What follows belongs to an exercise in optimizing a design on an open flow for small area, a short achievable clock period and few clock cycles; a production flow would make more cautious choices. At most, simulation tests tie the RTL to the original design; equivalence was not proved. The series may have gaps, and a smaller design here may also do less where the tests do not look. Function not checked in runs 2 to 5: the RTL went through the layout flow alone.

**flow/design.v**
```verilog
module fir_filter #(
    parameter DATA_WIDTH = 16,
    parameter TAPS = 16
)(
    input wire clk,
    input wire reset,
    input wire start_fir,
    input wire [1:0] filter_mode,
    input wire [TAPS*DATA_WIDTH-1:0] input_buffer,
    output reg signed [DATA_WIDTH-1:0] fir_output,
    output reg fir_done
);
    wire m0 = filter_mode == 2'd0;
    wire m1 = filter_mode == 2'd1;
    wire m2 = filter_mode == 2'd2;
    wire m3 = filter_mode == 2'd3;
    wire [15:0] x0 = input_buffer[15:0];
    wire [15:0] x1 = input_buffer[31:16];
    wire [15:0] x2 = input_buffer[47:32];
    wire [15:0] x3 = input_buffer[63:48];
    wire [15:0] x4 = input_buffer[79:64];
    wire [15:0] x5 = input_buffer[95:80];
    wire [15:0] x6 = input_buffer[111:96];
    wire [15:0] x7 = input_buffer[127:112];
    wire [15:0] x8 = input_buffer[143:128];
    wire [15:0] x9 = input_buffer[159:144];
    wire [15:0] x10 = input_buffer[175:160];
    wire [15:0] x11 = input_buffer[191:176];
    wire [15:0] x12 = input_buffer[207:192];
    wire [15:0] x13 = input_buffer[223:208];
    wire [15:0] x14 = input_buffer[239:224];
    wire [15:0] x15 = input_buffer[255:240];
    wire [16:0] p0 = {x0[15], x0} + {x15[15], x15};
    wire [16:0] p1 = {x1[15], x1} + {x14[15], x14};
    wire [16:0] p2 = {x2[15], x2} + {x13[15], x13};
    wire [16:0] p3 = {x3[15], x3} + {x12[15], x12};
    wire [16:0] p4 = {x4[15], x4} + {x11[15], x11};
    wire [16:0] p5 = {x5[15], x5} + {x10[15], x10};
    wire [16:0] p6 = {x6[15], x6} + {x9[15], x9};
    wire [16:0] p7 = {x7[15], x7} + {x8[15], x8};
    reg r0_0;
    reg r0_1;
    reg r0_2;
    reg r0_3;
    reg r0_4;
    reg r0_5;
    reg r0_6;
    reg r0_7;
    reg r0_8;
    reg r0_9;
    reg r0_10;
    reg r0_11;
    reg r0_12;
    reg r0_13;
    reg r0_14;
    reg r0_15;
    reg r0_16;
    reg r0_17;
    reg r0_18;
    reg r0_19;
    reg r0_20;
    reg r0_21;
    reg r1_0;
    reg r1_1;
    reg r1_2;
    reg r1_3;
    reg r1_4;
    reg r1_5;
    reg r1_6;
    reg r1_7;
    reg r1_8;
    reg r1_9;
    reg r1_10;
    reg r1_11;
    reg r1_12;
    reg r1_13;
    reg r1_14;
    reg r1_15;
    reg r1_16;
    reg r1_17;
    reg r1_18;
    reg r1_19;
    reg r1_20;
    reg r1_21;
    reg r1_22;
    reg [16:0] r_eg;
    wire g1;
    wire g2;
    wire g3;
    wire g4;
    wire g5;
    wire g6;
    wire g7;
    wire g8;
    wire g9;
    wire g10;
    wire g11;
    wire g12;
    wire g13;
    wire g14;
    wire g15;
    wire g16;
    wire g17;
    wire g18;
    wire g19;
    wire g20;
    wire g21;
    wire g22;
    wire g23;
    wire g24;
    wire g25;
    wire g26;
    wire g27;
    wire g28;
    wire g29;
    wire g30;
    wire g31;
    wire g32;
    wire g33;
    wire g34;
    wire g35;
    wire g36;
    wire g37;
    wire g38;
    wire g39;
    wire g40;
    wire g41;
    wire g42;
    wire g43;
    wire g44;
    wire g45;
    wire g46;
    wire g47;
    wire g48;
    wire g49;
    wire g50;
    wire g51;
    wire g52;
    wire g53;
    wire g54;
    wire g55;
    wire g56;
    wire g57;
    wire g58;
    wire g59;
    wire g60;
    wire g61;
    wire g62;
    wire g63;
    wire g64;
    wire g65;
    wire g66;
    wire g67;
    wire g68;
    wire g69;
    wire g70;
    wire g71;
    wire g72;
    wire g73;
    wire g74;
    wire g75;
    wire g76;
    wire g77;
    wire g78;
    wire g79;
    wire g80;
    wire g81;
    wire g82;
    wire g83;
    wire g84;
    wire g85;
    wire g86;
    wire g87;
    wire g88;
    wire g89;
    wire g90;
    wire g91;
    wire g92;
    wire g93;
    wire g94;
    wire g95;
    wire g96;
    wire g97;
    wire g98;
    wire g99;
    wire g100;
    wire g101;
    wire g102;
    wire g103;
    wire g104;
    wire g105;
    wire g106;
    wire g107;
    wire g108;
    wire g109;
    wire g110;
    wire g111;
    wire g112;
    wire g113;
    wire g114;
    wire g115;
    wire g116;
    wire g117;
    wire g118;
    wire g119;
    wire g120;
    wire g121;
    wire g122;
    wire g123;
    wire g124;
    wire g125;
    wire g126;
    wire g127;
    wire g128;
    wire g129;
    wire g130;
    wire g131;
    wire g132;
    wire g133;
    wire g134;
    wire g135;
    wire g136;
    wire g137;
    wire g138;
    wire g139;
    wire g140;
    wire g141;
    wire g142;
    wire g143;
    wire g144;
    wire g145;
    wire g146;
    wire g147;
    wire g148;
    wire g149;
    wire g150;
    wire g151;
    wire g152;
    wire g153;
    wire g154;
    wire g155;
    wire g156;
    wire g157;
    wire g158;
    wire g159;
    wire g160;
    wire g161;
    wire g162;
    wire g163;
    wire g164;
    wire g165;
    wire g166;
    wire g167;
    wire g168;
    wire g169;
    wire g170;
    wire g171;
    wire g172;
    wire g173;
    wire g174;
    wire g175;
    wire g176;
    wire g177;
    wire g178;
    wire g179;
    wire g180;
    wire g181;
    wire g182;
    wire g183;
    wire g184;
    wire g185;
    wire g186;
    wire g187;
    wire g188;
    wire g189;
    wire g190;
    wire g191;
    wire g192;
    wire g193;
    wire g194;
    wire g195;
    wire g196;
    wire g197;
    wire g198;
    wire g199;
    wire g200;
    wire g201;
    wire g202;
    wire g203;
    wire g204;
    wire g205;
    wire g206;
    wire g207;
    wire g208;
    wire g209;
    wire g210;
    wire g211;
    wire k212;
    wire k213;
    wire k214;
    wire k215;
    wire bs216;
    wire bc217;
    wire bs218;
    wire bc219;
    wire bs220;
    wire bc221;
    wire bs222;
    wire bc223;
    wire bs224;
    wire bc225;
    wire bs226;
    wire bc227;
    wire bs228;
    wire bc229;
    wire bs230;
    wire bc231;
    wire bs232;
    wire bc233;
    wire bs234;
    wire bc235;
    wire bs236;
    wire bc237;
    wire bs238;
    wire bc239;
    wire bs240;
    wire bc241;
    wire bs242;
    wire bc243;
    wire bs244;
    wire bc245;
    wire bs246;
    wire bc247;
    wire bs248;
    wire bc249;
    wire bs250;
    wire bc251;
    wire bs252;
    wire bc253;
    wire bs254;
    wire bc255;
    wire bs256;
    wire bc257;
    wire bs258;
    wire bc259;
    wire bs260;
    wire bc261;
    wire bs262;
    wire bc263;
    wire bs264;
    wire bc265;
    wire bs266;
    wire bc267;
    wire bs268;
    wire bc269;
    wire bs270;
    wire bc271;
    wire bs272;
    wire bc273;
    wire bs274;
    wire bc275;
    wire bs276;
    wire bc277;
    wire bs278;
    wire bc279;
    wire bs280;
    wire bc281;
    wire bs282;
    wire bc283;
    wire bs284;
    wire bc285;
    wire bs286;
    wire bc287;
    wire bs288;
    wire bc289;
    wire bs290;
    wire bc291;
    wire bs292;
    wire bc293;
    wire bs294;
    wire bc295;
    wire bs296;
    wire bc297;
    wire bs298;
    wire bc299;
    wire bs300;
    wire bc301;
    wire bs302;
    wire bc303;
    wire bs304;
    wire bc305;
    wire bs306;
    wire bc307;
    wire bs308;
    wire bc309;
    wire bs310;
    wire bc311;
    wire bs312;
    wire bc313;
    wire bs314;
    wire bc315;
    wire bs316;
    wire bc317;
    wire bs318;
    wire bc319;
    wire bs320;
    wire bc321;
    wire bs322;
    wire bc323;
    wire bs324;
    wire bc325;
    wire bs326;
    wire bc327;
    wire bs328;
    wire bc329;
    wire bs330;
    wire bc331;
    wire bs332;
    wire bc333;
    wire bs334;
    wire bc335;
    wire bs336;
    wire bc337;
    wire bs338;
    wire bc339;
    wire bs340;
    wire bc341;
    wire bs342;
    wire bc343;
    wire bs344;
    wire bc345;
    wire bs346;
    wire bc347;
    wire bs348;
    wire bc349;
    wire bs350;
    wire bc351;
    wire bs352;
    wire bc353;
    wire bs354;
    wire bc355;
    wire bs356;
    wire bc357;
    wire bs358;
    wire bc359;
    wire bs360;
    wire bc361;
    wire bs362;
    wire bc363;
    wire bs364;
    wire bc365;
    wire bs366;
    wire bc367;
    wire bs368;
    wire bc369;
    wire bs370;
    wire bc371;
    wire bs372;
    wire bc373;
    wire bs374;
    wire bc375;
    wire bs376;
    wire bc377;
    wire bs378;
    wire bc379;
    wire bs380;
    wire bc381;
    wire bs382;
    wire bc383;
    wire bs384;
    wire bc385;
    wire bs386;
    wire bc387;
    wire bs388;
    wire bc389;
    wire bs390;
    wire bc391;
    wire bs392;
    wire bc393;
    wire bs394;
    wire bc395;
    wire bs396;
    wire bc397;
    wire bs398;
    wire bc399;
    wire bs400;
    wire bc401;
    wire bs402;
    wire bc403;
    wire bs404;
    wire bc405;
    wire bs406;
    wire bc407;
    wire bs408;
    wire bc409;
    wire bs410;
    wire bc411;
    wire bs412;
    wire bc413;
    wire bs414;
    wire bc415;
    wire bs416;
    wire bc417;
    wire bs418;
    wire bc419;
    wire bs420;
    wire bc421;
    wire bs422;
    wire bc423;
    wire bs424;
    wire bc425;
    wire bs426;
    wire bc427;
    wire bs428;
    wire bc429;
    wire bs430;
    wire bc431;
    wire bs432;
    wire bc433;
    wire bs434;
    wire bc435;
    wire bs436;
    wire bc437;
    wire bs438;
    wire bc439;
    wire bs440;
    wire bc441;
    wire bs442;
    wire bc443;
    wire bs444;
    wire bc445;
    wire bs446;
    wire bc447;
    wire bs448;
    wire bc449;
    wire bs450;
    wire bc451;
    wire bs452;
    wire bc453;
    wire bs454;
    wire bc455;
    wire bs456;
    wire bc457;
    wire bs458;
    wire bc459;
    wire bs460;
    wire bc461;
    wire bs462;
    wire bc463;
    wire bs464;
    wire bc465;
    wire bs466;
    wire bc467;
    wire bs468;
    wire bc469;
    wire bs470;
    wire bc471;
    wire bs472;
    wire bc473;
    wire bs474;
    wire bc475;
    wire bs476;
    wire bc477;
    wire bs478;
    wire bc479;
    wire bs480;
    wire bc481;
    wire bs482;
    wire bc483;
    wire bs484;
    wire bc485;
    wire bs486;
    wire bc487;
    wire bs488;
    wire bc489;
    wire bs490;
    wire bc491;
    wire bs492;
    wire bc493;
    wire bs494;
    wire bc495;
    wire bs496;
    wire bc497;
    wire bs498;
    wire bc499;
    wire bs500;
    wire bc501;
    wire bs502;
    wire bc503;
    wire bs504;
    wire bc505;
    wire bs506;
    wire bc507;
    wire bs508;
    wire bc509;
    wire bs510;
    wire bc511;
    wire bs512;
    wire bc513;
    wire bs514;
    wire bc515;
    wire bs516;
    wire bc517;
    wire bs518;
    wire bc519;
    wire bs520;
    wire bc521;
    wire bs522;
    wire bc523;
    wire bs524;
    wire bc525;
    wire bs526;
    wire bc527;
    wire bs528;
    wire bc529;
    wire bs530;
    wire bc531;
    wire bs532;
    wire bc533;
    wire bs534;
    wire bc535;
    wire bs536;
    wire bc537;
    wire bs538;
    wire bc539;
    wire bs540;
    wire bc541;
    wire bs542;
    wire bc543;
    wire bs544;
    wire bc545;
    wire bs546;
    wire bc547;
    wire bs548;
    wire bc549;
    wire bs550;
    wire bc551;
    wire bs552;
    wire bc553;
    wire bs554;
    wire bc555;
    wire bs556;
    wire bc557;
    wire bs558;
    wire bc559;
    wire bs560;
    wire bc561;
    wire bs562;
    wire bc563;
    wire bs564;
    wire bc565;
    wire bs566;
    wire bc567;
    wire bs568;
    wire bc569;
    wire bs570;
    wire bc571;
    wire bs572;
    wire bc573;
    wire bs574;
    wire bc575;
    wire bs576;
    wire bc577;
    wire bs578;
    wire bc579;
    wire bs580;
    wire bc581;
    wire bs582;
    wire bc583;
    wire bs584;
    wire bc585;
    wire bs586;
    wire bc587;
    wire bs588;
    wire bc589;
    wire bs590;
    wire bc591;
    wire bs592;
    wire bc593;
    wire bs594;
    wire bc595;
    wire bs596;
    wire bc597;
    wire bs598;
    wire bc599;
    wire bs600;
    wire bc601;
    wire cs602;
    wire cc603;
    wire cs604;
    wire cc605;
    wire cs606;
    wire cc607;
    wire cs608;
    wire cc609;
    wire cs610;
    wire cc611;
    wire cs612;
    wire cc613;
    wire cs614;
    wire cc615;
    wire cs616;
    wire cc617;
    wire cs618;
    wire cc619;
    wire cs620;
    wire cc621;
    wire cs622;
    wire cc623;
    wire cs624;
    wire cc625;
    wire cs626;
    wire cc627;
    wire cs628;
    wire cc629;
    wire cs630;
    wire cc631;
    wire cs632;
    wire cc633;
    wire cs634;
    wire cc635;
    wire cs636;
    wire cc637;
    wire cs638;
    wire cc639;
    wire cs640;
    wire cc641;
    wire cs642;
    wire cc643;
    wire cs644;
    wire cc645;
    wire cs646;
    wire cc647;
    wire cs648;
    wire cc649;
    wire cs650;
    wire cc651;
    wire cs652;
    wire cc653;
    wire cs654;
    wire cc655;
    wire cs656;
    wire cc657;
    wire cs658;
    wire cc659;
    wire cs660;
    wire cc661;
    wire cs662;
    wire cc663;
    wire cs664;
    wire cc665;
    wire cs666;
    wire cc667;
    wire cs668;
    wire cc669;
    wire cs670;
    wire cc671;
    wire cs672;
    wire cc673;
    wire cs674;
    wire cc675;
    wire cs676;
    wire cc677;
    wire cs678;
    wire cc679;
    wire cs680;
    wire cc681;
    wire cs682;
    wire cc683;
    wire cs684;
    wire cc685;
    wire cs686;
    wire cc687;
    wire cs688;
    wire cc689;
    wire cs690;
    wire cc691;
    wire cs692;
    wire cc693;
    wire cs694;
    wire cc695;
    wire cs696;
    wire cc697;
    wire cs698;
    wire cc699;
    wire cs700;
    wire cc701;
    wire cs702;
    wire cc703;
    wire cs704;
    wire cc705;
    wire cs706;
    wire cc707;
    wire cs708;
    wire cc709;
    wire cs710;
    wire cc711;
    wire cs712;
    wire cc713;
    wire cs714;
    wire cc715;
    wire cs716;
    wire cc717;
    wire cs718;
    wire cc719;
    wire cs720;
    wire cc721;
    wire cs722;
    wire cc723;
    wire cs724;
    wire cc725;
    wire cs726;
    wire cc727;
    wire cs728;
    wire cc729;
    wire cs730;
    wire cc731;
    wire cs732;
    wire cc733;
    wire cs734;
    wire cc735;
    wire cs736;
    wire cc737;
    wire cs738;
    wire cc739;
    wire cs740;
    wire cc741;
    wire cs742;
    wire cc743;
    wire cs744;
    wire cc745;
    wire cs746;
    wire cc747;
    wire cs748;
    wire cc749;
    wire cs750;
    wire cc751;
    wire cs752;
    wire cc753;
    wire cs754;
    wire cc755;
    wire cs756;
    wire cc757;
    wire cs758;
    wire cc759;
    wire cs760;
    wire cc761;
    wire cs762;
    wire cc763;
    wire cs764;
    wire cc765;
    wire cs766;
    wire cc767;
    wire cs768;
    wire cc769;
    wire cs770;
    wire cc771;
    wire cs772;
    wire cc773;
    wire cs774;
    wire cc775;
    wire cs776;
    wire cc777;
    wire cs778;
    wire cc779;
    wire cs780;
    wire cc781;
    wire cs782;
    wire cc783;
    wire cs784;
    wire cc785;
    wire cs786;
    wire cc787;
    wire cs788;
    wire cc789;
    wire cs790;
    wire cc791;
    wire cs792;
    wire cc793;
    wire cs794;
    wire cc795;
    wire cs796;
    wire cc797;
    wire cs798;
    wire cc799;
    wire cs800;
    wire cc801;
    wire cs802;
    wire cc803;
    wire cs804;
    wire cc805;
    wire cs806;
    wire cc807;
    wire cs808;
    wire cc809;
    wire cs810;
    wire cc811;
    wire cs812;
    wire cc813;
    wire cs814;
    wire cc815;
    wire cs816;
    wire cc817;
    wire cs818;
    wire cc819;
    wire cs820;
    wire cc821;
    wire cs822;
    wire cc823;
    wire cs824;
    wire cc825;
    assign g1 = (m0 & p0[0]) | (m1 & ~p0[0]) | (m2 & p1[0]);
    assign g2 = (m0 & p0[1]) | (m1 & ~p0[1]) | (m2 & p1[1]);
    assign g3 = (m0 & p0[2]) | (m1 & ~p0[2]) | (m2 & p1[2]);
    assign g4 = (m0 & p0[3]) | (m1 & ~p0[3]) | (m2 & p1[3]);
    assign g5 = (m0 & p0[4]) | (m1 & ~p0[4]) | (m2 & p1[4]);
    assign g6 = (m0 & p0[5]) | (m1 & ~p0[5]) | (m2 & p1[5]);
    assign g7 = (m0 & p0[6]) | (m1 & ~p0[6]) | (m2 & p1[6]);
    assign g8 = (m0 & p0[7]) | (m1 & ~p0[7]) | (m2 & p1[7]);
    assign g9 = (m0 & p0[8]) | (m1 & ~p0[8]) | (m2 & p1[8]);
    assign g10 = (m0 & p0[9]) | (m1 & ~p0[9]) | (m2 & p1[9]);
    assign g11 = (m0 & p0[10]) | (m1 & ~p0[10]) | (m2 & p1[10]);
    assign g12 = (m0 & p0[11]) | (m1 & ~p0[11]) | (m2 & p1[11]);
    assign g13 = (m0 & p0[12]) | (m1 & ~p0[12]) | (m2 & p1[12]);
    assign g14 = (m0 & p0[13]) | (m1 & ~p0[13]) | (m2 & p1[13]);
    assign g15 = (m0 & p0[14]) | (m1 & ~p0[14]) | (m2 & p1[14]);
    assign g16 = (m0 & p0[15]) | (m1 & ~p0[15]) | (m2 & p1[15]);
    assign g17 = ~((m0 & p0[16]) | (m1 & ~p0[16]) | (m2 & p1[16]));
    assign g18 = (m0 & p1[0]) | (m1 & ~p1[0]) | (m2 & p4[0]);
    assign g19 = (m0 & p1[1]) | (m1 & ~p1[1]) | (m2 & p4[1]);
    assign g20 = (m0 & p1[2]) | (m1 & ~p1[2]) | (m2 & p4[2]);
    assign g21 = (m0 & p1[3]) | (m1 & ~p1[3]) | (m2 & p4[3]);
    assign g22 = (m0 & p1[4]) | (m1 & ~p1[4]) | (m2 & p4[4]);
    assign g23 = (m0 & p1[5]) | (m1 & ~p1[5]) | (m2 & p4[5]);
    assign g24 = (m0 & p1[6]) | (m1 & ~p1[6]) | (m2 & p4[6]);
    assign g25 = (m0 & p1[7]) | (m1 & ~p1[7]) | (m2 & p4[7]);
    assign g26 = (m0 & p1[8]) | (m1 & ~p1[8]) | (m2 & p4[8]);
    assign g27 = (m0 & p1[9]) | (m1 & ~p1[9]) | (m2 & p4[9]);
    assign g28 = (m0 & p1[10]) | (m1 & ~p1[10]) | (m2 & p4[10]);
    assign g29 = (m0 & p1[11]) | (m1 & ~p1[11]) | (m2 & p4[11]);
    assign g30 = (m0 & p1[12]) | (m1 & ~p1[12]) | (m2 & p4[12]);
    assign g31 = (m0 & p1[13]) | (m1 & ~p1[13]) | (m2 & p4[13]);
    assign g32 = (m0 & p1[14]) | (m1 & ~p1[14]) | (m2 & p4[14]);
    assign g33 = (m0 & p1[15]) | (m1 & ~p1[15]) | (m2 & p4[15]);
    assign g34 = ~((m0 & p1[16]) | (m1 & ~p1[16]) | (m2 & p4[16]));
    assign g35 = (m1 & ~p4[0]);
    assign g36 = (m0 & p3[0]) | (m1 & ~p4[1]) | (m2 & p6[0]);
    assign g37 = (m0 & p3[1]) | (m1 & ~p4[2]) | (m2 & p6[1]);
    assign g38 = (m0 & p3[2]) | (m1 & ~p4[3]) | (m2 & p6[2]);
    assign g39 = (m0 & p3[3]) | (m1 & ~p4[4]) | (m2 & p6[3]);
    assign g40 = (m0 & p3[4]) | (m1 & ~p4[5]) | (m2 & p6[4]);
    assign g41 = (m0 & p3[5]) | (m1 & ~p4[6]) | (m2 & p6[5]);
    assign g42 = (m0 & p3[6]) | (m1 & ~p4[7]) | (m2 & p6[6]);
    assign g43 = (m0 & p3[7]) | (m1 & ~p4[8]) | (m2 & p6[7]);
    assign g44 = (m0 & p3[8]) | (m1 & ~p4[9]) | (m2 & p6[8]);
    assign g45 = (m0 & p3[9]) | (m1 & ~p4[10]) | (m2 & p6[9]);
    assign g46 = (m0 & p3[10]) | (m1 & ~p4[11]) | (m2 & p6[10]);
    assign g47 = (m0 & p3[11]) | (m1 & ~p4[12]) | (m2 & p6[11]);
    assign g48 = (m0 & p3[12]) | (m1 & ~p4[13]) | (m2 & p6[12]);
    assign g49 = (m0 & p3[13]) | (m1 & ~p4[14]) | (m2 & p6[13]);
    assign g50 = (m0 & p3[14]) | (m1 & ~p4[15]) | (m2 & p6[14]);
    assign g51 = (m0 & p3[15]) | (m1 & ~p4[16]) | (m2 & p6[15]);
    assign g52 = ~((m0 & p3[16]) | (m1 & ~p4[16]) | (m2 & p6[16]));
    assign g53 = (m0 & p5[0]) | (m1 & ~p5[0]) | (m2 & p2[0]);
    assign g54 = (m0 & p5[1]) | (m1 & ~p5[1]) | (m2 & p2[1]);
    assign g55 = (m0 & p5[2]) | (m1 & ~p5[2]) | (m2 & p2[2]);
    assign g56 = (m0 & p5[3]) | (m1 & ~p5[3]) | (m2 & p2[3]);
    assign g57 = (m0 & p5[4]) | (m1 & ~p5[4]) | (m2 & p2[4]);
    assign g58 = (m0 & p5[5]) | (m1 & ~p5[5]) | (m2 & p2[5]);
    assign g59 = (m0 & p5[6]) | (m1 & ~p5[6]) | (m2 & p2[6]);
    assign g60 = (m0 & p5[7]) | (m1 & ~p5[7]) | (m2 & p2[7]);
    assign g61 = (m0 & p5[8]) | (m1 & ~p5[8]) | (m2 & p2[8]);
    assign g62 = (m0 & p5[9]) | (m1 & ~p5[9]) | (m2 & p2[9]);
    assign g63 = (m0 & p5[10]) | (m1 & ~p5[10]) | (m2 & p2[10]);
    assign g64 = (m0 & p5[11]) | (m1 & ~p5[11]) | (m2 & p2[11]);
    assign g65 = (m0 & p5[12]) | (m1 & ~p5[12]) | (m2 & p2[12]);
    assign g66 = (m0 & p5[13]) | (m1 & ~p5[13]) | (m2 & p2[13]);
    assign g67 = (m0 & p5[14]) | (m1 & ~p5[14]) | (m2 & p2[14]);
    assign g68 = (m0 & p5[15]) | (m1 & ~p5[15]) | (m2 & p2[15]);
    assign g69 = ~((m0 & p5[16]) | (m1 & ~p5[16]) | (m2 & p2[16]));
    assign g70 = (m1 & p2[0]);
    assign g71 = (m0 & ~p7[0]) | (m1 & p2[1]);
    assign g72 = (m0 & ~p7[1]) | (m1 & p2[2]);
    assign g73 = (m0 & ~p7[2]) | (m1 & p2[3]);
    assign g74 = (m0 & ~p7[3]) | (m1 & p2[4]);
    assign g75 = (m0 & ~p7[4]) | (m1 & p2[5]);
    assign g76 = (m0 & ~p7[5]) | (m1 & p2[6]);
    assign g77 = (m0 & ~p7[6]) | (m1 & p2[7]);
    assign g78 = (m0 & ~p7[7]) | (m1 & p2[8]);
    assign g79 = (m0 & ~p7[8]) | (m1 & p2[9]);
    assign g80 = (m0 & ~p7[9]) | (m1 & p2[10]);
    assign g81 = (m0 & ~p7[10]) | (m1 & p2[11]);
    assign g82 = (m0 & ~p7[11]) | (m1 & p2[12]);
    assign g83 = (m0 & ~p7[12]) | (m1 & p2[13]);
    assign g84 = (m0 & ~p7[13]) | (m1 & p2[14]);
    assign g85 = (m0 & ~p7[14]) | (m1 & p2[15]);
    assign g86 = (m0 & ~p7[15]) | (m1 & p2[16]);
    assign g87 = ~((m0 & ~p7[16]) | (m1 & p2[16]));
    assign g88 = (m0 & p2[0]) | (m1 & ~p2[0]) | (m2 & p7[0]);
    assign g89 = (m0 & p2[1]) | (m1 & ~p2[1]) | (m2 & p7[1]);
    assign g90 = (m0 & p2[2]) | (m1 & ~p2[2]) | (m2 & p7[2]);
    assign g91 = (m0 & p2[3]) | (m1 & ~p2[3]) | (m2 & p7[3]);
    assign g92 = (m0 & p2[4]) | (m1 & ~p2[4]) | (m2 & p7[4]);
    assign g93 = (m0 & p2[5]) | (m1 & ~p2[5]) | (m2 & p7[5]);
    assign g94 = (m0 & p2[6]) | (m1 & ~p2[6]) | (m2 & p7[6]);
    assign g95 = (m0 & p2[7]) | (m1 & ~p2[7]) | (m2 & p7[7]);
    assign g96 = (m0 & p2[8]) | (m1 & ~p2[8]) | (m2 & p7[8]);
    assign g97 = (m0 & p2[9]) | (m1 & ~p2[9]) | (m2 & p7[9]);
    assign g98 = (m0 & p2[10]) | (m1 & ~p2[10]) | (m2 & p7[10]);
    assign g99 = (m0 & p2[11]) | (m1 & ~p2[11]) | (m2 & p7[11]);
    assign g100 = (m0 & p2[12]) | (m1 & ~p2[12]) | (m2 & p7[12]);
    assign g101 = (m0 & p2[13]) | (m1 & ~p2[13]) | (m2 & p7[13]);
    assign g102 = (m0 & p2[14]) | (m1 & ~p2[14]) | (m2 & p7[14]);
    assign g103 = (m0 & p2[15]) | (m1 & ~p2[15]) | (m2 & p7[15]);
    assign g104 = ~((m0 & p2[16]) | (m1 & ~p2[16]) | (m2 & p7[16]));
    assign g105 = (m0 & p3[0]) | (m1 & ~p3[0]) | (m2 & p3[0]);
    assign g106 = (m0 & p3[1]) | (m1 & ~p3[1]) | (m2 & p3[1]);
    assign g107 = (m0 & p3[2]) | (m1 & ~p3[2]) | (m2 & p3[2]);
    assign g108 = (m0 & p3[3]) | (m1 & ~p3[3]) | (m2 & p3[3]);
    assign g109 = (m0 & p3[4]) | (m1 & ~p3[4]) | (m2 & p3[4]);
    assign g110 = (m0 & p3[5]) | (m1 & ~p3[5]) | (m2 & p3[5]);
    assign g111 = (m0 & p3[6]) | (m1 & ~p3[6]) | (m2 & p3[6]);
    assign g112 = (m0 & p3[7]) | (m1 & ~p3[7]) | (m2 & p3[7]);
    assign g113 = (m0 & p3[8]) | (m1 & ~p3[8]) | (m2 & p3[8]);
    assign g114 = (m0 & p3[9]) | (m1 & ~p3[9]) | (m2 & p3[9]);
    assign g115 = (m0 & p3[10]) | (m1 & ~p3[10]) | (m2 & p3[10]);
    assign g116 = (m0 & p3[11]) | (m1 & ~p3[11]) | (m2 & p3[11]);
    assign g117 = (m0 & p3[12]) | (m1 & ~p3[12]) | (m2 & p3[12]);
    assign g118 = (m0 & p3[13]) | (m1 & ~p3[13]) | (m2 & p3[13]);
    assign g119 = (m0 & p3[14]) | (m1 & ~p3[14]) | (m2 & p3[14]);
    assign g120 = (m0 & p3[15]) | (m1 & ~p3[15]) | (m2 & p3[15]);
    assign g121 = ~((m0 & p3[16]) | (m1 & ~p3[16]) | (m2 & p3[16]));
    assign g122 = (m0 & p6[0]) | (m1 & ~p5[0]);
    assign g123 = (m0 & p6[1]) | (m1 & ~p5[1]);
    assign g124 = (m0 & p6[2]) | (m1 & ~p5[2]);
    assign g125 = (m0 & p6[3]) | (m1 & ~p5[3]);
    assign g126 = (m0 & p6[4]) | (m1 & ~p5[4]);
    assign g127 = (m0 & p6[5]) | (m1 & ~p5[5]);
    assign g128 = (m0 & p6[6]) | (m1 & ~p5[6]);
    assign g129 = (m0 & p6[7]) | (m1 & ~p5[7]);
    assign g130 = (m0 & p6[8]) | (m1 & ~p5[8]);
    assign g131 = (m0 & p6[9]) | (m1 & ~p5[9]);
    assign g132 = (m0 & p6[10]) | (m1 & ~p5[10]);
    assign g133 = (m0 & p6[11]) | (m1 & ~p5[11]);
    assign g134 = (m0 & p6[12]) | (m1 & ~p5[12]);
    assign g135 = (m0 & p6[13]) | (m1 & ~p5[13]);
    assign g136 = (m0 & p6[14]) | (m1 & ~p5[14]);
    assign g137 = (m0 & p6[15]) | (m1 & ~p5[15]);
    assign g138 = ~((m0 & p6[16]) | (m1 & ~p5[16]));
    assign g139 = (m1 & ~p4[0]) | (m2 & p4[0]);
    assign g140 = (m0 & p4[0]) | (m1 & ~p4[1]) | (m2 & p4[1]);
    assign g141 = (m0 & p4[1]) | (m1 & ~p4[2]) | (m2 & p4[2]);
    assign g142 = (m0 & p4[2]) | (m1 & ~p4[3]) | (m2 & p4[3]);
    assign g143 = (m0 & p4[3]) | (m1 & ~p4[4]) | (m2 & p4[4]);
    assign g144 = (m0 & p4[4]) | (m1 & ~p4[5]) | (m2 & p4[5]);
    assign g145 = (m0 & p4[5]) | (m1 & ~p4[6]) | (m2 & p4[6]);
    assign g146 = (m0 & p4[6]) | (m1 & ~p4[7]) | (m2 & p4[7]);
    assign g147 = (m0 & p4[7]) | (m1 & ~p4[8]) | (m2 & p4[8]);
    assign g148 = (m0 & p4[8]) | (m1 & ~p4[9]) | (m2 & p4[9]);
    assign g149 = (m0 & p4[9]) | (m1 & ~p4[10]) | (m2 & p4[10]);
    assign g150 = (m0 & p4[10]) | (m1 & ~p4[11]) | (m2 & p4[11]);
    assign g151 = (m0 & p4[11]) | (m1 & ~p4[12]) | (m2 & p4[12]);
    assign g152 = (m0 & p4[12]) | (m1 & ~p4[13]) | (m2 & p4[13]);
    assign g153 = (m0 & p4[13]) | (m1 & ~p4[14]) | (m2 & p4[14]);
    assign g154 = (m0 & p4[14]) | (m1 & ~p4[15]) | (m2 & p4[15]);
    assign g155 = (m0 & p4[15]) | (m1 & ~p4[16]) | (m2 & p4[16]);
    assign g156 = ~((m0 & p4[16]) | (m1 & ~p4[16]) | (m2 & p4[16]));
    assign g157 = (m0 & p5[0]) | (m1 & p7[0]) | (m2 & p5[0]);
    assign g158 = (m0 & p5[1]) | (m1 & p7[1]) | (m2 & p5[1]);
    assign g159 = (m0 & p5[2]) | (m1 & p7[2]) | (m2 & p5[2]);
    assign g160 = (m0 & p5[3]) | (m1 & p7[3]) | (m2 & p5[3]);
    assign g161 = (m0 & p5[4]) | (m1 & p7[4]) | (m2 & p5[4]);
    assign g162 = (m0 & p5[5]) | (m1 & p7[5]) | (m2 & p5[5]);
    assign g163 = (m0 & p5[6]) | (m1 & p7[6]) | (m2 & p5[6]);
    assign g164 = (m0 & p5[7]) | (m1 & p7[7]) | (m2 & p5[7]);
    assign g165 = (m0 & p5[8]) | (m1 & p7[8]) | (m2 & p5[8]);
    assign g166 = (m0 & p5[9]) | (m1 & p7[9]) | (m2 & p5[9]);
    assign g167 = (m0 & p5[10]) | (m1 & p7[10]) | (m2 & p5[10]);
    assign g168 = (m0 & p5[11]) | (m1 & p7[11]) | (m2 & p5[11]);
    assign g169 = (m0 & p5[12]) | (m1 & p7[12]) | (m2 & p5[12]);
    assign g170 = (m0 & p5[13]) | (m1 & p7[13]) | (m2 & p5[13]);
    assign g171 = (m0 & p5[14]) | (m1 & p7[14]) | (m2 & p5[14]);
    assign g172 = (m0 & p5[15]) | (m1 & p7[15]) | (m2 & p5[15]);
    assign g173 = ~((m0 & p5[16]) | (m1 & p7[16]) | (m2 & p5[16]));
    assign g174 = (m0 & p6[0]) | (m1 & ~p6[0]) | (m2 & p6[0]);
    assign g175 = (m0 & p6[1]) | (m1 & ~p6[1]) | (m2 & p6[1]);
    assign g176 = (m0 & p6[2]) | (m1 & ~p6[2]) | (m2 & p6[2]);
    assign g177 = (m0 & p6[3]) | (m1 & ~p6[3]) | (m2 & p6[3]);
    assign g178 = (m0 & p6[4]) | (m1 & ~p6[4]) | (m2 & p6[4]);
    assign g179 = (m0 & p6[5]) | (m1 & ~p6[5]) | (m2 & p6[5]);
    assign g180 = (m0 & p6[6]) | (m1 & ~p6[6]) | (m2 & p6[6]);
    assign g181 = (m0 & p6[7]) | (m1 & ~p6[7]) | (m2 & p6[7]);
    assign g182 = (m0 & p6[8]) | (m1 & ~p6[8]) | (m2 & p6[8]);
    assign g183 = (m0 & p6[9]) | (m1 & ~p6[9]) | (m2 & p6[9]);
    assign g184 = (m0 & p6[10]) | (m1 & ~p6[10]) | (m2 & p6[10]);
    assign g185 = (m0 & p6[11]) | (m1 & ~p6[11]) | (m2 & p6[11]);
    assign g186 = (m0 & p6[12]) | (m1 & ~p6[12]) | (m2 & p6[12]);
    assign g187 = (m0 & p6[13]) | (m1 & ~p6[13]) | (m2 & p6[13]);
    assign g188 = (m0 & p6[14]) | (m1 & ~p6[14]) | (m2 & p6[14]);
    assign g189 = (m0 & p6[15]) | (m1 & ~p6[15]) | (m2 & p6[15]);
    assign g190 = ~((m0 & p6[16]) | (m1 & ~p6[16]) | (m2 & p6[16]));
    assign g191 = (m1 & p6[0]);
    assign g192 = (m1 & p6[1]);
    assign g193 = (m1 & p6[2]);
    assign g194 = (m1 & p6[3]);
    assign g195 = (m0 & p7[0]) | (m1 & p6[4]) | (m2 & ~p7[0]);
    assign g196 = (m0 & p7[1]) | (m1 & p6[5]) | (m2 & ~p7[1]);
    assign g197 = (m0 & p7[2]) | (m1 & p6[6]) | (m2 & ~p7[2]);
    assign g198 = (m0 & p7[3]) | (m1 & p6[7]) | (m2 & ~p7[3]);
    assign g199 = (m0 & p7[4]) | (m1 & p6[8]) | (m2 & ~p7[4]);
    assign g200 = (m0 & p7[5]) | (m1 & p6[9]) | (m2 & ~p7[5]);
    assign g201 = (m0 & p7[6]) | (m1 & p6[10]) | (m2 & ~p7[6]);
    assign g202 = (m0 & p7[7]) | (m1 & p6[11]) | (m2 & ~p7[7]);
    assign g203 = (m0 & p7[8]) | (m1 & p6[12]) | (m2 & ~p7[8]);
    assign g204 = (m0 & p7[9]) | (m1 & p6[13]) | (m2 & ~p7[9]);
    assign g205 = (m0 & p7[10]) | (m1 & p6[14]) | (m2 & ~p7[10]);
    assign g206 = (m0 & p7[11]) | (m1 & p6[15]) | (m2 & ~p7[11]);
    assign g207 = (m0 & p7[12]) | (m1 & p6[16]) | (m2 & ~p7[12]);
    assign g208 = (m0 & p7[13]) | (m1 & p6[16]) | (m2 & ~p7[13]);
    assign g209 = (m0 & p7[14]) | (m1 & p6[16]) | (m2 & ~p7[14]);
    assign g210 = (m0 & p7[15]) | (m1 & p6[16]) | (m2 & ~p7[15]);
    assign g211 = ~((m0 & p7[16]) | (m1 & p6[16]) | (m2 & ~p7[16]));
    assign k212 = m0 | m1;
    assign k213 = m1;
    assign k214 = m1;
    assign k215 = m1 | m2;
    fir_fa u_bs216 (.a(g3), .b(g19), .c(g37), .s(bs216), .co(bc217));
    fir_fa u_bs218 (.a(g4), .b(g20), .c(g38), .s(bs218), .co(bc219));
    fir_fa u_bs220 (.a(g55), .b(g73), .c(g89), .s(bs220), .co(bc221));
    fir_ha u_bs222 (.a(g106), .b(g123), .s(bs222), .co(bc223));
    fir_fa u_bs224 (.a(g5), .b(g21), .c(g39), .s(bs224), .co(bc225));
    fir_fa u_bs226 (.a(g56), .b(g74), .c(g90), .s(bs226), .co(bc227));
    fir_fa u_bs228 (.a(g107), .b(g124), .c(g141), .s(bs228), .co(bc229));
    fir_ha u_bs230 (.a(g158), .b(g175), .s(bs230), .co(bc231));
    fir_fa u_bs232 (.a(g6), .b(g22), .c(g40), .s(bs232), .co(bc233));
    fir_fa u_bs234 (.a(g57), .b(g75), .c(g91), .s(bs234), .co(bc235));
    fir_fa u_bs236 (.a(g108), .b(g125), .c(g142), .s(bs236), .co(bc237));
    fir_ha u_bs238 (.a(g159), .b(g176), .s(bs238), .co(bc239));
    fir_fa u_bs240 (.a(g7), .b(g23), .c(g41), .s(bs240), .co(bc241));
    fir_fa u_bs242 (.a(g58), .b(g76), .c(g92), .s(bs242), .co(bc243));
    fir_fa u_bs244 (.a(g109), .b(g126), .c(g143), .s(bs244), .co(bc245));
    fir_ha u_bs246 (.a(g160), .b(g177), .s(bs246), .co(bc247));
    fir_fa u_bs248 (.a(g8), .b(g24), .c(g42), .s(bs248), .co(bc249));
    fir_fa u_bs250 (.a(g59), .b(g77), .c(g93), .s(bs250), .co(bc251));
    fir_fa u_bs252 (.a(g110), .b(g127), .c(g144), .s(bs252), .co(bc253));
    fir_ha u_bs254 (.a(g161), .b(g178), .s(bs254), .co(bc255));
    fir_fa u_bs256 (.a(g9), .b(g25), .c(g43), .s(bs256), .co(bc257));
    fir_fa u_bs258 (.a(g60), .b(g78), .c(g94), .s(bs258), .co(bc259));
    fir_fa u_bs260 (.a(g111), .b(g128), .c(g145), .s(bs260), .co(bc261));
    fir_ha u_bs262 (.a(g162), .b(g179), .s(bs262), .co(bc263));
    fir_fa u_bs264 (.a(g10), .b(g26), .c(g44), .s(bs264), .co(bc265));
    fir_fa u_bs266 (.a(g61), .b(g79), .c(g95), .s(bs266), .co(bc267));
    fir_fa u_bs268 (.a(g112), .b(g129), .c(g146), .s(bs268), .co(bc269));
    fir_ha u_bs270 (.a(g163), .b(g180), .s(bs270), .co(bc271));
    fir_fa u_bs272 (.a(g11), .b(g27), .c(g45), .s(bs272), .co(bc273));
    fir_fa u_bs274 (.a(g62), .b(g80), .c(g96), .s(bs274), .co(bc275));
    fir_fa u_bs276 (.a(g113), .b(g130), .c(g147), .s(bs276), .co(bc277));
    fir_ha u_bs278 (.a(g164), .b(g181), .s(bs278), .co(bc279));
    fir_fa u_bs280 (.a(g12), .b(g28), .c(g46), .s(bs280), .co(bc281));
    fir_fa u_bs282 (.a(g63), .b(g81), .c(g97), .s(bs282), .co(bc283));
    fir_fa u_bs284 (.a(g114), .b(g131), .c(g148), .s(bs284), .co(bc285));
    fir_ha u_bs286 (.a(g165), .b(g182), .s(bs286), .co(bc287));
    fir_fa u_bs288 (.a(g13), .b(g29), .c(g47), .s(bs288), .co(bc289));
    fir_fa u_bs290 (.a(g64), .b(g82), .c(g98), .s(bs290), .co(bc291));
    fir_fa u_bs292 (.a(g115), .b(g132), .c(g149), .s(bs292), .co(bc293));
    fir_ha u_bs294 (.a(g166), .b(g183), .s(bs294), .co(bc295));
    fir_fa u_bs296 (.a(g14), .b(g30), .c(g48), .s(bs296), .co(bc297));
    fir_fa u_bs298 (.a(g65), .b(g83), .c(g99), .s(bs298), .co(bc299));
    fir_fa u_bs300 (.a(g116), .b(g133), .c(g150), .s(bs300), .co(bc301));
    fir_ha u_bs302 (.a(g167), .b(g184), .s(bs302), .co(bc303));
    fir_fa u_bs304 (.a(g15), .b(g31), .c(g49), .s(bs304), .co(bc305));
    fir_fa u_bs306 (.a(g66), .b(g84), .c(g100), .s(bs306), .co(bc307));
    fir_fa u_bs308 (.a(g117), .b(g134), .c(g151), .s(bs308), .co(bc309));
    fir_ha u_bs310 (.a(g168), .b(g185), .s(bs310), .co(bc311));
    fir_fa u_bs312 (.a(g16), .b(g32), .c(g50), .s(bs312), .co(bc313));
    fir_fa u_bs314 (.a(g67), .b(g85), .c(g101), .s(bs314), .co(bc315));
    fir_fa u_bs316 (.a(g118), .b(g135), .c(g152), .s(bs316), .co(bc317));
    fir_ha u_bs318 (.a(g169), .b(g186), .s(bs318), .co(bc319));
    fir_fa u_bs320 (.a(g17), .b(g33), .c(g51), .s(bs320), .co(bc321));
    fir_fa u_bs322 (.a(g68), .b(g86), .c(g102), .s(bs322), .co(bc323));
    fir_fa u_bs324 (.a(g119), .b(g136), .c(g153), .s(bs324), .co(bc325));
    fir_fa u_bs326 (.a(g170), .b(g187), .c(g207), .s(bs326), .co(bc327));
    fir_fa u_bs328 (.a(g34), .b(g52), .c(g69), .s(bs328), .co(bc329));
    fir_fa u_bs330 (.a(g87), .b(g103), .c(g120), .s(bs330), .co(bc331));
    fir_fa u_bs332 (.a(g137), .b(g154), .c(g171), .s(bs332), .co(bc333));
    fir_ha u_bs334 (.a(g104), .b(g121), .s(bs334), .co(bc335));
    fir_ha u_bs336 (.a(g2), .b(g18), .s(bs336), .co(bc337));
    fir_fa u_bs338 (.a(g54), .b(g72), .c(g88), .s(bs338), .co(bc339));
    fir_fa u_bs340 (.a(g105), .b(g122), .c(g139), .s(bs340), .co(bc341));
    fir_fa u_bs342 (.a(g140), .b(g157), .c(g174), .s(bs342), .co(bc343));
    fir_fa u_bs344 (.a(g194), .b(k214), .c(bs218), .s(bs344), .co(bc345));
    fir_ha u_bs346 (.a(bs220), .b(bs222), .s(bs346), .co(bc347));
    fir_fa u_bs348 (.a(g195), .b(k215), .c(bs224), .s(bs348), .co(bc349));
    fir_fa u_bs350 (.a(bs226), .b(bs228), .c(bs230), .s(bs350), .co(bc351));
    fir_fa u_bs352 (.a(bc219), .b(bc221), .c(bc223), .s(bs352), .co(bc353));
    fir_fa u_bs354 (.a(g196), .b(bs232), .c(bs234), .s(bs354), .co(bc355));
    fir_fa u_bs356 (.a(bs236), .b(bs238), .c(bc225), .s(bs356), .co(bc357));
    fir_fa u_bs358 (.a(bc227), .b(bc229), .c(bc231), .s(bs358), .co(bc359));
    fir_fa u_bs360 (.a(g197), .b(bs240), .c(bs242), .s(bs360), .co(bc361));
    fir_fa u_bs362 (.a(bs244), .b(bs246), .c(bc233), .s(bs362), .co(bc363));
    fir_fa u_bs364 (.a(bc235), .b(bc237), .c(bc239), .s(bs364), .co(bc365));
    fir_fa u_bs366 (.a(g198), .b(bs248), .c(bs250), .s(bs366), .co(bc367));
    fir_fa u_bs368 (.a(bs252), .b(bs254), .c(bc241), .s(bs368), .co(bc369));
    fir_fa u_bs370 (.a(bc243), .b(bc245), .c(bc247), .s(bs370), .co(bc371));
    fir_fa u_bs372 (.a(g199), .b(bs256), .c(bs258), .s(bs372), .co(bc373));
    fir_fa u_bs374 (.a(bs260), .b(bs262), .c(bc249), .s(bs374), .co(bc375));
    fir_fa u_bs376 (.a(bc251), .b(bc253), .c(bc255), .s(bs376), .co(bc377));
    fir_fa u_bs378 (.a(g200), .b(bs264), .c(bs266), .s(bs378), .co(bc379));
    fir_fa u_bs380 (.a(bs268), .b(bs270), .c(bc257), .s(bs380), .co(bc381));
    fir_fa u_bs382 (.a(bc259), .b(bc261), .c(bc263), .s(bs382), .co(bc383));
    fir_fa u_bs384 (.a(g201), .b(bs272), .c(bs274), .s(bs384), .co(bc385));
    fir_fa u_bs386 (.a(bs276), .b(bs278), .c(bc265), .s(bs386), .co(bc387));
    fir_fa u_bs388 (.a(bc267), .b(bc269), .c(bc271), .s(bs388), .co(bc389));
    fir_fa u_bs390 (.a(g202), .b(bs280), .c(bs282), .s(bs390), .co(bc391));
    fir_fa u_bs392 (.a(bs284), .b(bs286), .c(bc273), .s(bs392), .co(bc393));
    fir_fa u_bs394 (.a(bc275), .b(bc277), .c(bc279), .s(bs394), .co(bc395));
    fir_fa u_bs396 (.a(g203), .b(bs288), .c(bs290), .s(bs396), .co(bc397));
    fir_fa u_bs398 (.a(bs292), .b(bs294), .c(bc281), .s(bs398), .co(bc399));
    fir_fa u_bs400 (.a(bc283), .b(bc285), .c(bc287), .s(bs400), .co(bc401));
    fir_fa u_bs402 (.a(g204), .b(bs296), .c(bs298), .s(bs402), .co(bc403));
    fir_fa u_bs404 (.a(bs300), .b(bs302), .c(bc289), .s(bs404), .co(bc405));
    fir_fa u_bs406 (.a(bc291), .b(bc293), .c(bc295), .s(bs406), .co(bc407));
    fir_fa u_bs408 (.a(g205), .b(bs304), .c(bs306), .s(bs408), .co(bc409));
    fir_fa u_bs410 (.a(bs308), .b(bs310), .c(bc297), .s(bs410), .co(bc411));
    fir_fa u_bs412 (.a(bc299), .b(bc301), .c(bc303), .s(bs412), .co(bc413));
    fir_fa u_bs414 (.a(g206), .b(bs312), .c(bs314), .s(bs414), .co(bc415));
    fir_fa u_bs416 (.a(bs316), .b(bs318), .c(bc305), .s(bs416), .co(bc417));
    fir_fa u_bs418 (.a(bc307), .b(bc309), .c(bc311), .s(bs418), .co(bc419));
    fir_fa u_bs420 (.a(1'b1), .b(bs320), .c(bs322), .s(bs420), .co(bc421));
    fir_fa u_bs422 (.a(bs324), .b(bs326), .c(bc313), .s(bs422), .co(bc423));
    fir_fa u_bs424 (.a(bc315), .b(bc317), .c(bc319), .s(bs424), .co(bc425));
    fir_fa u_bs426 (.a(g188), .b(g208), .c(bs328), .s(bs426), .co(bc427));
    fir_fa u_bs428 (.a(bs330), .b(bs332), .c(bc321), .s(bs428), .co(bc429));
    fir_fa u_bs430 (.a(bc323), .b(bc325), .c(bc327), .s(bs430), .co(bc431));
    fir_fa u_bs432 (.a(g138), .b(g155), .c(g172), .s(bs432), .co(bc433));
    fir_fa u_bs434 (.a(g189), .b(g209), .c(bs334), .s(bs434), .co(bc435));
    fir_fa u_bs436 (.a(bc329), .b(bc331), .c(bc333), .s(bs436), .co(bc437));
    fir_fa u_bs438 (.a(g156), .b(g173), .c(g190), .s(bs438), .co(bc439));
    fir_fa u_bs440 (.a(g36), .b(g53), .c(g71), .s(bs440), .co(bc441));
    fir_fa u_bs442 (.a(g193), .b(k213), .c(bs216), .s(bs442), .co(bc443));
    fir_ha u_bs444 (.a(bs338), .b(bs340), .s(bs444), .co(bc445));
    fir_fa u_bs446 (.a(bc217), .b(bs342), .c(bs344), .s(bs446), .co(bc447));
    fir_fa u_bs448 (.a(bs346), .b(bc339), .c(bc341), .s(bs448), .co(bc449));
    fir_fa u_bs450 (.a(bs348), .b(bs350), .c(bs352), .s(bs450), .co(bc451));
    fir_fa u_bs452 (.a(bc343), .b(bc345), .c(bc347), .s(bs452), .co(bc453));
    fir_fa u_bs454 (.a(bs354), .b(bs356), .c(bs358), .s(bs454), .co(bc455));
    fir_fa u_bs456 (.a(bc349), .b(bc351), .c(bc353), .s(bs456), .co(bc457));
    fir_fa u_bs458 (.a(bs360), .b(bs362), .c(bs364), .s(bs458), .co(bc459));
    fir_fa u_bs460 (.a(bc355), .b(bc357), .c(bc359), .s(bs460), .co(bc461));
    fir_fa u_bs462 (.a(bs366), .b(bs368), .c(bs370), .s(bs462), .co(bc463));
    fir_fa u_bs464 (.a(bc361), .b(bc363), .c(bc365), .s(bs464), .co(bc465));
    fir_fa u_bs466 (.a(bs372), .b(bs374), .c(bs376), .s(bs466), .co(bc467));
    fir_fa u_bs468 (.a(bc367), .b(bc369), .c(bc371), .s(bs468), .co(bc469));
    fir_fa u_bs470 (.a(bs378), .b(bs380), .c(bs382), .s(bs470), .co(bc471));
    fir_fa u_bs472 (.a(bc373), .b(bc375), .c(bc377), .s(bs472), .co(bc473));
    fir_fa u_bs474 (.a(bs384), .b(bs386), .c(bs388), .s(bs474), .co(bc475));
    fir_fa u_bs476 (.a(bc379), .b(bc381), .c(bc383), .s(bs476), .co(bc477));
    fir_fa u_bs478 (.a(bs390), .b(bs392), .c(bs394), .s(bs478), .co(bc479));
    fir_fa u_bs480 (.a(bc385), .b(bc387), .c(bc389), .s(bs480), .co(bc481));
    fir_fa u_bs482 (.a(bs396), .b(bs398), .c(bs400), .s(bs482), .co(bc483));
    fir_fa u_bs484 (.a(bc391), .b(bc393), .c(bc395), .s(bs484), .co(bc485));
    fir_fa u_bs486 (.a(bs402), .b(bs404), .c(bs406), .s(bs486), .co(bc487));
    fir_fa u_bs488 (.a(bc397), .b(bc399), .c(bc401), .s(bs488), .co(bc489));
    fir_fa u_bs490 (.a(bs408), .b(bs410), .c(bs412), .s(bs490), .co(bc491));
    fir_fa u_bs492 (.a(bc403), .b(bc405), .c(bc407), .s(bs492), .co(bc493));
    fir_fa u_bs494 (.a(bs414), .b(bs416), .c(bs418), .s(bs494), .co(bc495));
    fir_fa u_bs496 (.a(bc409), .b(bc411), .c(bc413), .s(bs496), .co(bc497));
    fir_fa u_bs498 (.a(bs420), .b(bs422), .c(bs424), .s(bs498), .co(bc499));
    fir_fa u_bs500 (.a(bc415), .b(bc417), .c(bc419), .s(bs500), .co(bc501));
    fir_fa u_bs502 (.a(bs426), .b(bs428), .c(bs430), .s(bs502), .co(bc503));
    fir_fa u_bs504 (.a(bc421), .b(bc423), .c(bc425), .s(bs504), .co(bc505));
    fir_fa u_bs506 (.a(bs432), .b(bs434), .c(bs436), .s(bs506), .co(bc507));
    fir_fa u_bs508 (.a(bc427), .b(bc429), .c(bc431), .s(bs508), .co(bc509));
    fir_fa u_bs510 (.a(g210), .b(bc335), .c(bs438), .s(bs510), .co(bc511));
    fir_fa u_bs512 (.a(bc433), .b(bc435), .c(bc437), .s(bs512), .co(bc513));
    fir_ha u_bs514 (.a(g211), .b(1'b1), .s(bs514), .co(bc515));
    fir_ha u_bs516 (.a(g1), .b(g35), .s(bs516), .co(bc517));
    fir_fa u_bs518 (.a(g192), .b(k212), .c(bs336), .s(bs518), .co(bc519));
    fir_fa u_bs520 (.a(bc337), .b(bs442), .c(bs444), .s(bs520), .co(bc521));
    fir_fa u_bs522 (.a(bs446), .b(bs448), .c(bc443), .s(bs522), .co(bc523));
    fir_fa u_bs524 (.a(bs450), .b(bs452), .c(bc447), .s(bs524), .co(bc525));
    fir_fa u_bs526 (.a(bs454), .b(bs456), .c(bc451), .s(bs526), .co(bc527));
    fir_fa u_bs528 (.a(bs458), .b(bs460), .c(bc455), .s(bs528), .co(bc529));
    fir_fa u_bs530 (.a(bs462), .b(bs464), .c(bc459), .s(bs530), .co(bc531));
    fir_fa u_bs532 (.a(bs466), .b(bs468), .c(bc463), .s(bs532), .co(bc533));
    fir_fa u_bs534 (.a(bs470), .b(bs472), .c(bc467), .s(bs534), .co(bc535));
    fir_fa u_bs536 (.a(bs474), .b(bs476), .c(bc471), .s(bs536), .co(bc537));
    fir_fa u_bs538 (.a(bs478), .b(bs480), .c(bc475), .s(bs538), .co(bc539));
    fir_fa u_bs540 (.a(bs482), .b(bs484), .c(bc479), .s(bs540), .co(bc541));
    fir_fa u_bs542 (.a(bs486), .b(bs488), .c(bc483), .s(bs542), .co(bc543));
    fir_fa u_bs544 (.a(bs490), .b(bs492), .c(bc487), .s(bs544), .co(bc545));
    fir_fa u_bs546 (.a(bs494), .b(bs496), .c(bc491), .s(bs546), .co(bc547));
    fir_fa u_bs548 (.a(bs498), .b(bs500), .c(bc495), .s(bs548), .co(bc549));
    fir_fa u_bs550 (.a(bs502), .b(bs504), .c(bc499), .s(bs550), .co(bc551));
    fir_fa u_bs552 (.a(bs506), .b(bs508), .c(bc503), .s(bs552), .co(bc553));
    fir_fa u_bs554 (.a(bs510), .b(bs512), .c(bc507), .s(bs554), .co(bc555));
    fir_fa u_bs556 (.a(bc439), .b(bs514), .c(bc511), .s(bs556), .co(bc557));
    fir_ha u_bs558 (.a(g70), .b(g191), .s(bs558), .co(bc559));
    fir_fa u_bs560 (.a(bs440), .b(bs518), .c(bc517), .s(bs560), .co(bc561));
    fir_fa u_bs562 (.a(bc441), .b(bs520), .c(bc519), .s(bs562), .co(bc563));
    fir_fa u_bs564 (.a(bc445), .b(bs522), .c(bc521), .s(bs564), .co(bc565));
    fir_fa u_bs566 (.a(bc449), .b(bs524), .c(bc523), .s(bs566), .co(bc567));
    fir_fa u_bs568 (.a(bc453), .b(bs526), .c(bc525), .s(bs568), .co(bc569));
    fir_fa u_bs570 (.a(bc457), .b(bs528), .c(bc527), .s(bs570), .co(bc571));
    fir_fa u_bs572 (.a(bc461), .b(bs530), .c(bc529), .s(bs572), .co(bc573));
    fir_fa u_bs574 (.a(bc465), .b(bs532), .c(bc531), .s(bs574), .co(bc575));
    fir_fa u_bs576 (.a(bc469), .b(bs534), .c(bc533), .s(bs576), .co(bc577));
    fir_fa u_bs578 (.a(bc473), .b(bs536), .c(bc535), .s(bs578), .co(bc579));
    fir_fa u_bs580 (.a(bc477), .b(bs538), .c(bc537), .s(bs580), .co(bc581));
    fir_fa u_bs582 (.a(bc481), .b(bs540), .c(bc539), .s(bs582), .co(bc583));
    fir_fa u_bs584 (.a(bc485), .b(bs542), .c(bc541), .s(bs584), .co(bc585));
    fir_fa u_bs586 (.a(bc489), .b(bs544), .c(bc543), .s(bs586), .co(bc587));
    fir_fa u_bs588 (.a(bc493), .b(bs546), .c(bc545), .s(bs588), .co(bc589));
    fir_fa u_bs590 (.a(bc497), .b(bs548), .c(bc547), .s(bs590), .co(bc591));
    fir_fa u_bs592 (.a(bc501), .b(bs550), .c(bc549), .s(bs592), .co(bc593));
    fir_fa u_bs594 (.a(bc505), .b(bs552), .c(bc551), .s(bs594), .co(bc595));
    fir_fa u_bs596 (.a(bc509), .b(bs554), .c(bc553), .s(bs596), .co(bc597));
    fir_fa u_bs598 (.a(bc513), .b(bs556), .c(bc555), .s(bs598), .co(bc599));
    fir_fa u_bs600 (.a(1'b1), .b(bc515), .c(bc557), .s(bs600), .co(bc601));
    wire [16:0] eg = {17{m1}} & p7;
    fir_ha u_cs602 (.a(r0_4), .b(r0_1), .s(cs602), .co(cc603));
    fir_fa u_cs604 (.a(r0_5), .b(r0_2), .c(r0_1), .s(cs604), .co(cc605));
    fir_fa u_cs606 (.a(r0_6), .b(r0_3), .c(r0_2), .s(cs606), .co(cc607));
    fir_fa u_cs608 (.a(r0_7), .b(r0_4), .c(r0_3), .s(cs608), .co(cc609));
    fir_fa u_cs610 (.a(r0_8), .b(r0_5), .c(r0_4), .s(cs610), .co(cc611));
    fir_fa u_cs612 (.a(r0_9), .b(r0_6), .c(r0_5), .s(cs612), .co(cc613));
    fir_fa u_cs614 (.a(r0_10), .b(r0_7), .c(r0_6), .s(cs614), .co(cc615));
    fir_fa u_cs616 (.a(r0_11), .b(r0_8), .c(r0_7), .s(cs616), .co(cc617));
    fir_fa u_cs618 (.a(r0_12), .b(r0_9), .c(r0_8), .s(cs618), .co(cc619));
    fir_fa u_cs620 (.a(r0_13), .b(r0_10), .c(r0_9), .s(cs620), .co(cc621));
    fir_fa u_cs622 (.a(r0_14), .b(r0_11), .c(r0_10), .s(cs622), .co(cc623));
    fir_fa u_cs624 (.a(r0_15), .b(r0_12), .c(r0_11), .s(cs624), .co(cc625));
    fir_fa u_cs626 (.a(r0_16), .b(r0_13), .c(r0_12), .s(cs626), .co(cc627));
    fir_fa u_cs628 (.a(r0_17), .b(r0_14), .c(r0_13), .s(cs628), .co(cc629));
    fir_ha u_cs630 (.a(r0_18), .b(r0_15), .s(cs630), .co(cc631));
    fir_ha u_cs632 (.a(r0_19), .b(r0_16), .s(cs632), .co(cc633));
    fir_ha u_cs634 (.a(r0_20), .b(r0_17), .s(cs634), .co(cc635));
    fir_ha u_cs636 (.a(r0_21), .b(r0_18), .s(cs636), .co(cc637));
    fir_ha u_cs638 (.a(1'b1), .b(r0_19), .s(cs638), .co(cc639));
    fir_ha u_cs640 (.a(r0_3), .b(r0_0), .s(cs640), .co(cc641));
    fir_fa u_cs642 (.a(r0_0), .b(r1_4), .c(r1_1), .s(cs642), .co(cc643));
    fir_ha u_cs644 (.a(r1_0), .b(r_eg[3]), .s(cs644), .co(cc645));
    fir_fa u_cs646 (.a(r1_5), .b(r1_2), .c(r1_1), .s(cs646), .co(cc647));
    fir_fa u_cs648 (.a(r_eg[4]), .b(cs604), .c(cc603), .s(cs648), .co(cc649));
    fir_fa u_cs650 (.a(r1_6), .b(r1_3), .c(r1_2), .s(cs650), .co(cc651));
    fir_fa u_cs652 (.a(r_eg[5]), .b(cs606), .c(cc605), .s(cs652), .co(cc653));
    fir_fa u_cs654 (.a(r1_7), .b(r1_4), .c(r1_3), .s(cs654), .co(cc655));
    fir_fa u_cs656 (.a(r_eg[6]), .b(cs608), .c(cc607), .s(cs656), .co(cc657));
    fir_fa u_cs658 (.a(r1_8), .b(r1_5), .c(r1_4), .s(cs658), .co(cc659));
    fir_fa u_cs660 (.a(r_eg[7]), .b(cs610), .c(cc609), .s(cs660), .co(cc661));
    fir_fa u_cs662 (.a(r1_9), .b(r1_6), .c(r1_5), .s(cs662), .co(cc663));
    fir_fa u_cs664 (.a(r_eg[8]), .b(cs612), .c(cc611), .s(cs664), .co(cc665));
    fir_fa u_cs666 (.a(r1_10), .b(r1_7), .c(r1_6), .s(cs666), .co(cc667));
    fir_fa u_cs668 (.a(r_eg[9]), .b(cs614), .c(cc613), .s(cs668), .co(cc669));
    fir_fa u_cs670 (.a(r1_11), .b(r1_8), .c(r1_7), .s(cs670), .co(cc671));
    fir_fa u_cs672 (.a(r_eg[10]), .b(cs616), .c(cc615), .s(cs672), .co(cc673));
    fir_fa u_cs674 (.a(r1_12), .b(r1_9), .c(r1_8), .s(cs674), .co(cc675));
    fir_fa u_cs676 (.a(r_eg[11]), .b(cs618), .c(cc617), .s(cs676), .co(cc677));
    fir_fa u_cs678 (.a(r1_13), .b(r1_10), .c(r1_9), .s(cs678), .co(cc679));
    fir_fa u_cs680 (.a(r_eg[12]), .b(cs620), .c(cc619), .s(cs680), .co(cc681));
    fir_fa u_cs682 (.a(r1_14), .b(r1_11), .c(r1_10), .s(cs682), .co(cc683));
    fir_fa u_cs684 (.a(r_eg[13]), .b(cs622), .c(cc621), .s(cs684), .co(cc685));
    fir_fa u_cs686 (.a(r1_15), .b(r1_12), .c(r1_11), .s(cs686), .co(cc687));
    fir_fa u_cs688 (.a(r_eg[14]), .b(cs624), .c(cc623), .s(cs688), .co(cc689));
    fir_fa u_cs690 (.a(r1_16), .b(r1_13), .c(r1_12), .s(cs690), .co(cc691));
    fir_fa u_cs692 (.a(r_eg[15]), .b(cs626), .c(cc625), .s(cs692), .co(cc693));
    fir_fa u_cs694 (.a(r1_17), .b(r1_14), .c(r1_13), .s(cs694), .co(cc695));
    fir_fa u_cs696 (.a(~r_eg[16]), .b(cs628), .c(cc627), .s(cs696), .co(cc697));
    fir_fa u_cs698 (.a(r0_14), .b(r1_18), .c(r1_15), .s(cs698), .co(cc699));
    fir_fa u_cs700 (.a(r1_14), .b(cs630), .c(cc629), .s(cs700), .co(cc701));
    fir_fa u_cs702 (.a(r0_15), .b(r1_19), .c(r1_16), .s(cs702), .co(cc703));
    fir_fa u_cs704 (.a(r1_15), .b(cs632), .c(cc631), .s(cs704), .co(cc705));
    fir_fa u_cs706 (.a(r0_16), .b(r1_20), .c(r1_17), .s(cs706), .co(cc707));
    fir_fa u_cs708 (.a(r1_16), .b(cs634), .c(cc633), .s(cs708), .co(cc709));
    fir_fa u_cs710 (.a(r0_17), .b(r1_21), .c(r1_18), .s(cs710), .co(cc711));
    fir_fa u_cs712 (.a(r1_17), .b(cs636), .c(cc635), .s(cs712), .co(cc713));
    fir_fa u_cs714 (.a(r0_18), .b(r1_22), .c(r1_19), .s(cs714), .co(cc715));
    fir_fa u_cs716 (.a(r1_18), .b(cs638), .c(cc637), .s(cs716), .co(cc717));
    fir_fa u_cs718 (.a(r0_20), .b(r0_19), .c(r1_20), .s(cs718), .co(cc719));
    fir_ha u_cs720 (.a(r1_19), .b(cc639), .s(cs720), .co(cc721));
    fir_fa u_cs722 (.a(1'b1), .b(r0_21), .c(r0_20), .s(cs722), .co(cc723));
    fir_ha u_cs724 (.a(r1_21), .b(r1_20), .s(cs724), .co(cc725));
    fir_fa u_cs726 (.a(1'b1), .b(1'b1), .c(r0_21), .s(cs726), .co(cc727));
    fir_ha u_cs728 (.a(r1_22), .b(r1_21), .s(cs728), .co(cc729));
    fir_ha u_cs730 (.a(r1_3), .b(r1_0), .s(cs730), .co(cc731));
    fir_fa u_cs732 (.a(cs602), .b(cs642), .c(cs644), .s(cs732), .co(cc733));
    fir_fa u_cs734 (.a(cs646), .b(cs648), .c(cc643), .s(cs734), .co(cc735));
    fir_fa u_cs736 (.a(cs650), .b(cs652), .c(cc647), .s(cs736), .co(cc737));
    fir_fa u_cs738 (.a(cs654), .b(cs656), .c(cc651), .s(cs738), .co(cc739));
    fir_fa u_cs740 (.a(cs658), .b(cs660), .c(cc655), .s(cs740), .co(cc741));
    fir_fa u_cs742 (.a(cs662), .b(cs664), .c(cc659), .s(cs742), .co(cc743));
    fir_fa u_cs744 (.a(cs666), .b(cs668), .c(cc663), .s(cs744), .co(cc745));
    fir_fa u_cs746 (.a(cs670), .b(cs672), .c(cc667), .s(cs746), .co(cc747));
    fir_fa u_cs748 (.a(cs674), .b(cs676), .c(cc671), .s(cs748), .co(cc749));
    fir_fa u_cs750 (.a(cs678), .b(cs680), .c(cc675), .s(cs750), .co(cc751));
    fir_fa u_cs752 (.a(cs682), .b(cs684), .c(cc679), .s(cs752), .co(cc753));
    fir_fa u_cs754 (.a(cs686), .b(cs688), .c(cc683), .s(cs754), .co(cc755));
    fir_fa u_cs756 (.a(cs690), .b(cs692), .c(cc687), .s(cs756), .co(cc757));
    fir_fa u_cs758 (.a(cs694), .b(cs696), .c(cc691), .s(cs758), .co(cc759));
    fir_fa u_cs760 (.a(cs698), .b(cs700), .c(cc695), .s(cs760), .co(cc761));
    fir_fa u_cs762 (.a(cs702), .b(cs704), .c(cc699), .s(cs762), .co(cc763));
    fir_fa u_cs764 (.a(cs706), .b(cs708), .c(cc703), .s(cs764), .co(cc765));
    fir_fa u_cs766 (.a(cs710), .b(cs712), .c(cc707), .s(cs766), .co(cc767));
    fir_fa u_cs768 (.a(cs714), .b(cs716), .c(cc711), .s(cs768), .co(cc769));
    fir_fa u_cs770 (.a(cs718), .b(cs720), .c(cc715), .s(cs770), .co(cc771));
    fir_fa u_cs772 (.a(cs722), .b(cs724), .c(cc719), .s(cs772), .co(cc773));
    fir_fa u_cs774 (.a(cs726), .b(cs728), .c(cc723), .s(cs774), .co(cc775));
    fir_ha u_cs776 (.a(r0_1), .b(r1_1), .s(cs776), .co(cc777));
    fir_fa u_cs778 (.a(r0_2), .b(r1_2), .c(r_eg[1]), .s(cs778), .co(cc779));
    fir_fa u_cs780 (.a(r_eg[2]), .b(cs640), .c(cs730), .s(cs780), .co(cc781));
    fir_fa u_cs782 (.a(cc641), .b(cs732), .c(cc731), .s(cs782), .co(cc783));
    fir_fa u_cs784 (.a(cc645), .b(cs734), .c(cc733), .s(cs784), .co(cc785));
    fir_fa u_cs786 (.a(cc649), .b(cs736), .c(cc735), .s(cs786), .co(cc787));
    fir_fa u_cs788 (.a(cc653), .b(cs738), .c(cc737), .s(cs788), .co(cc789));
    fir_fa u_cs790 (.a(cc657), .b(cs740), .c(cc739), .s(cs790), .co(cc791));
    fir_fa u_cs792 (.a(cc661), .b(cs742), .c(cc741), .s(cs792), .co(cc793));
    fir_fa u_cs794 (.a(cc665), .b(cs744), .c(cc743), .s(cs794), .co(cc795));
    fir_fa u_cs796 (.a(cc669), .b(cs746), .c(cc745), .s(cs796), .co(cc797));
    fir_fa u_cs798 (.a(cc673), .b(cs748), .c(cc747), .s(cs798), .co(cc799));
    fir_fa u_cs800 (.a(cc677), .b(cs750), .c(cc749), .s(cs800), .co(cc801));
    fir_fa u_cs802 (.a(cc681), .b(cs752), .c(cc751), .s(cs802), .co(cc803));
    fir_fa u_cs804 (.a(cc685), .b(cs754), .c(cc753), .s(cs804), .co(cc805));
    fir_fa u_cs806 (.a(cc689), .b(cs756), .c(cc755), .s(cs806), .co(cc807));
    fir_fa u_cs808 (.a(cc693), .b(cs758), .c(cc757), .s(cs808), .co(cc809));
    fir_fa u_cs810 (.a(cc697), .b(cs760), .c(cc759), .s(cs810), .co(cc811));
    fir_fa u_cs812 (.a(cc701), .b(cs762), .c(cc761), .s(cs812), .co(cc813));
    fir_fa u_cs814 (.a(cc705), .b(cs764), .c(cc763), .s(cs814), .co(cc815));
    fir_fa u_cs816 (.a(cc709), .b(cs766), .c(cc765), .s(cs816), .co(cc817));
    fir_fa u_cs818 (.a(cc713), .b(cs768), .c(cc767), .s(cs818), .co(cc819));
    fir_fa u_cs820 (.a(cc717), .b(cs770), .c(cc769), .s(cs820), .co(cc821));
    fir_fa u_cs822 (.a(cc721), .b(cs772), .c(cc771), .s(cs822), .co(cc823));
    fir_fa u_cs824 (.a(cc725), .b(cs774), .c(cc773), .s(cs824), .co(cc825));
    wire [25:0] z = {cs824, cs822, cs820, cs818, cs816, cs814, cs812, cs810, cs808, cs806, cs804, cs802, cs800, cs798, cs796, cs794, cs792, cs790, cs788, cs786, cs784, cs782, cs780, cs778, r_eg[0], r0_0} + {cc823, cc821, cc819, cc817, cc815, cc813, cc811, cc809, cc807, cc805, cc803, cc801, cc799, cc797, cc795, cc793, cc791, cc789, cc787, cc785, cc783, cc781, cc779, cc777, cs776, r1_0};
    always @(posedge clk or posedge reset) begin
        if (reset) fir_done <= 1'b0;
        else fir_done <= start_fir;
    end
    always @(posedge clk) begin
        r0_0 <= bs516;
        r0_1 <= bs560;
        r0_2 <= bs562;
        r0_3 <= bs564;
        r0_4 <= bs566;
        r0_5 <= bs568;
        r0_6 <= bs570;
        r0_7 <= bs572;
        r0_8 <= bs574;
        r0_9 <= bs576;
        r0_10 <= bs578;
        r0_11 <= bs580;
        r0_12 <= bs582;
        r0_13 <= bs584;
        r0_14 <= bs586;
        r0_15 <= bs588;
        r0_16 <= bs590;
        r0_17 <= bs592;
        r0_18 <= bs594;
        r0_19 <= bs596;
        r0_20 <= bs598;
        r0_21 <= bs600;
        r1_0 <= bs558;
        r1_1 <= bc559;
        r1_2 <= bc561;
        r1_3 <= bc563;
        r1_4 <= bc565;
        r1_5 <= bc567;
        r1_6 <= bc569;
        r1_7 <= bc571;
        r1_8 <= bc573;
        r1_9 <= bc575;
        r1_10 <= bc577;
        r1_11 <= bc579;
        r1_12 <= bc581;
        r1_13 <= bc583;
        r1_14 <= bc585;
        r1_15 <= bc587;
        r1_16 <= bc589;
        r1_17 <= bc591;
        r1_18 <= bc593;
        r1_19 <= bc595;
        r1_20 <= bc597;
        r1_21 <= bc599;
        r1_22 <= bc601;
        r_eg <= eg;
    end
    always @(*) fir_output = z[25:10];
endmodule
module fir_fa (input wire a, input wire b, input wire c, output wire s, output wire co);
    assign s = a ^ b ^ c;
    assign co = (a & b) | (a & c) | (b & c);
endmodule
module fir_ha (input wire a, input wire b, output wire s, output wire co);
    assign s = a ^ b;
    assign co = a & b;
endmodule
```
**flow/flow/run.sh**
```bash
#!/bin/bash
# The standard layout (standard.sh) with smaller port buffers (buf_1).
set -uo pipefail
bash standard.sh "BUFFER_PORTS_ARGS=-buffer_cell sky130_fd_sc_hd__buf_1" finish > standard_make.log 2>&1
```
**flow/standard.sh**
```bash
#!/bin/bash
# synth_recipe.tcl (not shown) runs the flow's synth.tcl, then flattens the netlist and writes it again
# the make line also repeats each setting of config.mk as NAME=value (left out here)
make -C /OpenROAD-flow-scripts/flow DESIGN_CONFIG=/design/flow/config.mk WORK_HOME=/design/flow/orfs CLKGATE_MAP_FILE= SYNTH_SCRIPT=/design/flow/synth_recipe.tcl "${@:-finish}"
```
**flow/config.mk**
```make
export PLATFORM = sky130hd
export DESIGN_NAME = fir_filter
export DESIGN_NICKNAME = fir_filter
export VERILOG_FILES = /design/flow/design.v
export SDC_FILE = /design/flow/constraint.sdc
export NUM_CORES = 4
export LEC_CHECK = 0
export CAP_MARGIN = 20
export CORE_MARGIN = 2
export CORE_UTILIZATION = 40
export GPL_TIMING_DRIVEN = 1
export PLACE_DENSITY = 0.6
export SETUP_SLACK_MARGIN = 4.0
export SLEW_MARGIN = 20
export SYNTH_HIERARCHICAL = 1
export SYNTH_MINIMUM_KEEP_SIZE = 0
```
**flow/constraint.sdc**
```tcl
create_clock -name core_clock -period 11.0 [get_ports {clk}]
set_input_delay 2.2000 -clock core_clock [delete_from_list [all_inputs] [get_ports {clk}]]
set_output_delay 2.2000 -clock core_clock [all_outputs]
set_load 0.01 [all_outputs]
```
==> Implementation_results.wiki, run 1 <==
{| class="wikitable"
! Metric !! Value
|-
| Synthesized-area fraction occupied by adder cells || 46.0%
|-
| Maximum number of pins on one net before global-route repair || 91
|-
| Remaining antenna violation count || 0
|-
| Cell accounting for the most synthesized area || fa_1
|-
| Class of the worst hold path || in -> async
|-
| Relative max-transition margin || 28.4%
|-
| Worst slack, placed || around 3.3 ns
|-
| Fillcell total || ~4100
|-
| Placed cell count || around 2700
|-
| Outcome || timing/DRC/antenna clean
|-
| Reported max-cap violation count || 0
|-
| Compound-gate portion of the synthesized area || between 20% and 30%
|-
| Site row count || 76
|-
| Final clock-cell share || 1.78%
|-
| Most common cell after layout, fill and taps aside || buf_1
|-
| Number of distinct library cells after synthesis || 90
|-
| Dominant class by area || multi-input gates
|-
| Number of non-clock buffers in the layout || 300
|-
| Peak Freq || between 100 and 150 MHz
|-
| Max FO, Critical Path || 5
|-
| Initial antenna violation count || 0
|-
| Net count reported at finish || approximately 2900
|-
| Number of flip-flops under the largest register name || 17
|-
| DRT iter0 DRCs || between 1000 and 1500
|-
| Detailed Routing Iterations Pass 1 || 6
|-
| Total Routing Usage GR || around a quarter
|-
| Primary FF master, synth || dfxtp_1
|-
| Overall die width || approximately 210 um
|-
| Syn. warnings || 7
|-
| Area added between synthesis and finish || 15.5%
|-
| Fraction of area in registers || under 10%
|-
| Deepest level of the CTS H-tree || 3
|-
| HPWL Detailed || around 50 mm
|-
| Synthesized flop and latch total || between 60 and 70
|-
| Port bufs || ~280
|-
| Largest reg by FF count || r_eg
|-
| Number of vias per cell || 5.76
|-
| CTS Buf Count || 9
|-
| Full die area || about 0.045 mm2
|-
| Data arrival time of the critical path || 4.71 ns
|-
| Count of antenna diodes in the layout || 1
|-
| Mean area per synthesized cell || roughly 9.2 um2
|-
| Number of multi-input combinational cells in the layout || roughly 1700
|-
| Proportion of synthesized chip area in sequential cells || about 7.3%
|-
| Setup crit end kind || primary output
|-
| Ports placed on the boundary || around 280
|-
| Gr ovfl total || 0
|-
| Number of global-route vias before repair || about 16000
|-
| Async set-reset flop share out of synthesis || 1.59%
|-
| RSZ-0062 raised after global routing || yes
|-
| Simple logic cell fraction of the synthesized area || 14.5%
|-
| EDFF count, synth || 0
|-
| DRC violation count after routing || 0
|-
| Cells after synthesis || between 1500 and 2000
|-
| First-pass GRT wire length || just under 90 mm
|-
| Post-layout utilization of the core || 46.6%
|-
| Main combinational cell family by area after synthesis || adder cells
|-
| Portion of synthesized cell area occupied by the leading cell type || around 32%
|-
| Share of the synthesized netlist area taken by xor and xnor gates || ~4.7%
|-
| Fraction of standard cell area in multi-input logic || between 80% and 90%
|-
| # clk buffers || 10
|-
| Capturing instance or port of the critical path || fir_output[12]
|-
| Count of endpoints failing setup in the final report || 0
|-
| Std-Cell Core Area || roughly 0.043 mm2
|-
| Non-clock buffering overhead || between 6 and 7%
|-
| Number of tap cells added at floorplan || 585
|-
| Clock period minus worst slack || just under 7 ns
|-
| Worst hold slack || approximately 1.7 ns
|-
| Kind of launch point of the worst setup path || flip-flop
|-
| Area contributors post-synth || fa_1 32%, ha_1 14%, dfxtp_1 7.2%
|-
| Category of the critical setup timing path || reg -> out
|-
| Flip-flop and latch area || 0.00128 mm2
|-
| Worst Max-Slew Pin Slew || 1.07 ns
|-
| Fin crit share || 62.8%
|-
| Final Max Tran Viols || 0
|-
| Clock tree from TritonCTS || built
|-
| Fin worst setup slack || roughly 4.1 ns
|-
| Worst path required time || about 8.8 ns
|-
| Setup TNS || 0 ns
|-
| Wirelength per Cell || between 20 and 25 um
|-
| Starting Density || about two fifths
|-
| Share of final-layout standard cells stronger than drive strength 1 || under 10%
|-
| Flip-flop and latch count || 63
|-
| Commonest cells after routing, fill and taps aside || 276 x buf_1, 275 x fa_1, 177 x ha_1
|-
| Startpoint of the most critical setup path || r0_6$_DFF_P_
|-
| Die Height || roughly 210 um
|-
| Final hold viol count || 0
|-
| Clock-pin transition on the worst setup and hold timing paths || ~0.060 ns
|-
| Multi-input gate area in the final layout || between 0.015 and 0.02 mm2
|-
| Library cell used as clock root buffer || clkbuf_16
|-
| Count of clock tree sinks || 63
|-
| Non-Clock Inverter Count || 59
|-
| Syn Std Cell Area || 0.0173 mm2
|-
| Mux cell area share after synthesis || under 10%
|-
| Non-filler cells in the finished layout || 2722
|-
| Clk buf depth || 2
|-
| Final weighted congestion in routability-driven placement || 0.918
|}
Testbench counts for the RTL of run 1, summed over its fixed seeds: cycles 1,032.
run 1: cell families after synthesis:
logic type	after synthesis
compound gates	579
simple gates	529
fa+ha+maj	468
buf+inv	124
xor+xnor	92
flops	63
mux	23
other cells	1
run 1: timing repair:
action | CTS | global route
buffers inserted | 3 | 11
gates resized for setup | 37 | 78
pin swaps | 14 | 56
hold buffers | 0 | 0
endpoints found under the setup margin | 28 | 32
run 1: synth_stat cells, types with 9 or more instances:
master    number
a211o_1        9
a211oi_1      24
a21o_1        54
a21oi_1      125
a221o_1       41
a22oi_1       14
a311oi_1      10
a31oi_1        9
and2_1        23
and3_1        12
clkbuf_1      55
dfxtp_1       62
fa_1         280
ha_1         188
inv_1         56
mux2i_1       21
nand2_1      173
nand2b_1      28
nand3_1       28
nand4_1       11
nor2_1       141
nor2b_1       19
nor3_1        37
o211ai_1      41
o21a_1        20
o21ai_0      101
o21ai_1       13
o21bai_1      16
o221ai_1      15
o22ai_1        9
xnor2_1       61
xor2_1        31
run 1: Yosys stat by module (local to each module, per instance):
module / area (um2) / cells / flip-flops and latches / copies in the design
fir_fa: 20.0 / 1 / 0 / 272
fir_ha: 12.5 / 1 / 0 / 33
fir_filter: 11400 / 1574 / 63 / 1
run 1: critical path: stages (launching register included):
cell	delay, ns
dfxtp_4	0.36
fa_1	0.55
fa_1	0.43
fa_1	0.47
fa_1	0.58
ha_4	0.24
a211o_1	0.26
a21oi_2	0.14
o21ai_2	0.11
nor4b_4	0.36
nor3_4	0.09
or4_1	0.51
o311ai_1	0.09
buf_2	0.18
run 1: through the flow:
stage               area, um2
finish                  20000
global route            20000
CTS                     19500
detailed placement      18900
global placement        18900
floorplan               17300
run 1: per-layer routing:
layer	vias to the layer above	part of all wire [%]	track usage [%]
met5	-	0	0
met4	0	3.0	7.92
met3	56	7.7	5.52
met2	616	45	40.5
met1	7640	45	34.9
li1	7355	-	-
Figure 1. Metal 1 (run 1).
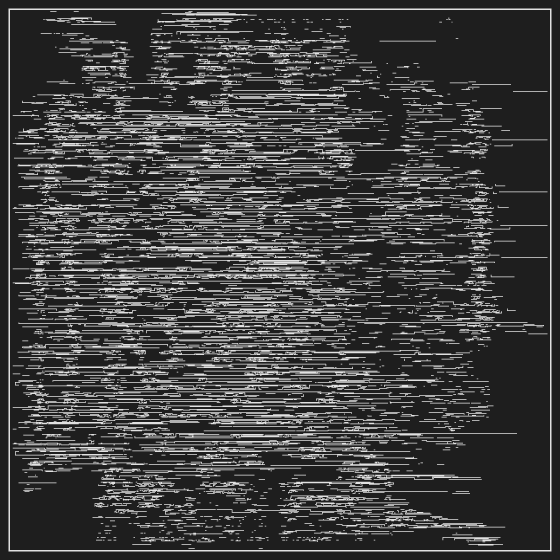
wire length on this layer: 25.9 mm
share of all routed wire: 45%
nets with wire on the layer: 2623
main direction: horizontal
total number of vias: 15700
Routed WL: 58.3 mm

Figure 2. Metal 4 (run 1).
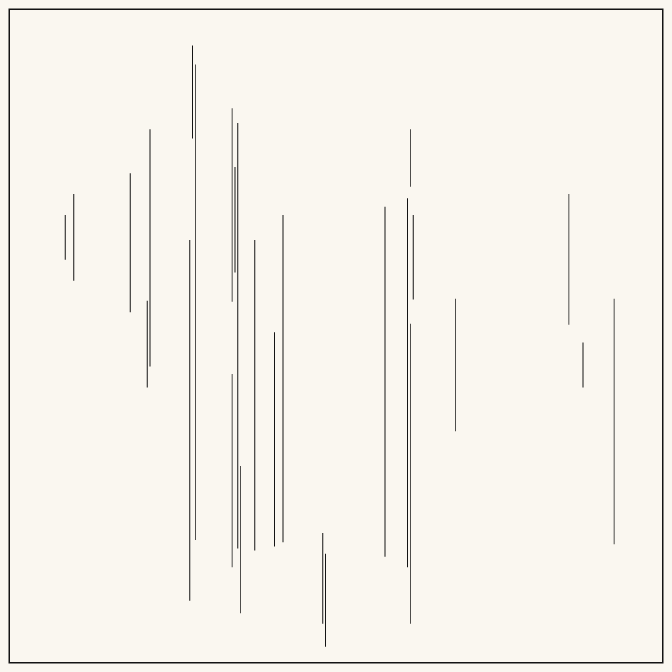
wire length on this layer: 1730 um
share of all routed wire: 3.0%
main direction: vertical
longest straight run: 154 um

Figure 3. Clock network drawn from the DEF (run 1).
Scale bar: 50 um.
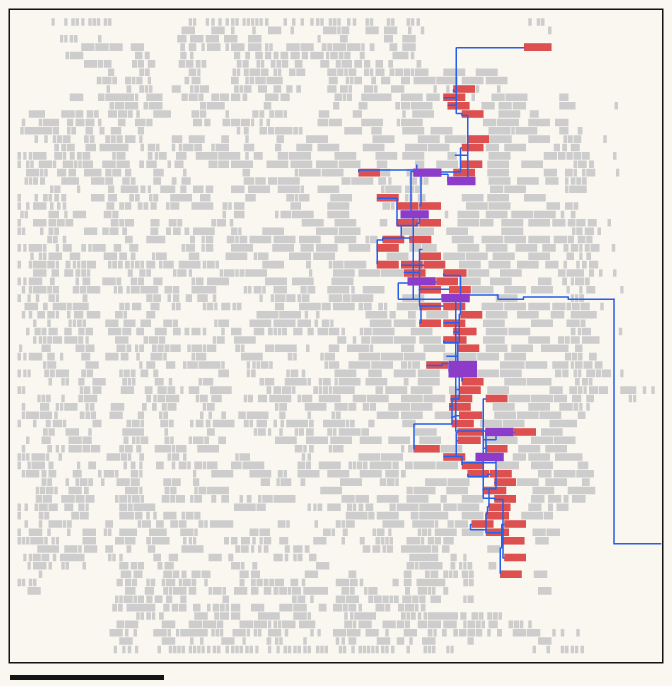
[red] flip-flops | count: 63
[blue] clock wires | length: 846 um
[purple] cells driving clock nets | count: 9
routed clock nets: 10

Figure 4. The worst timing path (run 1).
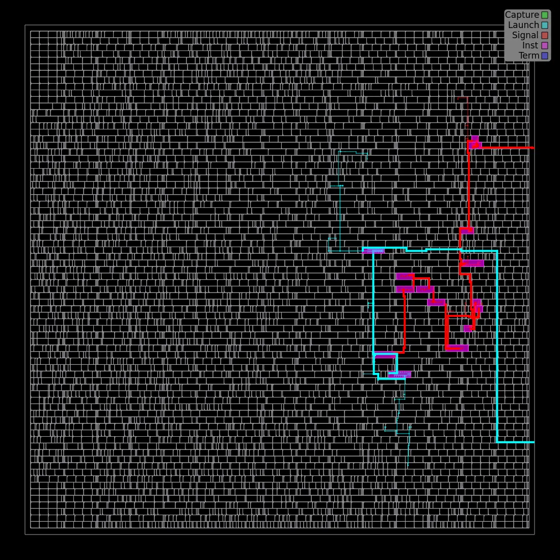

==> run 2: too many edits to list; what changed since run 1 <==
flow/design.v: 1495 -> 4027 lines; modules unchanged: 2
  fir_filter: edited, 1487 -> 3998 lines
  fir_aoi21: new, 3 lines
  fir_oai21: new, 3 lines
  fir_nand2: new, 3 lines
  fir_nor2: new, 3 lines
  fir_inv: new, 3 lines
  fir_xor2: new, 3 lines
  fir_xnor2: new, 3 lines
==> module fir_nand2 as of run 2 <==
module fir_nand2 (input wire a, input wire b, output wire y);
    assign y = ~(a & b);
endmodule
==> module fir_inv as of run 2 <==
module fir_inv (input wire a, output wire y);
    assign y = ~a;
endmodule
==> module fir_xor2 as of run 2 <==
module fir_xor2 (input wire a, input wire b, output wire y);
    assign y = a ^ b;
endmodule
==> module fir_oai21 as of run 2 <==
module fir_oai21 (input wire a, input wire b, input wire c, output wire y);
    assign y = ~((a | b) & c);
endmodule
==> module fir_xnor2 as of run 2 <==
module fir_xnor2 (input wire a, input wire b, output wire y);
    assign y = ~(a ^ b);
endmodule
==> module fir_aoi21 as of run 2 <==
module fir_aoi21 (input wire a, input wire b, input wire c, output wire y);
    assign y = ~((a & b) | c);
endmodule
==> module fir_nor2 as of run 2 <==
module fir_nor2 (input wire a, input wire b, output wire y);
    assign y = ~(a | b);
endmodule
--- a/flow/config.mk
+++ b/flow/config.mk
@@ -11,5 +11,5 @@
 export GPL_TIMING_DRIVEN = 1
 export PLACE_DENSITY = 0.6
-export SETUP_SLACK_MARGIN = 4.0
+export SETUP_SLACK_MARGIN = 4.5
 export SLEW_MARGIN = 20
 export SYNTH_HIERARCHICAL = 1
Figure 5. The worst timing path (run 2).
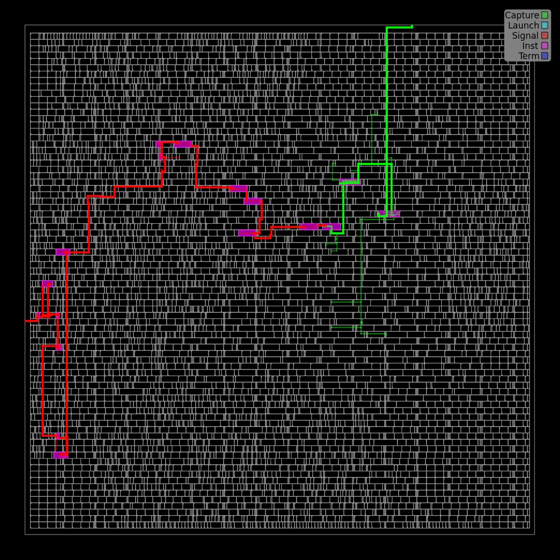
clock period minus worst slack: 6.40 ns
post-layout utilization of the core: 46.6%
setup TNS: 0 ns
non-filler cells in the finished layout: 2989
fin worst setup slack: 4.60 ns

Figure 6. Routing congestion (run 2).
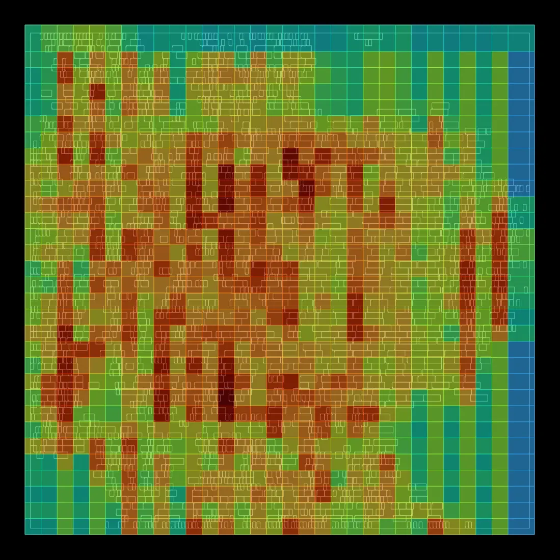
busiest grt layer: met2
GR Util met3: 2.52%

==> run 2 against run 1 <==
  * Utilization about the same
  * Largest cell class unchanged
  * Global-route usage is 0.34 points higher
  * Final cell count increased by 9.8%
  * Critical endpoint is now r0_14$_DFF_P_
  * Maximum frequency increased by 8.0%
==> Implementation_results.wiki, run 2 <==
{| class="wikitable"
! Metric !! Value
|-
| Max FO, Critical Path || 4 (-1)
|-
| Wirelength per Cell || 20.7 um (-3.5%)
|-
| Deepest level of the CTS H-tree || 3 (unchanged)
|-
| Area added between synthesis and finish || 15.1%
|-
| Synthesized flop and latch total || 63 (unchanged)
|-
| Initial antenna violation count || 1 (+1)
|-
| Class of the worst hold path || in -> async
|-
| RSZ-0062 raised after global routing || yes
|-
| Clock tree from TritonCTS || built
|-
| Syn Std Cell Area || 0.0184 mm2 (+6.2%)
|-
| Remaining antenna violation count || 0 (unchanged)
|-
| Kind of launch point of the worst setup path || input port
|-
| Clk buf depth || 2 (unchanged)
|-
| First-pass GRT wire length || 95.7 mm (+9.0%)
|-
| Most common cell after layout, fill and taps aside || nand2_1
|-
| Setup crit end kind || flip-flop
|-
| Reported max-cap violation count || 0 (unchanged)
|-
| Highest routed metal layer || met4
|-
| Number of vias per cell || 5.55 (-3.6%)
|-
| Post-Layout Inst Area || 0.0211 mm2 (+5.8%)
|-
| Routed WL || 61.8 mm (+6.0%)
|-
| Starting Density || 40.5% (+0.14 points)
|-
| Category of the critical setup timing path || in -> reg
|-
| Area contributors post-synth || fa_1 30%, ha_1 14%, a21oi_2 13%
|-
| Worst Max-Slew Pin Slew || 0.953 ns (-0.121 ns)
|-
| Worst path required time || 11.21 ns (+2.41 ns)
|-
| Worst slack, placed || 3.84 ns (+0.540 ns)
|-
| Library cell used as clock root buffer || clkbuf_16
|-
| Site row count || 78 (+2.6%)
|-
| Outcome || timing/DRC/antenna clean
|-
| Portion of synthesized cell area occupied by the leading cell type || 29.6% (-2.8 points)
|-
| CTS Buf Count || 9 (unchanged)
|-
| Fin crit share || 58.2% (-4.7 points)
|-
| Die Height || 218 um (+3.0%)
|-
| Final Max Tran Viols || 0 (unchanged)
|-
| Number of flip-flops under the largest register name || 17 (unchanged)
|-
| Number of distinct library cells after synthesis || 33 (-63%)
|-
| Cells after synthesis || 2127 (+13%)
|-
| DRC violation count after routing || 0 (unchanged)
|-
| Gr ovfl total || 0 (unchanged)
|-
| Total number of vias || 16600 (+5.8%)
|-
| Share of final-layout standard cells stronger than drive strength 1 || 18.8% (+11 points)
|-
| Data arrival time of the critical path || 6.60 ns (+1.89 ns)
|-
| Final hold viol count || 0 (unchanged)
|-
| Mean area per synthesized cell || 8.64 um2 (-6.2%)
|-
| Most used standard cell by instance count after synthesis || nand2_1
|-
| Async set-reset flop share out of synthesis || 1.59% (unchanged)
|-
| Syn. warnings || 7 (unchanged)
|-
| Commonest cells after routing, fill and taps aside || 424 x nand2_1, 276 x buf_1, 272 x fa_1
|-
| Routed length on met2 || 28.9 mm (+11%)
|-
| Full die area || 0.0477 mm2 (+6.1%)
|-
| Number of global-route vias before repair || 16800 (+7.9%)
|-
| Count of endpoints failing setup in the final report || 0 (unchanged)
|-
| Count of antenna diodes in the layout || 0 (-1)
|-
| Global-route track usage on met1 || 35.5% (+0.67 points)
|-
| Dpl cell area || 0.0199 mm2 (+5.3%)
|-
| Cell accounting for the most synthesized area || fa_1
|-
| DRT iter0 DRCs || 1135 (+5.7%)
|-
| Most instantiated cells after synthesis || 424 x nand2_1, 272 x fa_1, 270 x a21oi_2
|-
| EDFF count, synth || 0 (unchanged)
|-
| Primary FF master, synth || dfxtp_1
|-
| Std-Cell Core Area || 0.0454 mm2 (+5.8%)
|-
| Peak Freq || 156 MHz (+8.0%)
|-
| Met2 demand-to-capacity share in global routing || 43.8% (+3.2 points)
|-
| HPWL Detailed || 53.5 mm (+8.8%)
|-
| Detailed Routing Iterations Pass 1 || 6 (unchanged)
|-
| Net count reported at finish || 3117 (+9.0%)
|-
| Total Routing Usage GR || 25.9% (+0.34 points)
|-
| Overall die width || 218 um (+3.0%)
|-
| Worst hold slack || 1.67 ns (-0.00572 ns)
|-
| Clock-pin transition on the worst setup and hold timing paths || 0.05 ns (about the same)
|-
| Count of clock tree sinks || 63 (unchanged)
|-
| Proportion of synthesized chip area in sequential cells || 6.89% (-0.43 points)
|-
| Final weighted congestion in routability-driven placement || 1.00 (+9.1%)
|-
| Routed met1 length || 27.1 mm (+4.6%)
|-
| Maximum number of pins on one net before global-route repair || 79 (-13%)
|-
| Detailed-routed wire length on met3 || 3.74 mm (-17%)
|-
| Largest reg by FF count || r_eg
|-
| Relative max-transition margin || 36.0% (+7.6 points)
|}
Figure 7. I/O nets highlighted (run 2).
Scale bar: 50 um.
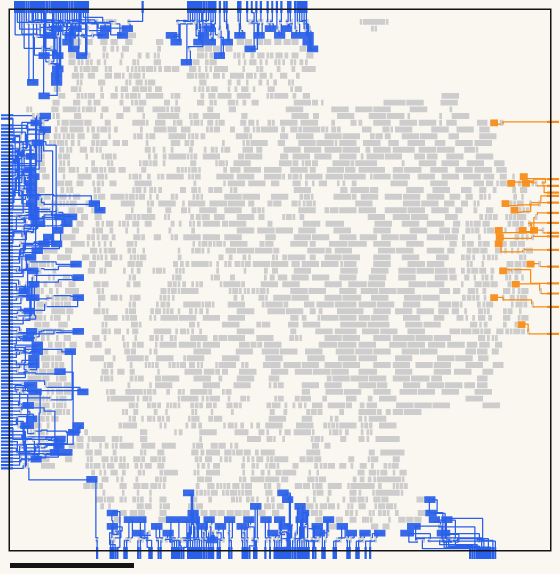
[orange] fir_output | bits: 16 | direction: output | edge: right | end cells: 16 | wire: 253 um
[blue] input_buffer | bits: 256 | direction: input | edge: 105 left, 83 bottom, 68 top | end cells: 136 | wire: 5060 um
ports placed on the boundary: 278
port bufs: 277

run 2: modules after synthesis (local to each module, per instance), excerpt:
module,copies in the design,flops+latches
fir_aoi21,270,0
fir_fa,272,0
fir_filter,1,63
fir_ha,195,0
fir_inv,40,0
fir_nand2,216,0
fir_oai21,216,0
fir_xnor2,49,0
run 2: path summary, 6_finish.rpt:
check / startpoint / to / slack, ns
max in group asynchronous: reset / fir_done$_DFF_PP0_ / 9.24
min: reset / fir_done$_DFF_PP0_ / 1.67
max: input_buffer[73] / r0_14$_DFF_P_ / 4.60
min in group core_clock: start_fir / fir_done$_DFF_PP0_ / 1.97
run 2: stage by stage:
step / instances / util [%]
after floorplan: 2133 / -
after global placement: 2953 / 43.9
after detailed placement: 2953 / 43.9
after CTS: 2971 / 45.1
after global routing: 2989 / 46.6
final: 2989 / 46.6
run 2: what timing repair did:
item,in CTS,in global routing
gates cloned,1,0
pin swaps,4,27
setup endpoints to repair,32,45
gates resized for setup,25,129
endpoints found under the hold margin,0,0
hold buffers,0,0
buffers inserted,1,18
run 2: area by class of cell:
class	instances	area, um2
clock buffers	10	239
clock inverters	6	115
fillers	4486	24200
inverters	47	184
multi-input cells	1957	17300
flip-flops and latches	63	1280
well taps	600	751
repair buffers	306	1290
run 2: cell families (layout without fill, tap and decap cells):
logic type / after synthesis / in the layout / synth area share (%)
simple gates: 669 / 670 / 14.6
compound gates: 658 / 658 / 25.1
fa+ha+maj: 472 / 472 / 43.3
xor+xnor: 144 / 144 / 6.86
buf+inv: 114 / 369 / 2.96
flops: 63 / 63 / 6.89
mux: 6 / 6 / 0.334
other cells: 1 / 7 / 0.0204
run 2: critical path, stage by stage:
cell,delay [ns]
buf_1,0.08
ha_1,0.38
nand2_1,0.18
nor2_2,0.24
nand2_1,0.13
o21ai_4,0.22
xor2_2,0.29
nand2_1,0.12
o211ai_1,0.16
fa_1,0.51
fa_1,0.51
fa_1,0.54
fa_1,0.61
fa_1,0.42
Figure 8. Metal 1 (run 2).
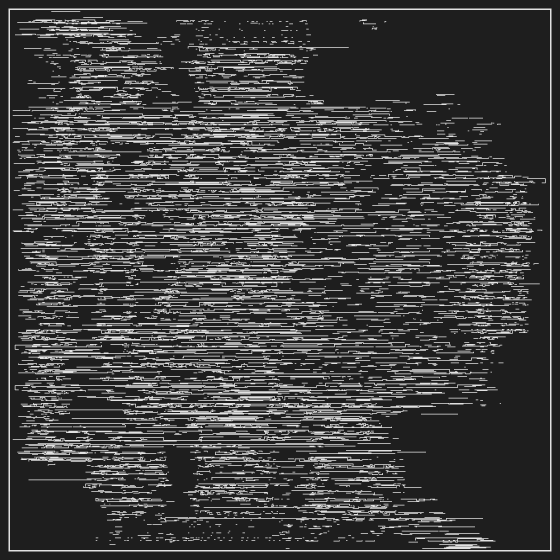

==> run 3: changes to the inputs <==
--- a/flow/config.mk
+++ b/flow/config.mk
@@ -10,7 +10,7 @@
 export CORE_UTILIZATION = 40
 export GPL_TIMING_DRIVEN = 1
 export PLACE_DENSITY = 0.6
-export SETUP_SLACK_MARGIN = 4.5
+export SETUP_SLACK_MARGIN = 4.8
 export SLEW_MARGIN = 20
 export SYNTH_HIERARCHICAL = 1
 export SYNTH_MINIMUM_KEEP_SIZE = 0
Figure 9. Metal 1 (run 3).
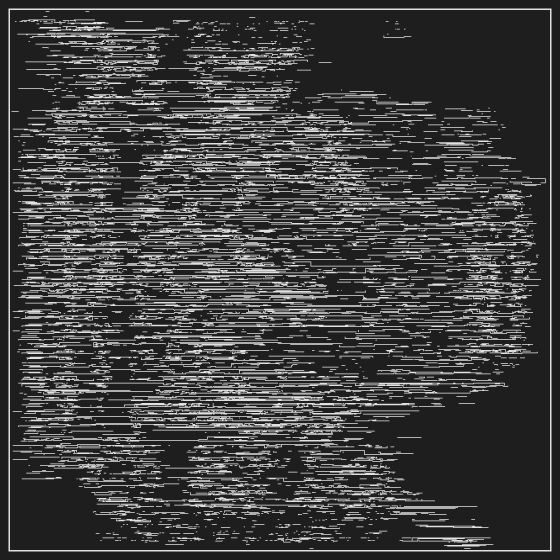
share of all routed wire: 41%
main direction: horizontal
nets with wire on the layer: 2897
longest straight run: 60.7 um
wire length on this layer: 27.3 mm
Routed WL: 66.2 mm
global-route track usage on met1: 35.0%
total number of vias: 17200

Figure 10. Routing congestion (run 3).
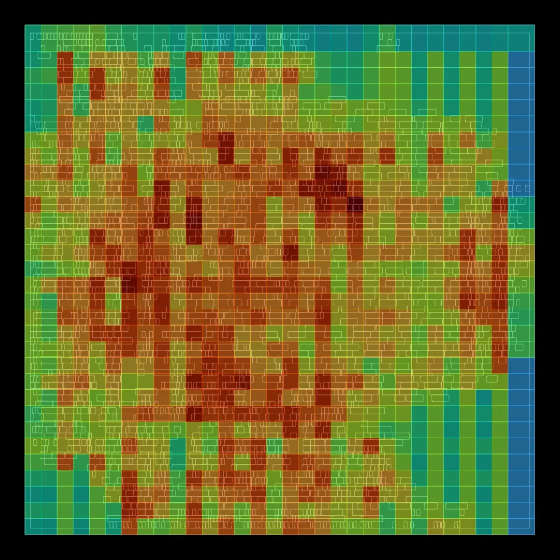
GR Util met3: 4.57%
Total Routing Usage GR: 26.6%

==> run 3 against run 2 <==
  * Still clean on timing, DRC and antenna
  * Maximum frequency rose by 2.5%
  * Die area did not move
  * Cell area rose by 15%
  * Clock-buffer cell count fell by 1
  * Sequential share of layout area fell by 0.73 points
  * Setup slack improved by 0.15 ns
  * Synthesized area did not move
  * Highest routed layer unchanged
==> Implementation_results.wiki, run 3 <==
{| class="wikitable"
! Metric !! Value
|-
| Most instantiated cells after synthesis || 424 x nand2_1, 272 x fa_1, 270 x a21oi_2
|-
| Site row count || 78 (unchanged)
|-
| Initial antenna violation count || 1 (unchanged)
|-
| Kind of launch point of the worst setup path || flip-flop
|-
| Largest reg by FF count || r_eg
|-
| Port bufs || 277 (unchanged)
|-
| HPWL Detailed || 54.1 mm (+1.2%)
|-
| Setup TNS || 0 ns (unchanged)
|-
| Count of endpoints failing setup in the final report || 0 (unchanged)
|-
| Post-Layout Inst Area || 0.0243 mm2 (+15%)
|-
| DRC violation count after routing || 0 (unchanged)
|-
| Class of the worst hold path || in -> async
|-
| Clk buf depth || 2 (unchanged)
|-
| Portion of synthesized cell area occupied by the leading cell type || 29.6% (unchanged)
|-
| Gr ovfl total || 0 (unchanged)
|-
| Std-Cell Core Area || 0.0454 mm2 (unchanged)
|-
| Number of global-route vias before repair || 17300 (+2.9%)
|-
| Final weighted congestion in routability-driven placement || 1.00 (about the same)
|-
| Remaining antenna violation count || 0 (unchanged)
|-
| Setup crit end kind || primary output
|-
| Library cell used as clock root buffer || clkbuf_16
|-
| Placed cell count || 2956 (+0.10%)
|-
| Worst Max-Slew Pin Slew || 0.877 ns (-0.0767 ns)
|-
| Overall die width || 218 um (unchanged)
|-
| Final hold viol count || 0 (unchanged)
|-
| Cells after synthesis || 2127 (unchanged)
|-
| Startpoint of the most critical setup path || r0_17$_DFF_P_
|-
| Synthesized flop and latch total || 63 (unchanged)
|-
| Relative max-transition margin || 41.6% (+5.6 points)
|-
| Wirelength per Cell || 21.6 um (+4.7%)
|-
| Number of distinct library cells after synthesis || 33 (unchanged)
|-
| Async set-reset flop share out of synthesis || 1.59% (unchanged)
|-
| Commonest cells after routing, fill and taps aside || 378 x nand2_1, 270 x fa_1, 255 x buf_1
|-
| Clock period minus worst slack || 6.24 ns (-0.154 ns)
|-
| Reported max-cap violation count || 0 (unchanged)
|-
| Maximum number of pins on one net before global-route repair || 76 (-3.8%)
|-
| Data arrival time of the critical path || 4.04 ns (-2.56 ns)
|-
| Clock-pin transition on the worst setup and hold timing paths || 0.06 ns (about the same)
|-
| DRT iter0 DRCs || 1112 (-2.0%)
|-
| Max FO, Critical Path || 4 (unchanged)
|-
| Worst path required time || 8.80 ns (-2.41 ns)
|-
| Fin worst setup slack || 4.76 ns (+0.154 ns)
|-
| Post-layout utilization of the core || 53.6% (+7.0 points)
|-
| First-pass GRT wire length || 97.6 mm (+2.0%)
|-
| CTS Buf Count || 9 (unchanged)
|-
| Net count reported at finish || 3187 (+2.2%)
|-
| Cell accounting for the most synthesized area || fa_1
|-
| Mean area per synthesized cell || 8.64 um2 (unchanged)
|-
| Detailed Routing Iterations Pass 1 || 7 (+1)
|-
| Peak Freq || 160 MHz (+2.5%)
|-
| Full die area || 0.0477 mm2 (unchanged)
|-
| Share of final-layout standard cells stronger than drive strength 1 || 36.1% (+17 points)
|-
| Primary FF master, synth || dfxtp_1
|-
| Fin crit share || 56.8% (-1.4 points)
|-
| RSZ-0062 raised after global routing || yes
|-
| Worst hold slack || 1.67 ns (-0.000380 ns)
|-
| Proportion of synthesized chip area in sequential cells || 6.89% (unchanged)
|-
| Dpl cell area || 0.0200 mm2 (+0.26%)
|-
| Starting Density || 40.5% (unchanged)
|-
| Deepest level of the CTS H-tree || 3 (unchanged)
|-
| Ports placed on the boundary || 278 (unchanged)
|-
| Non-filler cells in the finished layout || 3062 (+2.4%)
|-
| Final Max Tran Viols || 0 (unchanged)
|-
| Number of vias per cell || 5.62 (+1.3%)
|-
| Worst slack, placed || 3.78 ns (-0.0545 ns)
|-
| Most common cell after layout, fill and taps aside || nand2_1
|-
| Category of the critical setup timing path || reg -> out
|-
| Syn Std Cell Area || 0.0184 mm2 (unchanged)
|-
| Outcome || timing/DRC/antenna clean
|-
| EDFF count, synth || 0 (unchanged)
|-
| Die Height || 218 um (unchanged)
|-
| Syn. warnings || 7 (unchanged)
|-
| Area contributors post-synth || fa_1 30%, ha_1 14%, a21oi_2 13%
|-
| Area added between synthesis and finish || 32.4%
|-
| Most used standard cell by instance count after synthesis || nand2_1
|-
| Number of flip-flops under the largest register name || 17 (unchanged)
|-
| Clock tree from TritonCTS || built
|-
| Count of clock tree sinks || 63 (unchanged)
|}
Figure 11. Metal 4 (run 3).
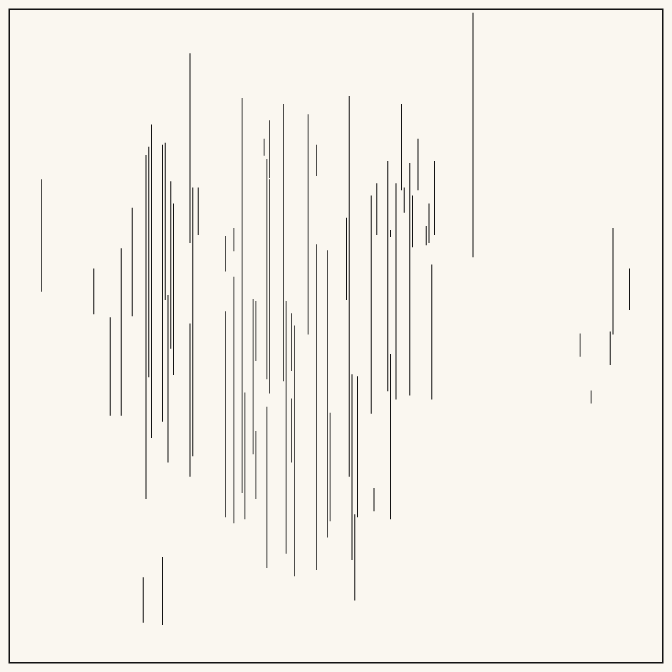
wire length on this layer: 3310 um
nets with wire on the layer: 64
main direction: vertical

-- run 3: changes by cell type in the layout (fill, tap and decap cells not counted), moves of 37 or more --
cell	delta
ha_1	-101
o21ai_1	-86
o21ai_2	+72
ha_4	+65
nor2_1	-65
buf_4	+60
nand2_1	-46
nand2_2	+44
nor2_2	+41
a21oi_4	+37
-- run 3: kinds of logic after synthesis --
family	after synthesis	synth area share, %
fa+ha+maj	472	43.3
mux	6	0.334
xor+xnor	144	6.86
compound gates	658	25.1
buf+inv	114	2.96
simple gates	669	14.6
other cells	1	0.0204
flops	63	6.89
-- run 3: final timing paths --
kind	endpoint	slack, ns	cells after the start
max in group asynchronous	fir_done$_DFF_PP0_	9.24	2
worst max-delay path	fir_output[13]	4.76	12
min in group core_clock	fir_done$_DFF_PP0_	1.97	1
worst min-delay path	fir_done$_DFF_PP0_	1.67	2
-- run 3: cell type report --
type                       instances  area (um2)
clock inverter                     7         125
timing repair buffer             376        1970
inverter                          47         185
multi-input combinational       1957       19800
fill                            4098       21000
clock buffer                       9         225
sequential                        63        1300
tap                              600         751
antenna                            3        7.51
-- run 3: repair_timing --
action / in CTS / in global routing
hold buffers: 0 / 0
cloned: 1 / 2
endpoints found under the setup margin: 54 / 50
pin swaps: 97 / 123
buffers inserted: 53 / 31
resized for setup: 249 / 420
-- run 3: per-layer routing --
metal	global-route usage (%)	share of wire (%)
met1	35.0	41
met2	43.6	46
met3	4.57	8.0
met4	10.2	5.0
met5	0	0
-- run 3: worst max-delay path: stages (launching register included) --
cell	delay (ns)
dfxtp_2	0.36
fa_1	0.46
fa_1	0.52
fa_1	0.44
fa_1	0.43
ha_1	0.39
nand2_1	0.17
nor2_1	0.25
nand2_1	0.14
o21ai_1	0.19
a21oi_2	0.07
xnor2_1	0.15
buf_2	0.15
Figure 12. Clock network drawn from the DEF (run 3).
Scale bar: 50 um.
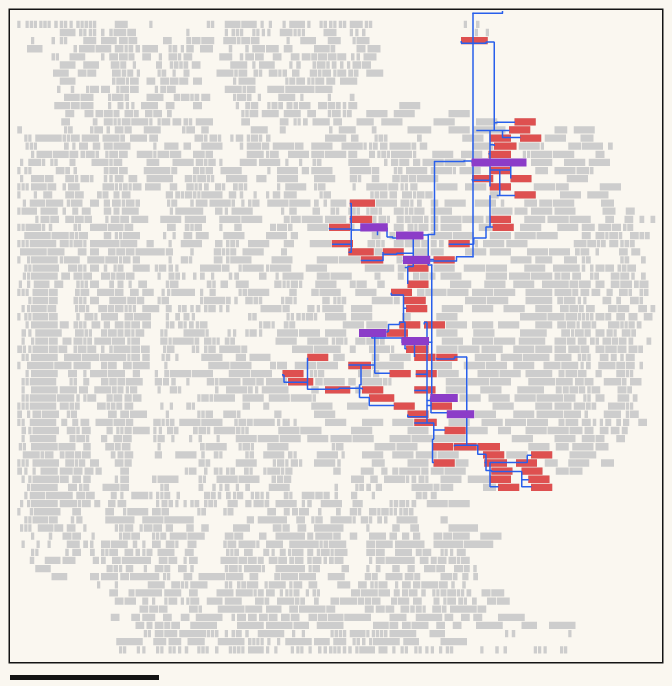

==> run 4: too many edits to list; what changed since run 3 <==
flow/design.v: 4027 -> 3573 lines; modules unchanged: 9
  fir_filter: edited, 3998 -> 3544 lines
--- a/flow/config.mk
+++ b/flow/config.mk
@@ -11,5 +11,5 @@
 export GPL_TIMING_DRIVEN = 1
 export PLACE_DENSITY = 0.6
-export SETUP_SLACK_MARGIN = 4.8
+export SETUP_SLACK_MARGIN = 4.5
 export SLEW_MARGIN = 20
 export SYNTH_HIERARCHICAL = 1
Figure 13. Clock network drawn from the DEF (run 4).
Scale bar: 50 um.
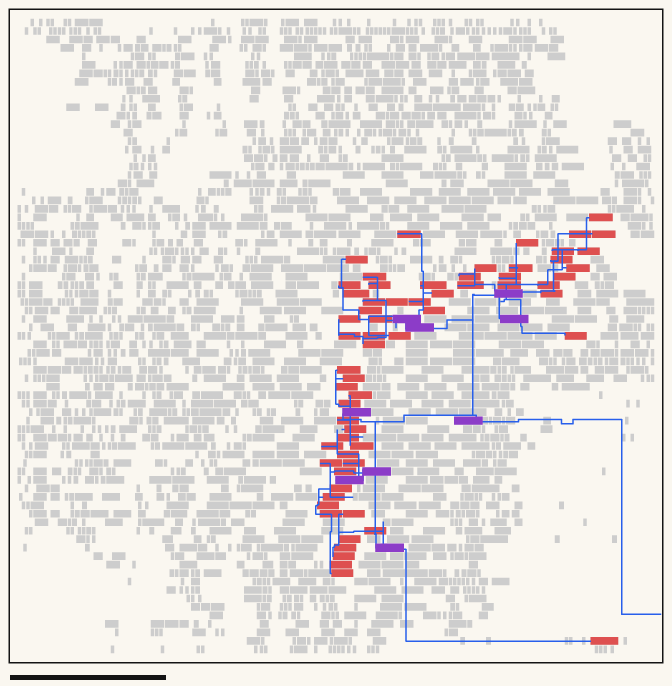
[purple] cells driving clock nets | count: 9
[red] flip-flops | count: 63
[blue] clock wires | length: 993 um
routed clock nets: 10

Figure 14. Routing congestion (run 4).
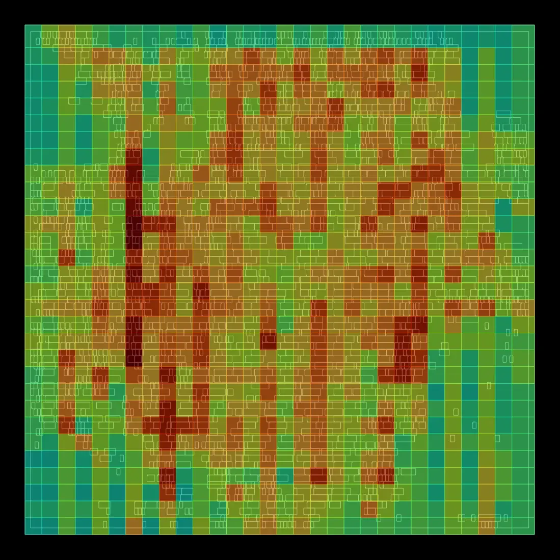
met2 demand-to-capacity share in global routing: 40.3%
post-layout utilization of the core: 49.1%
Wirelength per Cell: 18.7 um
GR Util met3: 2.71%

==> run 4 against run 3 <==
  * Still clean on timing, DRC and antenna
  * Synthesized cell count decreased by 11%
  * Cell area shrank 16%
  * Hold slack lost 0.010 ns
  * Synthesized area fell by 8.2%
  * Maximum frequency down 2.6%
  * First-iteration DRC count shrank 10%
==> Implementation_results.wiki, run 4 <==
{| class="wikitable"
! Metric !! Value
|-
| Crit path max-delay cell type || fa_1
|-
| Busiest grt layer || met2
|-
| DRT iter0 DRCs || 997 (-10%)
|-
| Mean area per synthesized cell || 8.88 um2 (+2.8%)
|-
| Peak Freq || 156 MHz (-2.6%)
|-
| Kind of launch point of the worst setup path || input port
|-
| Reported max-cap violation count || 0 (unchanged)
|-
| Setup crit end kind || flip-flop
|-
| Library cell used as clock root buffer || clkbuf_16
|-
| Initial antenna violation count || 0 (-1)
|-
| EDFF count, synth || 0 (unchanged)
|-
| Worst hold slack || 1.66 ns (-0.0103 ns)
|-
| Ports placed on the boundary || 278 (unchanged)
|-
| Site row count || 75 (-3.8%)
|-
| Starting Density || 40.4% (-0.081 points)
|-
| Area contributors post-synth || fa_1 32%, ha_1 15%, a21oi_2 8.2%
|-
| Worst path required time || 11.19 ns (+2.39 ns)
|-
| Commonest cells after routing, fill and taps aside || 311 x nand2_1, 271 x buf_1, 268 x fa_1
|-
| Most common cell after layout, fill and taps aside || nand2_1
|-
| HPWL Detailed || 42.3 mm (-22%)
|-
| Most common cell type on the critical path || fa_1
|-
| Gr ovfl total || 0 (unchanged)
|-
| Clk buf depth || 2 (unchanged)
|-
| Placed cell count || 2664 (-9.9%)
|-
| First-pass GRT wire length || 79.7 mm (-18%)
|-
| Fillcell total || 3946 (-3.7%)
|-
| Syn Std Cell Area || 0.0169 mm2 (-8.2%)
|-
| Clock tree from TritonCTS || built
|-
| Category of the critical setup timing path || in -> reg
|-
| Async set-reset flop share out of synthesis || 1.59% (unchanged)
|-
| Deepest level of the CTS H-tree || 3 (unchanged)
|-
| Stage delay of the slowest cell on the critical path || 0.56 ns (+0.04 ns)
|-
| Most used standard cell by instance count after synthesis || nand2_1
|-
| Fin crit share || 58.3% (+1.5 points)
|-
| Data arrival time of the critical path || 6.60 ns (+2.56 ns)
|-
| Most instantiated cells after synthesis || 315 x nand2_1, 272 x fa_1, 200 x ha_1
|-
| DRC violation count after routing || 0 (unchanged)
|-
| Detailed Routing Iterations Pass 1 || 5 (-2)
|-
| Primary FF master, synth || dfxtp_1
|-
| Number of global-route vias before repair || 14800 (-14%)
|-
| CTS Buf Count || 9 (unchanged)
|-
| Worst Max-Slew Pin Slew || 0.939 ns (+0.0621 ns)
|-
| Critical path cell sequence || buf_1 -> ha_1 -> nand2_1 -> o21ai_4 -> a21oi_4 -> buf_12 -> o21ai_1 -> xor2_2 -> nand2_1 -> o211ai_1 -> fa_1 -> fa_1 -> fa_1 -> fa_1 -> fa_1
|-
| Die Height || 209 um (-4.1%)
|-
| Non-filler cells in the finished layout || 2769 (-9.6%)
|-
| Maximum number of pins on one net before global-route repair || 73 (-3.9%)
|-
| Final Max Tran Viols || 0 (unchanged)
|-
| Net count reported at finish || 2957 (-7.2%)
|-
| Port bufs || 277 (unchanged)
|-
| Relative max-transition margin || 37.4% (-4.1 points)
|-
| Proportion of synthesized chip area in sequential cells || 7.50% (+0.61 points)
|-
| Remaining antenna violation count || 0 (unchanged)
|-
| Count of clock tree sinks || 63 (unchanged)
|-
| Total Routing Usage GR || 23.3% (-3.3 points)
|-
| Final hold viol count || 0 (unchanged)
|-
| Share of final-layout standard cells stronger than drive strength 1 || 18.7% (-17 points)
|-
| Overall die width || 209 um (-4.1%)
|-
| Syn. warnings || 7 (unchanged)
|-
| Count of endpoints failing setup in the final report || 0 (unchanged)
|-
| Global-route track usage on met1 || 30.9% (-4.1 points)
|-
| Number of distinct library cells after synthesis || 33 (unchanged)
|-
| Number of vias per cell || 5.26 (-6.4%)
|-
| RSZ-0062 raised after global routing || yes
|-
| Portion of synthesized cell area occupied by the leading cell type || 32.3% (+2.6 points)
|-
| Cells after synthesis || 1900 (-11%)
|-
| Full die area || 0.0438 mm2 (-8.0%)
|-
| Final weighted congestion in routability-driven placement || 0.927 (-7.5%)
|-
| Std-Cell Core Area || 0.0418 mm2 (-8.0%)
|-
| Largest reg by FF count || r_eg
|-
| Outcome || timing/DRC/antenna clean
|-
| Cell accounting for the most synthesized area || fa_1
|-
| Class of the worst hold path || in -> async
|-
| Max FO, Critical Path || 7 (+3)
|-
| WP buf/inv || 2 (+1)
|-
| CTS hold repair buffers || 0 (unchanged)
|-
| Cell class contributing the biggest share of worst-path delay || adder cells
|-
| Clock-pin transition on the worst setup and hold timing paths || 0.06 ns (about the same)
|-
| Area added between synthesis and finish || 21.5%
|-
| Clock period minus worst slack || 6.41 ns (+0.165 ns)
|-
| Startpoint of the most critical setup path || input_buffer[227]
|-
| Setup TNS || 0 ns (unchanged)
|-
| Number of flip-flops under the largest register name || 17 (unchanged)
|-
| Synthesized flop and latch total || 63 (unchanged)
|}
Figure 15. Metal 4 (run 4).
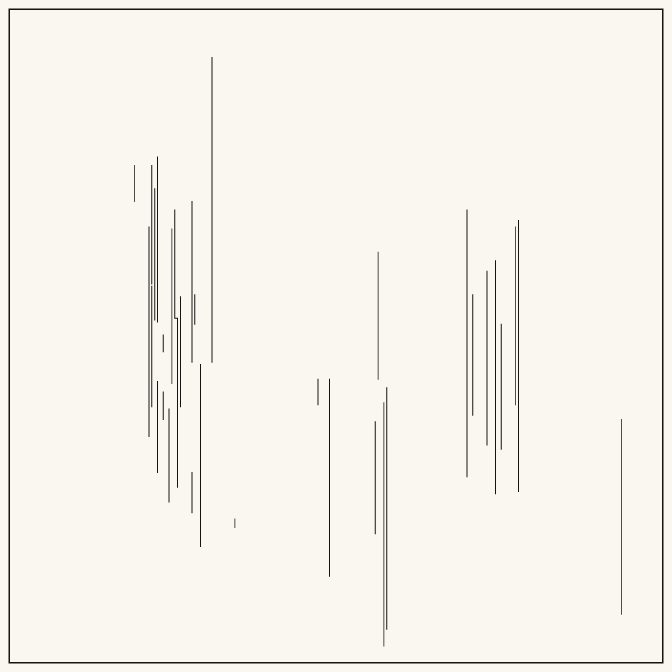
wire length on this layer: 1540 um
longest straight run: 97.9 um
share of all routed wire: 3.0%
main direction: vertical
nets with wire on the layer: 32
Routed WL: 51.8 mm
total number of vias: 14600

[run 4: cell families after synthesis]
logic type / after synthesis / synth area share, %
XOR/XNOR: 144 / 7.47
flip-flops: 63 / 7.50
adder cells (fa/ha/maj): 472 / 47.1
AO/OA/AOI/OAI: 476 / 19.4
buffers and inverters: 246 / 6.15
other: 1 / 0.0222
multiplexers: 6 / 0.363
AND/OR/NAND/NOR: 492 / 12.0
[run 4: path summary, 6_finish.rpt]
kind	slack, ns	cells after the start	endpoint
max	4.59	15	r0_15$_DFF_P_
min	1.66	2	fir_done$_DFF_PP0_
max in group asynchronous	9.25	2	fir_done$_DFF_PP0_
min in group core_clock	1.96	1	fir_done$_DFF_PP0_
[run 4: area by class of cell]
type                       count  area (um2)  area share (%)
clock inverter                 6        61.3           0.299
tap                          539         674            3.29
multi-input combinational   1599       15600            76.2
clock buffer                  10         229            1.12
antenna                        1        2.50          0.0122
sequential                    63        1290            6.31
inverter                     179         676            3.30
timing repair buffer         372        1940            9.48
[run 4: what timing repair did]
action,CTS,global route
endpoints found under the setup margin,44,43
buffers inserted,23,62
gates cloned,1,2
pin swaps,17,114
resized for setup,85,97
endpoints found under the hold margin,0,0
[run 4: per-stage QoR]
step,worst slack (ns),area [um2]
after floorplan,4.51,16900
after global placement,3.53,18300
after detailed placement,3.41,18300
after CTS,4.50,19300
after global routing,4.44,20500
final,4.59,20500
[run 4: metal layers]
layer | wire [um] | up-vias
li1 | - | 6907
met1 | 22800 | 7109
met2 | 24900 | 478
met3 | 2540 | 71
met4 | 1540 | 0
met5 | 0 | -
[run 4: Yosys stat by module (local to each module, per instance)]
module / flip-flops and latches / cells inside / area, um2 / copies in the design
fir_filter: 63 / 648 / 4350 / 1
fir_fa: 0 / 1 / 20.0 / 272
fir_ha: 0 / 1 / 12.5 / 195
fir_aoi21: 0 / 1 / 8.76 / 158
fir_xnor2: 0 / 1 / 8.76 / 49
fir_xor2: 0 / 1 / 8.76 / 95
fir_oai21: 0 / 1 / 5.00 / 146
fir_inv: 0 / 1 / 3.75 / 172
fir_nand2: 0 / 1 / 3.75 / 107
fir_nor2: 0 / 1 / 3.75 / 58
Figure 16. I/O nets highlighted (run 4).
Scale bar: 50 um.
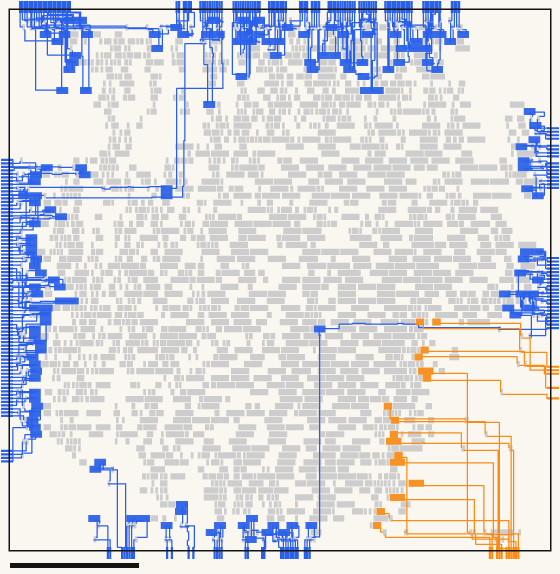

==> run 5: changes to the inputs <==
--- a/flow/config.mk
+++ b/flow/config.mk
@@ -10,7 +10,7 @@
 export CORE_UTILIZATION = 40
 export GPL_TIMING_DRIVEN = 1
 export PLACE_DENSITY = 0.6
-export SETUP_SLACK_MARGIN = 4.5
+export SETUP_SLACK_MARGIN = 4.3
 export SLEW_MARGIN = 20
 export SYNTH_HIERARCHICAL = 1
 export SYNTH_MINIMUM_KEEP_SIZE = 0
Figure 17. I/O nets highlighted (run 5).
Scale bar: 50 um.
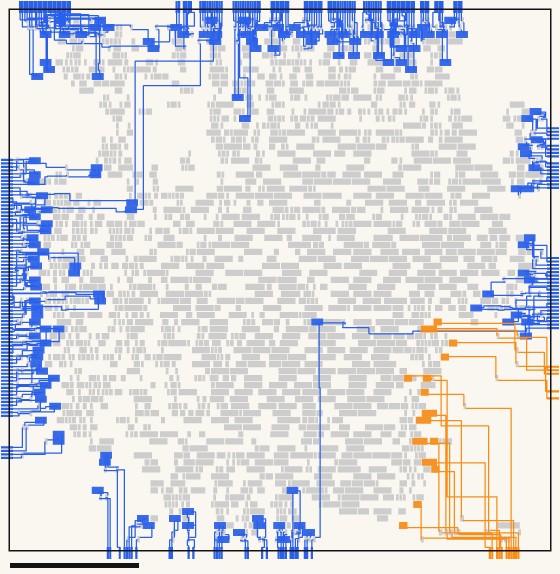
[orange] fir_output | bits: 16 | direction: output | edge: 11 bottom, 5 right | end cells: 16 | wire: 1060 um
[blue] input_buffer | bits: 256 | direction: input | edge: 110 top, 78 left, 37 right, 31 bottom | end cells: 136 | wire: 4830 um

Figure 18. Routing congestion (run 5).
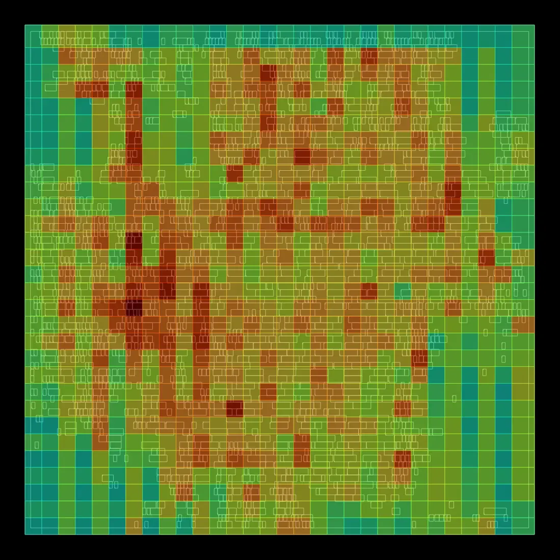
Wirelength per Cell: 18.5 um
global-route track usage on met1: 30.9%

==> run 5 against run 4 <==
  * Still clean
  * Via count decreased by 2.6%
  * Critical path depth unchanged
  * First-iteration DRC count down 16%
  * Final cell count fell by 2.4%
  * Critical path type unchanged
==> Implementation_results.wiki, run 5 <==
{| class="wikitable"
! Metric !! Value
|-
| Async set-reset flop share out of synthesis || 1.59% (unchanged)
|-
| Count of endpoints failing setup in the final report || 0 (unchanged)
|-
| Std-Cell Core Area || 0.0418 mm2 (unchanged)
|-
| Primary FF master, synth || dfxtp_1
|-
| Met2 demand-to-capacity share in global routing || 38.8% (-1.6 points)
|-
| Dpl cell area || 0.0183 mm2 (about the same)
|-
| Site row count || 75 (unchanged)
|-
| Routed met1 length || 22.6 mm (-0.79%)
|-
| Fillcell total || 3996 (+1.3%)
|-
| Remaining antenna violation count || 0 (unchanged)
|-
| Clock-pin transition on the worst setup and hold timing paths || 0.05 ns (about the same)
|-
| Fin worst setup slack || 4.40 ns (-0.188 ns)
|-
| Clock tree from TritonCTS || built
|-
| Count of clock tree sinks || 63 (unchanged)
|-
| Library cell used as clock root buffer || clkbuf_16
|-
| Number of global-route vias before repair || 14400 (-2.7%)
|-
| Most common cell after layout, fill and taps aside || nand2_1
|-
| First-pass GRT wire length || 77.5 mm (-2.9%)
|-
| Setup TNS || 0 ns (unchanged)
|-
| Total Routing Usage GR || 22.4% (-0.82 points)
|-
| Ports placed on the boundary || 278 (unchanged)
|-
| DRT iter0 DRCs || 837 (-16%)
|-
| Routed length on met2 || 24.3 mm (-2.7%)
|-
| Area contributors post-synth || fa_1 32%, ha_1 15%, a21oi_2 8.2%
|-
| Clock period minus worst slack || 6.60 ns (+0.188 ns)
|-
| Final Max Tran Viols || 0 (unchanged)
|-
| Class of the worst hold path || in -> async
|-
| Commonest cells after routing, fill and taps aside || 315 x nand2_1, 273 x buf_1, 272 x fa_1
|-
| GR Util met3 || 2.11% (-0.60 points)
|-
| Number of vias per cell || 5.25 (-0.18%)
|-
| Synthesized flop and latch total || 63 (unchanged)
|-
| Syn. warnings || 7 (unchanged)
|-
| Outcome || timing/DRC/antenna clean
|-
| Detailed-routed wire length on met3 || 2.43 mm (-4.1%)
|-
| Number of flip-flops under the largest register name || 17 (unchanged)
|-
| HPWL Detailed || 42.1 mm (-0.43%)
|-
| EDFF count, synth || 0 (unchanged)
|-
| Detailed Routing Iterations Pass 1 || 5 (unchanged)
|-
| Area added between synthesis and finish || 15.1%
|-
| Gr ovfl total || 0 (unchanged)
|-
| Worst hold slack || 1.67 ns (+0.00806 ns)
|-
| Most used standard cell by instance count after synthesis || nand2_1
|-
| Final weighted congestion in routability-driven placement || 0.888 (-4.2%)
|-
| Data arrival time of the critical path || 6.80 ns (+0.20 ns)
|-
| Final hold viol count || 0 (unchanged)
|-
| Proportion of synthesized chip area in sequential cells || 7.50% (unchanged)
|-
| Initial antenna violation count || 0 (unchanged)
|-
| Clk buf depth || 2 (unchanged)
|-
| Post-Layout Inst Area || 0.0194 mm2 (-5.2%)
|-
| Post-layout utilization of the core || 46.5% (-2.6 points)
|-
| Worst slack, placed || 3.47 ns (+0.0593 ns)
|-
| Maximum number of pins on one net before global-route repair || 76 (+4.1%)
|-
| Overall die width || 209 um (unchanged)
|-
| Reported max-cap violation count || 0 (unchanged)
|-
| Deepest level of the CTS H-tree || 3 (unchanged)
|-
| Worst path required time || 11.20 ns (about the same)
|-
| Kind of launch point of the worst setup path || input port
|-
| Share of final-layout standard cells stronger than drive strength 1 || 13.2% (-5.5 points)
|-
| Portion of synthesized cell area occupied by the leading cell type || 32.3% (unchanged)
|-
| RSZ-0062 raised after global routing || yes
|-
| Cell accounting for the most synthesized area || fa_1
|-
| Number of distinct library cells after synthesis || 33 (unchanged)
|-
| Highest routed metal layer || met4
|-
| Port bufs || 277 (unchanged)
|-
| Largest reg by FF count || r_eg
|-
| Category of the critical setup timing path || in -> reg
|-
| Max FO, Critical Path || 9 (+2)
|-
| Net count reported at finish || 2893 (-2.2%)
|-
| Non-filler cells in the finished layout || 2703 (-2.4%)
|-
| CTS Buf Count || 9 (unchanged)
|-
| Mean area per synthesized cell || 8.88 um2 (unchanged)
|-
| Cells after synthesis || 1900 (unchanged)
|-
| Fin crit share || 60.0% (+1.7 points)
|-
| Peak Freq || 152 MHz (-2.9%)
|-
| Setup crit end kind || flip-flop
|-
| Most instantiated cells after synthesis || 315 x nand2_1, 272 x fa_1, 200 x ha_1
|-
| Die Height || 209 um (unchanged)
|-
| Count of antenna diodes in the layout || 0 (-1)
|-
| Worst Max-Slew Pin Slew || 1.03 ns (+0.0909 ns)
|-
| Relative max-transition margin || 31.4% (-6.1 points)
|-
| Syn Std Cell Area || 0.0169 mm2 (unchanged)
|-
| Busiest grt layer || met2
|-
| DRC violation count after routing || 0 (unchanged)
|-
| Placed cell count || 2662 (-0.075%)
|-
| Full die area || 0.0438 mm2 (unchanged)
|-
| Starting Density || 40.4% (unchanged)
|}
Figure 19. Metal 1 (run 5).
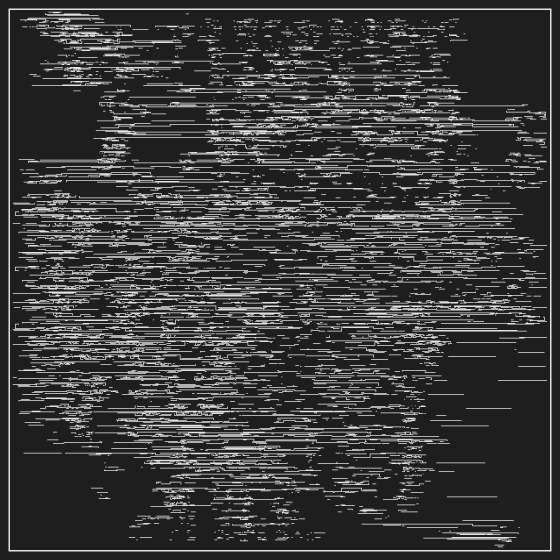
nets with wire on the layer: 2605
main direction: horizontal
share of all routed wire: 45%
total number of vias: 14200
Routed WL: 50.1 mm

## run 5: per-module statistics from Yosys, one instance, submodules excluded
module / cell area, um2 / flip-flops and latches / copies in the design / cells
fir_filter: 4350 / 63 / 1 / 648
fir_fa: 20.0 / 0 / 272 / 1
fir_ha: 12.5 / 0 / 195 / 1
fir_aoi21: 8.76 / 0 / 158 / 1
fir_xnor2: 8.76 / 0 / 49 / 1
fir_xor2: 8.76 / 0 / 95 / 1
fir_oai21: 5.00 / 0 / 146 / 1
fir_inv: 3.75 / 0 / 172 / 1
fir_nand2: 3.75 / 0 / 107 / 1
fir_nor2: 3.75 / 0 / 58 / 1
## run 5: cell families after synthesis
logic type,Yosys count,share of synthesized area [%]
and+or+nand+nor,492,12.0
AOI/OAI and AO/OA,476,19.4
xor gates and xnor gates,144,7.47
DFF,63,7.50
muxes,6,0.363
other,1,0.0222
adders and majority gates,472,47.1
buffers and inverters,246,6.15
## run 5: path summary, 6_finish.rpt
check | start | to | slack [ns] | depth (start not counted)
worst max-delay path | input_buffer[81] | r0_13$_DFF_P_ | 4.40 | 15
worst min-delay path | reset | fir_done$_DFF_PP0_ | 1.67 | 2
max in group asynchronous | reset | fir_done$_DFF_PP0_ | 9.24 | 2
min in group core_clock | start_fir | fir_done$_DFF_PP0_ | 1.97 | 1
## run 5: worst max-delay path: stages
cell,delay [ns]
buf_1,0.07
ha_1,0.32
a21oi_2,0.26
o21ai_4,0.08
buf_12,0.14
a21oi_4,0.17
buf_12,0.15
o21ai_1,0.08
xor2_1,0.49
o21ai_0,0.21
fa_1,0.55
fa_1,0.58
fa_1,0.45
fa_1,0.58
fa_1,0.43
## run 5: cell type report
| class | count | area [um2] | area share, % |
|---|---|---|---|
| clock inverters | 3 | 18.8 | 0.0966 |
| clock buffers | 12 | 256 | 1.32 |
| multi-input cells | 1599 | 15200 | 78.1 |
| flip-flops and latches | 63 | 1280 | 6.58 |
| well taps | 539 | 674 | 3.47 |
| repair buffers | 308 | 1340 | 6.92 |
| inverters | 179 | 672 | 3.46 |
## run 5: repair_timing
action,CTS,global route
pin swaps,3,22
buffers inserted,5,19
endpoints found under the setup margin,37,35
gates cloned,0,2
hold buffers,0,0
gates resized for setup,33,66
Figure 20. The worst timing path (run 5).
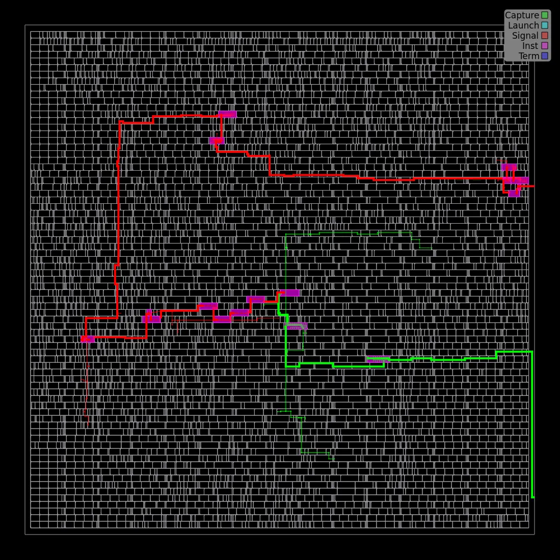

==> run 6: changes to the inputs <==
--- a/flow/design.v
+++ b/flow/design.v
@@ -1892,74 +1892,74 @@
     wire fn1814;
     wire fq1815;
     wire fn1816;
-    wire fq1817;
-    wire fn1818;
-    wire fn1819;
-    wire fq1820;
+    wire fn1817;
+    wire fq1818;
+    wire fq1819;
+    wire fn1820;
     wire fq1821;
     wire fn1822;
-    wire fq1823;
+    wire fn1823;
     wire fn1824;
-    wire fn1825;
-    wire fn1826;
-    wire fn1827;
-    wire fz1828;
-    wire fi1829;
-    wire fi1830;
+    wire fq1825;
+    wire fq1826;
+    wire fq1827;
+    wire fn1828;
+    wire fn1829;
+    wire fz1830;
     wire fn1831;
-    wire fi1832;
-    wire fq1833;
-    wire fi1834;
-    wire fn1835;
-    wire fz1836;
+    wire fq1832;
+    wire fn1833;
+    wire fn1834;
+    wire fq1835;
+    wire fq1836;
     wire fn1837;
     wire fq1838;
     wire fn1839;
-    wire fi1840;
-    wire fq1841;
-    wire fi1842;
-    wire fn1843;
-    wire fz1844;
+    wire fn1840;
+    wire fn1841;
+    wire fq1842;
+    wire fq1843;
+    wire fq1844;
     wire fn1845;
     wire fq1846;
-    wire fn1847;
-    wire fz1848;
-    wire fn1849;
-    wire fi1850;
-    wire fq1851;
-    wire fi1852;
-    wire fn1853;
-    wire fq1854;
-    wire fn1855;
-    wire fz1856;
-    wire fi1857;
-    wire fi1858;
-    wire fn1859;
-    wire fq1860;
-    wire fn1861;
-    wire fq1862;
-    wire fn1863;
-    wire fz1864;
-    wire fn1865;
-    wire fq1866;
-    wire fn1867;
-    wire fq1868;
+    wire fi1847;
+    wire fn1848;
+    wire fi1849;
+    wire fn1850;
+    wire fz1851;
+    wire fn1852;
+    wire fq1853;
+    wire fn1854;
+    wire fq1855;
+    wire fn1856;
+    wire fn1857;
+    wire fq1858;
+    wire fq1859;
+    wire fn1860;
+    wire fi1861;
+    wire fn1862;
+    wire fz1863;
+    wire fn1864;
+    wire fq1865;
+    wire fn1866;
+    wire fq1867;
+    wire fn1868;
     wire fn1869;
     wire fq1870;
-    wire fn1871;
-    wire fz1872;
-    wire fn1873;
-    wire fz1874;
+    wire fq1871;
+    wire fn1872;
+    wire fq1873;
+    wire fn1874;
     wire fn1875;
-    wire fi1876;
-    wire fq1877;
-    wire fi1878;
+    wire fz1876;
+    wire fn1877;
+    wire fq1878;
     wire fn1879;
-    wire fz1880;
-    wire fi1881;
-    wire fi1882;
-    wire fn1883;
-    wire fq1884;
+    wire fq1880;
+    wire fn1881;
+    wire fq1882;
+    wire fi1883;
+    wire fn1884;
     wire fn1885;
     wire fz1886;
     wire fn1887;
@@ -1967,49 +1967,116 @@
     wire fn1889;
     wire fq1890;
     wire fn1891;
-    wire fz1892;
+    wire fq1892;
     wire fn1893;
-    wire fi1894;
-    wire fq1895;
-    wire fi1896;
-    wire fn1897;
-    wire fz1898;
-    wire fn1899;
-    wire fi1900;
+    wire fn1894;
+    wire fz1895;
+    wire fn1896;
+    wire fq1897;
+    wire fn1898;
+    wire fq1899;
+    wire fn1900;
     wire fq1901;
-    wire fi1902;
+    wire fn1902;
     wire fn1903;
-    wire fi1904;
-    wire fq1905;
-    wire fi1906;
+    wire fz1904;
+    wire fn1905;
+    wire fq1906;
     wire fn1907;
-    wire fz1908;
-    wire fi1909;
-    wire fi1910;
+    wire fq1908;
+    wire fn1909;
+    wire fq1910;
     wire fn1911;
-    wire fq1912;
-    wire fn1913;
-    wire fi1914;
-    wire fq1915;
-    wire fi1916;
+    wire fn1912;
+    wire fq1913;
+    wire fq1914;
+    wire fn1915;
+    wire fz1916;
     wire fn1917;
-    wire fz1918;
+    wire fq1918;
     wire fn1919;
     wire fq1920;
     wire fn1921;
     wire fq1922;
     wire fn1923;
-    wire fi1924;
-    wire fq1925;
-    wire fi1926;
+    wire fq1924;
+    wire fn1925;
+    wire fz1926;
     wire fn1927;
-    wire fz1928;
-    wire fi1929;
-    wire fi1930;
+    wire fq1928;
+    wire fn1929;
+    wire fq1930;
     wire fn1931;
     wire fq1932;
     wire fn1933;
-    wire fz1934;
+    wire fq1934;
+    wire fn1935;
+    wire fz1936;
+    wire fn1937;
+    wire fq1938;
+    wire fn1939;
+    wire fq1940;
+    wire fn1941;
+    wire fq1942;
+    wire fn1943;
+    wire fq1944;
+    wire fn1945;
+    wire fz1946;
+    wire fn1947;
+    wire fq1948;
+    wire fn1949;
+    wire fq1950;
+    wire fn1951;
+    wire fq1952;
+    wire fn1953;
+    wire fq1954;
+    wire fi1955;
+    wire fn1956;
+    wire fz1957;
+    wire fn1958;
+    wire fq1959;
+    wire fn1960;
+    wire fq1961;
+    wire fn1962;
+    wire fq1963;
+    wire fn1964;
+    wire fq1965;
+    wire fi1966;
+    wire fn1967;
+    wire fz1968;
+    wire fn1969;
+    wire fq1970;
+    wire fn1971;
+    wire fq1972;
+    wire fn1973;
+    wire fq1974;
+    wire fn1975;
+    wire fq1976;
+    wire fi1977;
+    wire fn1978;
+    wire fz1979;
+    wire fn1980;
+    wire fq1981;
+    wire fn1982;
+    wire fq1983;
+    wire fn1984;
+    wire fq1985;
+    wire fn1986;
+    wire fq1987;
+    wire fi1988;
+    wire fn1989;
+    wire fz1990;
+    wire fn1991;
+    wire fq1992;
+    wire fn1993;
+    wire fq1994;
+    wire fn1995;
+    wire fq1996;
+    wire fn1997;
+    wire fq1998;
+    wire fn1999;
+    wire fn2000;
+    wire fz2001;
     fir_ha u_a0_p1 (.a(x0[0]), .b(x15[0]), .s(a0_p1), .co(a0_g2));
     fir_ha u_a0_p3 (.a(x0[1]), .b(x15[1]), .s(a0_p3), .co(a0_g4));
     fir_ha u_a0_p5 (.a(x0[2]), .b(x15[2]), .s(a0_p5), .co(a0_g6));
@@ -3368,125 +3435,192 @@
     fir_aoi21 u_fn1814 (.a(fp1780), .b(fg1779), .c(fg1781), .y(fn1814));
     fir_nand2 u_fq1815 (.a(fp1780), .b(fp1778), .y(fq1815));
     fir_aoi21 u_fn1816 (.a(fp1776), .b(fg1775), .c(fg1777), .y(fn1816));
-    fir_nand2 u_fq1817 (.a(fp1776), .b(fp1774), .y(fq1817));
-    fir_aoi21 u_fn1818 (.a(fp1772), .b(fg1771), .c(fg1773), .y(fn1818));
-    fir_oai21 u_fn1819 (.a(fq1817), .b(fn1818), .c(fn1816), .y(fn1819));
-    fir_nand2 u_fq1820 (.a(fp1772), .b(fp1770), .y(fq1820));
-    fir_nor2 u_fq1821 (.a(fq1817), .b(fq1820), .y(fq1821));
+    fir_oai21 u_fn1817 (.a(fq1815), .b(fn1816), .c(fn1814), .y(fn1817));
+    fir_nand2 u_fq1818 (.a(fp1776), .b(fp1774), .y(fq1818));
+    fir_nor2 u_fq1819 (.a(fq1815), .b(fq1818), .y(fq1819));
+    fir_aoi21 u_fn1820 (.a(fp1772), .b(fg1771), .c(fg1773), .y(fn1820));
+    fir_nand2 u_fq1821 (.a(fp1772), .b(fp1770), .y(fq1821));
     fir_aoi21 u_fn1822 (.a(fp1768), .b(fg1767), .c(fg1769), .y(fn1822));
-    fir_nand2 u_fq1823 (.a(fp1768), .b(fp1766), .y(fq1823));
-    fir_aoi21 u_fn1824 (.a(fp1764), .b(fg1763), .c(fg1765), .y(fn1824));
-    fir_oai21 u_fn1825 (.a(fq1823), .b(fn1824), .c(fn1822), .y(fn1825));
-    fir_aoi21 u_fn1826 (.a(fq1821), .b(fn1825), .c(fn1819), .y(fn1826));
-    fir_oai21 u_fn1827 (.a(fq1815), .b(fn1826), .c(fn1814), .y(fn1827));
-    fir_xor2 u_fz1828 (.a(fp1782), .b(fn1827), .y(fz1828));
-    fir_inv u_fi1829 (.a(fg1783), .y(fi1829));
-    fir_inv u_fi1830 (.a(fp1782), .y(fi1830));
-    fir_oai21 u_fn1831 (.a(fi1830), .b(fn1814), .c(fi1829), .y(fn1831));
-    fir_inv u_fi1832 (.a(fn1831), .y(fi1832));
-    fir_nor2 u_fq1833 (.a(fi1830), .b(fq1815), .y(fq1833));
-    fir_inv u_fi1834 (.a(fq1833), .y(fi1834));
-    fir_oai21 u_fn1835 (.a(fi1834), .b(fn1826), .c(fi1832), .y(fn1835));
-    fir_xor2 u_fz1836 (.a(fp1784), .b(fn1835), .y(fz1836));
-    fir_aoi21 u_fn1837 (.a(fp1784), .b(fg1783), .c(fg1785), .y(fn1837));
-    fir_nand2 u_fq1838 (.a(fp1784), .b(fp1782), .y(fq1838));
-    fir_oai21 u_fn1839 (.a(fq1838), .b(fn1814), .c(fn1837), .y(fn1839));
-    fir_inv u_fi1840 (.a(fn1839), .y(fi1840));
-    fir_nor2 u_fq1841 (.a(fq1838), .b(fq1815), .y(fq1841));
-    fir_inv u_fi1842 (.a(fq1841), .y(fi1842));
-    fir_oai21 u_fn1843 (.a(fi1842), .b(fn1826), .c(fi1840), .y(fn1843));
-    fir_xor2 u_fz1844 (.a(fp1786), .b(fn1843), .y(fz1844));
-    fir_aoi21 u_fn1845 (.a(fp1786), .b(fn1839), .c(fg1787), .y(fn1845));
-    fir_nand2 u_fq1846 (.a(fp1786), .b(fq1841), .y(fq1846));
-    fir_oai21 u_fn1847 (.a(fq1846), .b(fn1826), .c(fn1845), .y(fn1847));
-    fir_xor2 u_fz1848 (.a(fp1788), .b(fn1847), .y(fz1848));
-    fir_aoi21 u_fn1849 (.a(fp1788), .b(fg1787), .c(fg1789), .y(fn1849));
-    fir_inv u_fi1850 (.a(fn1849), .y(fi1850));
-    fir_nand2 u_fq1851 (.a(fp1788), .b(fp1786), .y(fq1851));
-    fir_inv u_fi1852 (.a(fq1851), .y(fi1852));
-    fir_aoi21 u_fn1853 (.a(fi1852), .b(fn1839), .c(fi1850), .y(fn1853));
-    fir_nand2 u_fq1854 (.a(fi1852), .b(fq1841), .y(fq1854));
-    fir_oai21 u_fn1855 (.a(fq1854), .b(fn1826), .c(fn1853), .y(fn1855));
-    fir_xor2 u_fz1856 (.a(fp1790), .b(fn1855), .y(fz1856));
-    fir_inv u_fi1857 (.a(fg1791), .y(fi1857));
-    fir_inv u_fi1858 (.a(fp1790), .y(fi1858));
-    fir_oai21 u_fn1859 (.a(fi1858), .b(fn1849), .c(fi1857), .y(fn1859));
-    fir_nor2 u_fq1860 (.a(fi1858), .b(fq1851), .y(fq1860));
-    fir_aoi21 u_fn1861 (.a(fq1860), .b(fn1839), .c(fn1859), .y(fn1861));
-    fir_nand2 u_fq1862 (.a(fq1860), .b(fq1841), .y(fq1862));
-    fir_oai21 u_fn1863 (.a(fq1862), .b(fn1826), .c(fn1861), .y(fn1863));
-    fir_xor2 u_fz1864 (.a(fp1792), .b(fn1863), .y(fz1864));
-    fir_aoi21 u_fn1865 (.a(fp1792), .b(fg1791), .c(fg1793), .y(fn1865));
-    fir_nand2 u_fq1866 (.a(fp1792), .b(fp1790), .y(fq1866));
-    fir_oai21 u_fn1867 (.a(fq1866), .b(fn1849), .c(fn1865), .y(fn1867));
-    fir_nor2 u_fq1868 (.a(fq1866), .b(fq1851), .y(fq1868));
-    fir_aoi21 u_fn1869 (.a(fq1868), .b(fn1839), .c(fn1867), .y(fn1869));
-    fir_nand2 u_fq1870 (.a(fq1868), .b(fq1841), .y(fq1870));
-    fir_oai21 u_fn1871 (.a(fq1870), .b(fn1826), .c(fn1869), .y(fn1871));
-    fir_xor2 u_fz1872 (.a(fp1794), .b(fn1871), .y(fz1872));
-    fir_aoi21 u_fn1873 (.a(fp1794), .b(fn1871), .c(fg1795), .y(fn1873));
-    fir_xnor2 u_fz1874 (.a(fp1796), .b(fn1873), .y(fz1874));
-    fir_aoi21 u_fn1875 (.a(fp1796), .b(fg1795), .c(fg1797), .y(fn1875));
-    fir_inv u_fi1876 (.a(fn1875), .y(fi1876));
-    fir_nand2 u_fq1877 (.a(fp1796), .b(fp1794), .y(fq1877));
-    fir_inv u_fi1878 (.a(fq1877), .y(fi1878));
-    fir_aoi21 u_fn1879 (.a(fi1878), .b(fn1871), .c(fi1876), .y(fn1879));
-    fir_xnor2 u_fz1880 (.a(fp1798), .b(fn1879), .y(fz1880));
-    fir_inv u_fi1881 (.a(fg1799), .y(fi1881));
-    fir_inv u_fi1882 (.a(fp1798), .y(fi1882));
-    fir_oai21 u_fn1883 (.a(fi1882), .b(fn1875), .c(fi1881), .y(fn1883));
-    fir_nor2 u_fq1884 (.a(fi1882), .b(fq1877), .y(fq1884));
-    fir_aoi21 u_fn1885 (.a(fq1884), .b(fn1871), .c(fn1883), .y(fn1885));
-    fir_xnor2 u_fz1886 (.a(fp1800), .b(fn1885), .y(fz1886));
-    fir_aoi21 u_fn1887 (.a(fp1800), .b(fg1799), .c(fg1801), .y(fn1887));
-    fir_nand2 u_fq1888 (.a(fp1800), .b(fp1798), .y(fq1888));
-    fir_oai21 u_fn1889 (.a(fq1888), .b(fn1875), .c(fn1887), .y(fn1889));
-    fir_nor2 u_fq1890 (.a(fq1888), .b(fq1877), .y(fq1890));
-    fir_aoi21 u_fn1891 (.a(fq1890), .b(fn1871), .c(fn1889), .y(fn1891));
-    fir_xnor2 u_fz1892 (.a(fp1802), .b(fn1891), .y(fz1892));
-    fir_aoi21 u_fn1893 (.a(fp1802), .b(fn1889), .c(fg1803), .y(fn1893));
-    fir_inv u_fi1894 (.a(fn1893), .y(fi1894));
-    fir_nand2 u_fq1895 (.a(fp1802), .b(fq1890), .y(fq1895));
-    fir_inv u_fi1896 (.a(fq1895), .y(fi1896));
-    fir_aoi21 u_fn1897 (.a(fi1896), .b(fn1871), .c(fi1894), .y(fn1897));
-    fir_xnor2 u_fz1898 (.a(fp1804), .b(fn1897), .y(fz1898));
-    fir_aoi21 u_fn1899 (.a(fp1804), .b(fg1803), .c(fg1805), .y(fn1899));
-    fir_inv u_fi1900 (.a(fn1899), .y(fi1900));
-    fir_nand2 u_fq1901 (.a(fp1804), .b(fp1802), .y(fq1901));
-    fir_inv u_fi1902 (.a(fq1901), .y(fi1902));
-    fir_aoi21 u_fn1903 (.a(fi1902), .b(fn1889), .c(fi1900), .y(fn1903));
-    fir_inv u_fi1904 (.a(fn1903), .y(fi1904));
-    fir_nand2 u_fq1905 (.a(fi1902), .b(fq1890), .y(fq1905));
-    fir_inv u_fi1906 (.a(fq1905), .y(fi1906));
-    fir_aoi21 u_fn1907 (.a(fi1906), .b(fn1871), .c(fi1904), .y(fn1907));
-    fir_xnor2 u_fz1908 (.a(fp1806), .b(fn1907), .y(fz1908));
-    fir_inv u_fi1909 (.a(fg1807), .y(fi1909));
-    fir_inv u_fi1910 (.a(fp1806), .y(fi1910));
-    fir_oai21 u_fn1911 (.a(fi1910), .b(fn1899), .c(fi1909), .y(fn1911));
-    fir_nor2 u_fq1912 (.a(fi1910), .b(fq1901), .y(fq1912));
-    fir_aoi21 u_fn1913 (.a(fq1912), .b(fn1889), .c(fn1911), .y(fn1913));
-    fir_inv u_fi1914 (.a(fn1913), .y(fi1914));
-    fir_nand2 u_fq1915 (.a(fq1912), .b(fq1890), .y(fq1915));
-    fir_inv u_fi1916 (.a(fq1915), .y(fi1916));
-    fir_aoi21 u_fn1917 (.a(fi1916), .b(fn1871), .c(fi1914), .y(fn1917));
-    fir_xnor2 u_fz1918 (.a(fp1808), .b(fn1917), .y(fz1918));
-    fir_aoi21 u_fn1919 (.a(fp1808), .b(fg1807), .c(fg1809), .y(fn1919));
-    fir_nand2 u_fq1920 (.a(fp1808), .b(fp1806), .y(fq1920));
-    fir_oai21 u_fn1921 (.a(fq1920), .b(fn1899), .c(fn1919), .y(fn1921));
-    fir_nor2 u_fq1922 (.a(fq1920), .b(fq1901), .y(fq1922));
-    fir_aoi21 u_fn1923 (.a(fq1922), .b(fn1889), .c(fn1921), .y(fn1923));
-    fir_inv u_fi1924 (.a(fn1923), .y(fi1924));
-    fir_nand2 u_fq1925 (.a(fq1922), .b(fq1890), .y(fq1925));
-    fir_inv u_fi1926 (.a(fq1925), .y(fi1926));
-    fir_aoi21 u_fn1927 (.a(fi1926), .b(fn1871), .c(fi1924), .y(fn1927));
-    fir_xnor2 u_fz1928 (.a(fp1810), .b(fn1927), .y(fz1928));
-    fir_inv u_fi1929 (.a(fg1811), .y(fi1929));
-    fir_inv u_fi1930 (.a(fp1810), .y(fi1930));
-    fir_oai21 u_fn1931 (.a(fi1930), .b(fn1923), .c(fi1929), .y(fn1931));
-    fir_nor2 u_fq1932 (.a(fi1930), .b(fq1925), .y(fq1932));
-    fir_aoi21 u_fn1933 (.a(fq1932), .b(fn1871), .c(fn1931), .y(fn1933));
-    fir_xnor2 u_fz1934 (.a(fp1812), .b(fn1933), .y(fz1934));
-    wire [25:10] zt = {fz1934, fz1928, fz1918, fz1908, fz1898, fz1892, fz1886, fz1880, fz1874, fz1872, fz1864, fz1856, fz1848, fz1844, fz1836, fz1828};
+    fir_oai21 u_fn1823 (.a(fq1821), .b(fn1822), .c(fn1820), .y(fn1823));
+    fir_aoi21 u_fn1824 (.a(fq1819), .b(fn1823), .c(fn1817), .y(fn1824));
+    fir_nand2 u_fq1825 (.a(fp1768), .b(fp1766), .y(fq1825));
+    fir_nor2 u_fq1826 (.a(fq1821), .b(fq1825), .y(fq1826));
+    fir_nand2 u_fq1827 (.a(fq1819), .b(fq1826), .y(fq1827));
+    fir_aoi21 u_fn1828 (.a(fp1764), .b(fg1763), .c(fg1765), .y(fn1828));
+    fir_oai21 u_fn1829 (.a(fq1827), .b(fn1828), .c(fn1824), .y(fn1829));
+    fir_xor2 u_fz1830 (.a(fp1782), .b(fn1829), .y(fz1830));
+    fir_aoi21 u_fn1831 (.a(fp1782), .b(fg1781), .c(fg1783), .y(fn1831));
+    fir_nand2 u_fq1832 (.a(fp1782), .b(fp1780), .y(fq1832));
+    fir_aoi21 u_fn1833 (.a(fp1778), .b(fg1777), .c(fg1779), .y(fn1833));
+    fir_oai21 u_fn1834 (.a(fq1832), .b(fn1833), .c(fn1831), .y(fn1834));
+    fir_nand2 u_fq1835 (.a(fp1778), .b(fp1776), .y(fq1835));
+    fir_nor2 u_fq1836 (.a(fq1832), .b(fq1835), .y(fq1836));
+    fir_aoi21 u_fn1837 (.a(fp1774), .b(fg1773), .c(fg1775), .y(fn1837));
+    fir_nand2 u_fq1838 (.a(fp1774), .b(fp1772), .y(fq1838));
+    fir_aoi21 u_fn1839 (.a(fp1770), .b(fg1769), .c(fg1771), .y(fn1839));
+    fir_oai21 u_fn1840 (.a(fq1838), .b(fn1839), .c(fn1837), .y(fn1840));
+    fir_aoi21 u_fn1841 (.a(fq1836), .b(fn1840), .c(fn1834), .y(fn1841));
+    fir_nand2 u_fq1842 (.a(fp1770), .b(fp1768), .y(fq1842));
+    fir_nor2 u_fq1843 (.a(fq1838), .b(fq1842), .y(fq1843));
+    fir_nand2 u_fq1844 (.a(fq1836), .b(fq1843), .y(fq1844));
+    fir_aoi21 u_fn1845 (.a(fp1766), .b(fg1765), .c(fg1767), .y(fn1845));
+    fir_nand2 u_fq1846 (.a(fp1766), .b(fp1764), .y(fq1846));
+    fir_inv u_fi1847 (.a(fg1763), .y(fi1847));
+    fir_oai21 u_fn1848 (.a(fq1846), .b(fi1847), .c(fn1845), .y(fn1848));
+    fir_inv u_fi1849 (.a(fn1848), .y(fi1849));
+    fir_oai21 u_fn1850 (.a(fq1844), .b(fi1849), .c(fn1841), .y(fn1850));
+    fir_xor2 u_fz1851 (.a(fp1784), .b(fn1850), .y(fz1851));
+    fir_aoi21 u_fn1852 (.a(fp1784), .b(fg1783), .c(fg1785), .y(fn1852));
+    fir_nand2 u_fq1853 (.a(fp1784), .b(fp1782), .y(fq1853));
+    fir_oai21 u_fn1854 (.a(fq1853), .b(fn1814), .c(fn1852), .y(fn1854));
+    fir_nor2 u_fq1855 (.a(fq1853), .b(fq1815), .y(fq1855));
+    fir_oai21 u_fn1856 (.a(fq1818), .b(fn1820), .c(fn1816), .y(fn1856));
+    fir_aoi21 u_fn1857 (.a(fq1855), .b(fn1856), .c(fn1854), .y(fn1857));
+    fir_nor2 u_fq1858 (.a(fq1818), .b(fq1821), .y(fq1858));
+    fir_nand2 u_fq1859 (.a(fq1855), .b(fq1858), .y(fq1859));
+    fir_oai21 u_fn1860 (.a(fq1825), .b(fn1828), .c(fn1822), .y(fn1860));
+    fir_inv u_fi1861 (.a(fn1860), .y(fi1861));
+    fir_oai21 u_fn1862 (.a(fq1859), .b(fi1861), .c(fn1857), .y(fn1862));
+    fir_xor2 u_fz1863 (.a(fp1786), .b(fn1862), .y(fz1863));
+    fir_aoi21 u_fn1864 (.a(fp1786), .b(fg1785), .c(fg1787), .y(fn1864));
+    fir_nand2 u_fq1865 (.a(fp1786), .b(fp1784), .y(fq1865));
+    fir_oai21 u_fn1866 (.a(fq1865), .b(fn1831), .c(fn1864), .y(fn1866));
+    fir_nor2 u_fq1867 (.a(fq1865), .b(fq1832), .y(fq1867));
+    fir_oai21 u_fn1868 (.a(fq1835), .b(fn1837), .c(fn1833), .y(fn1868));
+    fir_aoi21 u_fn1869 (.a(fq1867), .b(fn1868), .c(fn1866), .y(fn1869));
+    fir_nor2 u_fq1870 (.a(fq1835), .b(fq1838), .y(fq1870));
+    fir_nand2 u_fq1871 (.a(fq1867), .b(fq1870), .y(fq1871));
+    fir_oai21 u_fn1872 (.a(fq1842), .b(fn1845), .c(fn1839), .y(fn1872));
+    fir_nor2 u_fq1873 (.a(fq1842), .b(fq1846), .y(fq1873));
+    fir_aoi21 u_fn1874 (.a(fq1873), .b(fg1763), .c(fn1872), .y(fn1874));
+    fir_oai21 u_fn1875 (.a(fq1871), .b(fn1874), .c(fn1869), .y(fn1875));
+    fir_xor2 u_fz1876 (.a(fp1788), .b(fn1875), .y(fz1876));
+    fir_aoi21 u_fn1877 (.a(fp1788), .b(fg1787), .c(fg1789), .y(fn1877));
+    fir_nand2 u_fq1878 (.a(fp1788), .b(fp1786), .y(fq1878));
+    fir_oai21 u_fn1879 (.a(fq1878), .b(fn1852), .c(fn1877), .y(fn1879));
+    fir_nor2 u_fq1880 (.a(fq1878), .b(fq1853), .y(fq1880));
+    fir_aoi21 u_fn1881 (.a(fq1880), .b(fn1817), .c(fn1879), .y(fn1881));
+    fir_nand2 u_fq1882 (.a(fq1880), .b(fq1819), .y(fq1882));
+    fir_inv u_fi1883 (.a(fn1828), .y(fi1883));
+    fir_aoi21 u_fn1884 (.a(fq1826), .b(fi1883), .c(fn1823), .y(fn1884));
+    fir_oai21 u_fn1885 (.a(fq1882), .b(fn1884), .c(fn1881), .y(fn1885));
+    fir_xor2 u_fz1886 (.a(fp1790), .b(fn1885), .y(fz1886));
+    fir_aoi21 u_fn1887 (.a(fp1790), .b(fg1789), .c(fg1791), .y(fn1887));
+    fir_nand2 u_fq1888 (.a(fp1790), .b(fp1788), .y(fq1888));
+    fir_oai21 u_fn1889 (.a(fq1888), .b(fn1864), .c(fn1887), .y(fn1889));
+    fir_nor2 u_fq1890 (.a(fq1888), .b(fq1865), .y(fq1890));
+    fir_aoi21 u_fn1891 (.a(fq1890), .b(fn1834), .c(fn1889), .y(fn1891));
+    fir_nand2 u_fq1892 (.a(fq1890), .b(fq1836), .y(fq1892));
+    fir_aoi21 u_fn1893 (.a(fq1843), .b(fn1848), .c(fn1840), .y(fn1893));
+    fir_oai21 u_fn1894 (.a(fq1892), .b(fn1893), .c(fn1891), .y(fn1894));
+    fir_xor2 u_fz1895 (.a(fp1792), .b(fn1894), .y(fz1895));
+    fir_aoi21 u_fn1896 (.a(fp1792), .b(fg1791), .c(fg1793), .y(fn1896));
+    fir_nand2 u_fq1897 (.a(fp1792), .b(fp1790), .y(fq1897));
+    fir_oai21 u_fn1898 (.a(fq1897), .b(fn1877), .c(fn1896), .y(fn1898));
+    fir_nor2 u_fq1899 (.a(fq1897), .b(fq1878), .y(fq1899));
+    fir_aoi21 u_fn1900 (.a(fq1899), .b(fn1854), .c(fn1898), .y(fn1900));
+    fir_nand2 u_fq1901 (.a(fq1899), .b(fq1855), .y(fq1901));
+    fir_aoi21 u_fn1902 (.a(fq1858), .b(fn1860), .c(fn1856), .y(fn1902));
+    fir_oai21 u_fn1903 (.a(fq1901), .b(fn1902), .c(fn1900), .y(fn1903));
+    fir_xor2 u_fz1904 (.a(fp1794), .b(fn1903), .y(fz1904));
+    fir_aoi21 u_fn1905 (.a(fp1794), .b(fg1793), .c(fg1795), .y(fn1905));
+    fir_nand2 u_fq1906 (.a(fp1794), .b(fp1792), .y(fq1906));
+    fir_oai21 u_fn1907 (.a(fq1906), .b(fn1887), .c(fn1905), .y(fn1907));
+    fir_nor2 u_fq1908 (.a(fq1906), .b(fq1888), .y(fq1908));
+    fir_aoi21 u_fn1909 (.a(fq1908), .b(fn1866), .c(fn1907), .y(fn1909));
+    fir_nand2 u_fq1910 (.a(fq1908), .b(fq1867), .y(fq1910));
+    fir_aoi21 u_fn1911 (.a(fq1870), .b(fn1872), .c(fn1868), .y(fn1911));
+    fir_oai21 u_fn1912 (.a(fq1910), .b(fn1911), .c(fn1909), .y(fn1912));
+    fir_nand2 u_fq1913 (.a(fq1870), .b(fq1873), .y(fq1913));
+    fir_nor2 u_fq1914 (.a(fq1910), .b(fq1913), .y(fq1914));
+    fir_aoi21 u_fn1915 (.a(fq1914), .b(fg1763), .c(fn1912), .y(fn1915));
+    fir_xnor2 u_fz1916 (.a(fp1796), .b(fn1915), .y(fz1916));
+    fir_aoi21 u_fn1917 (.a(fp1796), .b(fg1795), .c(fg1797), .y(fn1917));
+    fir_nand2 u_fq1918 (.a(fp1796), .b(fp1794), .y(fq1918));
+    fir_oai21 u_fn1919 (.a(fq1918), .b(fn1896), .c(fn1917), .y(fn1919));
+    fir_nor2 u_fq1920 (.a(fq1918), .b(fq1897), .y(fq1920));
+    fir_aoi21 u_fn1921 (.a(fq1920), .b(fn1879), .c(fn1919), .y(fn1921));
+    fir_nand2 u_fq1922 (.a(fq1920), .b(fq1880), .y(fq1922));
+    fir_oai21 u_fn1923 (.a(fq1922), .b(fn1824), .c(fn1921), .y(fn1923));
+    fir_nor2 u_fq1924 (.a(fq1922), .b(fq1827), .y(fq1924));
+    fir_aoi21 u_fn1925 (.a(fq1924), .b(fi1883), .c(fn1923), .y(fn1925));
+    fir_xnor2 u_fz1926 (.a(fp1798), .b(fn1925), .y(fz1926));
+    fir_aoi21 u_fn1927 (.a(fp1798), .b(fg1797), .c(fg1799), .y(fn1927));
+    fir_nand2 u_fq1928 (.a(fp1798), .b(fp1796), .y(fq1928));
+    fir_oai21 u_fn1929 (.a(fq1928), .b(fn1905), .c(fn1927), .y(fn1929));
+    fir_nor2 u_fq1930 (.a(fq1928), .b(fq1906), .y(fq1930));
+    fir_aoi21 u_fn1931 (.a(fq1930), .b(fn1889), .c(fn1929), .y(fn1931));
+    fir_nand2 u_fq1932 (.a(fq1930), .b(fq1890), .y(fq1932));
+    fir_oai21 u_fn1933 (.a(fq1932), .b(fn1841), .c(fn1931), .y(fn1933));
+    fir_nor2 u_fq1934 (.a(fq1932), .b(fq1844), .y(fq1934));
+    fir_aoi21 u_fn1935 (.a(fq1934), .b(fn1848), .c(fn1933), .y(fn1935));
+    fir_xnor2 u_fz1936 (.a(fp1800), .b(fn1935), .y(fz1936));
+    fir_aoi21 u_fn1937 (.a(fp1800), .b(fg1799), .c(fg1801), .y(fn1937));
+    fir_nand2 u_fq1938 (.a(fp1800), .b(fp1798), .y(fq1938));
+    fir_oai21 u_fn1939 (.a(fq1938), .b(fn1917), .c(fn1937), .y(fn1939));
+    fir_nor2 u_fq1940 (.a(fq1938), .b(fq1918), .y(fq1940));
+    fir_aoi21 u_fn1941 (.a(fq1940), .b(fn1898), .c(fn1939), .y(fn1941));
+    fir_nand2 u_fq1942 (.a(fq1940), .b(fq1899), .y(fq1942));
+    fir_oai21 u_fn1943 (.a(fq1942), .b(fn1857), .c(fn1941), .y(fn1943));
+    fir_nor2 u_fq1944 (.a(fq1942), .b(fq1859), .y(fq1944));
+    fir_aoi21 u_fn1945 (.a(fq1944), .b(fn1860), .c(fn1943), .y(fn1945));
+    fir_xnor2 u_fz1946 (.a(fp1802), .b(fn1945), .y(fz1946));
+    fir_aoi21 u_fn1947 (.a(fp1802), .b(fg1801), .c(fg1803), .y(fn1947));
+    fir_nand2 u_fq1948 (.a(fp1802), .b(fp1800), .y(fq1948));
+    fir_oai21 u_fn1949 (.a(fq1948), .b(fn1927), .c(fn1947), .y(fn1949));
+    fir_nor2 u_fq1950 (.a(fq1948), .b(fq1928), .y(fq1950));
+    fir_aoi21 u_fn1951 (.a(fq1950), .b(fn1907), .c(fn1949), .y(fn1951));
+    fir_nand2 u_fq1952 (.a(fq1950), .b(fq1908), .y(fq1952));
+    fir_oai21 u_fn1953 (.a(fq1952), .b(fn1869), .c(fn1951), .y(fn1953));
+    fir_nor2 u_fq1954 (.a(fq1952), .b(fq1871), .y(fq1954));
+    fir_inv u_fi1955 (.a(fn1874), .y(fi1955));
+    fir_aoi21 u_fn1956 (.a(fq1954), .b(fi1955), .c(fn1953), .y(fn1956));
+    fir_xnor2 u_fz1957 (.a(fp1804), .b(fn1956), .y(fz1957));
+    fir_aoi21 u_fn1958 (.a(fp1804), .b(fg1803), .c(fg1805), .y(fn1958));
+    fir_nand2 u_fq1959 (.a(fp1804), .b(fp1802), .y(fq1959));
+    fir_oai21 u_fn1960 (.a(fq1959), .b(fn1937), .c(fn1958), .y(fn1960));
+    fir_nor2 u_fq1961 (.a(fq1959), .b(fq1938), .y(fq1961));
+    fir_aoi21 u_fn1962 (.a(fq1961), .b(fn1919), .c(fn1960), .y(fn1962));
+    fir_nand2 u_fq1963 (.a(fq1961), .b(fq1920), .y(fq1963));
+    fir_oai21 u_fn1964 (.a(fq1963), .b(fn1881), .c(fn1962), .y(fn1964));
+    fir_nor2 u_fq1965 (.a(fq1963), .b(fq1882), .y(fq1965));
+    fir_inv u_fi1966 (.a(fn1884), .y(fi1966));
+    fir_aoi21 u_fn1967 (.a(fq1965), .b(fi1966), .c(fn1964), .y(fn1967));
+    fir_xnor2 u_fz1968 (.a(fp1806), .b(fn1967), .y(fz1968));
+    fir_aoi21 u_fn1969 (.a(fp1806), .b(fg1805), .c(fg1807), .y(fn1969));
+    fir_nand2 u_fq1970 (.a(fp1806), .b(fp1804), .y(fq1970));
+    fir_oai21 u_fn1971 (.a(fq1970), .b(fn1947), .c(fn1969), .y(fn1971));
+    fir_nor2 u_fq1972 (.a(fq1970), .b(fq1948), .y(fq1972));
+    fir_aoi21 u_fn1973 (.a(fq1972), .b(fn1929), .c(fn1971), .y(fn1973));
+    fir_nand2 u_fq1974 (.a(fq1972), .b(fq1930), .y(fq1974));
+    fir_oai21 u_fn1975 (.a(fq1974), .b(fn1891), .c(fn1973), .y(fn1975));
+    fir_nor2 u_fq1976 (.a(fq1974), .b(fq1892), .y(fq1976));
+    fir_inv u_fi1977 (.a(fn1893), .y(fi1977));
+    fir_aoi21 u_fn1978 (.a(fq1976), .b(fi1977), .c(fn1975), .y(fn1978));
+    fir_xnor2 u_fz1979 (.a(fp1808), .b(fn1978), .y(fz1979));
+    fir_aoi21 u_fn1980 (.a(fp1808), .b(fg1807), .c(fg1809), .y(fn1980));
+    fir_nand2 u_fq1981 (.a(fp1808), .b(fp1806), .y(fq1981));
+    fir_oai21 u_fn1982 (.a(fq1981), .b(fn1958), .c(fn1980), .y(fn1982));
+    fir_nor2 u_fq1983 (.a(fq1981), .b(fq1959), .y(fq1983));
+    fir_aoi21 u_fn1984 (.a(fq1983), .b(fn1939), .c(fn1982), .y(fn1984));
+    fir_nand2 u_fq1985 (.a(fq1983), .b(fq1940), .y(fq1985));
+    fir_oai21 u_fn1986 (.a(fq1985), .b(fn1900), .c(fn1984), .y(fn1986));
+    fir_nor2 u_fq1987 (.a(fq1985), .b(fq1901), .y(fq1987));
+    fir_inv u_fi1988 (.a(fn1902), .y(fi1988));
+    fir_aoi21 u_fn1989 (.a(fq1987), .b(fi1988), .c(fn1986), .y(fn1989));
+    fir_xnor2 u_fz1990 (.a(fp1810), .b(fn1989), .y(fz1990));
+    fir_aoi21 u_fn1991 (.a(fp1810), .b(fg1809), .c(fg1811), .y(fn1991));
+    fir_nand2 u_fq1992 (.a(fp1810), .b(fp1808), .y(fq1992));
+    fir_oai21 u_fn1993 (.a(fq1992), .b(fn1969), .c(fn1991), .y(fn1993));
+    fir_nor2 u_fq1994 (.a(fq1992), .b(fq1970), .y(fq1994));
+    fir_aoi21 u_fn1995 (.a(fq1994), .b(fn1949), .c(fn1993), .y(fn1995));
+    fir_nand2 u_fq1996 (.a(fq1994), .b(fq1950), .y(fq1996));
+    fir_oai21 u_fn1997 (.a(fq1996), .b(fn1909), .c(fn1995), .y(fn1997));
+    fir_nor2 u_fq1998 (.a(fq1996), .b(fq1910), .y(fq1998));
+    fir_oai21 u_fn1999 (.a(fq1913), .b(fi1847), .c(fn1911), .y(fn1999));
+    fir_aoi21 u_fn2000 (.a(fq1998), .b(fn1999), .c(fn1997), .y(fn2000));
+    fir_xnor2 u_fz2001 (.a(fp1812), .b(fn2000), .y(fz2001));
+    wire [25:10] zt = {fz2001, fz1990, fz1979, fz1968, fz1957, fz1946, fz1936, fz1926, fz1916, fz1904, fz1895, fz1886, fz1876, fz1863, fz1851, fz1830};
     wire [25:0] z = {zt, 10'b0};
     always @(posedge clk or posedge reset) begin
         if (reset) fir_done <= 1'b0;
--- a/flow/config.mk
+++ b/flow/config.mk
@@ -10,7 +10,7 @@
 export CORE_UTILIZATION = 40
 export GPL_TIMING_DRIVEN = 1
 export PLACE_DENSITY = 0.6
-export SETUP_SLACK_MARGIN = 4.3
+export SETUP_SLACK_MARGIN = 4.65
 export SLEW_MARGIN = 20
 export SYNTH_HIERARCHICAL = 1
 export SYNTH_MINIMUM_KEEP_SIZE = 0
Figure 21. The worst timing path (run 6).
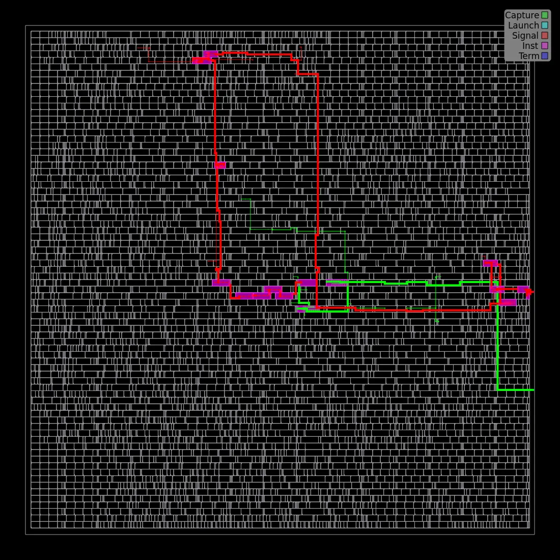
clock period minus worst slack: 6.36 ns
non-filler cells in the finished layout: 2873
post-layout utilization of the core: 50.7%
fin worst setup slack: 4.64 ns

Figure 22. I/O nets highlighted (run 6).
Scale bar: 50 um.
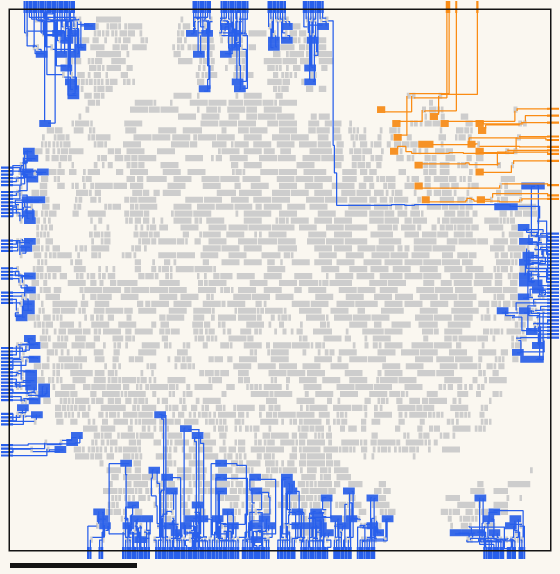
[blue] input_buffer | bits: 256 | direction: input | edge: 116 bottom, 59 top, 50 left, 31 right | end cells: 136 | wire: 5050 um
[orange] fir_output | bits: 16 | direction: output | edge: 12 right, 4 top | end cells: 16 | wire: 729 um

Figure 23. Metal 1 (run 6).
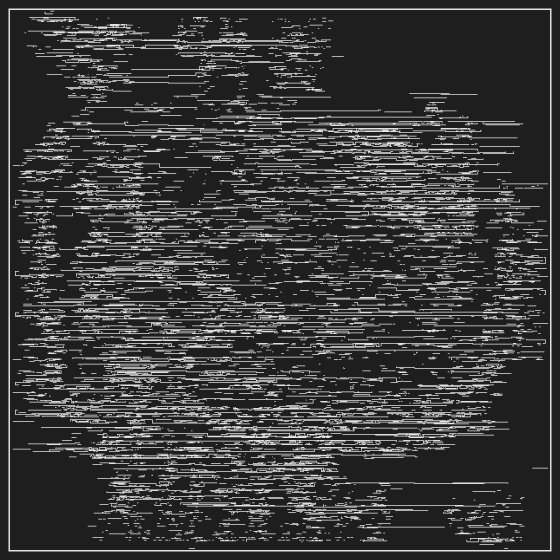
share of all routed wire: 40%
main direction: horizontal
global-route track usage on met1: 29.3%
Routed WL: 55.2 mm

==> run 6 against run 5 <==
  * Still clean on timing, DRC and antenna
  * Clock-buffer cell count down 3
==> Implementation_results.wiki, run 6 <==
{| class="wikitable"
! Metric !! Value
|-
| WP buf/inv || 2 (-1)
|-
| Area added between synthesis and finish || 26.0%
|-
| Share of final-layout standard cells stronger than drive strength 1 || 24.0% (+11 points)
|-
| Cell class contributing the biggest share of worst-path delay || adder cells
|-
| Clock tree from TritonCTS || built
|-
| Worst Max-Slew Pin Slew || 0.835 ns (-0.195 ns)
|-
| Most instantiated cells after synthesis || 336 x nand2_1, 272 x fa_1, 200 x ha_1
|-
| Cell accounting for the most synthesized area || fa_1
|-
| Gr ovfl total || 0 (unchanged)
|-
| Final Max Tran Viols || 0 (unchanged)
|-
| CTS hold repair buffers || 0 (unchanged)
|-
| HPWL Detailed || 45.0 mm (+6.8%)
|-
| Class of the worst hold path || in -> async
|-
| Count of clock tree sinks || 63 (unchanged)
|-
| Most common cell type on the critical path || fa_1
|-
| Startpoint of the most critical setup path || input_buffer[225]
|-
| Data arrival time of the critical path || 6.55 ns (-0.25 ns)
|-
| Total Routing Usage GR || 24.7% (+2.3 points)
|-
| Syn Std Cell Area || 0.0173 mm2 (+2.4%)
|-
| Syn. warnings || 7 (unchanged)
|-
| Total number of vias || 15100 (+6.1%)
|-
| Worst path required time || 11.20 ns (about the same)
|-
| First-pass GRT wire length || 85.1 mm (+9.9%)
|-
| Overall die width || 212 um (+1.2%)
|-
| Stage delay of the slowest cell on the critical path || 0.57 ns (about the same)
|-
| Kind of launch point of the worst setup path || input port
|-
| Category of the critical setup timing path || in -> reg
|-
| Mean area per synthesized cell || 8.78 um2 (-1.1%)
|-
| Largest reg by FF count || r_eg
|-
| Reported max-cap violation count || 0 (unchanged)
|-
| Max FO, Critical Path || 5 (-4)
|-
| Setup crit end kind || flip-flop
|-
| Initial antenna violation count || 0 (unchanged)
|-
| Wirelength per Cell || 19.2 um (+3.6%)
|-
| GR Util met3 || 3.25% (+1.1 points)
|-
| Number of global-route vias before repair || 15900 (+11%)
|-
| Clock-pin transition on the worst setup and hold timing paths || 0.06 ns (about the same)
|-
| Detailed Routing Iterations Pass 1 || 5 (unchanged)
|-
| Fin crit share || 57.8% (-2.2 points)
|-
| Outcome || timing/DRC/antenna clean
|-
| RSZ-0062 raised after global routing || yes
|-
| Count of endpoints failing setup in the final report || 0 (unchanged)
|-
| Net count reported at finish || 3016 (+4.3%)
|-
| DRT iter0 DRCs || 925 (+11%)
|-
| Worst hold slack || 1.67 ns (+0.00767 ns)
|-
| Most common cell after layout, fill and taps aside || nand2_1
|-
| Clk buf depth || 2 (unchanged)
|-
| Peak Freq || 157 MHz (+3.8%)
|-
| Site row count || 76 (+1.3%)
|-
| CTS Buf Count || 9 (unchanged)
|-
| Fillcell total || 3983 (-0.33%)
|-
| Synthesized flop and latch total || 63 (unchanged)
|-
| Count of antenna diodes in the layout || 0 (unchanged)
|-
| Busiest grt layer || met2
|-
| Number of distinct library cells after synthesis || 33 (unchanged)
|-
| Async set-reset flop share out of synthesis || 1.59% (unchanged)
|-
| Port bufs || 277 (unchanged)
|-
| Met2 demand-to-capacity share in global routing || 46.1% (+7.3 points)
|-
| Critical path cell sequence || buf_1 -> ha_1 -> a21oi_4 -> o21ai_4 -> buf_12 -> a21oi_4 -> o21ai_1 -> xor2_2 -> nand2_1 -> o211ai_1 -> fa_1 -> fa_1 -> fa_1 -> fa_1 -> fa_1
|-
| DRC violation count after routing || 0 (unchanged)
|-
| Number of flip-flops under the largest register name || 17 (unchanged)
|-
| Full die area || 0.0449 mm2 (+2.3%)
|-
| Remaining antenna violation count || 0 (unchanged)
|-
| Final hold viol count || 0 (unchanged)
|-
| Relative max-transition margin || 44.4% (+13 points)
|-
| Std-Cell Core Area || 0.0429 mm2 (+2.7%)
|-
| Ports placed on the boundary || 278 (unchanged)
|-
| Deepest level of the CTS H-tree || 3 (unchanged)
|-
| Die Height || 212 um (+1.2%)
|-
| Proportion of synthesized chip area in sequential cells || 7.33% (-0.17 points)
|-
| Final weighted congestion in routability-driven placement || 0.937 (+5.5%)
|-
| Maximum number of pins on one net before global-route repair || 106 (+39%)
|-
| Worst slack, placed || 3.79 ns (+0.323 ns)
|-
| Most used standard cell by instance count after synthesis || nand2_1
|-
| Commonest cells after routing, fill and taps aside || 317 x nand2_1, 269 x fa_1, 265 x buf_1
|-
| Starting Density || 40.3% (-0.13 points)
|-
| Crit path max-delay cell type || fa_1
|-
| Cells after synthesis || 1967 (+3.5%)
|-
| Library cell used as clock root buffer || clkbuf_16
|-
| Number of vias per cell || 5.24 (-0.16%)
|-
| Portion of synthesized cell area occupied by the leading cell type || 31.5% (-0.75 points)
|-
| Setup TNS || 0 ns (unchanged)
|-
| Primary FF master, synth || dfxtp_1
|-
| EDFF count, synth || 0 (unchanged)
|-
| Area contributors post-synth || fa_1 32%, ha_1 14%, a21oi_2 9.2%
|}
Testbench counts for the RTL of run 6, summed over its fixed seeds: cycles 1,032.
run 6: changes by cell type after synthesis, sizes merged:
cell / delta
o21ai: +22
nor2: +20
a21oi: +24
nand2: +21
inv: -20
run 6: per-module statistics from Yosys (local to each module, per instance), a selection:
module / area [um2] / times used / flip-flops and latches / cells
fir_xnor2: 8.76 / 49 / 0 / 1
fir_inv: 3.75 / 152 / 0 / 1
fir_nor2: 3.75 / 78 / 0 / 1
fir_fa: 20.0 / 272 / 0 / 1
fir_aoi21: 8.76 / 182 / 0 / 1
fir_xor2: 8.76 / 95 / 0 / 1
run 6: stage by stage:
stage                     cell area [um2]  std cells
after detailed placement            18900       2775
after global routing                21800       2873
after global placement              18900       2775
final                               21800       2873
after CTS                           20400       2839
after floorplan                     17400       1973
run 6: per-layer routing:
layer | part of all wire, % | wire length, um
met2 | 53 | 29100
met4 | 2.8 | 1560
met1 | 40 | 22200
met5 | 0 | 0
met3 | 4.1 | 2290
run 6: layout make-up:
| type | instances | area (um2) | share of cell area, % |
|---|---|---|---|
| Multi-Input combinational cell | 1690 | 16900 | 77.8 |
| Clock inverter | 7 | 104 | 0.477 |
| Inverter | 159 | 604 | 2.78 |
| Clock buffer | 9 | 225 | 1.03 |
| Tap cell | 585 | 732 | 3.36 |
| Sequential cell | 63 | 1290 | 5.94 |
| Timing Repair Buffer | 360 | 1880 | 8.63 |
run 6: logic make-up after synthesis:
kind of cell | count (synthesis) | synth area share (%)
other cells | 1 | 0.0217
simple gates | 533 | 12.6
buf+inv | 226 | 5.58
fa+ha+maj | 472 | 46.0
mux | 6 | 0.355
flops | 63 | 7.33
xor+xnor | 144 | 7.30
compound gates | 522 | 20.8
run 6: repair_timing:
item	in CTS	in global routing
cloned	6	0
setup endpoints to repair	48	46
pin swaps	49	128
resized for setup	135	210
setup buffers	42	34
run 6: worst paths after layout:
check,end,slack [ns],cells past startpoint
setup / recovery,r0_10$_DFF_P_,4.64,15
hold / removal,fir_done$_DFF_PP0_,1.67,2
max in group asynchronous,fir_done$_DFF_PP0_,9.24,2
min in group core_clock,fir_done$_DFF_PP0_,1.96,1
Figure 24. Routing congestion (run 6).
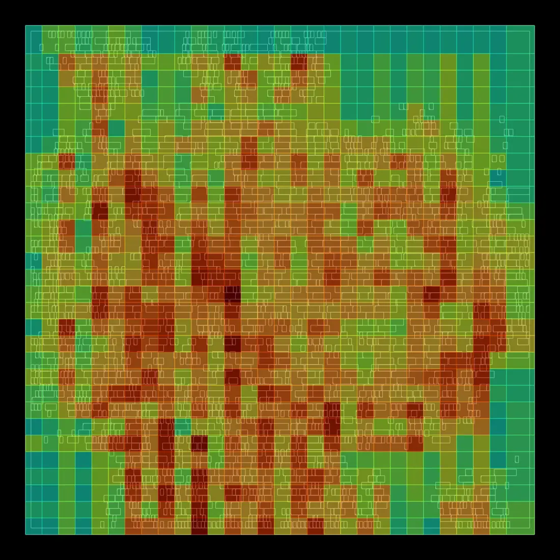

==> run 7: changes to the inputs <==
--- a/flow/config.mk
+++ b/flow/config.mk
@@ -10,7 +10,7 @@
 export CORE_UTILIZATION = 40
 export GPL_TIMING_DRIVEN = 1
 export PLACE_DENSITY = 0.6
-export SETUP_SLACK_MARGIN = 4.65
+export SETUP_SLACK_MARGIN = 4.4
 export SLEW_MARGIN = 20
 export SYNTH_HIERARCHICAL = 1
 export SYNTH_MINIMUM_KEEP_SIZE = 0
Figure 25. Routing congestion (run 7).
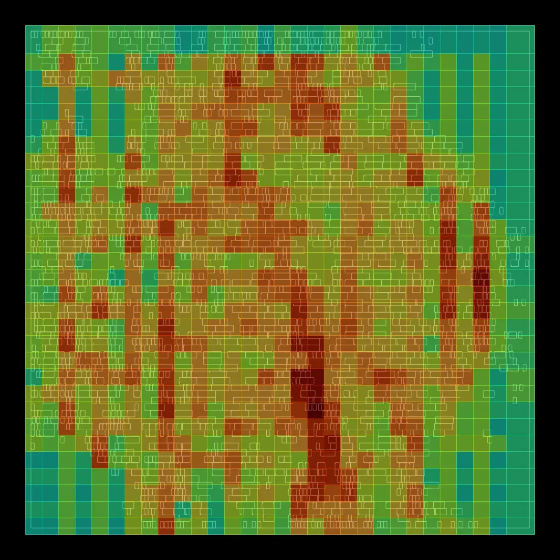
Total Routing Usage GR: 23.8%
post-layout utilization of the core: 46.4%
met2 demand-to-capacity share in global routing: 37.8%

Figure 26. Metal 1 (run 7).
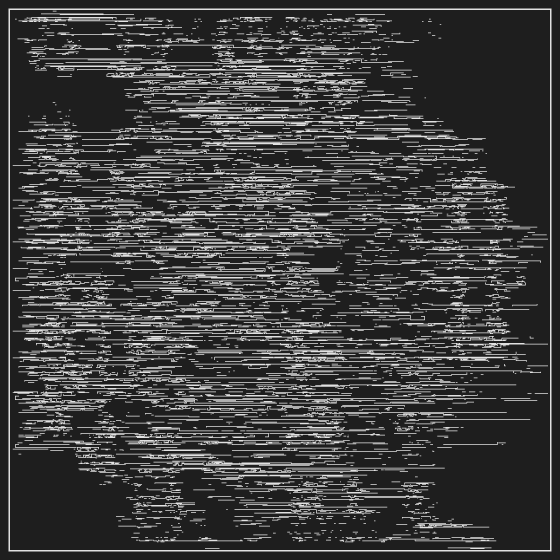
share of all routed wire: 46%
main direction: horizontal
nets with wire on the layer: 2680
total number of vias: 14800
Routed WL: 53.4 mm
global-route track usage on met1: 34.6%

==> run 7 against run 6 <==
  * Still clean on timing, DRC and antenna
  * Utilization is 4.4 points lower
  * Cell area is 8.6% lower
  * Hold slack worse by 0.0088 ns
  * Non-clock buffer count is 50 lower
  * Maximum frequency is 2.0% lower
  * Critical path depth stayed put
==> Implementation_results.wiki, run 7 <==
{| class="wikitable"
! Metric !! Value
|-
| Starting Density || 40.3% (unchanged)
|-
| Initial antenna violation count || 0 (unchanged)
|-
| Mean area per synthesized cell || 8.78 um2 (unchanged)
|-
| Data arrival time of the critical path || 6.71 ns (+0.16 ns)
|-
| CTS Buf Count || 9 (unchanged)
|-
| Commonest cells after routing, fill and taps aside || 336 x nand2_1, 276 x buf_1, 272 x fa_1
|-
| Peak Freq || 154 MHz (-2.0%)
|-
| Dpl cell area || 0.0188 mm2 (-0.56%)
|-
| Primary FF master, synth || dfxtp_1
|-
| Count of clock tree sinks || 63 (unchanged)
|-
| Number of flip-flops under the largest register name || 17 (unchanged)
|-
| Maximum number of pins on one net before global-route repair || 79 (-25%)
|-
| CTS hold repair buffers || 0 (unchanged)
|-
| Reported max-cap violation count || 0 (unchanged)
|-
| Clock tree from TritonCTS || built
|-
| Most common cell after layout, fill and taps aside || nand2_1
|-
| EDFF count, synth || 0 (unchanged)
|-
| Ports placed on the boundary || 278 (unchanged)
|-
| Full die area || 0.0449 mm2 (unchanged)
|-
| RSZ-0062 raised after global routing || yes
|-
| Net count reported at finish || 2963 (-1.8%)
|-
| Worst Max-Slew Pin Slew || 0.941 ns (+0.107 ns)
|-
| Most instantiated cells after synthesis || 336 x nand2_1, 272 x fa_1, 200 x ha_1
|-
| Most used standard cell by instance count after synthesis || nand2_1
|-
| DRC violation count after routing || 0 (unchanged)
|-
| Worst slack, placed || 3.44 ns (-0.349 ns)
|-
| First-pass GRT wire length || 82.9 mm (-2.6%)
|-
| Number of global-route vias before repair || 15200 (-4.3%)
|-
| Area contributors post-synth || fa_1 32%, ha_1 14%, a21oi_2 9.2%
|-
| Max FO, Critical Path || 5 (unchanged)
|-
| Detailed Routing Iterations Pass 1 || 5 (unchanged)
|-
| Share of final-layout standard cells stronger than drive strength 1 || 14.2% (-9.8 points)
|-
| Area added between synthesis and finish || 15.1%
|-
| Final Max Tran Viols || 0 (unchanged)
|-
| Number of distinct library cells after synthesis || 33 (unchanged)
|-
| Fin worst setup slack || 4.51 ns (-0.131 ns)
|-
| Syn. warnings || 7 (unchanged)
|-
| GR Util met3 || 2.34% (-0.90 points)
|-
| Clock period minus worst slack || 6.49 ns (+0.131 ns)
|-
| Cell accounting for the most synthesized area || fa_1
|-
| Std-Cell Core Area || 0.0429 mm2 (unchanged)
|-
| Async set-reset flop share out of synthesis || 1.59% (unchanged)
|-
| Site row count || 76 (unchanged)
|-
| Die Height || 212 um (unchanged)
|-
| Syn Std Cell Area || 0.0173 mm2 (unchanged)
|-
| Gr ovfl total || 0 (unchanged)
|-
| Outcome || timing/DRC/antenna clean
|-
| Library cell used as clock root buffer || clkbuf_16
|-
| Final weighted congestion in routability-driven placement || 0.931 (-0.59%)
|-
| Setup TNS || 0 ns (unchanged)
|-
| Remaining antenna violation count || 0 (unchanged)
|-
| Portion of synthesized cell area occupied by the leading cell type || 31.5% (unchanged)
|-
| Proportion of synthesized chip area in sequential cells || 7.33% (unchanged)
|-
| Final hold viol count || 0 (unchanged)
|-
| Number of vias per cell || 5.27 (+0.45%)
|-
| Overall die width || 212 um (unchanged)
|-
| HPWL Detailed || 45.4 mm (+0.91%)
|-
| Clock-pin transition on the worst setup and hold timing paths || 0.06 ns (about the same)
|-
| Port bufs || 277 (unchanged)
|-
| Count of endpoints failing setup in the final report || 0 (unchanged)
|-
| Setup crit end kind || flip-flop
|-
| Deepest level of the CTS H-tree || 3 (unchanged)
|-
| Worst path required time || 11.22 ns (+0.02 ns)
|-
| Class of the worst hold path || in -> async
|-
| Synthesized flop and latch total || 63 (unchanged)
|-
| Wirelength per Cell || 18.9 um (-1.3%)
|-
| Post-Layout Inst Area || 0.0199 mm2 (-8.6%)
|-
| Largest reg by FF count || r_eg
|-
| Count of antenna diodes in the layout || 0 (unchanged)
|-
| Clk buf depth || 2 (unchanged)
|-
| Category of the critical setup timing path || in -> reg
|-
| DRT iter0 DRCs || 967 (+4.5%)
|-
| Relative max-transition margin || 37.3% (-7.1 points)
|}
Figure 27. Metal 4 (run 7).
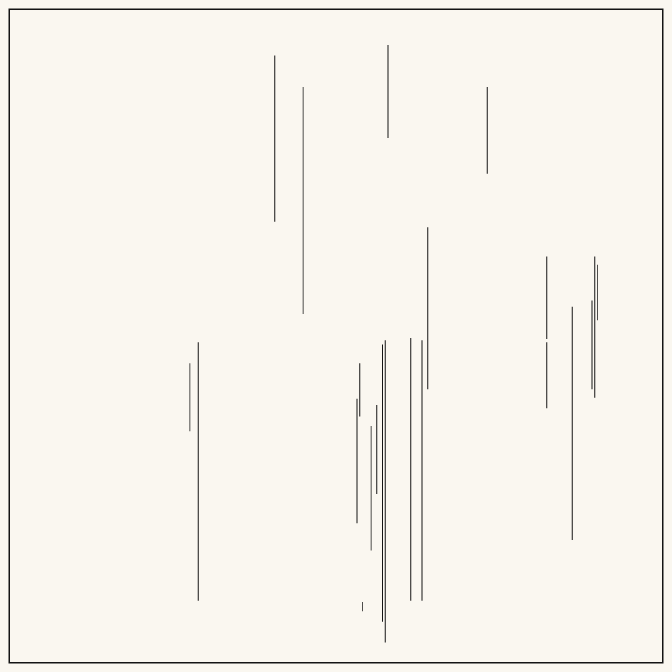
longest straight run: 97.9 um
wire length on this layer: 1040 um
share of all routed wire: 2.0%
nets with wire on the layer: 20

==> run 7: final cells by class <==
class | count | area [um2]
fillers | 4274 | 23000
multi-input cells | 1687 | 15600
repair buffers | 310 | 1370
flip-flops and latches | 63 | 1280
well taps | 585 | 732
inverters | 159 | 603
clock buffers | 10 | 229
clock inverters | 6 | 85.1
==> run 7: per-layer routing <==
metal,share of wire (%),vias up
met5,0,-
met4,2.0,0
met3,5.3,46
met2,47,503
met1,46,7234
li1,-,7065
==> run 7: critical path, cell delays in order <==
cell and delay (ns):
buf_1 0.07, ha_1 0.34, a21oi_2 0.20, o21ai_4 0.09, buf_12 0.15, a21oi_2 0.29
buf_4 0.17, o21ai_1 0.10, xor2_2 0.32, o21ai_0 0.21, fa_1 0.60, fa_1 0.45
fa_1 0.52, fa_1 0.58, fa_1 0.41
==> run 7: timing repair <==
item / CTS / global route
setup buffers: 2 / 24
gates resized for setup: 35 / 69
pin swaps: 3 / 20
setup endpoints to repair: 33 / 41
cloned: 0 / 3
==> run 7: worst paths after layout <==
kind                                   start                  to  slack, ns  cells past startpoint
max                        input_buffer[115]       r0_10$_DFF_P_       4.51                     15
max in group asynchronous              reset  fir_done$_DFF_PP0_       9.25                      2
min in group core_clock            start_fir  fir_done$_DFF_PP0_       1.96                      1
min                                    reset  fir_done$_DFF_PP0_       1.66                      2
==> run 7: cells by family (layout without fill, tap and decap cells) <==
kind of cell	Yosys count	in the layout	share of synthesized area, %
xor gates and xnor gates	144	144	7.30
DFF	63	63	7.33
other	1	7	0.0217
adders and majority gates	472	472	46.0
and+or+nand+nor	533	533	12.6
buffers and inverters	226	485	5.58
muxes	6	6	0.355
AOI/OAI and AO/OA	522	525	20.8
==> run 7: per-stage QoR <==
stage | utilization [%] | hold slack [ns] | instances
final | 46.4 | 1.66 | 2820
after CTS | 45.1 | 1.65 | 2793
after floorplan | - | 1.93 | 1973
after global routing | 46.4 | 1.67 | 2820
after detailed placement | 43.8 | 2.01 | 2775
after global placement | 43.8 | 2.01 | 2775
Figure 28. I/O nets highlighted (run 7).
Scale bar: 50 um.
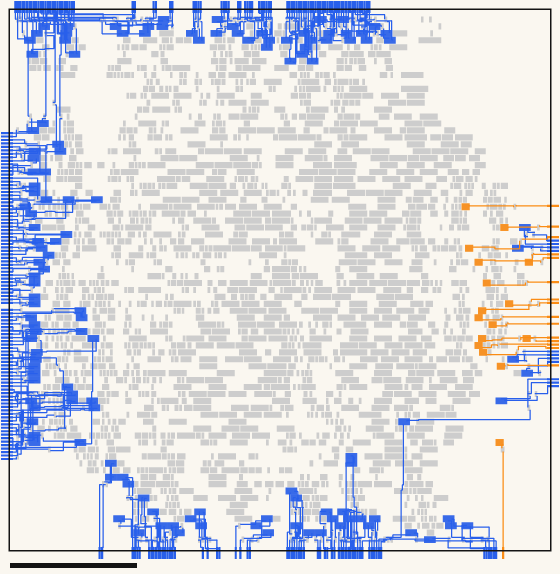

==> run 8: changes to the inputs <==
--- a/flow/config.mk
+++ b/flow/config.mk
@@ -10,7 +10,7 @@
 export CORE_UTILIZATION = 40
 export GPL_TIMING_DRIVEN = 1
 export PLACE_DENSITY = 0.6
-export SETUP_SLACK_MARGIN = 4.4
+export SETUP_SLACK_MARGIN = 3.9
 export SLEW_MARGIN = 20
 export SYNTH_HIERARCHICAL = 1
 export SYNTH_MINIMUM_KEEP_SIZE = 0
Figure 29. I/O nets highlighted (run 8).
Scale bar: 50 um.
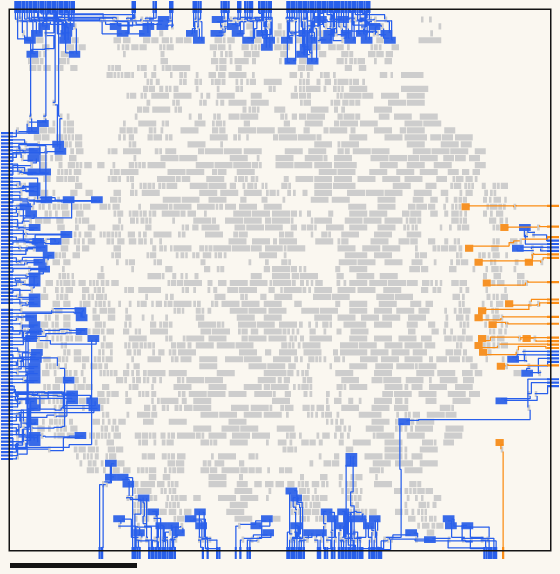
[blue] input_buffer | bits: 256 | direction: input | edge: 94 left, 88 top, 63 bottom, 11 right | end cells: 136 | wire: 4880 um
[orange] fir_output | bits: 16 | direction: output | edge: 15 right, 1 bottom | end cells: 16 | wire: 371 um

Figure 30. Clock network drawn from the DEF (run 8).
Scale bar: 50 um.
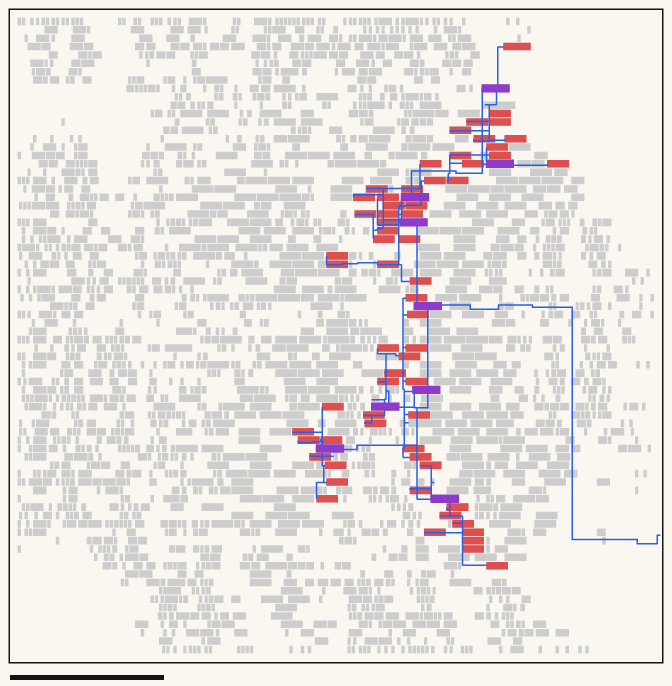
[purple] cells driving clock nets | count: 9
[red] flip-flops | count: 63
[blue] clock wires | length: 963 um
routed clock nets: 10

==> run 8 against run 7 <==
  * Global-route usage shrank 0.12 points
  * First-iteration DRC count shrank 19%
  * Sequential share of layout area is 0.16 points higher
  * Cell area decreased by 3.7%
  * Synthesized cell count is the same
  * Sequential cell count did not move
  * Die area unchanged
  * Final cell count is 1.0% lower
  * Clock-buffer cell count did not move
  * Critical endpoint is now r0_11$_DFF_P_
  * Highest routed layer unchanged
==> Implementation_results.wiki, run 8 <==
{| class="wikitable"
! Metric !! Value
|-
| Multi-input gate area in the final layout || 0.0152 mm2 (-2.8%)
|-
| Remaining antenna violation count || 0 (unchanged)
|-
| Portion of synthesized cell area occupied by the leading cell type || 31.5% (unchanged)
|-
| Full die area || 0.0449 mm2 (unchanged)
|-
| DRC violation count after routing || 0 (unchanged)
|-
| RSZ-0062 raised after global routing || no
|-
| Number of distinct library cells after synthesis || 33 (unchanged)
|-
| Final hold viol count || 0 (unchanged)
|-
| Starting Density || 40.3% (unchanged)
|-
| Stage delay of the slowest cell on the critical path || 0.59 ns (about the same)
|-
| Fillcell total || 4312 (+0.89%)
|-
| Area added between synthesis and finish || 10.9%
|-
| Most used standard cell by instance count after synthesis || nand2_1
|-
| Post-Layout Inst Area || 0.0192 mm2 (-3.7%)
|-
| Site row count || 76 (unchanged)
|-
| Deepest level of the CTS H-tree || 3 (unchanged)
|-
| Worst slack, placed || 3.44 ns (unchanged)
|-
| Most common cell after layout, fill and taps aside || nand2_1
|-
| Startpoint of the most critical setup path || input_buffer[97]
|-
| Number of vias per cell || 5.22 (-0.92%)
|-
| Syn. warnings || 7 (unchanged)
|-
| Gr ovfl total || 0 (unchanged)
|-
| Synthesized flop and latch total || 63 (unchanged)
|-
| Critical path cell sequence || buf_1 -> ha_1 -> a21oi_2 -> o21ai_2 -> a21oi_2 -> o21ai_1 -> xor2_1 -> nand2_1 -> o21ai_0 -> fa_1 -> fa_1 -> fa_1 -> fa_1 -> fa_1
|-
| Mean area per synthesized cell || 8.78 um2 (unchanged)
|-
| Total Routing Usage GR || 23.6% (-0.12 points)
|-
| Detailed Routing Iterations Pass 1 || 5 (unchanged)
|-
| Count of antenna diodes in the layout || 0 (unchanged)
|-
| Std-Cell Core Area || 0.0429 mm2 (unchanged)
|-
| EDFF count, synth || 0 (unchanged)
|-
| Worst path required time || 11.21 ns (about the same)
|-
| Data arrival time of the critical path || 7.13 ns (+0.42 ns)
|-
| Number of global-route vias before repair || 15100 (-0.68%)
|-
| Async set-reset flop share out of synthesis || 1.59% (unchanged)
|-
| Largest reg by FF count || r_eg
|-
| Clock-pin transition on the worst setup and hold timing paths || 0.05 ns (about the same)
|-
| Outcome || timing/DRC/antenna clean
|-
| Total number of vias || 14600 (-1.9%)
|-
| Library cell used as clock root buffer || clkbuf_16
|-
| Syn Std Cell Area || 0.0173 mm2 (unchanged)
|-
| Cell accounting for the most synthesized area || fa_1
|-
| Flip-flop and latch area || 0.00127 mm2 (-1.3%)
|-
| Relative max-transition margin || 37.7% (+0.45 points)
|-
| Worst hold slack || 1.67 ns (+0.00336 ns)
|-
| Routed WL || 51.9 mm (-2.8%)
|-
| Category of the critical setup timing path || in -> reg
|-
| Setup crit end kind || flip-flop
|-
| DRT iter0 DRCs || 779 (-19%)
|-
| Most common cell type on the critical path || fa_1
|-
| Crit path max-delay cell type || xor2_1
|-
| Met2 demand-to-capacity share in global routing || 37.8% (unchanged)
|-
| Count of endpoints failing setup in the final report || 0 (unchanged)
|-
| Commonest cells after routing, fill and taps aside || 336 x nand2_1, 277 x buf_1, 272 x fa_1
|-
| Overall die width || 212 um (unchanged)
|-
| Proportion of synthesized chip area in sequential cells || 7.33% (unchanged)
|-
| Peak Freq || 145 MHz (-6.2%)
|-
| Max FO, Critical Path || 9 (+4)
|-
| Number of flip-flops under the largest register name || 17 (unchanged)
|-
| Area contributors post-synth || fa_1 32%, ha_1 14%, a21oi_2 9.2%
|-
| Clk buf depth || 2 (unchanged)
|-
| GR Util met3 || 2.33% (-0.015 points)
|-
| Final weighted congestion in routability-driven placement || 0.931 (unchanged)
|-
| Ports placed on the boundary || 278 (unchanged)
|-
| Final Max Tran Viols || 0 (unchanged)
|-
| Net count reported at finish || 2934 (-0.98%)
|-
| Worst Max-Slew Pin Slew || 0.935 ns (-0.00671 ns)
|-
| Global-route track usage on met1 || 34.4% (-0.16 points)
|-
| HPWL Detailed || 45.4 mm (unchanged)
|-
| Initial antenna violation count || 0 (unchanged)
|-
| Setup TNS || 0 ns (unchanged)
|-
| CTS Buf Count || 9 (unchanged)
|}
Figure 31. The worst timing path (run 8).
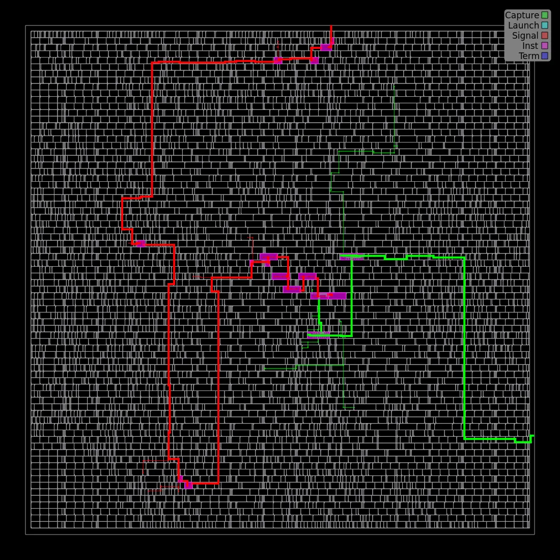
non-filler cells in the finished layout: 2791
post-layout utilization of the core: 44.7%
fin worst setup slack: 4.08 ns
clock period minus worst slack: 6.92 ns

run 8: final cells by class:
| type | instances | area share [%] |
|---|---|---|
| Inverter | 159 | 3.12 |
| Sequential cell | 63 | 6.61 |
| Timing Repair Buffer | 284 | 5.70 |
| Clock inverter | 6 | 0.444 |
| Clock buffer | 10 | 1.20 |
| Multi-Input combinational cell | 1684 | 79.1 |
| Tap cell | 585 | 3.82 |
run 8: Yosys stat by module, one instance, submodules excluded:
module	area, um2	flip-flops and latches
fir_nor2	3.75	0
fir_fa	20.0	0
fir_ha	12.5	0
fir_filter	4350	63
fir_oai21	5.00	0
fir_inv	3.75	0
fir_xor2	8.76	0
fir_nand2	3.75	0
fir_xnor2	8.76	0
fir_aoi21	8.76	0
run 8: what timing repair did:
action	in CTS	in global routing
pin swaps	0	0
hold buffers	0	0
endpoints found under the setup margin	5	18
resized for setup	3	8
run 8: critical path, delay by kind of cell:
kind,cells,cell delay [ns]
xor gates and xnor gates,1,0.59
AOI/OAI and AO/OA,5,1.30
adders and majority gates,6,2.84
buffers and inverters,1,0.07
and+or+nand+nor,1,0.11
run 8: metal layers:
metal  part of all wire [%]  wire (um)
met5                      0          0
met4                    1.8        954
met3                    5.0       2580
met2                     46      23700
met1                     48      24700
run 8: cell families (layout without fill, tap and decap cells):
group | after synthesis | after routing | share of synthesized area, %
AND/OR/NAND/NOR | 533 | 533 | 12.6
AO/OA/AOI/OAI | 522 | 522 | 20.8
adder cells (fa/ha/maj) | 472 | 472 | 46.0
buffers and inverters | 226 | 459 | 5.58
XOR/XNOR | 144 | 144 | 7.30
flip-flops | 63 | 63 | 7.33
multiplexers | 6 | 6 | 0.355
other | 1 | 7 | 0.0217
run 8: worst max-delay path by stage:
stage	cells past startpoint	to	slack, ns
finish	14	r0_11$_DFF_P_	4.08
global route	14	r0_10$_DFF_P_	3.94
detailed placement	14	r0_12$_DFF_P_	3.44
CTS	13	r0_15$_DFF_P_	3.91
floorplan	13	r0_17$_DFF_P_	4.43
global placement	14	r0_12$_DFF_P_	3.48
Figure 32. Metal 4 (run 8).
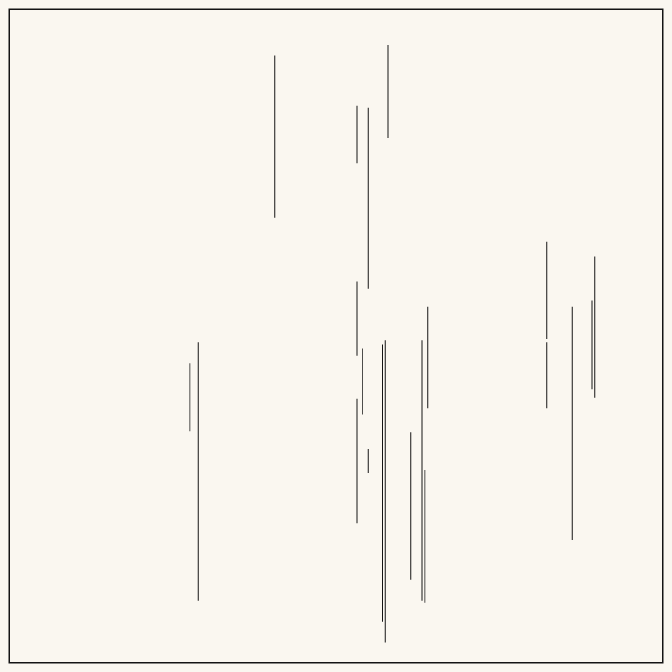

==> run 9: changes to the inputs <==
--- a/flow/config.mk
+++ b/flow/config.mk
@@ -10,7 +10,7 @@
 export CORE_UTILIZATION = 40
 export GPL_TIMING_DRIVEN = 1
 export PLACE_DENSITY = 0.6
-export SETUP_SLACK_MARGIN = 3.9
+export SETUP_SLACK_MARGIN = 4.1
 export SLEW_MARGIN = 20
 export SYNTH_HIERARCHICAL = 1
 export SYNTH_MINIMUM_KEEP_SIZE = 0
Figure 33. Metal 4 (run 9).
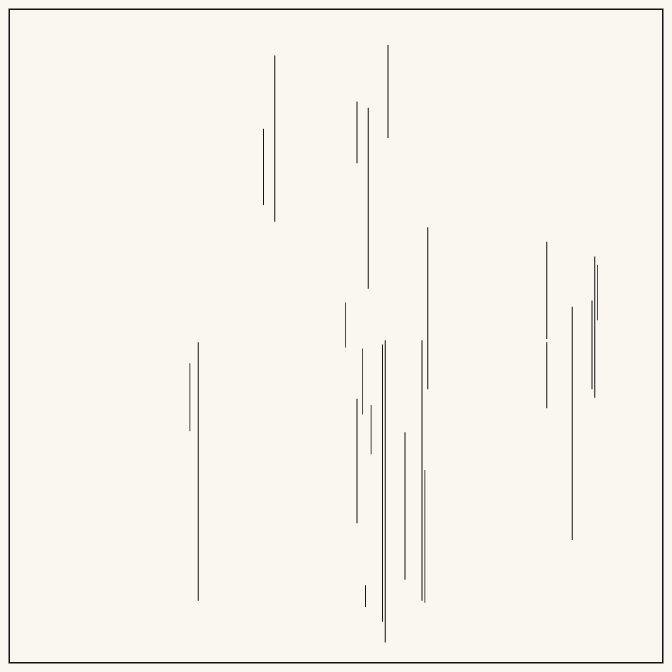
wire length on this layer: 1020 um
longest straight run: 97.9 um
main direction: vertical
total number of vias: 14600
Routed WL: 52.1 mm

Figure 34. Metal 1 (run 9).
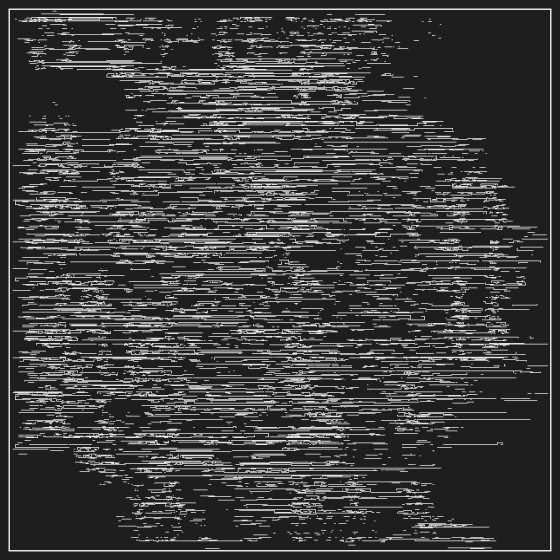
main direction: horizontal
longest straight run: 59.8 um
share of all routed wire: 46%
nets with wire on the layer: 2659
global-route track usage on met1: 34.4%

==> run 9 against run 8 <==
  * Sequential share of layout area barely moved
  * Utilization increased by 0.15 points
  * Hold slack worse by 0.0011 ns
  * Cell area increased by 0.35%
  * Via count up 0.45%
  * Global-route usage hardly changed
  * Setup slack better by 0.22 ns
  * Non-clock buffer count unchanged
  * Still clean
  * Maximum frequency up 3.3%
==> Implementation_results.wiki, run 9 <==
{| class="wikitable"
! Metric !! Value
|-
| Outcome || timing/DRC/antenna clean
|-
| Syn Std Cell Area || 0.0173 mm2 (unchanged)
|-
| Relative max-transition margin || 36.5% (-1.2 points)
|-
| Setup TNS || 0 ns (unchanged)
|-
| Ports placed on the boundary || 278 (unchanged)
|-
| Data arrival time of the critical path || 6.91 ns (-0.22 ns)
|-
| Dpl cell area || 0.0188 mm2
|-
| Full die area || 0.0449 mm2 (unchanged)
|-
| Starting Density || 40.3% (unchanged)
|-
| First-pass GRT wire length || ~83 mm
|-
| CTS Buf Count || 9 (unchanged)
|-
| Deepest level of the CTS H-tree || 3 (unchanged)
|-
| Most used standard cell by instance count after synthesis || nand2_1
|-
| Worst path required time || 11.21 ns (about the same)
|-
| Proportion of synthesized chip area in sequential cells || 7.33% (unchanged)
|-
| DRT iter0 DRCs || 848 (+8.9%)
|-
| Busiest grt layer || met2
|-
| Synthesized flop and latch total || 63 (unchanged)
|-
| Number of global-route vias before repair || 15200 (+0.14%)
|-
| GR Util met3 || 2.33% (unchanged)
|-
| Std-Cell Core Area || 0.0429 mm2 (unchanged)
|-
| Gr ovfl total || 0 (unchanged)
|-
| Flip-flop and latch area || 0.00127 mm2 (unchanged)
|-
| Fillcell total || 4317 (+0.12%)
|-
| Post-Layout Inst Area || 0.0192 mm2 (+0.35%)
|-
| Number of cells upsized or downsized after cts || 11 (+8)
|-
| EDFF count, synth || 0 (unchanged)
|-
| Maximum number of pins on one net before global-route repair || 79
|-
| Category of the critical setup timing path || in -> reg
|-
| Count of antenna diodes in the layout || 0 (unchanged)
|-
| CTS hold repair buffers || 0 (unchanged)
|-
| Clock period minus worst slack || 6.70 ns (-0.218 ns)
|-
| Number of flip-flops under the largest register name || 17 (unchanged)
|-
| Routed length on met2 || 23.8 mm (+0.21%)
|-
| Primary FF master, synth || dfxtp_1
|-
| Port bufs || between 200 and 300
|-
| Count of endpoints failing setup in the final report || 0 (unchanged)
|-
| Share of final-layout standard cells stronger than drive strength 1 || about a tenth
|-
| Fin crit share || 60.9%
|-
| Wirelength per Cell || ~19 um
|-
| Final Max Tran Viols || 0 (unchanged)
|-
| Cell accounting for the most synthesized area || fa_1
|-
| Commonest cells after routing, fill and taps aside || 336 x nand2_1, 277 x buf_1, 272 x fa_1
|-
| Die Height || 212 um
|-
| Remaining antenna violation count || 0 (unchanged)
|-
| Peak Freq || 149 MHz (+3.3%)
|-
| Met2 demand-to-capacity share in global routing || 37.9% (+0.10 points)
|-
| Number of distinct library cells after synthesis || 33 (unchanged)
|-
| Post-layout utilization of the core || 44.8% (+0.15 points)
|-
| Most instantiated cells after synthesis || 336 x nand2_1, 272 x fa_1, 200 x ha_1
|-
| Max FO, Critical Path || 9 (unchanged)
|-
| Multi-input gate area in the final layout || 0.0152 mm2 (+0.42%)
|-
| Library cell used as clock root buffer || clkbuf_16
|-
| Total Routing Usage GR || 23.7% (+0.034 points)
|-
| Kind of launch point of the worst setup path || input port
|-
| Routed met1 length || 24.2 mm (-2.0%)
|-
| Detailed-routed wire length on met3 || 3.07 mm (+19%)
|-
| RSZ-0062 raised after global routing || no
|-
| Syn. warnings || 7 (unchanged)
|-
| Reported max-cap violation count || 0
|-
| Clock-pin transition on the worst setup and hold timing paths || 0.05 ns (about the same)
|-
| Final hold viol count || 0 (unchanged)
|-
| HPWL Detailed || 45.4 mm (unchanged)
|-
| Largest reg by FF count || r_eg
|-
| Cells after synthesis || 1967
|-
| Portion of synthesized cell area occupied by the leading cell type || 31.5% (unchanged)
|-
| Site row count || 76 (unchanged)
|-
| Most common cell after layout, fill and taps aside || nand2_1
|-
| Detailed Routing Iterations Pass 1 || 5 (unchanged)
|-
| DRC violation count after routing || 0 (unchanged)
|-
| Class of the worst hold path || in -> async
|-
| Clk buf depth || 2 (unchanged)
|-
| Count of clock tree sinks || 63
|-
| Overall die width || 212 um (unchanged)
|-
| Final weighted congestion in routability-driven placement || 0.931 (unchanged)
|-
| Clock tree from TritonCTS || built
|-
| Net count reported at finish || 2934 (unchanged)
|-
| Area added between synthesis and finish || 11.3%
|-
| Async set-reset flop share out of synthesis || 1.59% (unchanged)
|-
| Mean area per synthesized cell || 8.78 um2 (unchanged)
|-
| Initial antenna violation count || 0 (unchanged)
|-
| Worst hold slack || 1.67 ns (-0.00114 ns)
|-
| Area contributors post-synth || fa_1 32%, ha_1 14%, a21oi_2 9.2%
|-
| Number of vias per cell || 5.24 (+0.45%)
|-
| Worst Max-Slew Pin Slew || 0.952 ns (+0.0178 ns)
|-
| Number of post-CTS setup repair buffers || 0
|-
| Highest routed metal layer || met4
|-
| Setup crit end kind || flip-flop
|}
Figure 35. Clock network drawn from the DEF (run 9).
Scale bar: 50 um.
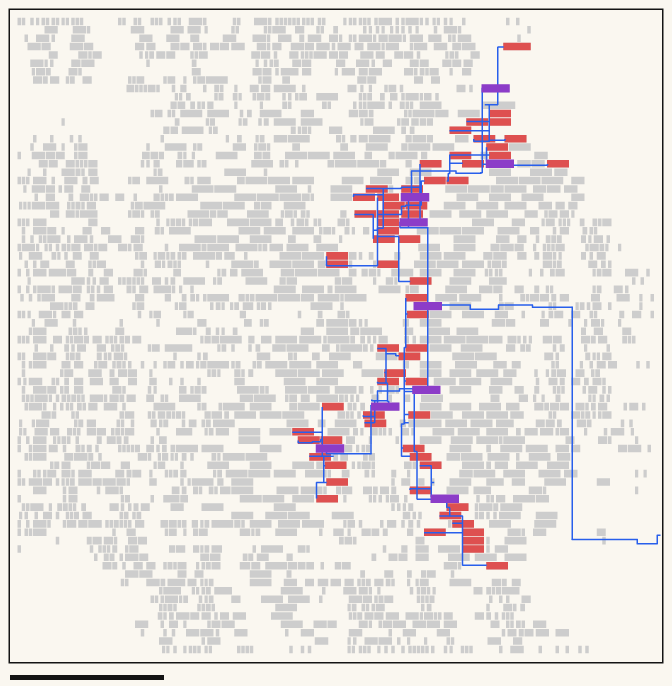
[red] flip-flops | count: 63
[purple] cells driving clock nets | count: 9
[blue] clock wires | length: 961 um
routed clock nets: 10

==> run 9: cell counts after synthesis <==
Identical to the previous run, type by type.
==> run 9: worst max-delay path by stage <==
stage,depth (start not counted),startpoint,end
2_1_floorplan,13,input_buffer[65],r0_17$_DFF_P_
3_3_place_gp,14,input_buffer[97],r0_12$_DFF_P_
3_5_place_dp,14,input_buffer[97],r0_12$_DFF_P_
4_1_cts,14,input_buffer[33],r0_12$_DFF_P_
5_1_grt,14,input_buffer[113],r0_16$_DFF_P_
6_report,13,input_buffer[113],r0_14$_DFF_P_
==> run 9: final cells by class <==
class,instances,area share [%]
multi-input combinational,1684,79.2
sequential,63,6.59
timing repair buffer,284,5.68
tap,585,3.81
inverter,159,3.12
clock buffer,10,1.19
clock inverter,6,0.443
==> run 9: worst max-delay path, cell delays in order <==
cell and delay, ns:
buf_1 0.07, ha_1 0.32, a21oi_2 0.24, o21ai_2 0.19, a21oi_4 0.34, o21ai_1 0.14, xor2_1 0.53, o21ai_0 0.28
fa_1 0.61, fa_1 0.46, fa_1 0.52, fa_1 0.57, fa_1 0.41
==> run 9: modules after synthesis, one instance, submodules excluded, excerpt <==
module / cell area [um2] / cells / copies in the design / flops+latches
fir_inv: 3.75 / 1 / 152 / 0
fir_nor2: 3.75 / 1 / 78 / 0
fir_filter: 4350 / 648 / 1 / 63
fir_xnor2: 8.76 / 1 / 49 / 0
fir_ha: 12.5 / 1 / 195 / 0
fir_fa: 20.0 / 1 / 272 / 0
fir_nand2: 3.75 / 1 / 128 / 0
fir_xor2: 8.76 / 1 / 95 / 0
fir_aoi21: 8.76 / 1 / 182 / 0
==> run 9: cell families after synthesis <==
logic type | count (synthesis) | share of synthesized area (%)
buf+inv | 226 | 5.58
compound gates | 522 | 20.8
mux | 6 | 0.355
other cells | 1 | 0.0217
flops | 63 | 7.33
simple gates | 533 | 12.6
fa+ha+maj | 472 | 46.0
xor+xnor | 144 | 7.30
==> run 9: metrics by stage <==
stage / std cells / setup slack [ns]
after CTS: 2791 / 4.07
final: 2791 / 4.30
after global placement: 2775 / 3.48
after detailed placement: 2775 / 3.44
after floorplan: 1973 / 4.43
after global routing: 2791 / 4.10
Figure 36. Routing congestion (run 9).
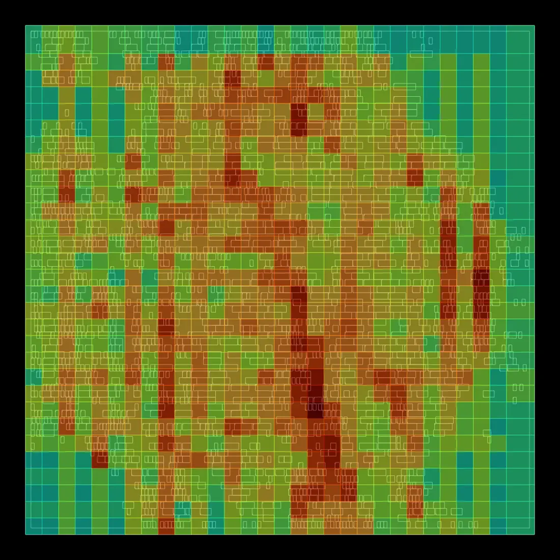

==> run 10: changes to the inputs <==
--- a/flow/config.mk
+++ b/flow/config.mk
@@ -10,7 +10,7 @@
 export CORE_UTILIZATION = 40
 export GPL_TIMING_DRIVEN = 1
 export PLACE_DENSITY = 0.6
-export SETUP_SLACK_MARGIN = 4.1
+export SETUP_SLACK_MARGIN = 4.5
 export SLEW_MARGIN = 20
 export SYNTH_HIERARCHICAL = 1
 export SYNTH_MINIMUM_KEEP_SIZE = 0
Figure 37. Routing congestion (run 10).
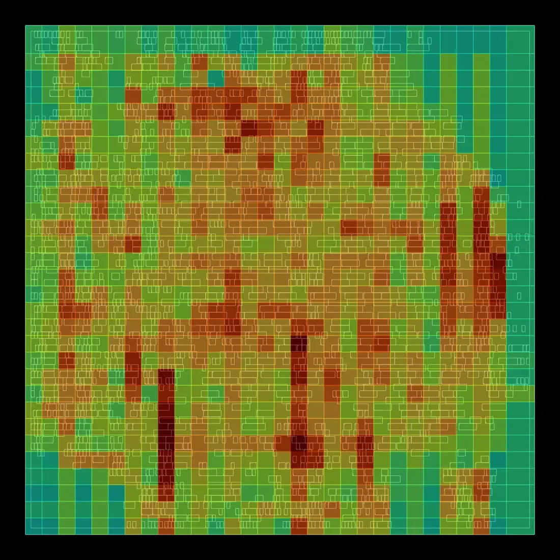
GR Util met3: 2.80%
met2 demand-to-capacity share in global routing: 39.6%

Figure 38. Metal 1 (run 10).
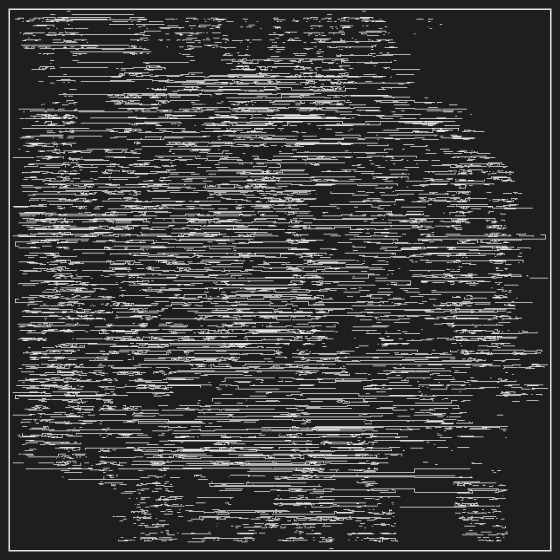
nets with wire on the layer: 2692
share of all routed wire: 46%
global-route track usage on met1: 35.1%
Routed WL: 54.5 mm
total number of vias: 15000

==> run 10 against run 9 <==
  * Largest cell class unchanged
  * Highest routed layer unchanged
  * Non-clock buffer count up 60
==> Implementation_results.wiki, run 10 <==
{| class="wikitable"
! Metric !! Value
|-
| Outcome || timing/DRC/antenna clean
|-
| Placed cell count || 2775 (unchanged)
|-
| Cell class contributing the biggest share of worst-path delay || adder cells
|-
| Dpl cell area || 0.0188 mm2 (+0.11%)
|-
| Commonest cells after routing, fill and taps aside || 330 x nand2_1, 273 x buf_1, 272 x fa_1
|-
| Net count reported at finish || 2997 (+2.1%)
|-
| Setup TNS || 0 ns (unchanged)
|-
| Most instantiated cells after synthesis || 336 x nand2_1, 272 x fa_1, 200 x ha_1
|-
| Number of distinct library cells after synthesis || 33 (unchanged)
|-
| Syn Std Cell Area || 0.0173 mm2 (unchanged)
|-
| Setup crit end kind || flip-flop
|-
| Most common cell after layout, fill and taps aside || nand2_1
|-
| Data arrival time of the critical path || 6.61 ns (-0.30 ns)
|-
| Post-Layout Inst Area || 0.0206 mm2 (+7.4%)
|-
| Die Height || 212 um (unchanged)
|-
| Worst path required time || 11.20 ns (about the same)
|-
| Detailed Routing Iterations Pass 1 || 7 (+2)
|-
| Max FO, Critical Path || 6 (-3)
|-
| Syn. warnings || 7 (unchanged)
|-
| Most used standard cell by instance count after synthesis || nand2_1
|-
| Site row count || 76 (unchanged)
|-
| Fillcell total || 4103 (-5.0%)
|-
| Clock tree from TritonCTS || built
|-
| Critical path cell sequence || buf_1 -> ha_1 -> a21oi_2 -> o21ai_4 -> buf_12 -> a21oi_4 -> buf_12 -> buf_6 -> o21ai_2 -> xor2_2 -> buf_4 -> and2_1 -> a21o_1 -> fa_1 -> fa_1 -> fa_1 -> fa_1 -> fa_1
|-
| WP buf/inv || 5 (+4)
|-
| Primary FF master, synth || dfxtp_1
|-
| Final hold viol count || 0 (unchanged)
|-
| Area added between synthesis and finish || 19.5%
|-
| Std-Cell Core Area || 0.0429 mm2 (unchanged)
|-
| Fin crit share || 58.2% (-2.7 points)
|-
| CTS hold repair buffers || 0 (unchanged)
|-
| Maximum number of pins on one net before global-route repair || 72 (-8.9%)
|-
| Reported max-cap violation count || 0 (unchanged)
|-
| Stage delay of the slowest cell on the critical path || 0.57 ns (-0.04 ns)
|-
| Largest reg by FF count || r_eg
|-
| Full die area || 0.0449 mm2 (unchanged)
|-
| Portion of synthesized cell area occupied by the leading cell type || 31.5% (unchanged)
|-
| Number of vias per cell || 5.24 (about the same)
|-
| Kind of launch point of the worst setup path || input port
|-
| HPWL Detailed || 45.6 mm (+0.57%)
|-
| Worst slack, placed || 3.37 ns (-0.0698 ns)
|-
| DRT iter0 DRCs || 816 (-3.8%)
|-
| Mean area per synthesized cell || 8.78 um2 (unchanged)
|-
| Library cell used as clock root buffer || clkbuf_16
|-
| Crit path max-delay cell type || fa_1
|-
| Count of endpoints failing setup in the final report || 0 (unchanged)
|-
| Gr ovfl total || 0 (unchanged)
|-
| Remaining antenna violation count || 0 (unchanged)
|-
| Area contributors post-synth || fa_1 32%, ha_1 14%, a21oi_2 9.2%
|-
| Peak Freq || 156 MHz (+4.7%)
|-
| Clock-pin transition on the worst setup and hold timing paths || 0.05 ns (about the same)
|-
| RSZ-0062 raised after global routing || yes
|-
| Overall die width || 212 um (unchanged)
|-
| Most common cell type on the critical path || fa_1
|-
| Number of global-route vias before repair || 15100 (-0.24%)
|-
| Starting Density || 40.3% (unchanged)
|-
| Clk buf depth || 2 (unchanged)
|-
| Startpoint of the most critical setup path || input_buffer[115]
|-
| DRC violation count after routing || 0 (unchanged)
|-
| Worst Max-Slew Pin Slew || 0.947 ns (-0.00511 ns)
|-
| CTS Buf Count || 9 (unchanged)
|-
| Initial antenna violation count || 0 (unchanged)
|-
| Number of flip-flops under the largest register name || 17 (unchanged)
|-
| Worst hold slack || 1.67 ns (+0.000670 ns)
|-
| Share of final-layout standard cells stronger than drive strength 1 || 18.3% (+8.1 points)
|-
| Proportion of synthesized chip area in sequential cells || 7.33% (unchanged)
|-
| Synthesized flop and latch total || 63 (unchanged)
|-
| Cells after synthesis || 1967 (unchanged)
|-
| Busiest grt layer || met2
|-
| Category of the critical setup timing path || in -> reg
|-
| Async set-reset flop share out of synthesis || 1.59% (unchanged)
|-
| Relative max-transition margin || 36.9% (+0.34 points)
|-
| Total Routing Usage GR || 24.5% (+0.81 points)
|-
| Ports placed on the boundary || 278 (unchanged)
|-
| Final Max Tran Viols || 0 (unchanged)
|-
| Clock period minus worst slack || 6.40 ns (-0.299 ns)
|-
| Cell accounting for the most synthesized area || fa_1
|-
| Port bufs || 277 (unchanged)
|-
| Class of the worst hold path || in -> async
|-
| Count of antenna diodes in the layout || 0 (unchanged)
|-
| Post-layout utilization of the core || 48.1% (+3.3 points)
|-
| EDFF count, synth || 0 (unchanged)
|-
| Count of clock tree sinks || 63 (unchanged)
|-
| Final weighted congestion in routability-driven placement || 0.902 (-3.1%)
|-
| Deepest level of the CTS H-tree || 3 (unchanged)
|-
| Wirelength per Cell || 19.1 um (+2.3%)
|-
| First-pass GRT wire length || 84.6 mm (+2.4%)
|}
Figure 39. The worst timing path (run 10).
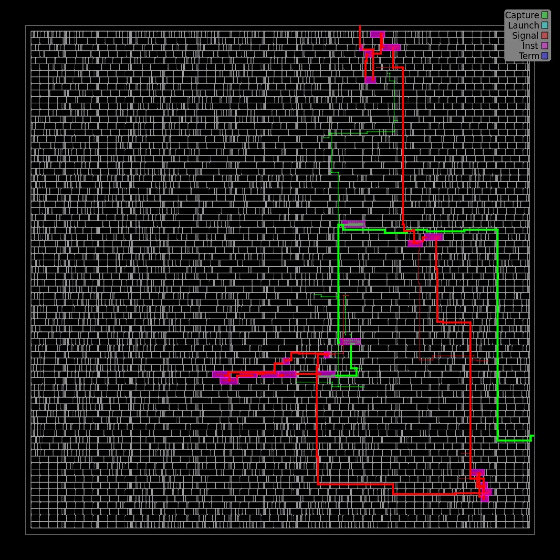
fin worst setup slack: 4.60 ns
non-filler cells in the finished layout: 2853

## run 10: cell counts after synthesis
Identical to the previous run, type by type.
## run 10: layer usage
layer  part of all wire (%)  wire, um  up-vias
met2                     46     25200      488
li1                       -         -     7142
met3                    5.7      3100       58
met4                    2.1      1120        0
met1                     46     25000     7264
met5                      0         0        -
## run 10: cell families after synthesis
logic type / after synthesis / share of synthesized area (%)
flops: 63 / 7.33
compound gates: 522 / 20.8
xor+xnor: 144 / 7.30
simple gates: 533 / 12.6
mux: 6 / 0.355
buf+inv: 226 / 5.58
other cells: 1 / 0.0217
fa+ha+maj: 472 / 46.0
## run 10: area by class of cell
cell class,count,area (um2),share of cell area [%]
Multi-Input combinational cell,1687,16000,77.6
Tap cell,585,732,3.54
Clock buffer,9,225,1.09
Inverter,159,601,2.91
Sequential cell,63,1290,6.23
Timing Repair Buffer,344,1700,8.25
Clock inverter,6,86.3,0.418
## run 10: timing repair
| item | in CTS | in global routing |
|---|---|---|
| setup endpoints to repair | 36 | 47 |
| gates resized for setup | 68 | 127 |
| gates cloned | 3 | 0 |
| pin swaps | 20 | 49 |
| setup buffers | 20 | 40 |
## run 10: path summary, 6_finish.rpt
| check | to | slack (ns) | cells after the start |
|---|---|---|---|
| max in group asynchronous | fir_done$_DFF_PP0_ | 9.25 | 2 |
| setup / recovery | r0_16$_DFF_P_ | 4.60 | 18 |
| min in group core_clock | fir_done$_DFF_PP0_ | 1.97 | 1 |
| hold / removal | fir_done$_DFF_PP0_ | 1.67 | 2 |
## run 10: modules after synthesis (local to each module, per instance)
module	flops+latches	cells
fir_inv	0	1
fir_nor2	0	1
fir_fa	0	1
fir_nand2	0	1
fir_xnor2	0	1
fir_xor2	0	1
fir_oai21	0	1
fir_aoi21	0	1
fir_ha	0	1
fir_filter	63	648
Figure 40. Clock network drawn from the DEF (run 10).
Scale bar: 50 um.
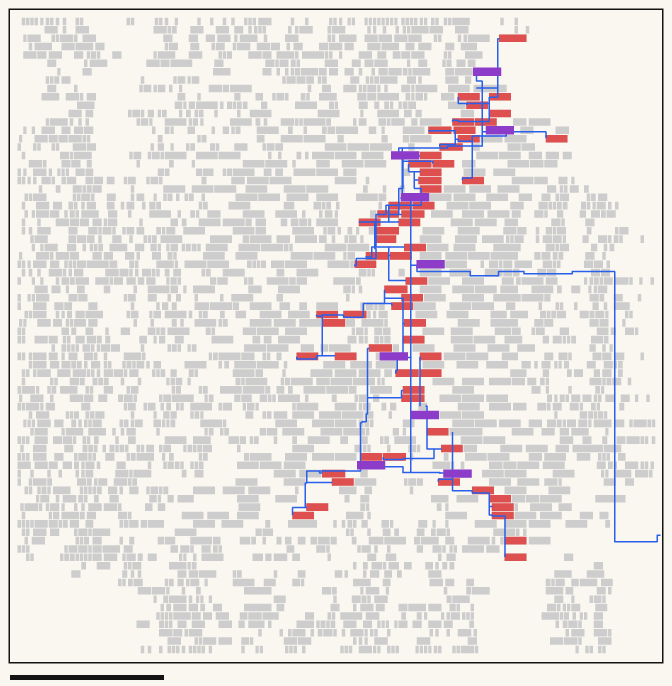

==> run 11: changes to the inputs <==
--- a/flow/config.mk
+++ b/flow/config.mk
@@ -7,9 +7,9 @@
 export LEC_CHECK = 0
 export CAP_MARGIN = 20
 export CORE_MARGIN = 2
-export CORE_UTILIZATION = 40
+export CORE_UTILIZATION = 45
 export GPL_TIMING_DRIVEN = 1
-export PLACE_DENSITY = 0.6
+export PLACE_DENSITY = 0.65
 export SETUP_SLACK_MARGIN = 4.5
 export SLEW_MARGIN = 20
 export SYNTH_HIERARCHICAL = 1
Figure 41. Clock network drawn from the DEF (run 11).
Scale bar: 50 um.
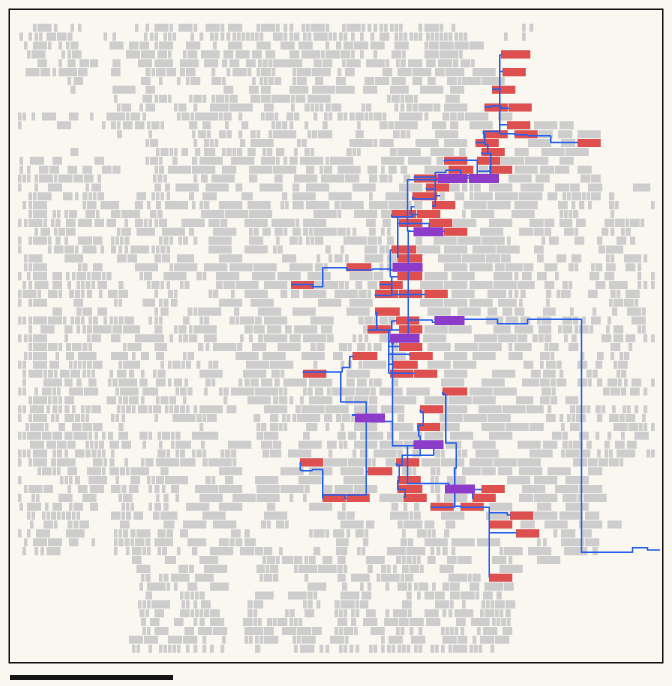
[blue] clock wires | length: 919 um
[red] flip-flops | count: 63
[purple] cells driving clock nets | count: 9
routed clock nets: 10

Figure 42. I/O nets highlighted (run 11).
Scale bar: 50 um.
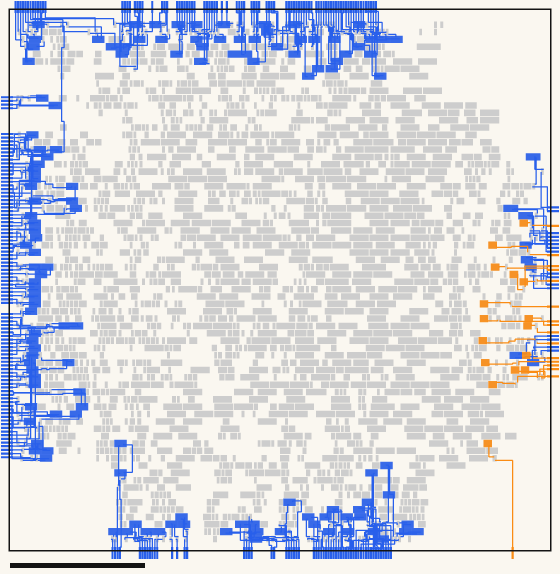
[orange] fir_output | bits: 16 | direction: output | edge: 15 right, 1 bottom | end cells: 16 | wire: 287 um
[blue] input_buffer | bits: 256 | direction: input | edge: 91 left, 89 top, 60 bottom, 16 right | end cells: 136 | wire: 4490 um

Figure 43. The worst timing path (run 11).
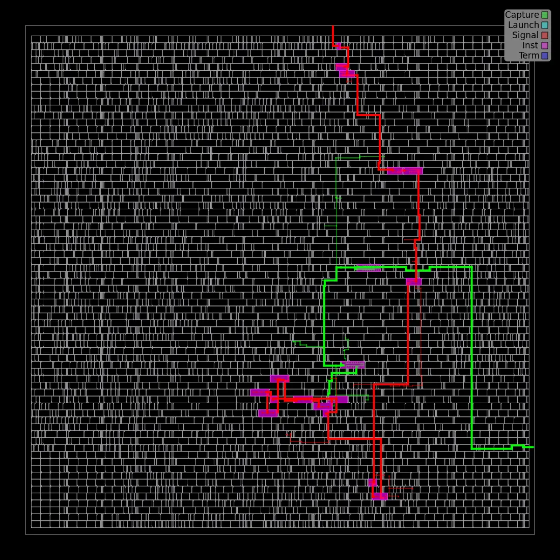
fin worst setup slack: 4.59 ns
clock period minus worst slack: 6.41 ns

==> run 11 against run 10 <==
  * Still clean on timing, DRC and antenna
  * Non-clock buffer count decreased by 11
  * Critical path depth fell by 3
  * Synthesized cell count unchanged
  * Clock-buffer cell count up 2
  * Utilization increased by 5.8 points
==> Implementation_results.wiki, run 11 <==
{| class="wikitable"
! Metric !! Value
|-
| Outcome || timing/DRC/antenna clean
|-
| Syn Std Cell Area || 0.0173 mm2 (unchanged)
|-
| Site row count || 71 (-6.6%)
|-
| Worst Max-Slew Pin Slew || 1.09 ns (+0.138 ns)
|-
| Number of vias per cell || 5.38 (+2.6%)
|-
| Critical path cell sequence || buf_1 -> ha_1 -> a21oi_4 -> o21ai_4 -> buf_12 -> a21oi_4 -> o21ai_2 -> xor2_2 -> and2_1 -> a21o_1 -> fa_1 -> fa_1 -> fa_1 -> fa_1 -> fa_1
|-
| Reported max-cap violation count || 0 (unchanged)
|-
| Global-route track usage on met1 || 37.3% (+2.2 points)
|-
| Count of endpoints failing setup in the final report || 0 (unchanged)
|-
| Starting Density || 45.7% (+5.5 points)
|-
| WP buf/inv || 2 (-3)
|-
| Multi-input gate area in the final layout || 0.0160 mm2 (-0.16%)
|-
| Ports placed on the boundary || 278 (unchanged)
|-
| Number of flip-flops under the largest register name || 17 (unchanged)
|-
| Portion of synthesized cell area occupied by the leading cell type || 31.5% (unchanged)
|-
| Detailed Routing Iterations Pass 1 || 5 (-2)
|-
| Relative max-transition margin || 27.6% (-9.3 points)
|-
| Async set-reset flop share out of synthesis || 1.59% (unchanged)
|-
| Proportion of synthesized chip area in sequential cells || 7.33% (unchanged)
|-
| Busiest grt layer || met2
|-
| Setup TNS || 0 ns (unchanged)
|-
| Gr ovfl total || 0 (unchanged)
|-
| Count of clock tree sinks || 63 (unchanged)
|-
| Synthesized flop and latch total || 63 (unchanged)
|-
| DRT iter0 DRCs || 1044 (+28%)
|-
| Port bufs || 277 (unchanged)
|-
| Most used standard cell by instance count after synthesis || nand2_1
|-
| Clock-pin transition on the worst setup and hold timing paths || 0.05 ns (about the same)
|-
| Worst hold slack || 1.67 ns (-0.00178 ns)
|-
| Primary FF master, synth || dfxtp_1
|-
| Clock tree from TritonCTS || built
|-
| Category of the critical setup timing path || in -> reg
|-
| Syn. warnings || 7 (unchanged)
|-
| Peak Freq || 156 MHz (-0.16%)
|-
| Dpl cell area || 0.0187 mm2 (-0.57%)
|-
| Clk buf depth || 2 (unchanged)
|-
| Total number of vias || 14900 (-0.35%)
|-
| Overall die width || 200 um (-5.6%)
|-
| Post-Layout Inst Area || 0.0204 mm2 (-1.3%)
|-
| Fillcell total || 3478 (-15%)
|-
| Routed WL || 51.8 mm (-4.9%)
|-
| Cells after synthesis || 1967 (unchanged)
|-
| Total Routing Usage GR || 26.0% (+1.5 points)
|-
| HPWL Detailed || 43.4 mm (-5.0%)
|-
| Die Height || 200 um (-5.6%)
|-
| Wirelength per Cell || 18.7 um (-2.0%)
|-
| Met2 demand-to-capacity share in global routing || 41.2% (+1.5 points)
|-
| Final hold viol count || 0 (unchanged)
|-
| Maximum number of pins on one net before global-route repair || 66 (-8.3%)
|-
| First-pass GRT wire length || 80.3 mm (-5.0%)
|-
| Worst slack, placed || 3.46 ns (+0.0929 ns)
|-
| Library cell used as clock root buffer || clkbuf_16
|-
| Full die area || 0.0400 mm2 (-11%)
|-
| GR Util met3 || 4.05% (+1.2 points)
|-
| Mean area per synthesized cell || 8.78 um2 (unchanged)
|-
| Crit path max-delay cell type || fa_1
|-
| CTS hold repair buffers || 0 (unchanged)
|-
| Cell class contributing the biggest share of worst-path delay || adder cells
|-
| DRC violation count after routing || 0 (unchanged)
|-
| Most instantiated cells after synthesis || 336 x nand2_1, 272 x fa_1, 200 x ha_1
|-
| Net count reported at finish || 2987 (-0.33%)
|-
| Class of the worst hold path || in -> async
|-
| Placed cell count || 2701 (-2.7%)
|-
| Post-layout utilization of the core || 54.0% (+5.8 points)
|-
| CTS Buf Count || 9 (unchanged)
|-
| Area contributors post-synth || fa_1 32%, ha_1 14%, a21oi_2 9.2%
|-
| Cell accounting for the most synthesized area || fa_1
|-
| Largest reg by FF count || r_eg
|-
| EDFF count, synth || 0 (unchanged)
|-
| Number of distinct library cells after synthesis || 33 (unchanged)
|-
| Number of global-route vias before repair || 15100 (-0.30%)
|-
| Setup crit end kind || flip-flop
|-
| Kind of launch point of the worst setup path || input port
|-
| Final weighted congestion in routability-driven placement || 0.957 (+6.2%)
|-
| Count of antenna diodes in the layout || 0 (unchanged)
|-
| Remaining antenna violation count || 0 (unchanged)
|-
| Std-Cell Core Area || 0.0378 mm2 (-12%)
|-
| Flip-flop and latch area || 0.00128 mm2 (-0.19%)
|-
| Fin crit share || 58.3% (+0.092 points)
|-
| Most common cell type on the critical path || fa_1
|-
| Share of final-layout standard cells stronger than drive strength 1 || 18.0% (-0.28 points)
|-
| Worst path required time || 11.20 ns (about the same)
|-
| Max FO, Critical Path || 5 (-1)
|-
| Area added between synthesis and finish || 18.0%
|-
| Stage delay of the slowest cell on the critical path || 0.58 ns (about the same)
|-
| RSZ-0062 raised after global routing || yes
|-
| Deepest level of the CTS H-tree || 3 (unchanged)
|-
| Initial antenna violation count || 0 (unchanged)
|-
| Most common cell after layout, fill and taps aside || nand2_1
|-
| Commonest cells after routing, fill and taps aside || 331 x nand2_1, 275 x buf_1, 271 x fa_1
|-
| Data arrival time of the critical path || 6.61 ns (about the same)
|-
| Final Max Tran Viols || 0 (unchanged)
|-
| Non-filler cells in the finished layout || 2770 (-2.9%)
|}
run 11: worst paths after layout:
kind	from	endpoint	slack [ns]	depth (start not counted)
worst max-delay path	input_buffer[129]	r0_16$_DFF_P_	4.59	15
worst min-delay path	reset	fir_done$_DFF_PP0_	1.67	2
max in group asynchronous	reset	fir_done$_DFF_PP0_	9.25	2
min in group core_clock	start_fir	fir_done$_DFF_PP0_	1.97	1
run 11: metal layers:
metal,routed length (um),vias to the layer above
li1,-,7115
met1,23300,7187
met2,24100,546
met3,3620,51
met4,836,0
met5,0,-
run 11: repair_timing:
item                                    CTS  global route
gates resized for setup                  60           129
endpoints found under the setup margin   35            47
pin swaps                                14            57
setup buffers                             7            42
cloned                                    3             1
run 11: cells by family (layout without fill, tap and decap cells):
family | after synthesis | count (layout) | synth area share [%]
AND/OR/NAND/NOR | 533 | 534 | 12.6
AO/OA/AOI/OAI | 522 | 525 | 20.8
adder cells (fa/ha/maj) | 472 | 472 | 46.0
buffers and inverters | 226 | 508 | 5.58
XOR/XNOR | 144 | 144 | 7.30
flip-flops | 63 | 63 | 7.33
multiplexers | 6 | 6 | 0.355
other | 1 | 7 | 0.0217
run 11: Yosys stat by module (local to each module, per instance):
| module | area [um2] | cells | flops+latches |
|---|---|---|---|
| fir_aoi21 | 8.76 | 1 | 0 |
| fir_fa | 20.0 | 1 | 0 |
| fir_filter | 4350 | 648 | 63 |
| fir_ha | 12.5 | 1 | 0 |
| fir_inv | 3.75 | 1 | 0 |
| fir_nand2 | 3.75 | 1 | 0 |
| fir_nor2 | 3.75 | 1 | 0 |
| fir_oai21 | 5.00 | 1 | 0 |
| fir_xnor2 | 8.76 | 1 | 0 |
| fir_xor2 | 8.76 | 1 | 0 |
run 11: cell type report:
class                      instances  area share, %
clock buffer                      11           1.24
clock inverter                     5          0.160
inverter                         159           2.95
multi-input combinational       1688           78.4
sequential                        63           6.30
tap                              511           3.14
timing repair buffer             333           7.77
Figure 44. Routing congestion (run 11).
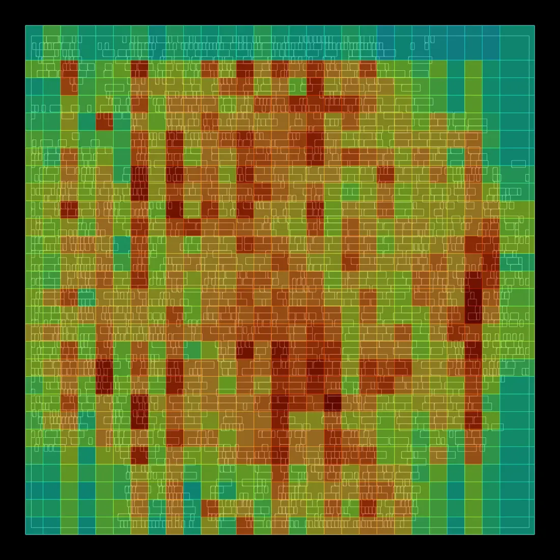

==> run 12: changes to the inputs <==
--- a/flow/config.mk
+++ b/flow/config.mk
@@ -10,7 +10,7 @@
 export CORE_UTILIZATION = 45
 export GPL_TIMING_DRIVEN = 1
 export PLACE_DENSITY = 0.65
-export SETUP_SLACK_MARGIN = 4.5
+export SETUP_SLACK_MARGIN = 4.4
 export SLEW_MARGIN = 20
 export SYNTH_HIERARCHICAL = 1
 export SYNTH_MINIMUM_KEEP_SIZE = 0
Figure 45. Routing congestion (run 12).
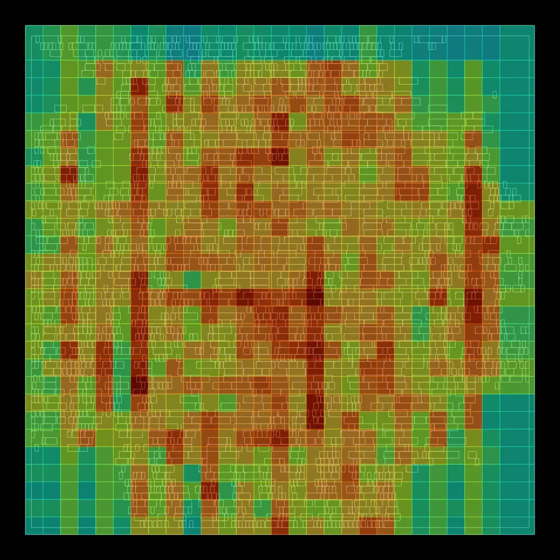
GR Util met3: 3.73%
global-route track usage on met1: 36.5%
post-layout utilization of the core: 52.3%
met2 demand-to-capacity share in global routing: 40.4%

Figure 46. Metal 1 (run 12).
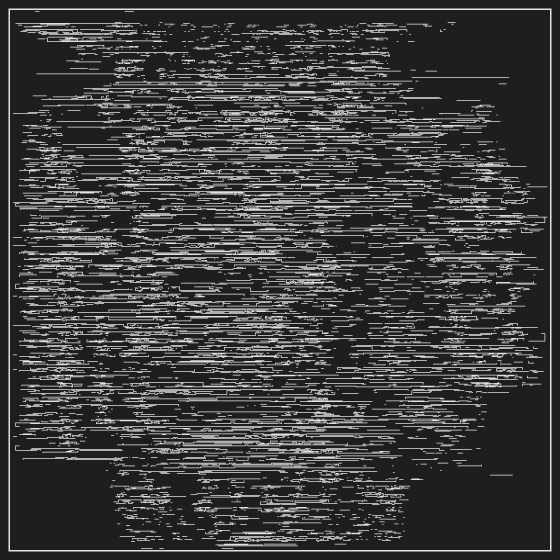
share of all routed wire: 45%
longest straight run: 80.5 um
Routed WL: 50.6 mm
total number of vias: 14700

==> run 12 against run 11 <==
  * Final cell count is 0.76% lower
  * Critical path depth stayed put
  * Via count is 1.7% lower
  * Non-clock buffer count is 20 lower
  * Highest routed layer unchanged
==> Implementation_results.wiki, run 12 <==
{| class="wikitable"
! Metric !! Value
|-
| DRC violation count after routing || 0 (unchanged)
|-
| Synthesized flop and latch total || 63 (unchanged)
|-
| CTS hold repair buffers || 0 (unchanged)
|-
| Total Routing Usage GR || 25.2% (-0.84 points)
|-
| Remaining antenna violation count || 0 (unchanged)
|-
| Multi-input gate area in the final layout || 0.0156 mm2 (-2.7%)
|-
| Peak Freq || 154 MHz (-1.3%)
|-
| Final hold viol count || 0 (unchanged)
|-
| Detailed-routed wire length on met3 || 3.50 mm (-3.3%)
|-
| DRT iter0 DRCs || 1071 (+2.6%)
|-
| Die Height || 200 um (unchanged)
|-
| Outcome || timing/DRC/antenna clean
|-
| Primary FF master, synth || dfxtp_1
|-
| Clock tree from TritonCTS || built
|-
| Net count reported at finish || 2966 (-0.70%)
|-
| Routed length on met2 || 23.5 mm (-2.7%)
|-
| Busiest grt layer || met2
|-
| Synthesized-area fraction occupied by adder cells || 46.0% (unchanged)
|-
| Compound-gate portion of the synthesized area || 20.8% (unchanged)
|-
| Count of antenna diodes in the layout || 0 (unchanged)
|-
| Async set-reset flop share out of synthesis || 1.59% (unchanged)
|-
| Detailed Routing Iterations Pass 1 || 5 (unchanged)
|-
| Final weighted congestion in routability-driven placement || 0.891 (-7.0%)
|-
| Maximum number of pins on one net before global-route repair || 66 (unchanged)
|-
| Most common cell after layout, fill and taps aside || nand2_1
|-
| Reported max-cap violation count || 0 (unchanged)
|-
| Ports placed on the boundary || 278 (unchanged)
|-
| Number of global-route vias before repair || 14600 (-3.4%)
|-
| Fin crit share || 59.1% (+0.78 points)
|-
| Cell accounting for the most synthesized area || fa_1
|-
| Setup TNS || 0 ns (unchanged)
|-
| Most instantiated cells after synthesis || 336 x nand2_1, 272 x fa_1, 200 x ha_1
|-
| Worst slack, placed || 3.43 ns (-0.0302 ns)
|-
| Gr ovfl total || 0 (unchanged)
|-
| Final Max Tran Viols || 0 (unchanged)
|-
| Clock-pin transition on the worst setup and hold timing paths || 0.06 ns (about the same)
|-
| Area contributors post-synth || fa_1 32%, ha_1 14%, a21oi_2 9.2%
|-
| Flip-flop and latch area || 0.00127 mm2 (-0.78%)
|-
| Proportion of synthesized chip area in sequential cells || 7.33% (unchanged)
|-
| RSZ-0062 raised after global routing || yes
|-
| Worst Max-Slew Pin Slew || 0.979 ns (-0.106 ns)
|-
| Main combinational cell family by area after synthesis || adder cells
|-
| Library cell used as clock root buffer || clkbuf_16
|-
| Starting Density || 45.7% (unchanged)
|-
| Count of endpoints failing setup in the final report || 0 (unchanged)
|-
| Number of flip-flops under the largest register name || 17 (unchanged)
|-
| Routed met1 length || 23.0 mm (-1.3%)
|-
| Clock period minus worst slack || 6.50 ns (+0.0853 ns)
|-
| Startpoint of the most critical setup path || input_buffer[115]
|-
| Fillcell total || 3600 (+3.5%)
|-
| Syn Std Cell Area || 0.0173 mm2 (unchanged)
|-
| Number of vias per cell || 5.33 (-0.92%)
|-
| First-pass GRT wire length || 77.9 mm (-3.0%)
|-
| Initial antenna violation count || 0 (unchanged)
|-
| Category of the critical setup timing path || in -> reg
|-
| EDFF count, synth || 0 (unchanged)
|-
| Setup crit end kind || flip-flop
|-
| Relative max-transition margin || 34.7% (+7.1 points)
|-
| Cells after synthesis || 1967 (unchanged)
|-
| Highest routed metal layer || met4
|-
| Mean area per synthesized cell || 8.78 um2 (unchanged)
|-
| Site row count || 71 (unchanged)
|-
| Fin worst setup slack || 4.50 ns (-0.0853 ns)
|-
| Max FO, Critical Path || 9 (+4)
|-
| Mux cell area share after synthesis || 0.355% (unchanged)
|-
| Class of the worst hold path || in -> async
|-
| Share of the synthesized netlist area taken by xor and xnor gates || 7.30% (unchanged)
|-
| Simple logic cell fraction of the synthesized area || 12.6% (unchanged)
|-
| Portion of synthesized cell area occupied by the leading cell type || 31.5% (unchanged)
|-
| Clk buf depth || 2 (unchanged)
|-
| Largest reg by FF count || r_eg
|-
| Count of clock tree sinks || 63 (unchanged)
|}
Figure 47. Clock network drawn from the DEF (run 12).
Scale bar: 50 um.
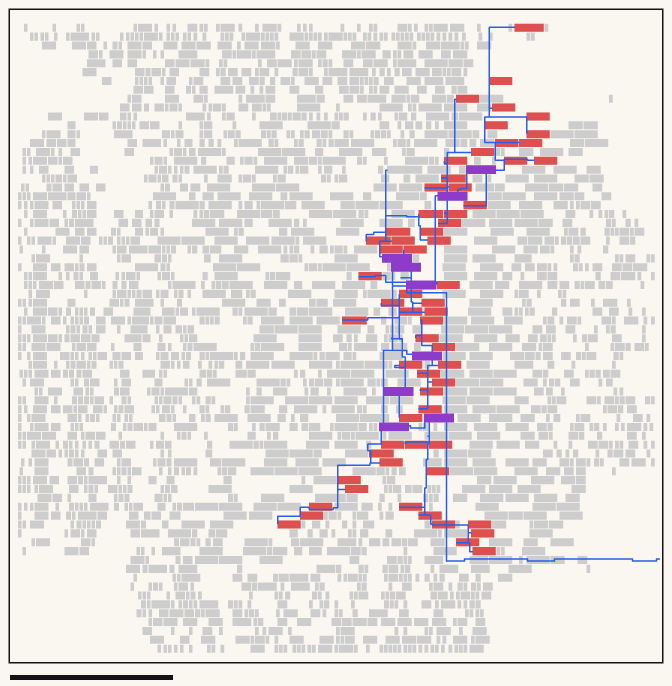
[red] flip-flops | count: 63
[blue] clock wires | length: 895 um
[purple] cells driving clock nets | count: 9
routed clock nets: 10

==> run 12: cell counts after synthesis <==
No cell type changed its count.
==> run 12: final cells by class <==
cell class / count / area share [%]
sequential: 63 / 6.45
multi-input combinational: 1687 / 78.8
clock inverter: 6 / 0.310
clock buffer: 10 / 1.16
tap: 511 / 3.24
inverter: 159 / 3.07
timing repair buffer: 313 / 7.01
==> run 12: per-module statistics from Yosys, one instance, submodules excluded, a selection <==
module | cell area, um2 | flip-flops and latches
fir_aoi21 | 8.76 | 0
fir_fa | 20.0 | 0
fir_filter | 4350 | 63
fir_ha | 12.5 | 0
fir_inv | 3.75 | 0
fir_nand2 | 3.75 | 0
fir_oai21 | 5.00 | 0
fir_xor2 | 8.76 | 0
==> run 12: per-stage QoR <==
step	hold WS, ns	cell area, um2	util, %	cells
after floorplan	1.93	17300	-	1973
after global placement	2.01	18700	49.5	2701
after detailed placement	2.01	18700	49.5	2701
after CTS	1.66	19200	51.0	2722
after global routing	1.68	19800	52.3	2749
final	1.67	19800	52.3	2749
==> run 12: worst max-delay path by stage <==
stage | cells after the start | slack (ns) | endpoint
global placement | 14 | 3.48 | r0_14$_DFF_P_
CTS | 14 | 4.38 | r0_14$_DFF_P_
finish | 15 | 4.50 | r0_16$_DFF_P_
floorplan | 13 | 4.43 | r0_17$_DFF_P_
global route | 15 | 4.34 | r0_17$_DFF_P_
detailed placement | 14 | 3.43 | r0_14$_DFF_P_
==> run 12: critical path, stage by stage <==
cell and delay [ns]:
buf_1 0.11, ha_1 0.36, nand2_1 0.11, o21ai_4 0.28
a21oi_4 0.11, buf_12 0.15, o21ai_1 0.22, xor2_2 0.31
mux2i_1 0.23, nand2_1 0.13, fa_1 0.52, fa_1 0.46
fa_1 0.51, fa_1 0.59, fa_1 0.41
==> run 12: timing repair <==
| item | CTS | global route |
|---|---|---|
| pin swaps | 6 | 22 |
| gates cloned | 1 | 2 |
| buffers inserted | 4 | 25 |
| gates resized for setup | 34 | 60 |
| endpoints found under the setup margin | 34 | 36 |

==> screenshots <==
The worst timing path.
(a)
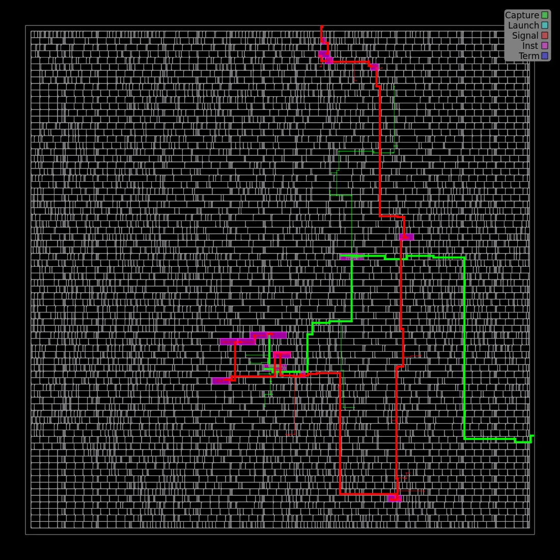
(b)
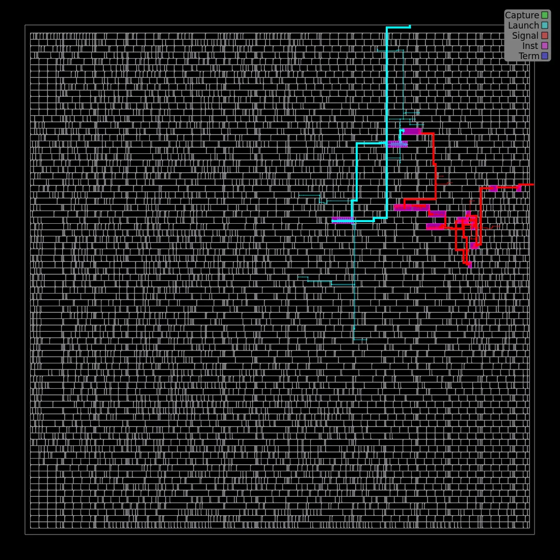
For run 9, see (a).
For run 3, see (b).
The one with the highest utilization is (b).

-- separate check: timing with driven ports --
No port has a modelled driver above. Below, the same layouts with a new extraction and two added sets of constraints. Step 1 sets driving cells, clkbuf_16 on the clock port and buf_2 on the other inputs (assumed; they add their load-dependent delay and slew). Step 2 also shifts input and output timing later by t, the mid clock arrival at the registers, as if the neighbouring blocks saw the same clock. a / b / c = ideal / step 1 / step 2; a / b = the first two.
run | t (ns) | setup WS [ns] | hold WS [ns] | clock arrival spread, ns | cell pins on the clock port's net
run 1 | 0.366 | 4.089 / 4.042 / 3.775 | 1.674 / 1.647 / 2.014 | 0.004 / 0.005 | 1
run 2 | 0.365 | 4.602 / 4.614 / 4.253 | 1.668 / 1.652 / 2.018 | 0.007 / 0.007 | 1
run 3 | 0.367 | 4.757 / 4.716 / 4.431 | 1.668 / 1.646 / 2.013 | 0.010 / 0.010 | 1
run 4 | 0.370 | 4.592 / 4.573 / 4.235 | 1.657 / 1.634 / 2.005 | 0.013 / 0.013 | 1
run 5 | 0.373 | 4.403 / 4.423 / 4.050 | 1.665 / 1.645 / 2.019 | 0.007 / 0.007 | 1
run 6 | 0.374 | 4.643 / 4.670 / 4.296 | 1.673 / 1.645 / 2.020 | 0.013 / 0.013 | 1
run 7 | 0.385 | 4.512 / 4.534 / 4.149 | 1.664 / 1.635 / 2.019 | 0.006 / 0.005 | 1
run 8 | 0.380 | 4.080 / 4.107 / 3.727 | 1.668 / 1.638 / 2.018 | 0.006 / 0.006 | 1
run 9 | 0.383 | 4.298 / 4.325 / 3.942 | 1.667 / 1.637 / 2.020 | 0.006 / 0.006 | 1
run 10 | 0.386 | 4.597 / 4.615 / 4.242 | 1.667 / 1.633 / 2.019 | 0.008 / 0.008 | 1
run 11 | 0.376 | 4.587 / 4.606 / 4.237 | 1.665 / 1.637 / 2.012 | 0.013 / 0.013 | 1
run 12 | 0.368 | 4.502 / 4.520 / 4.160 | 1.668 / 1.639 / 2.007 | 0.009 / 0.009 | 1
After both steps setup and hold are still met in every run listed. For run 7, which loses most, drivers alone change the setup slack by +0.022 ns; drivers and shift together by -0.363 ns.
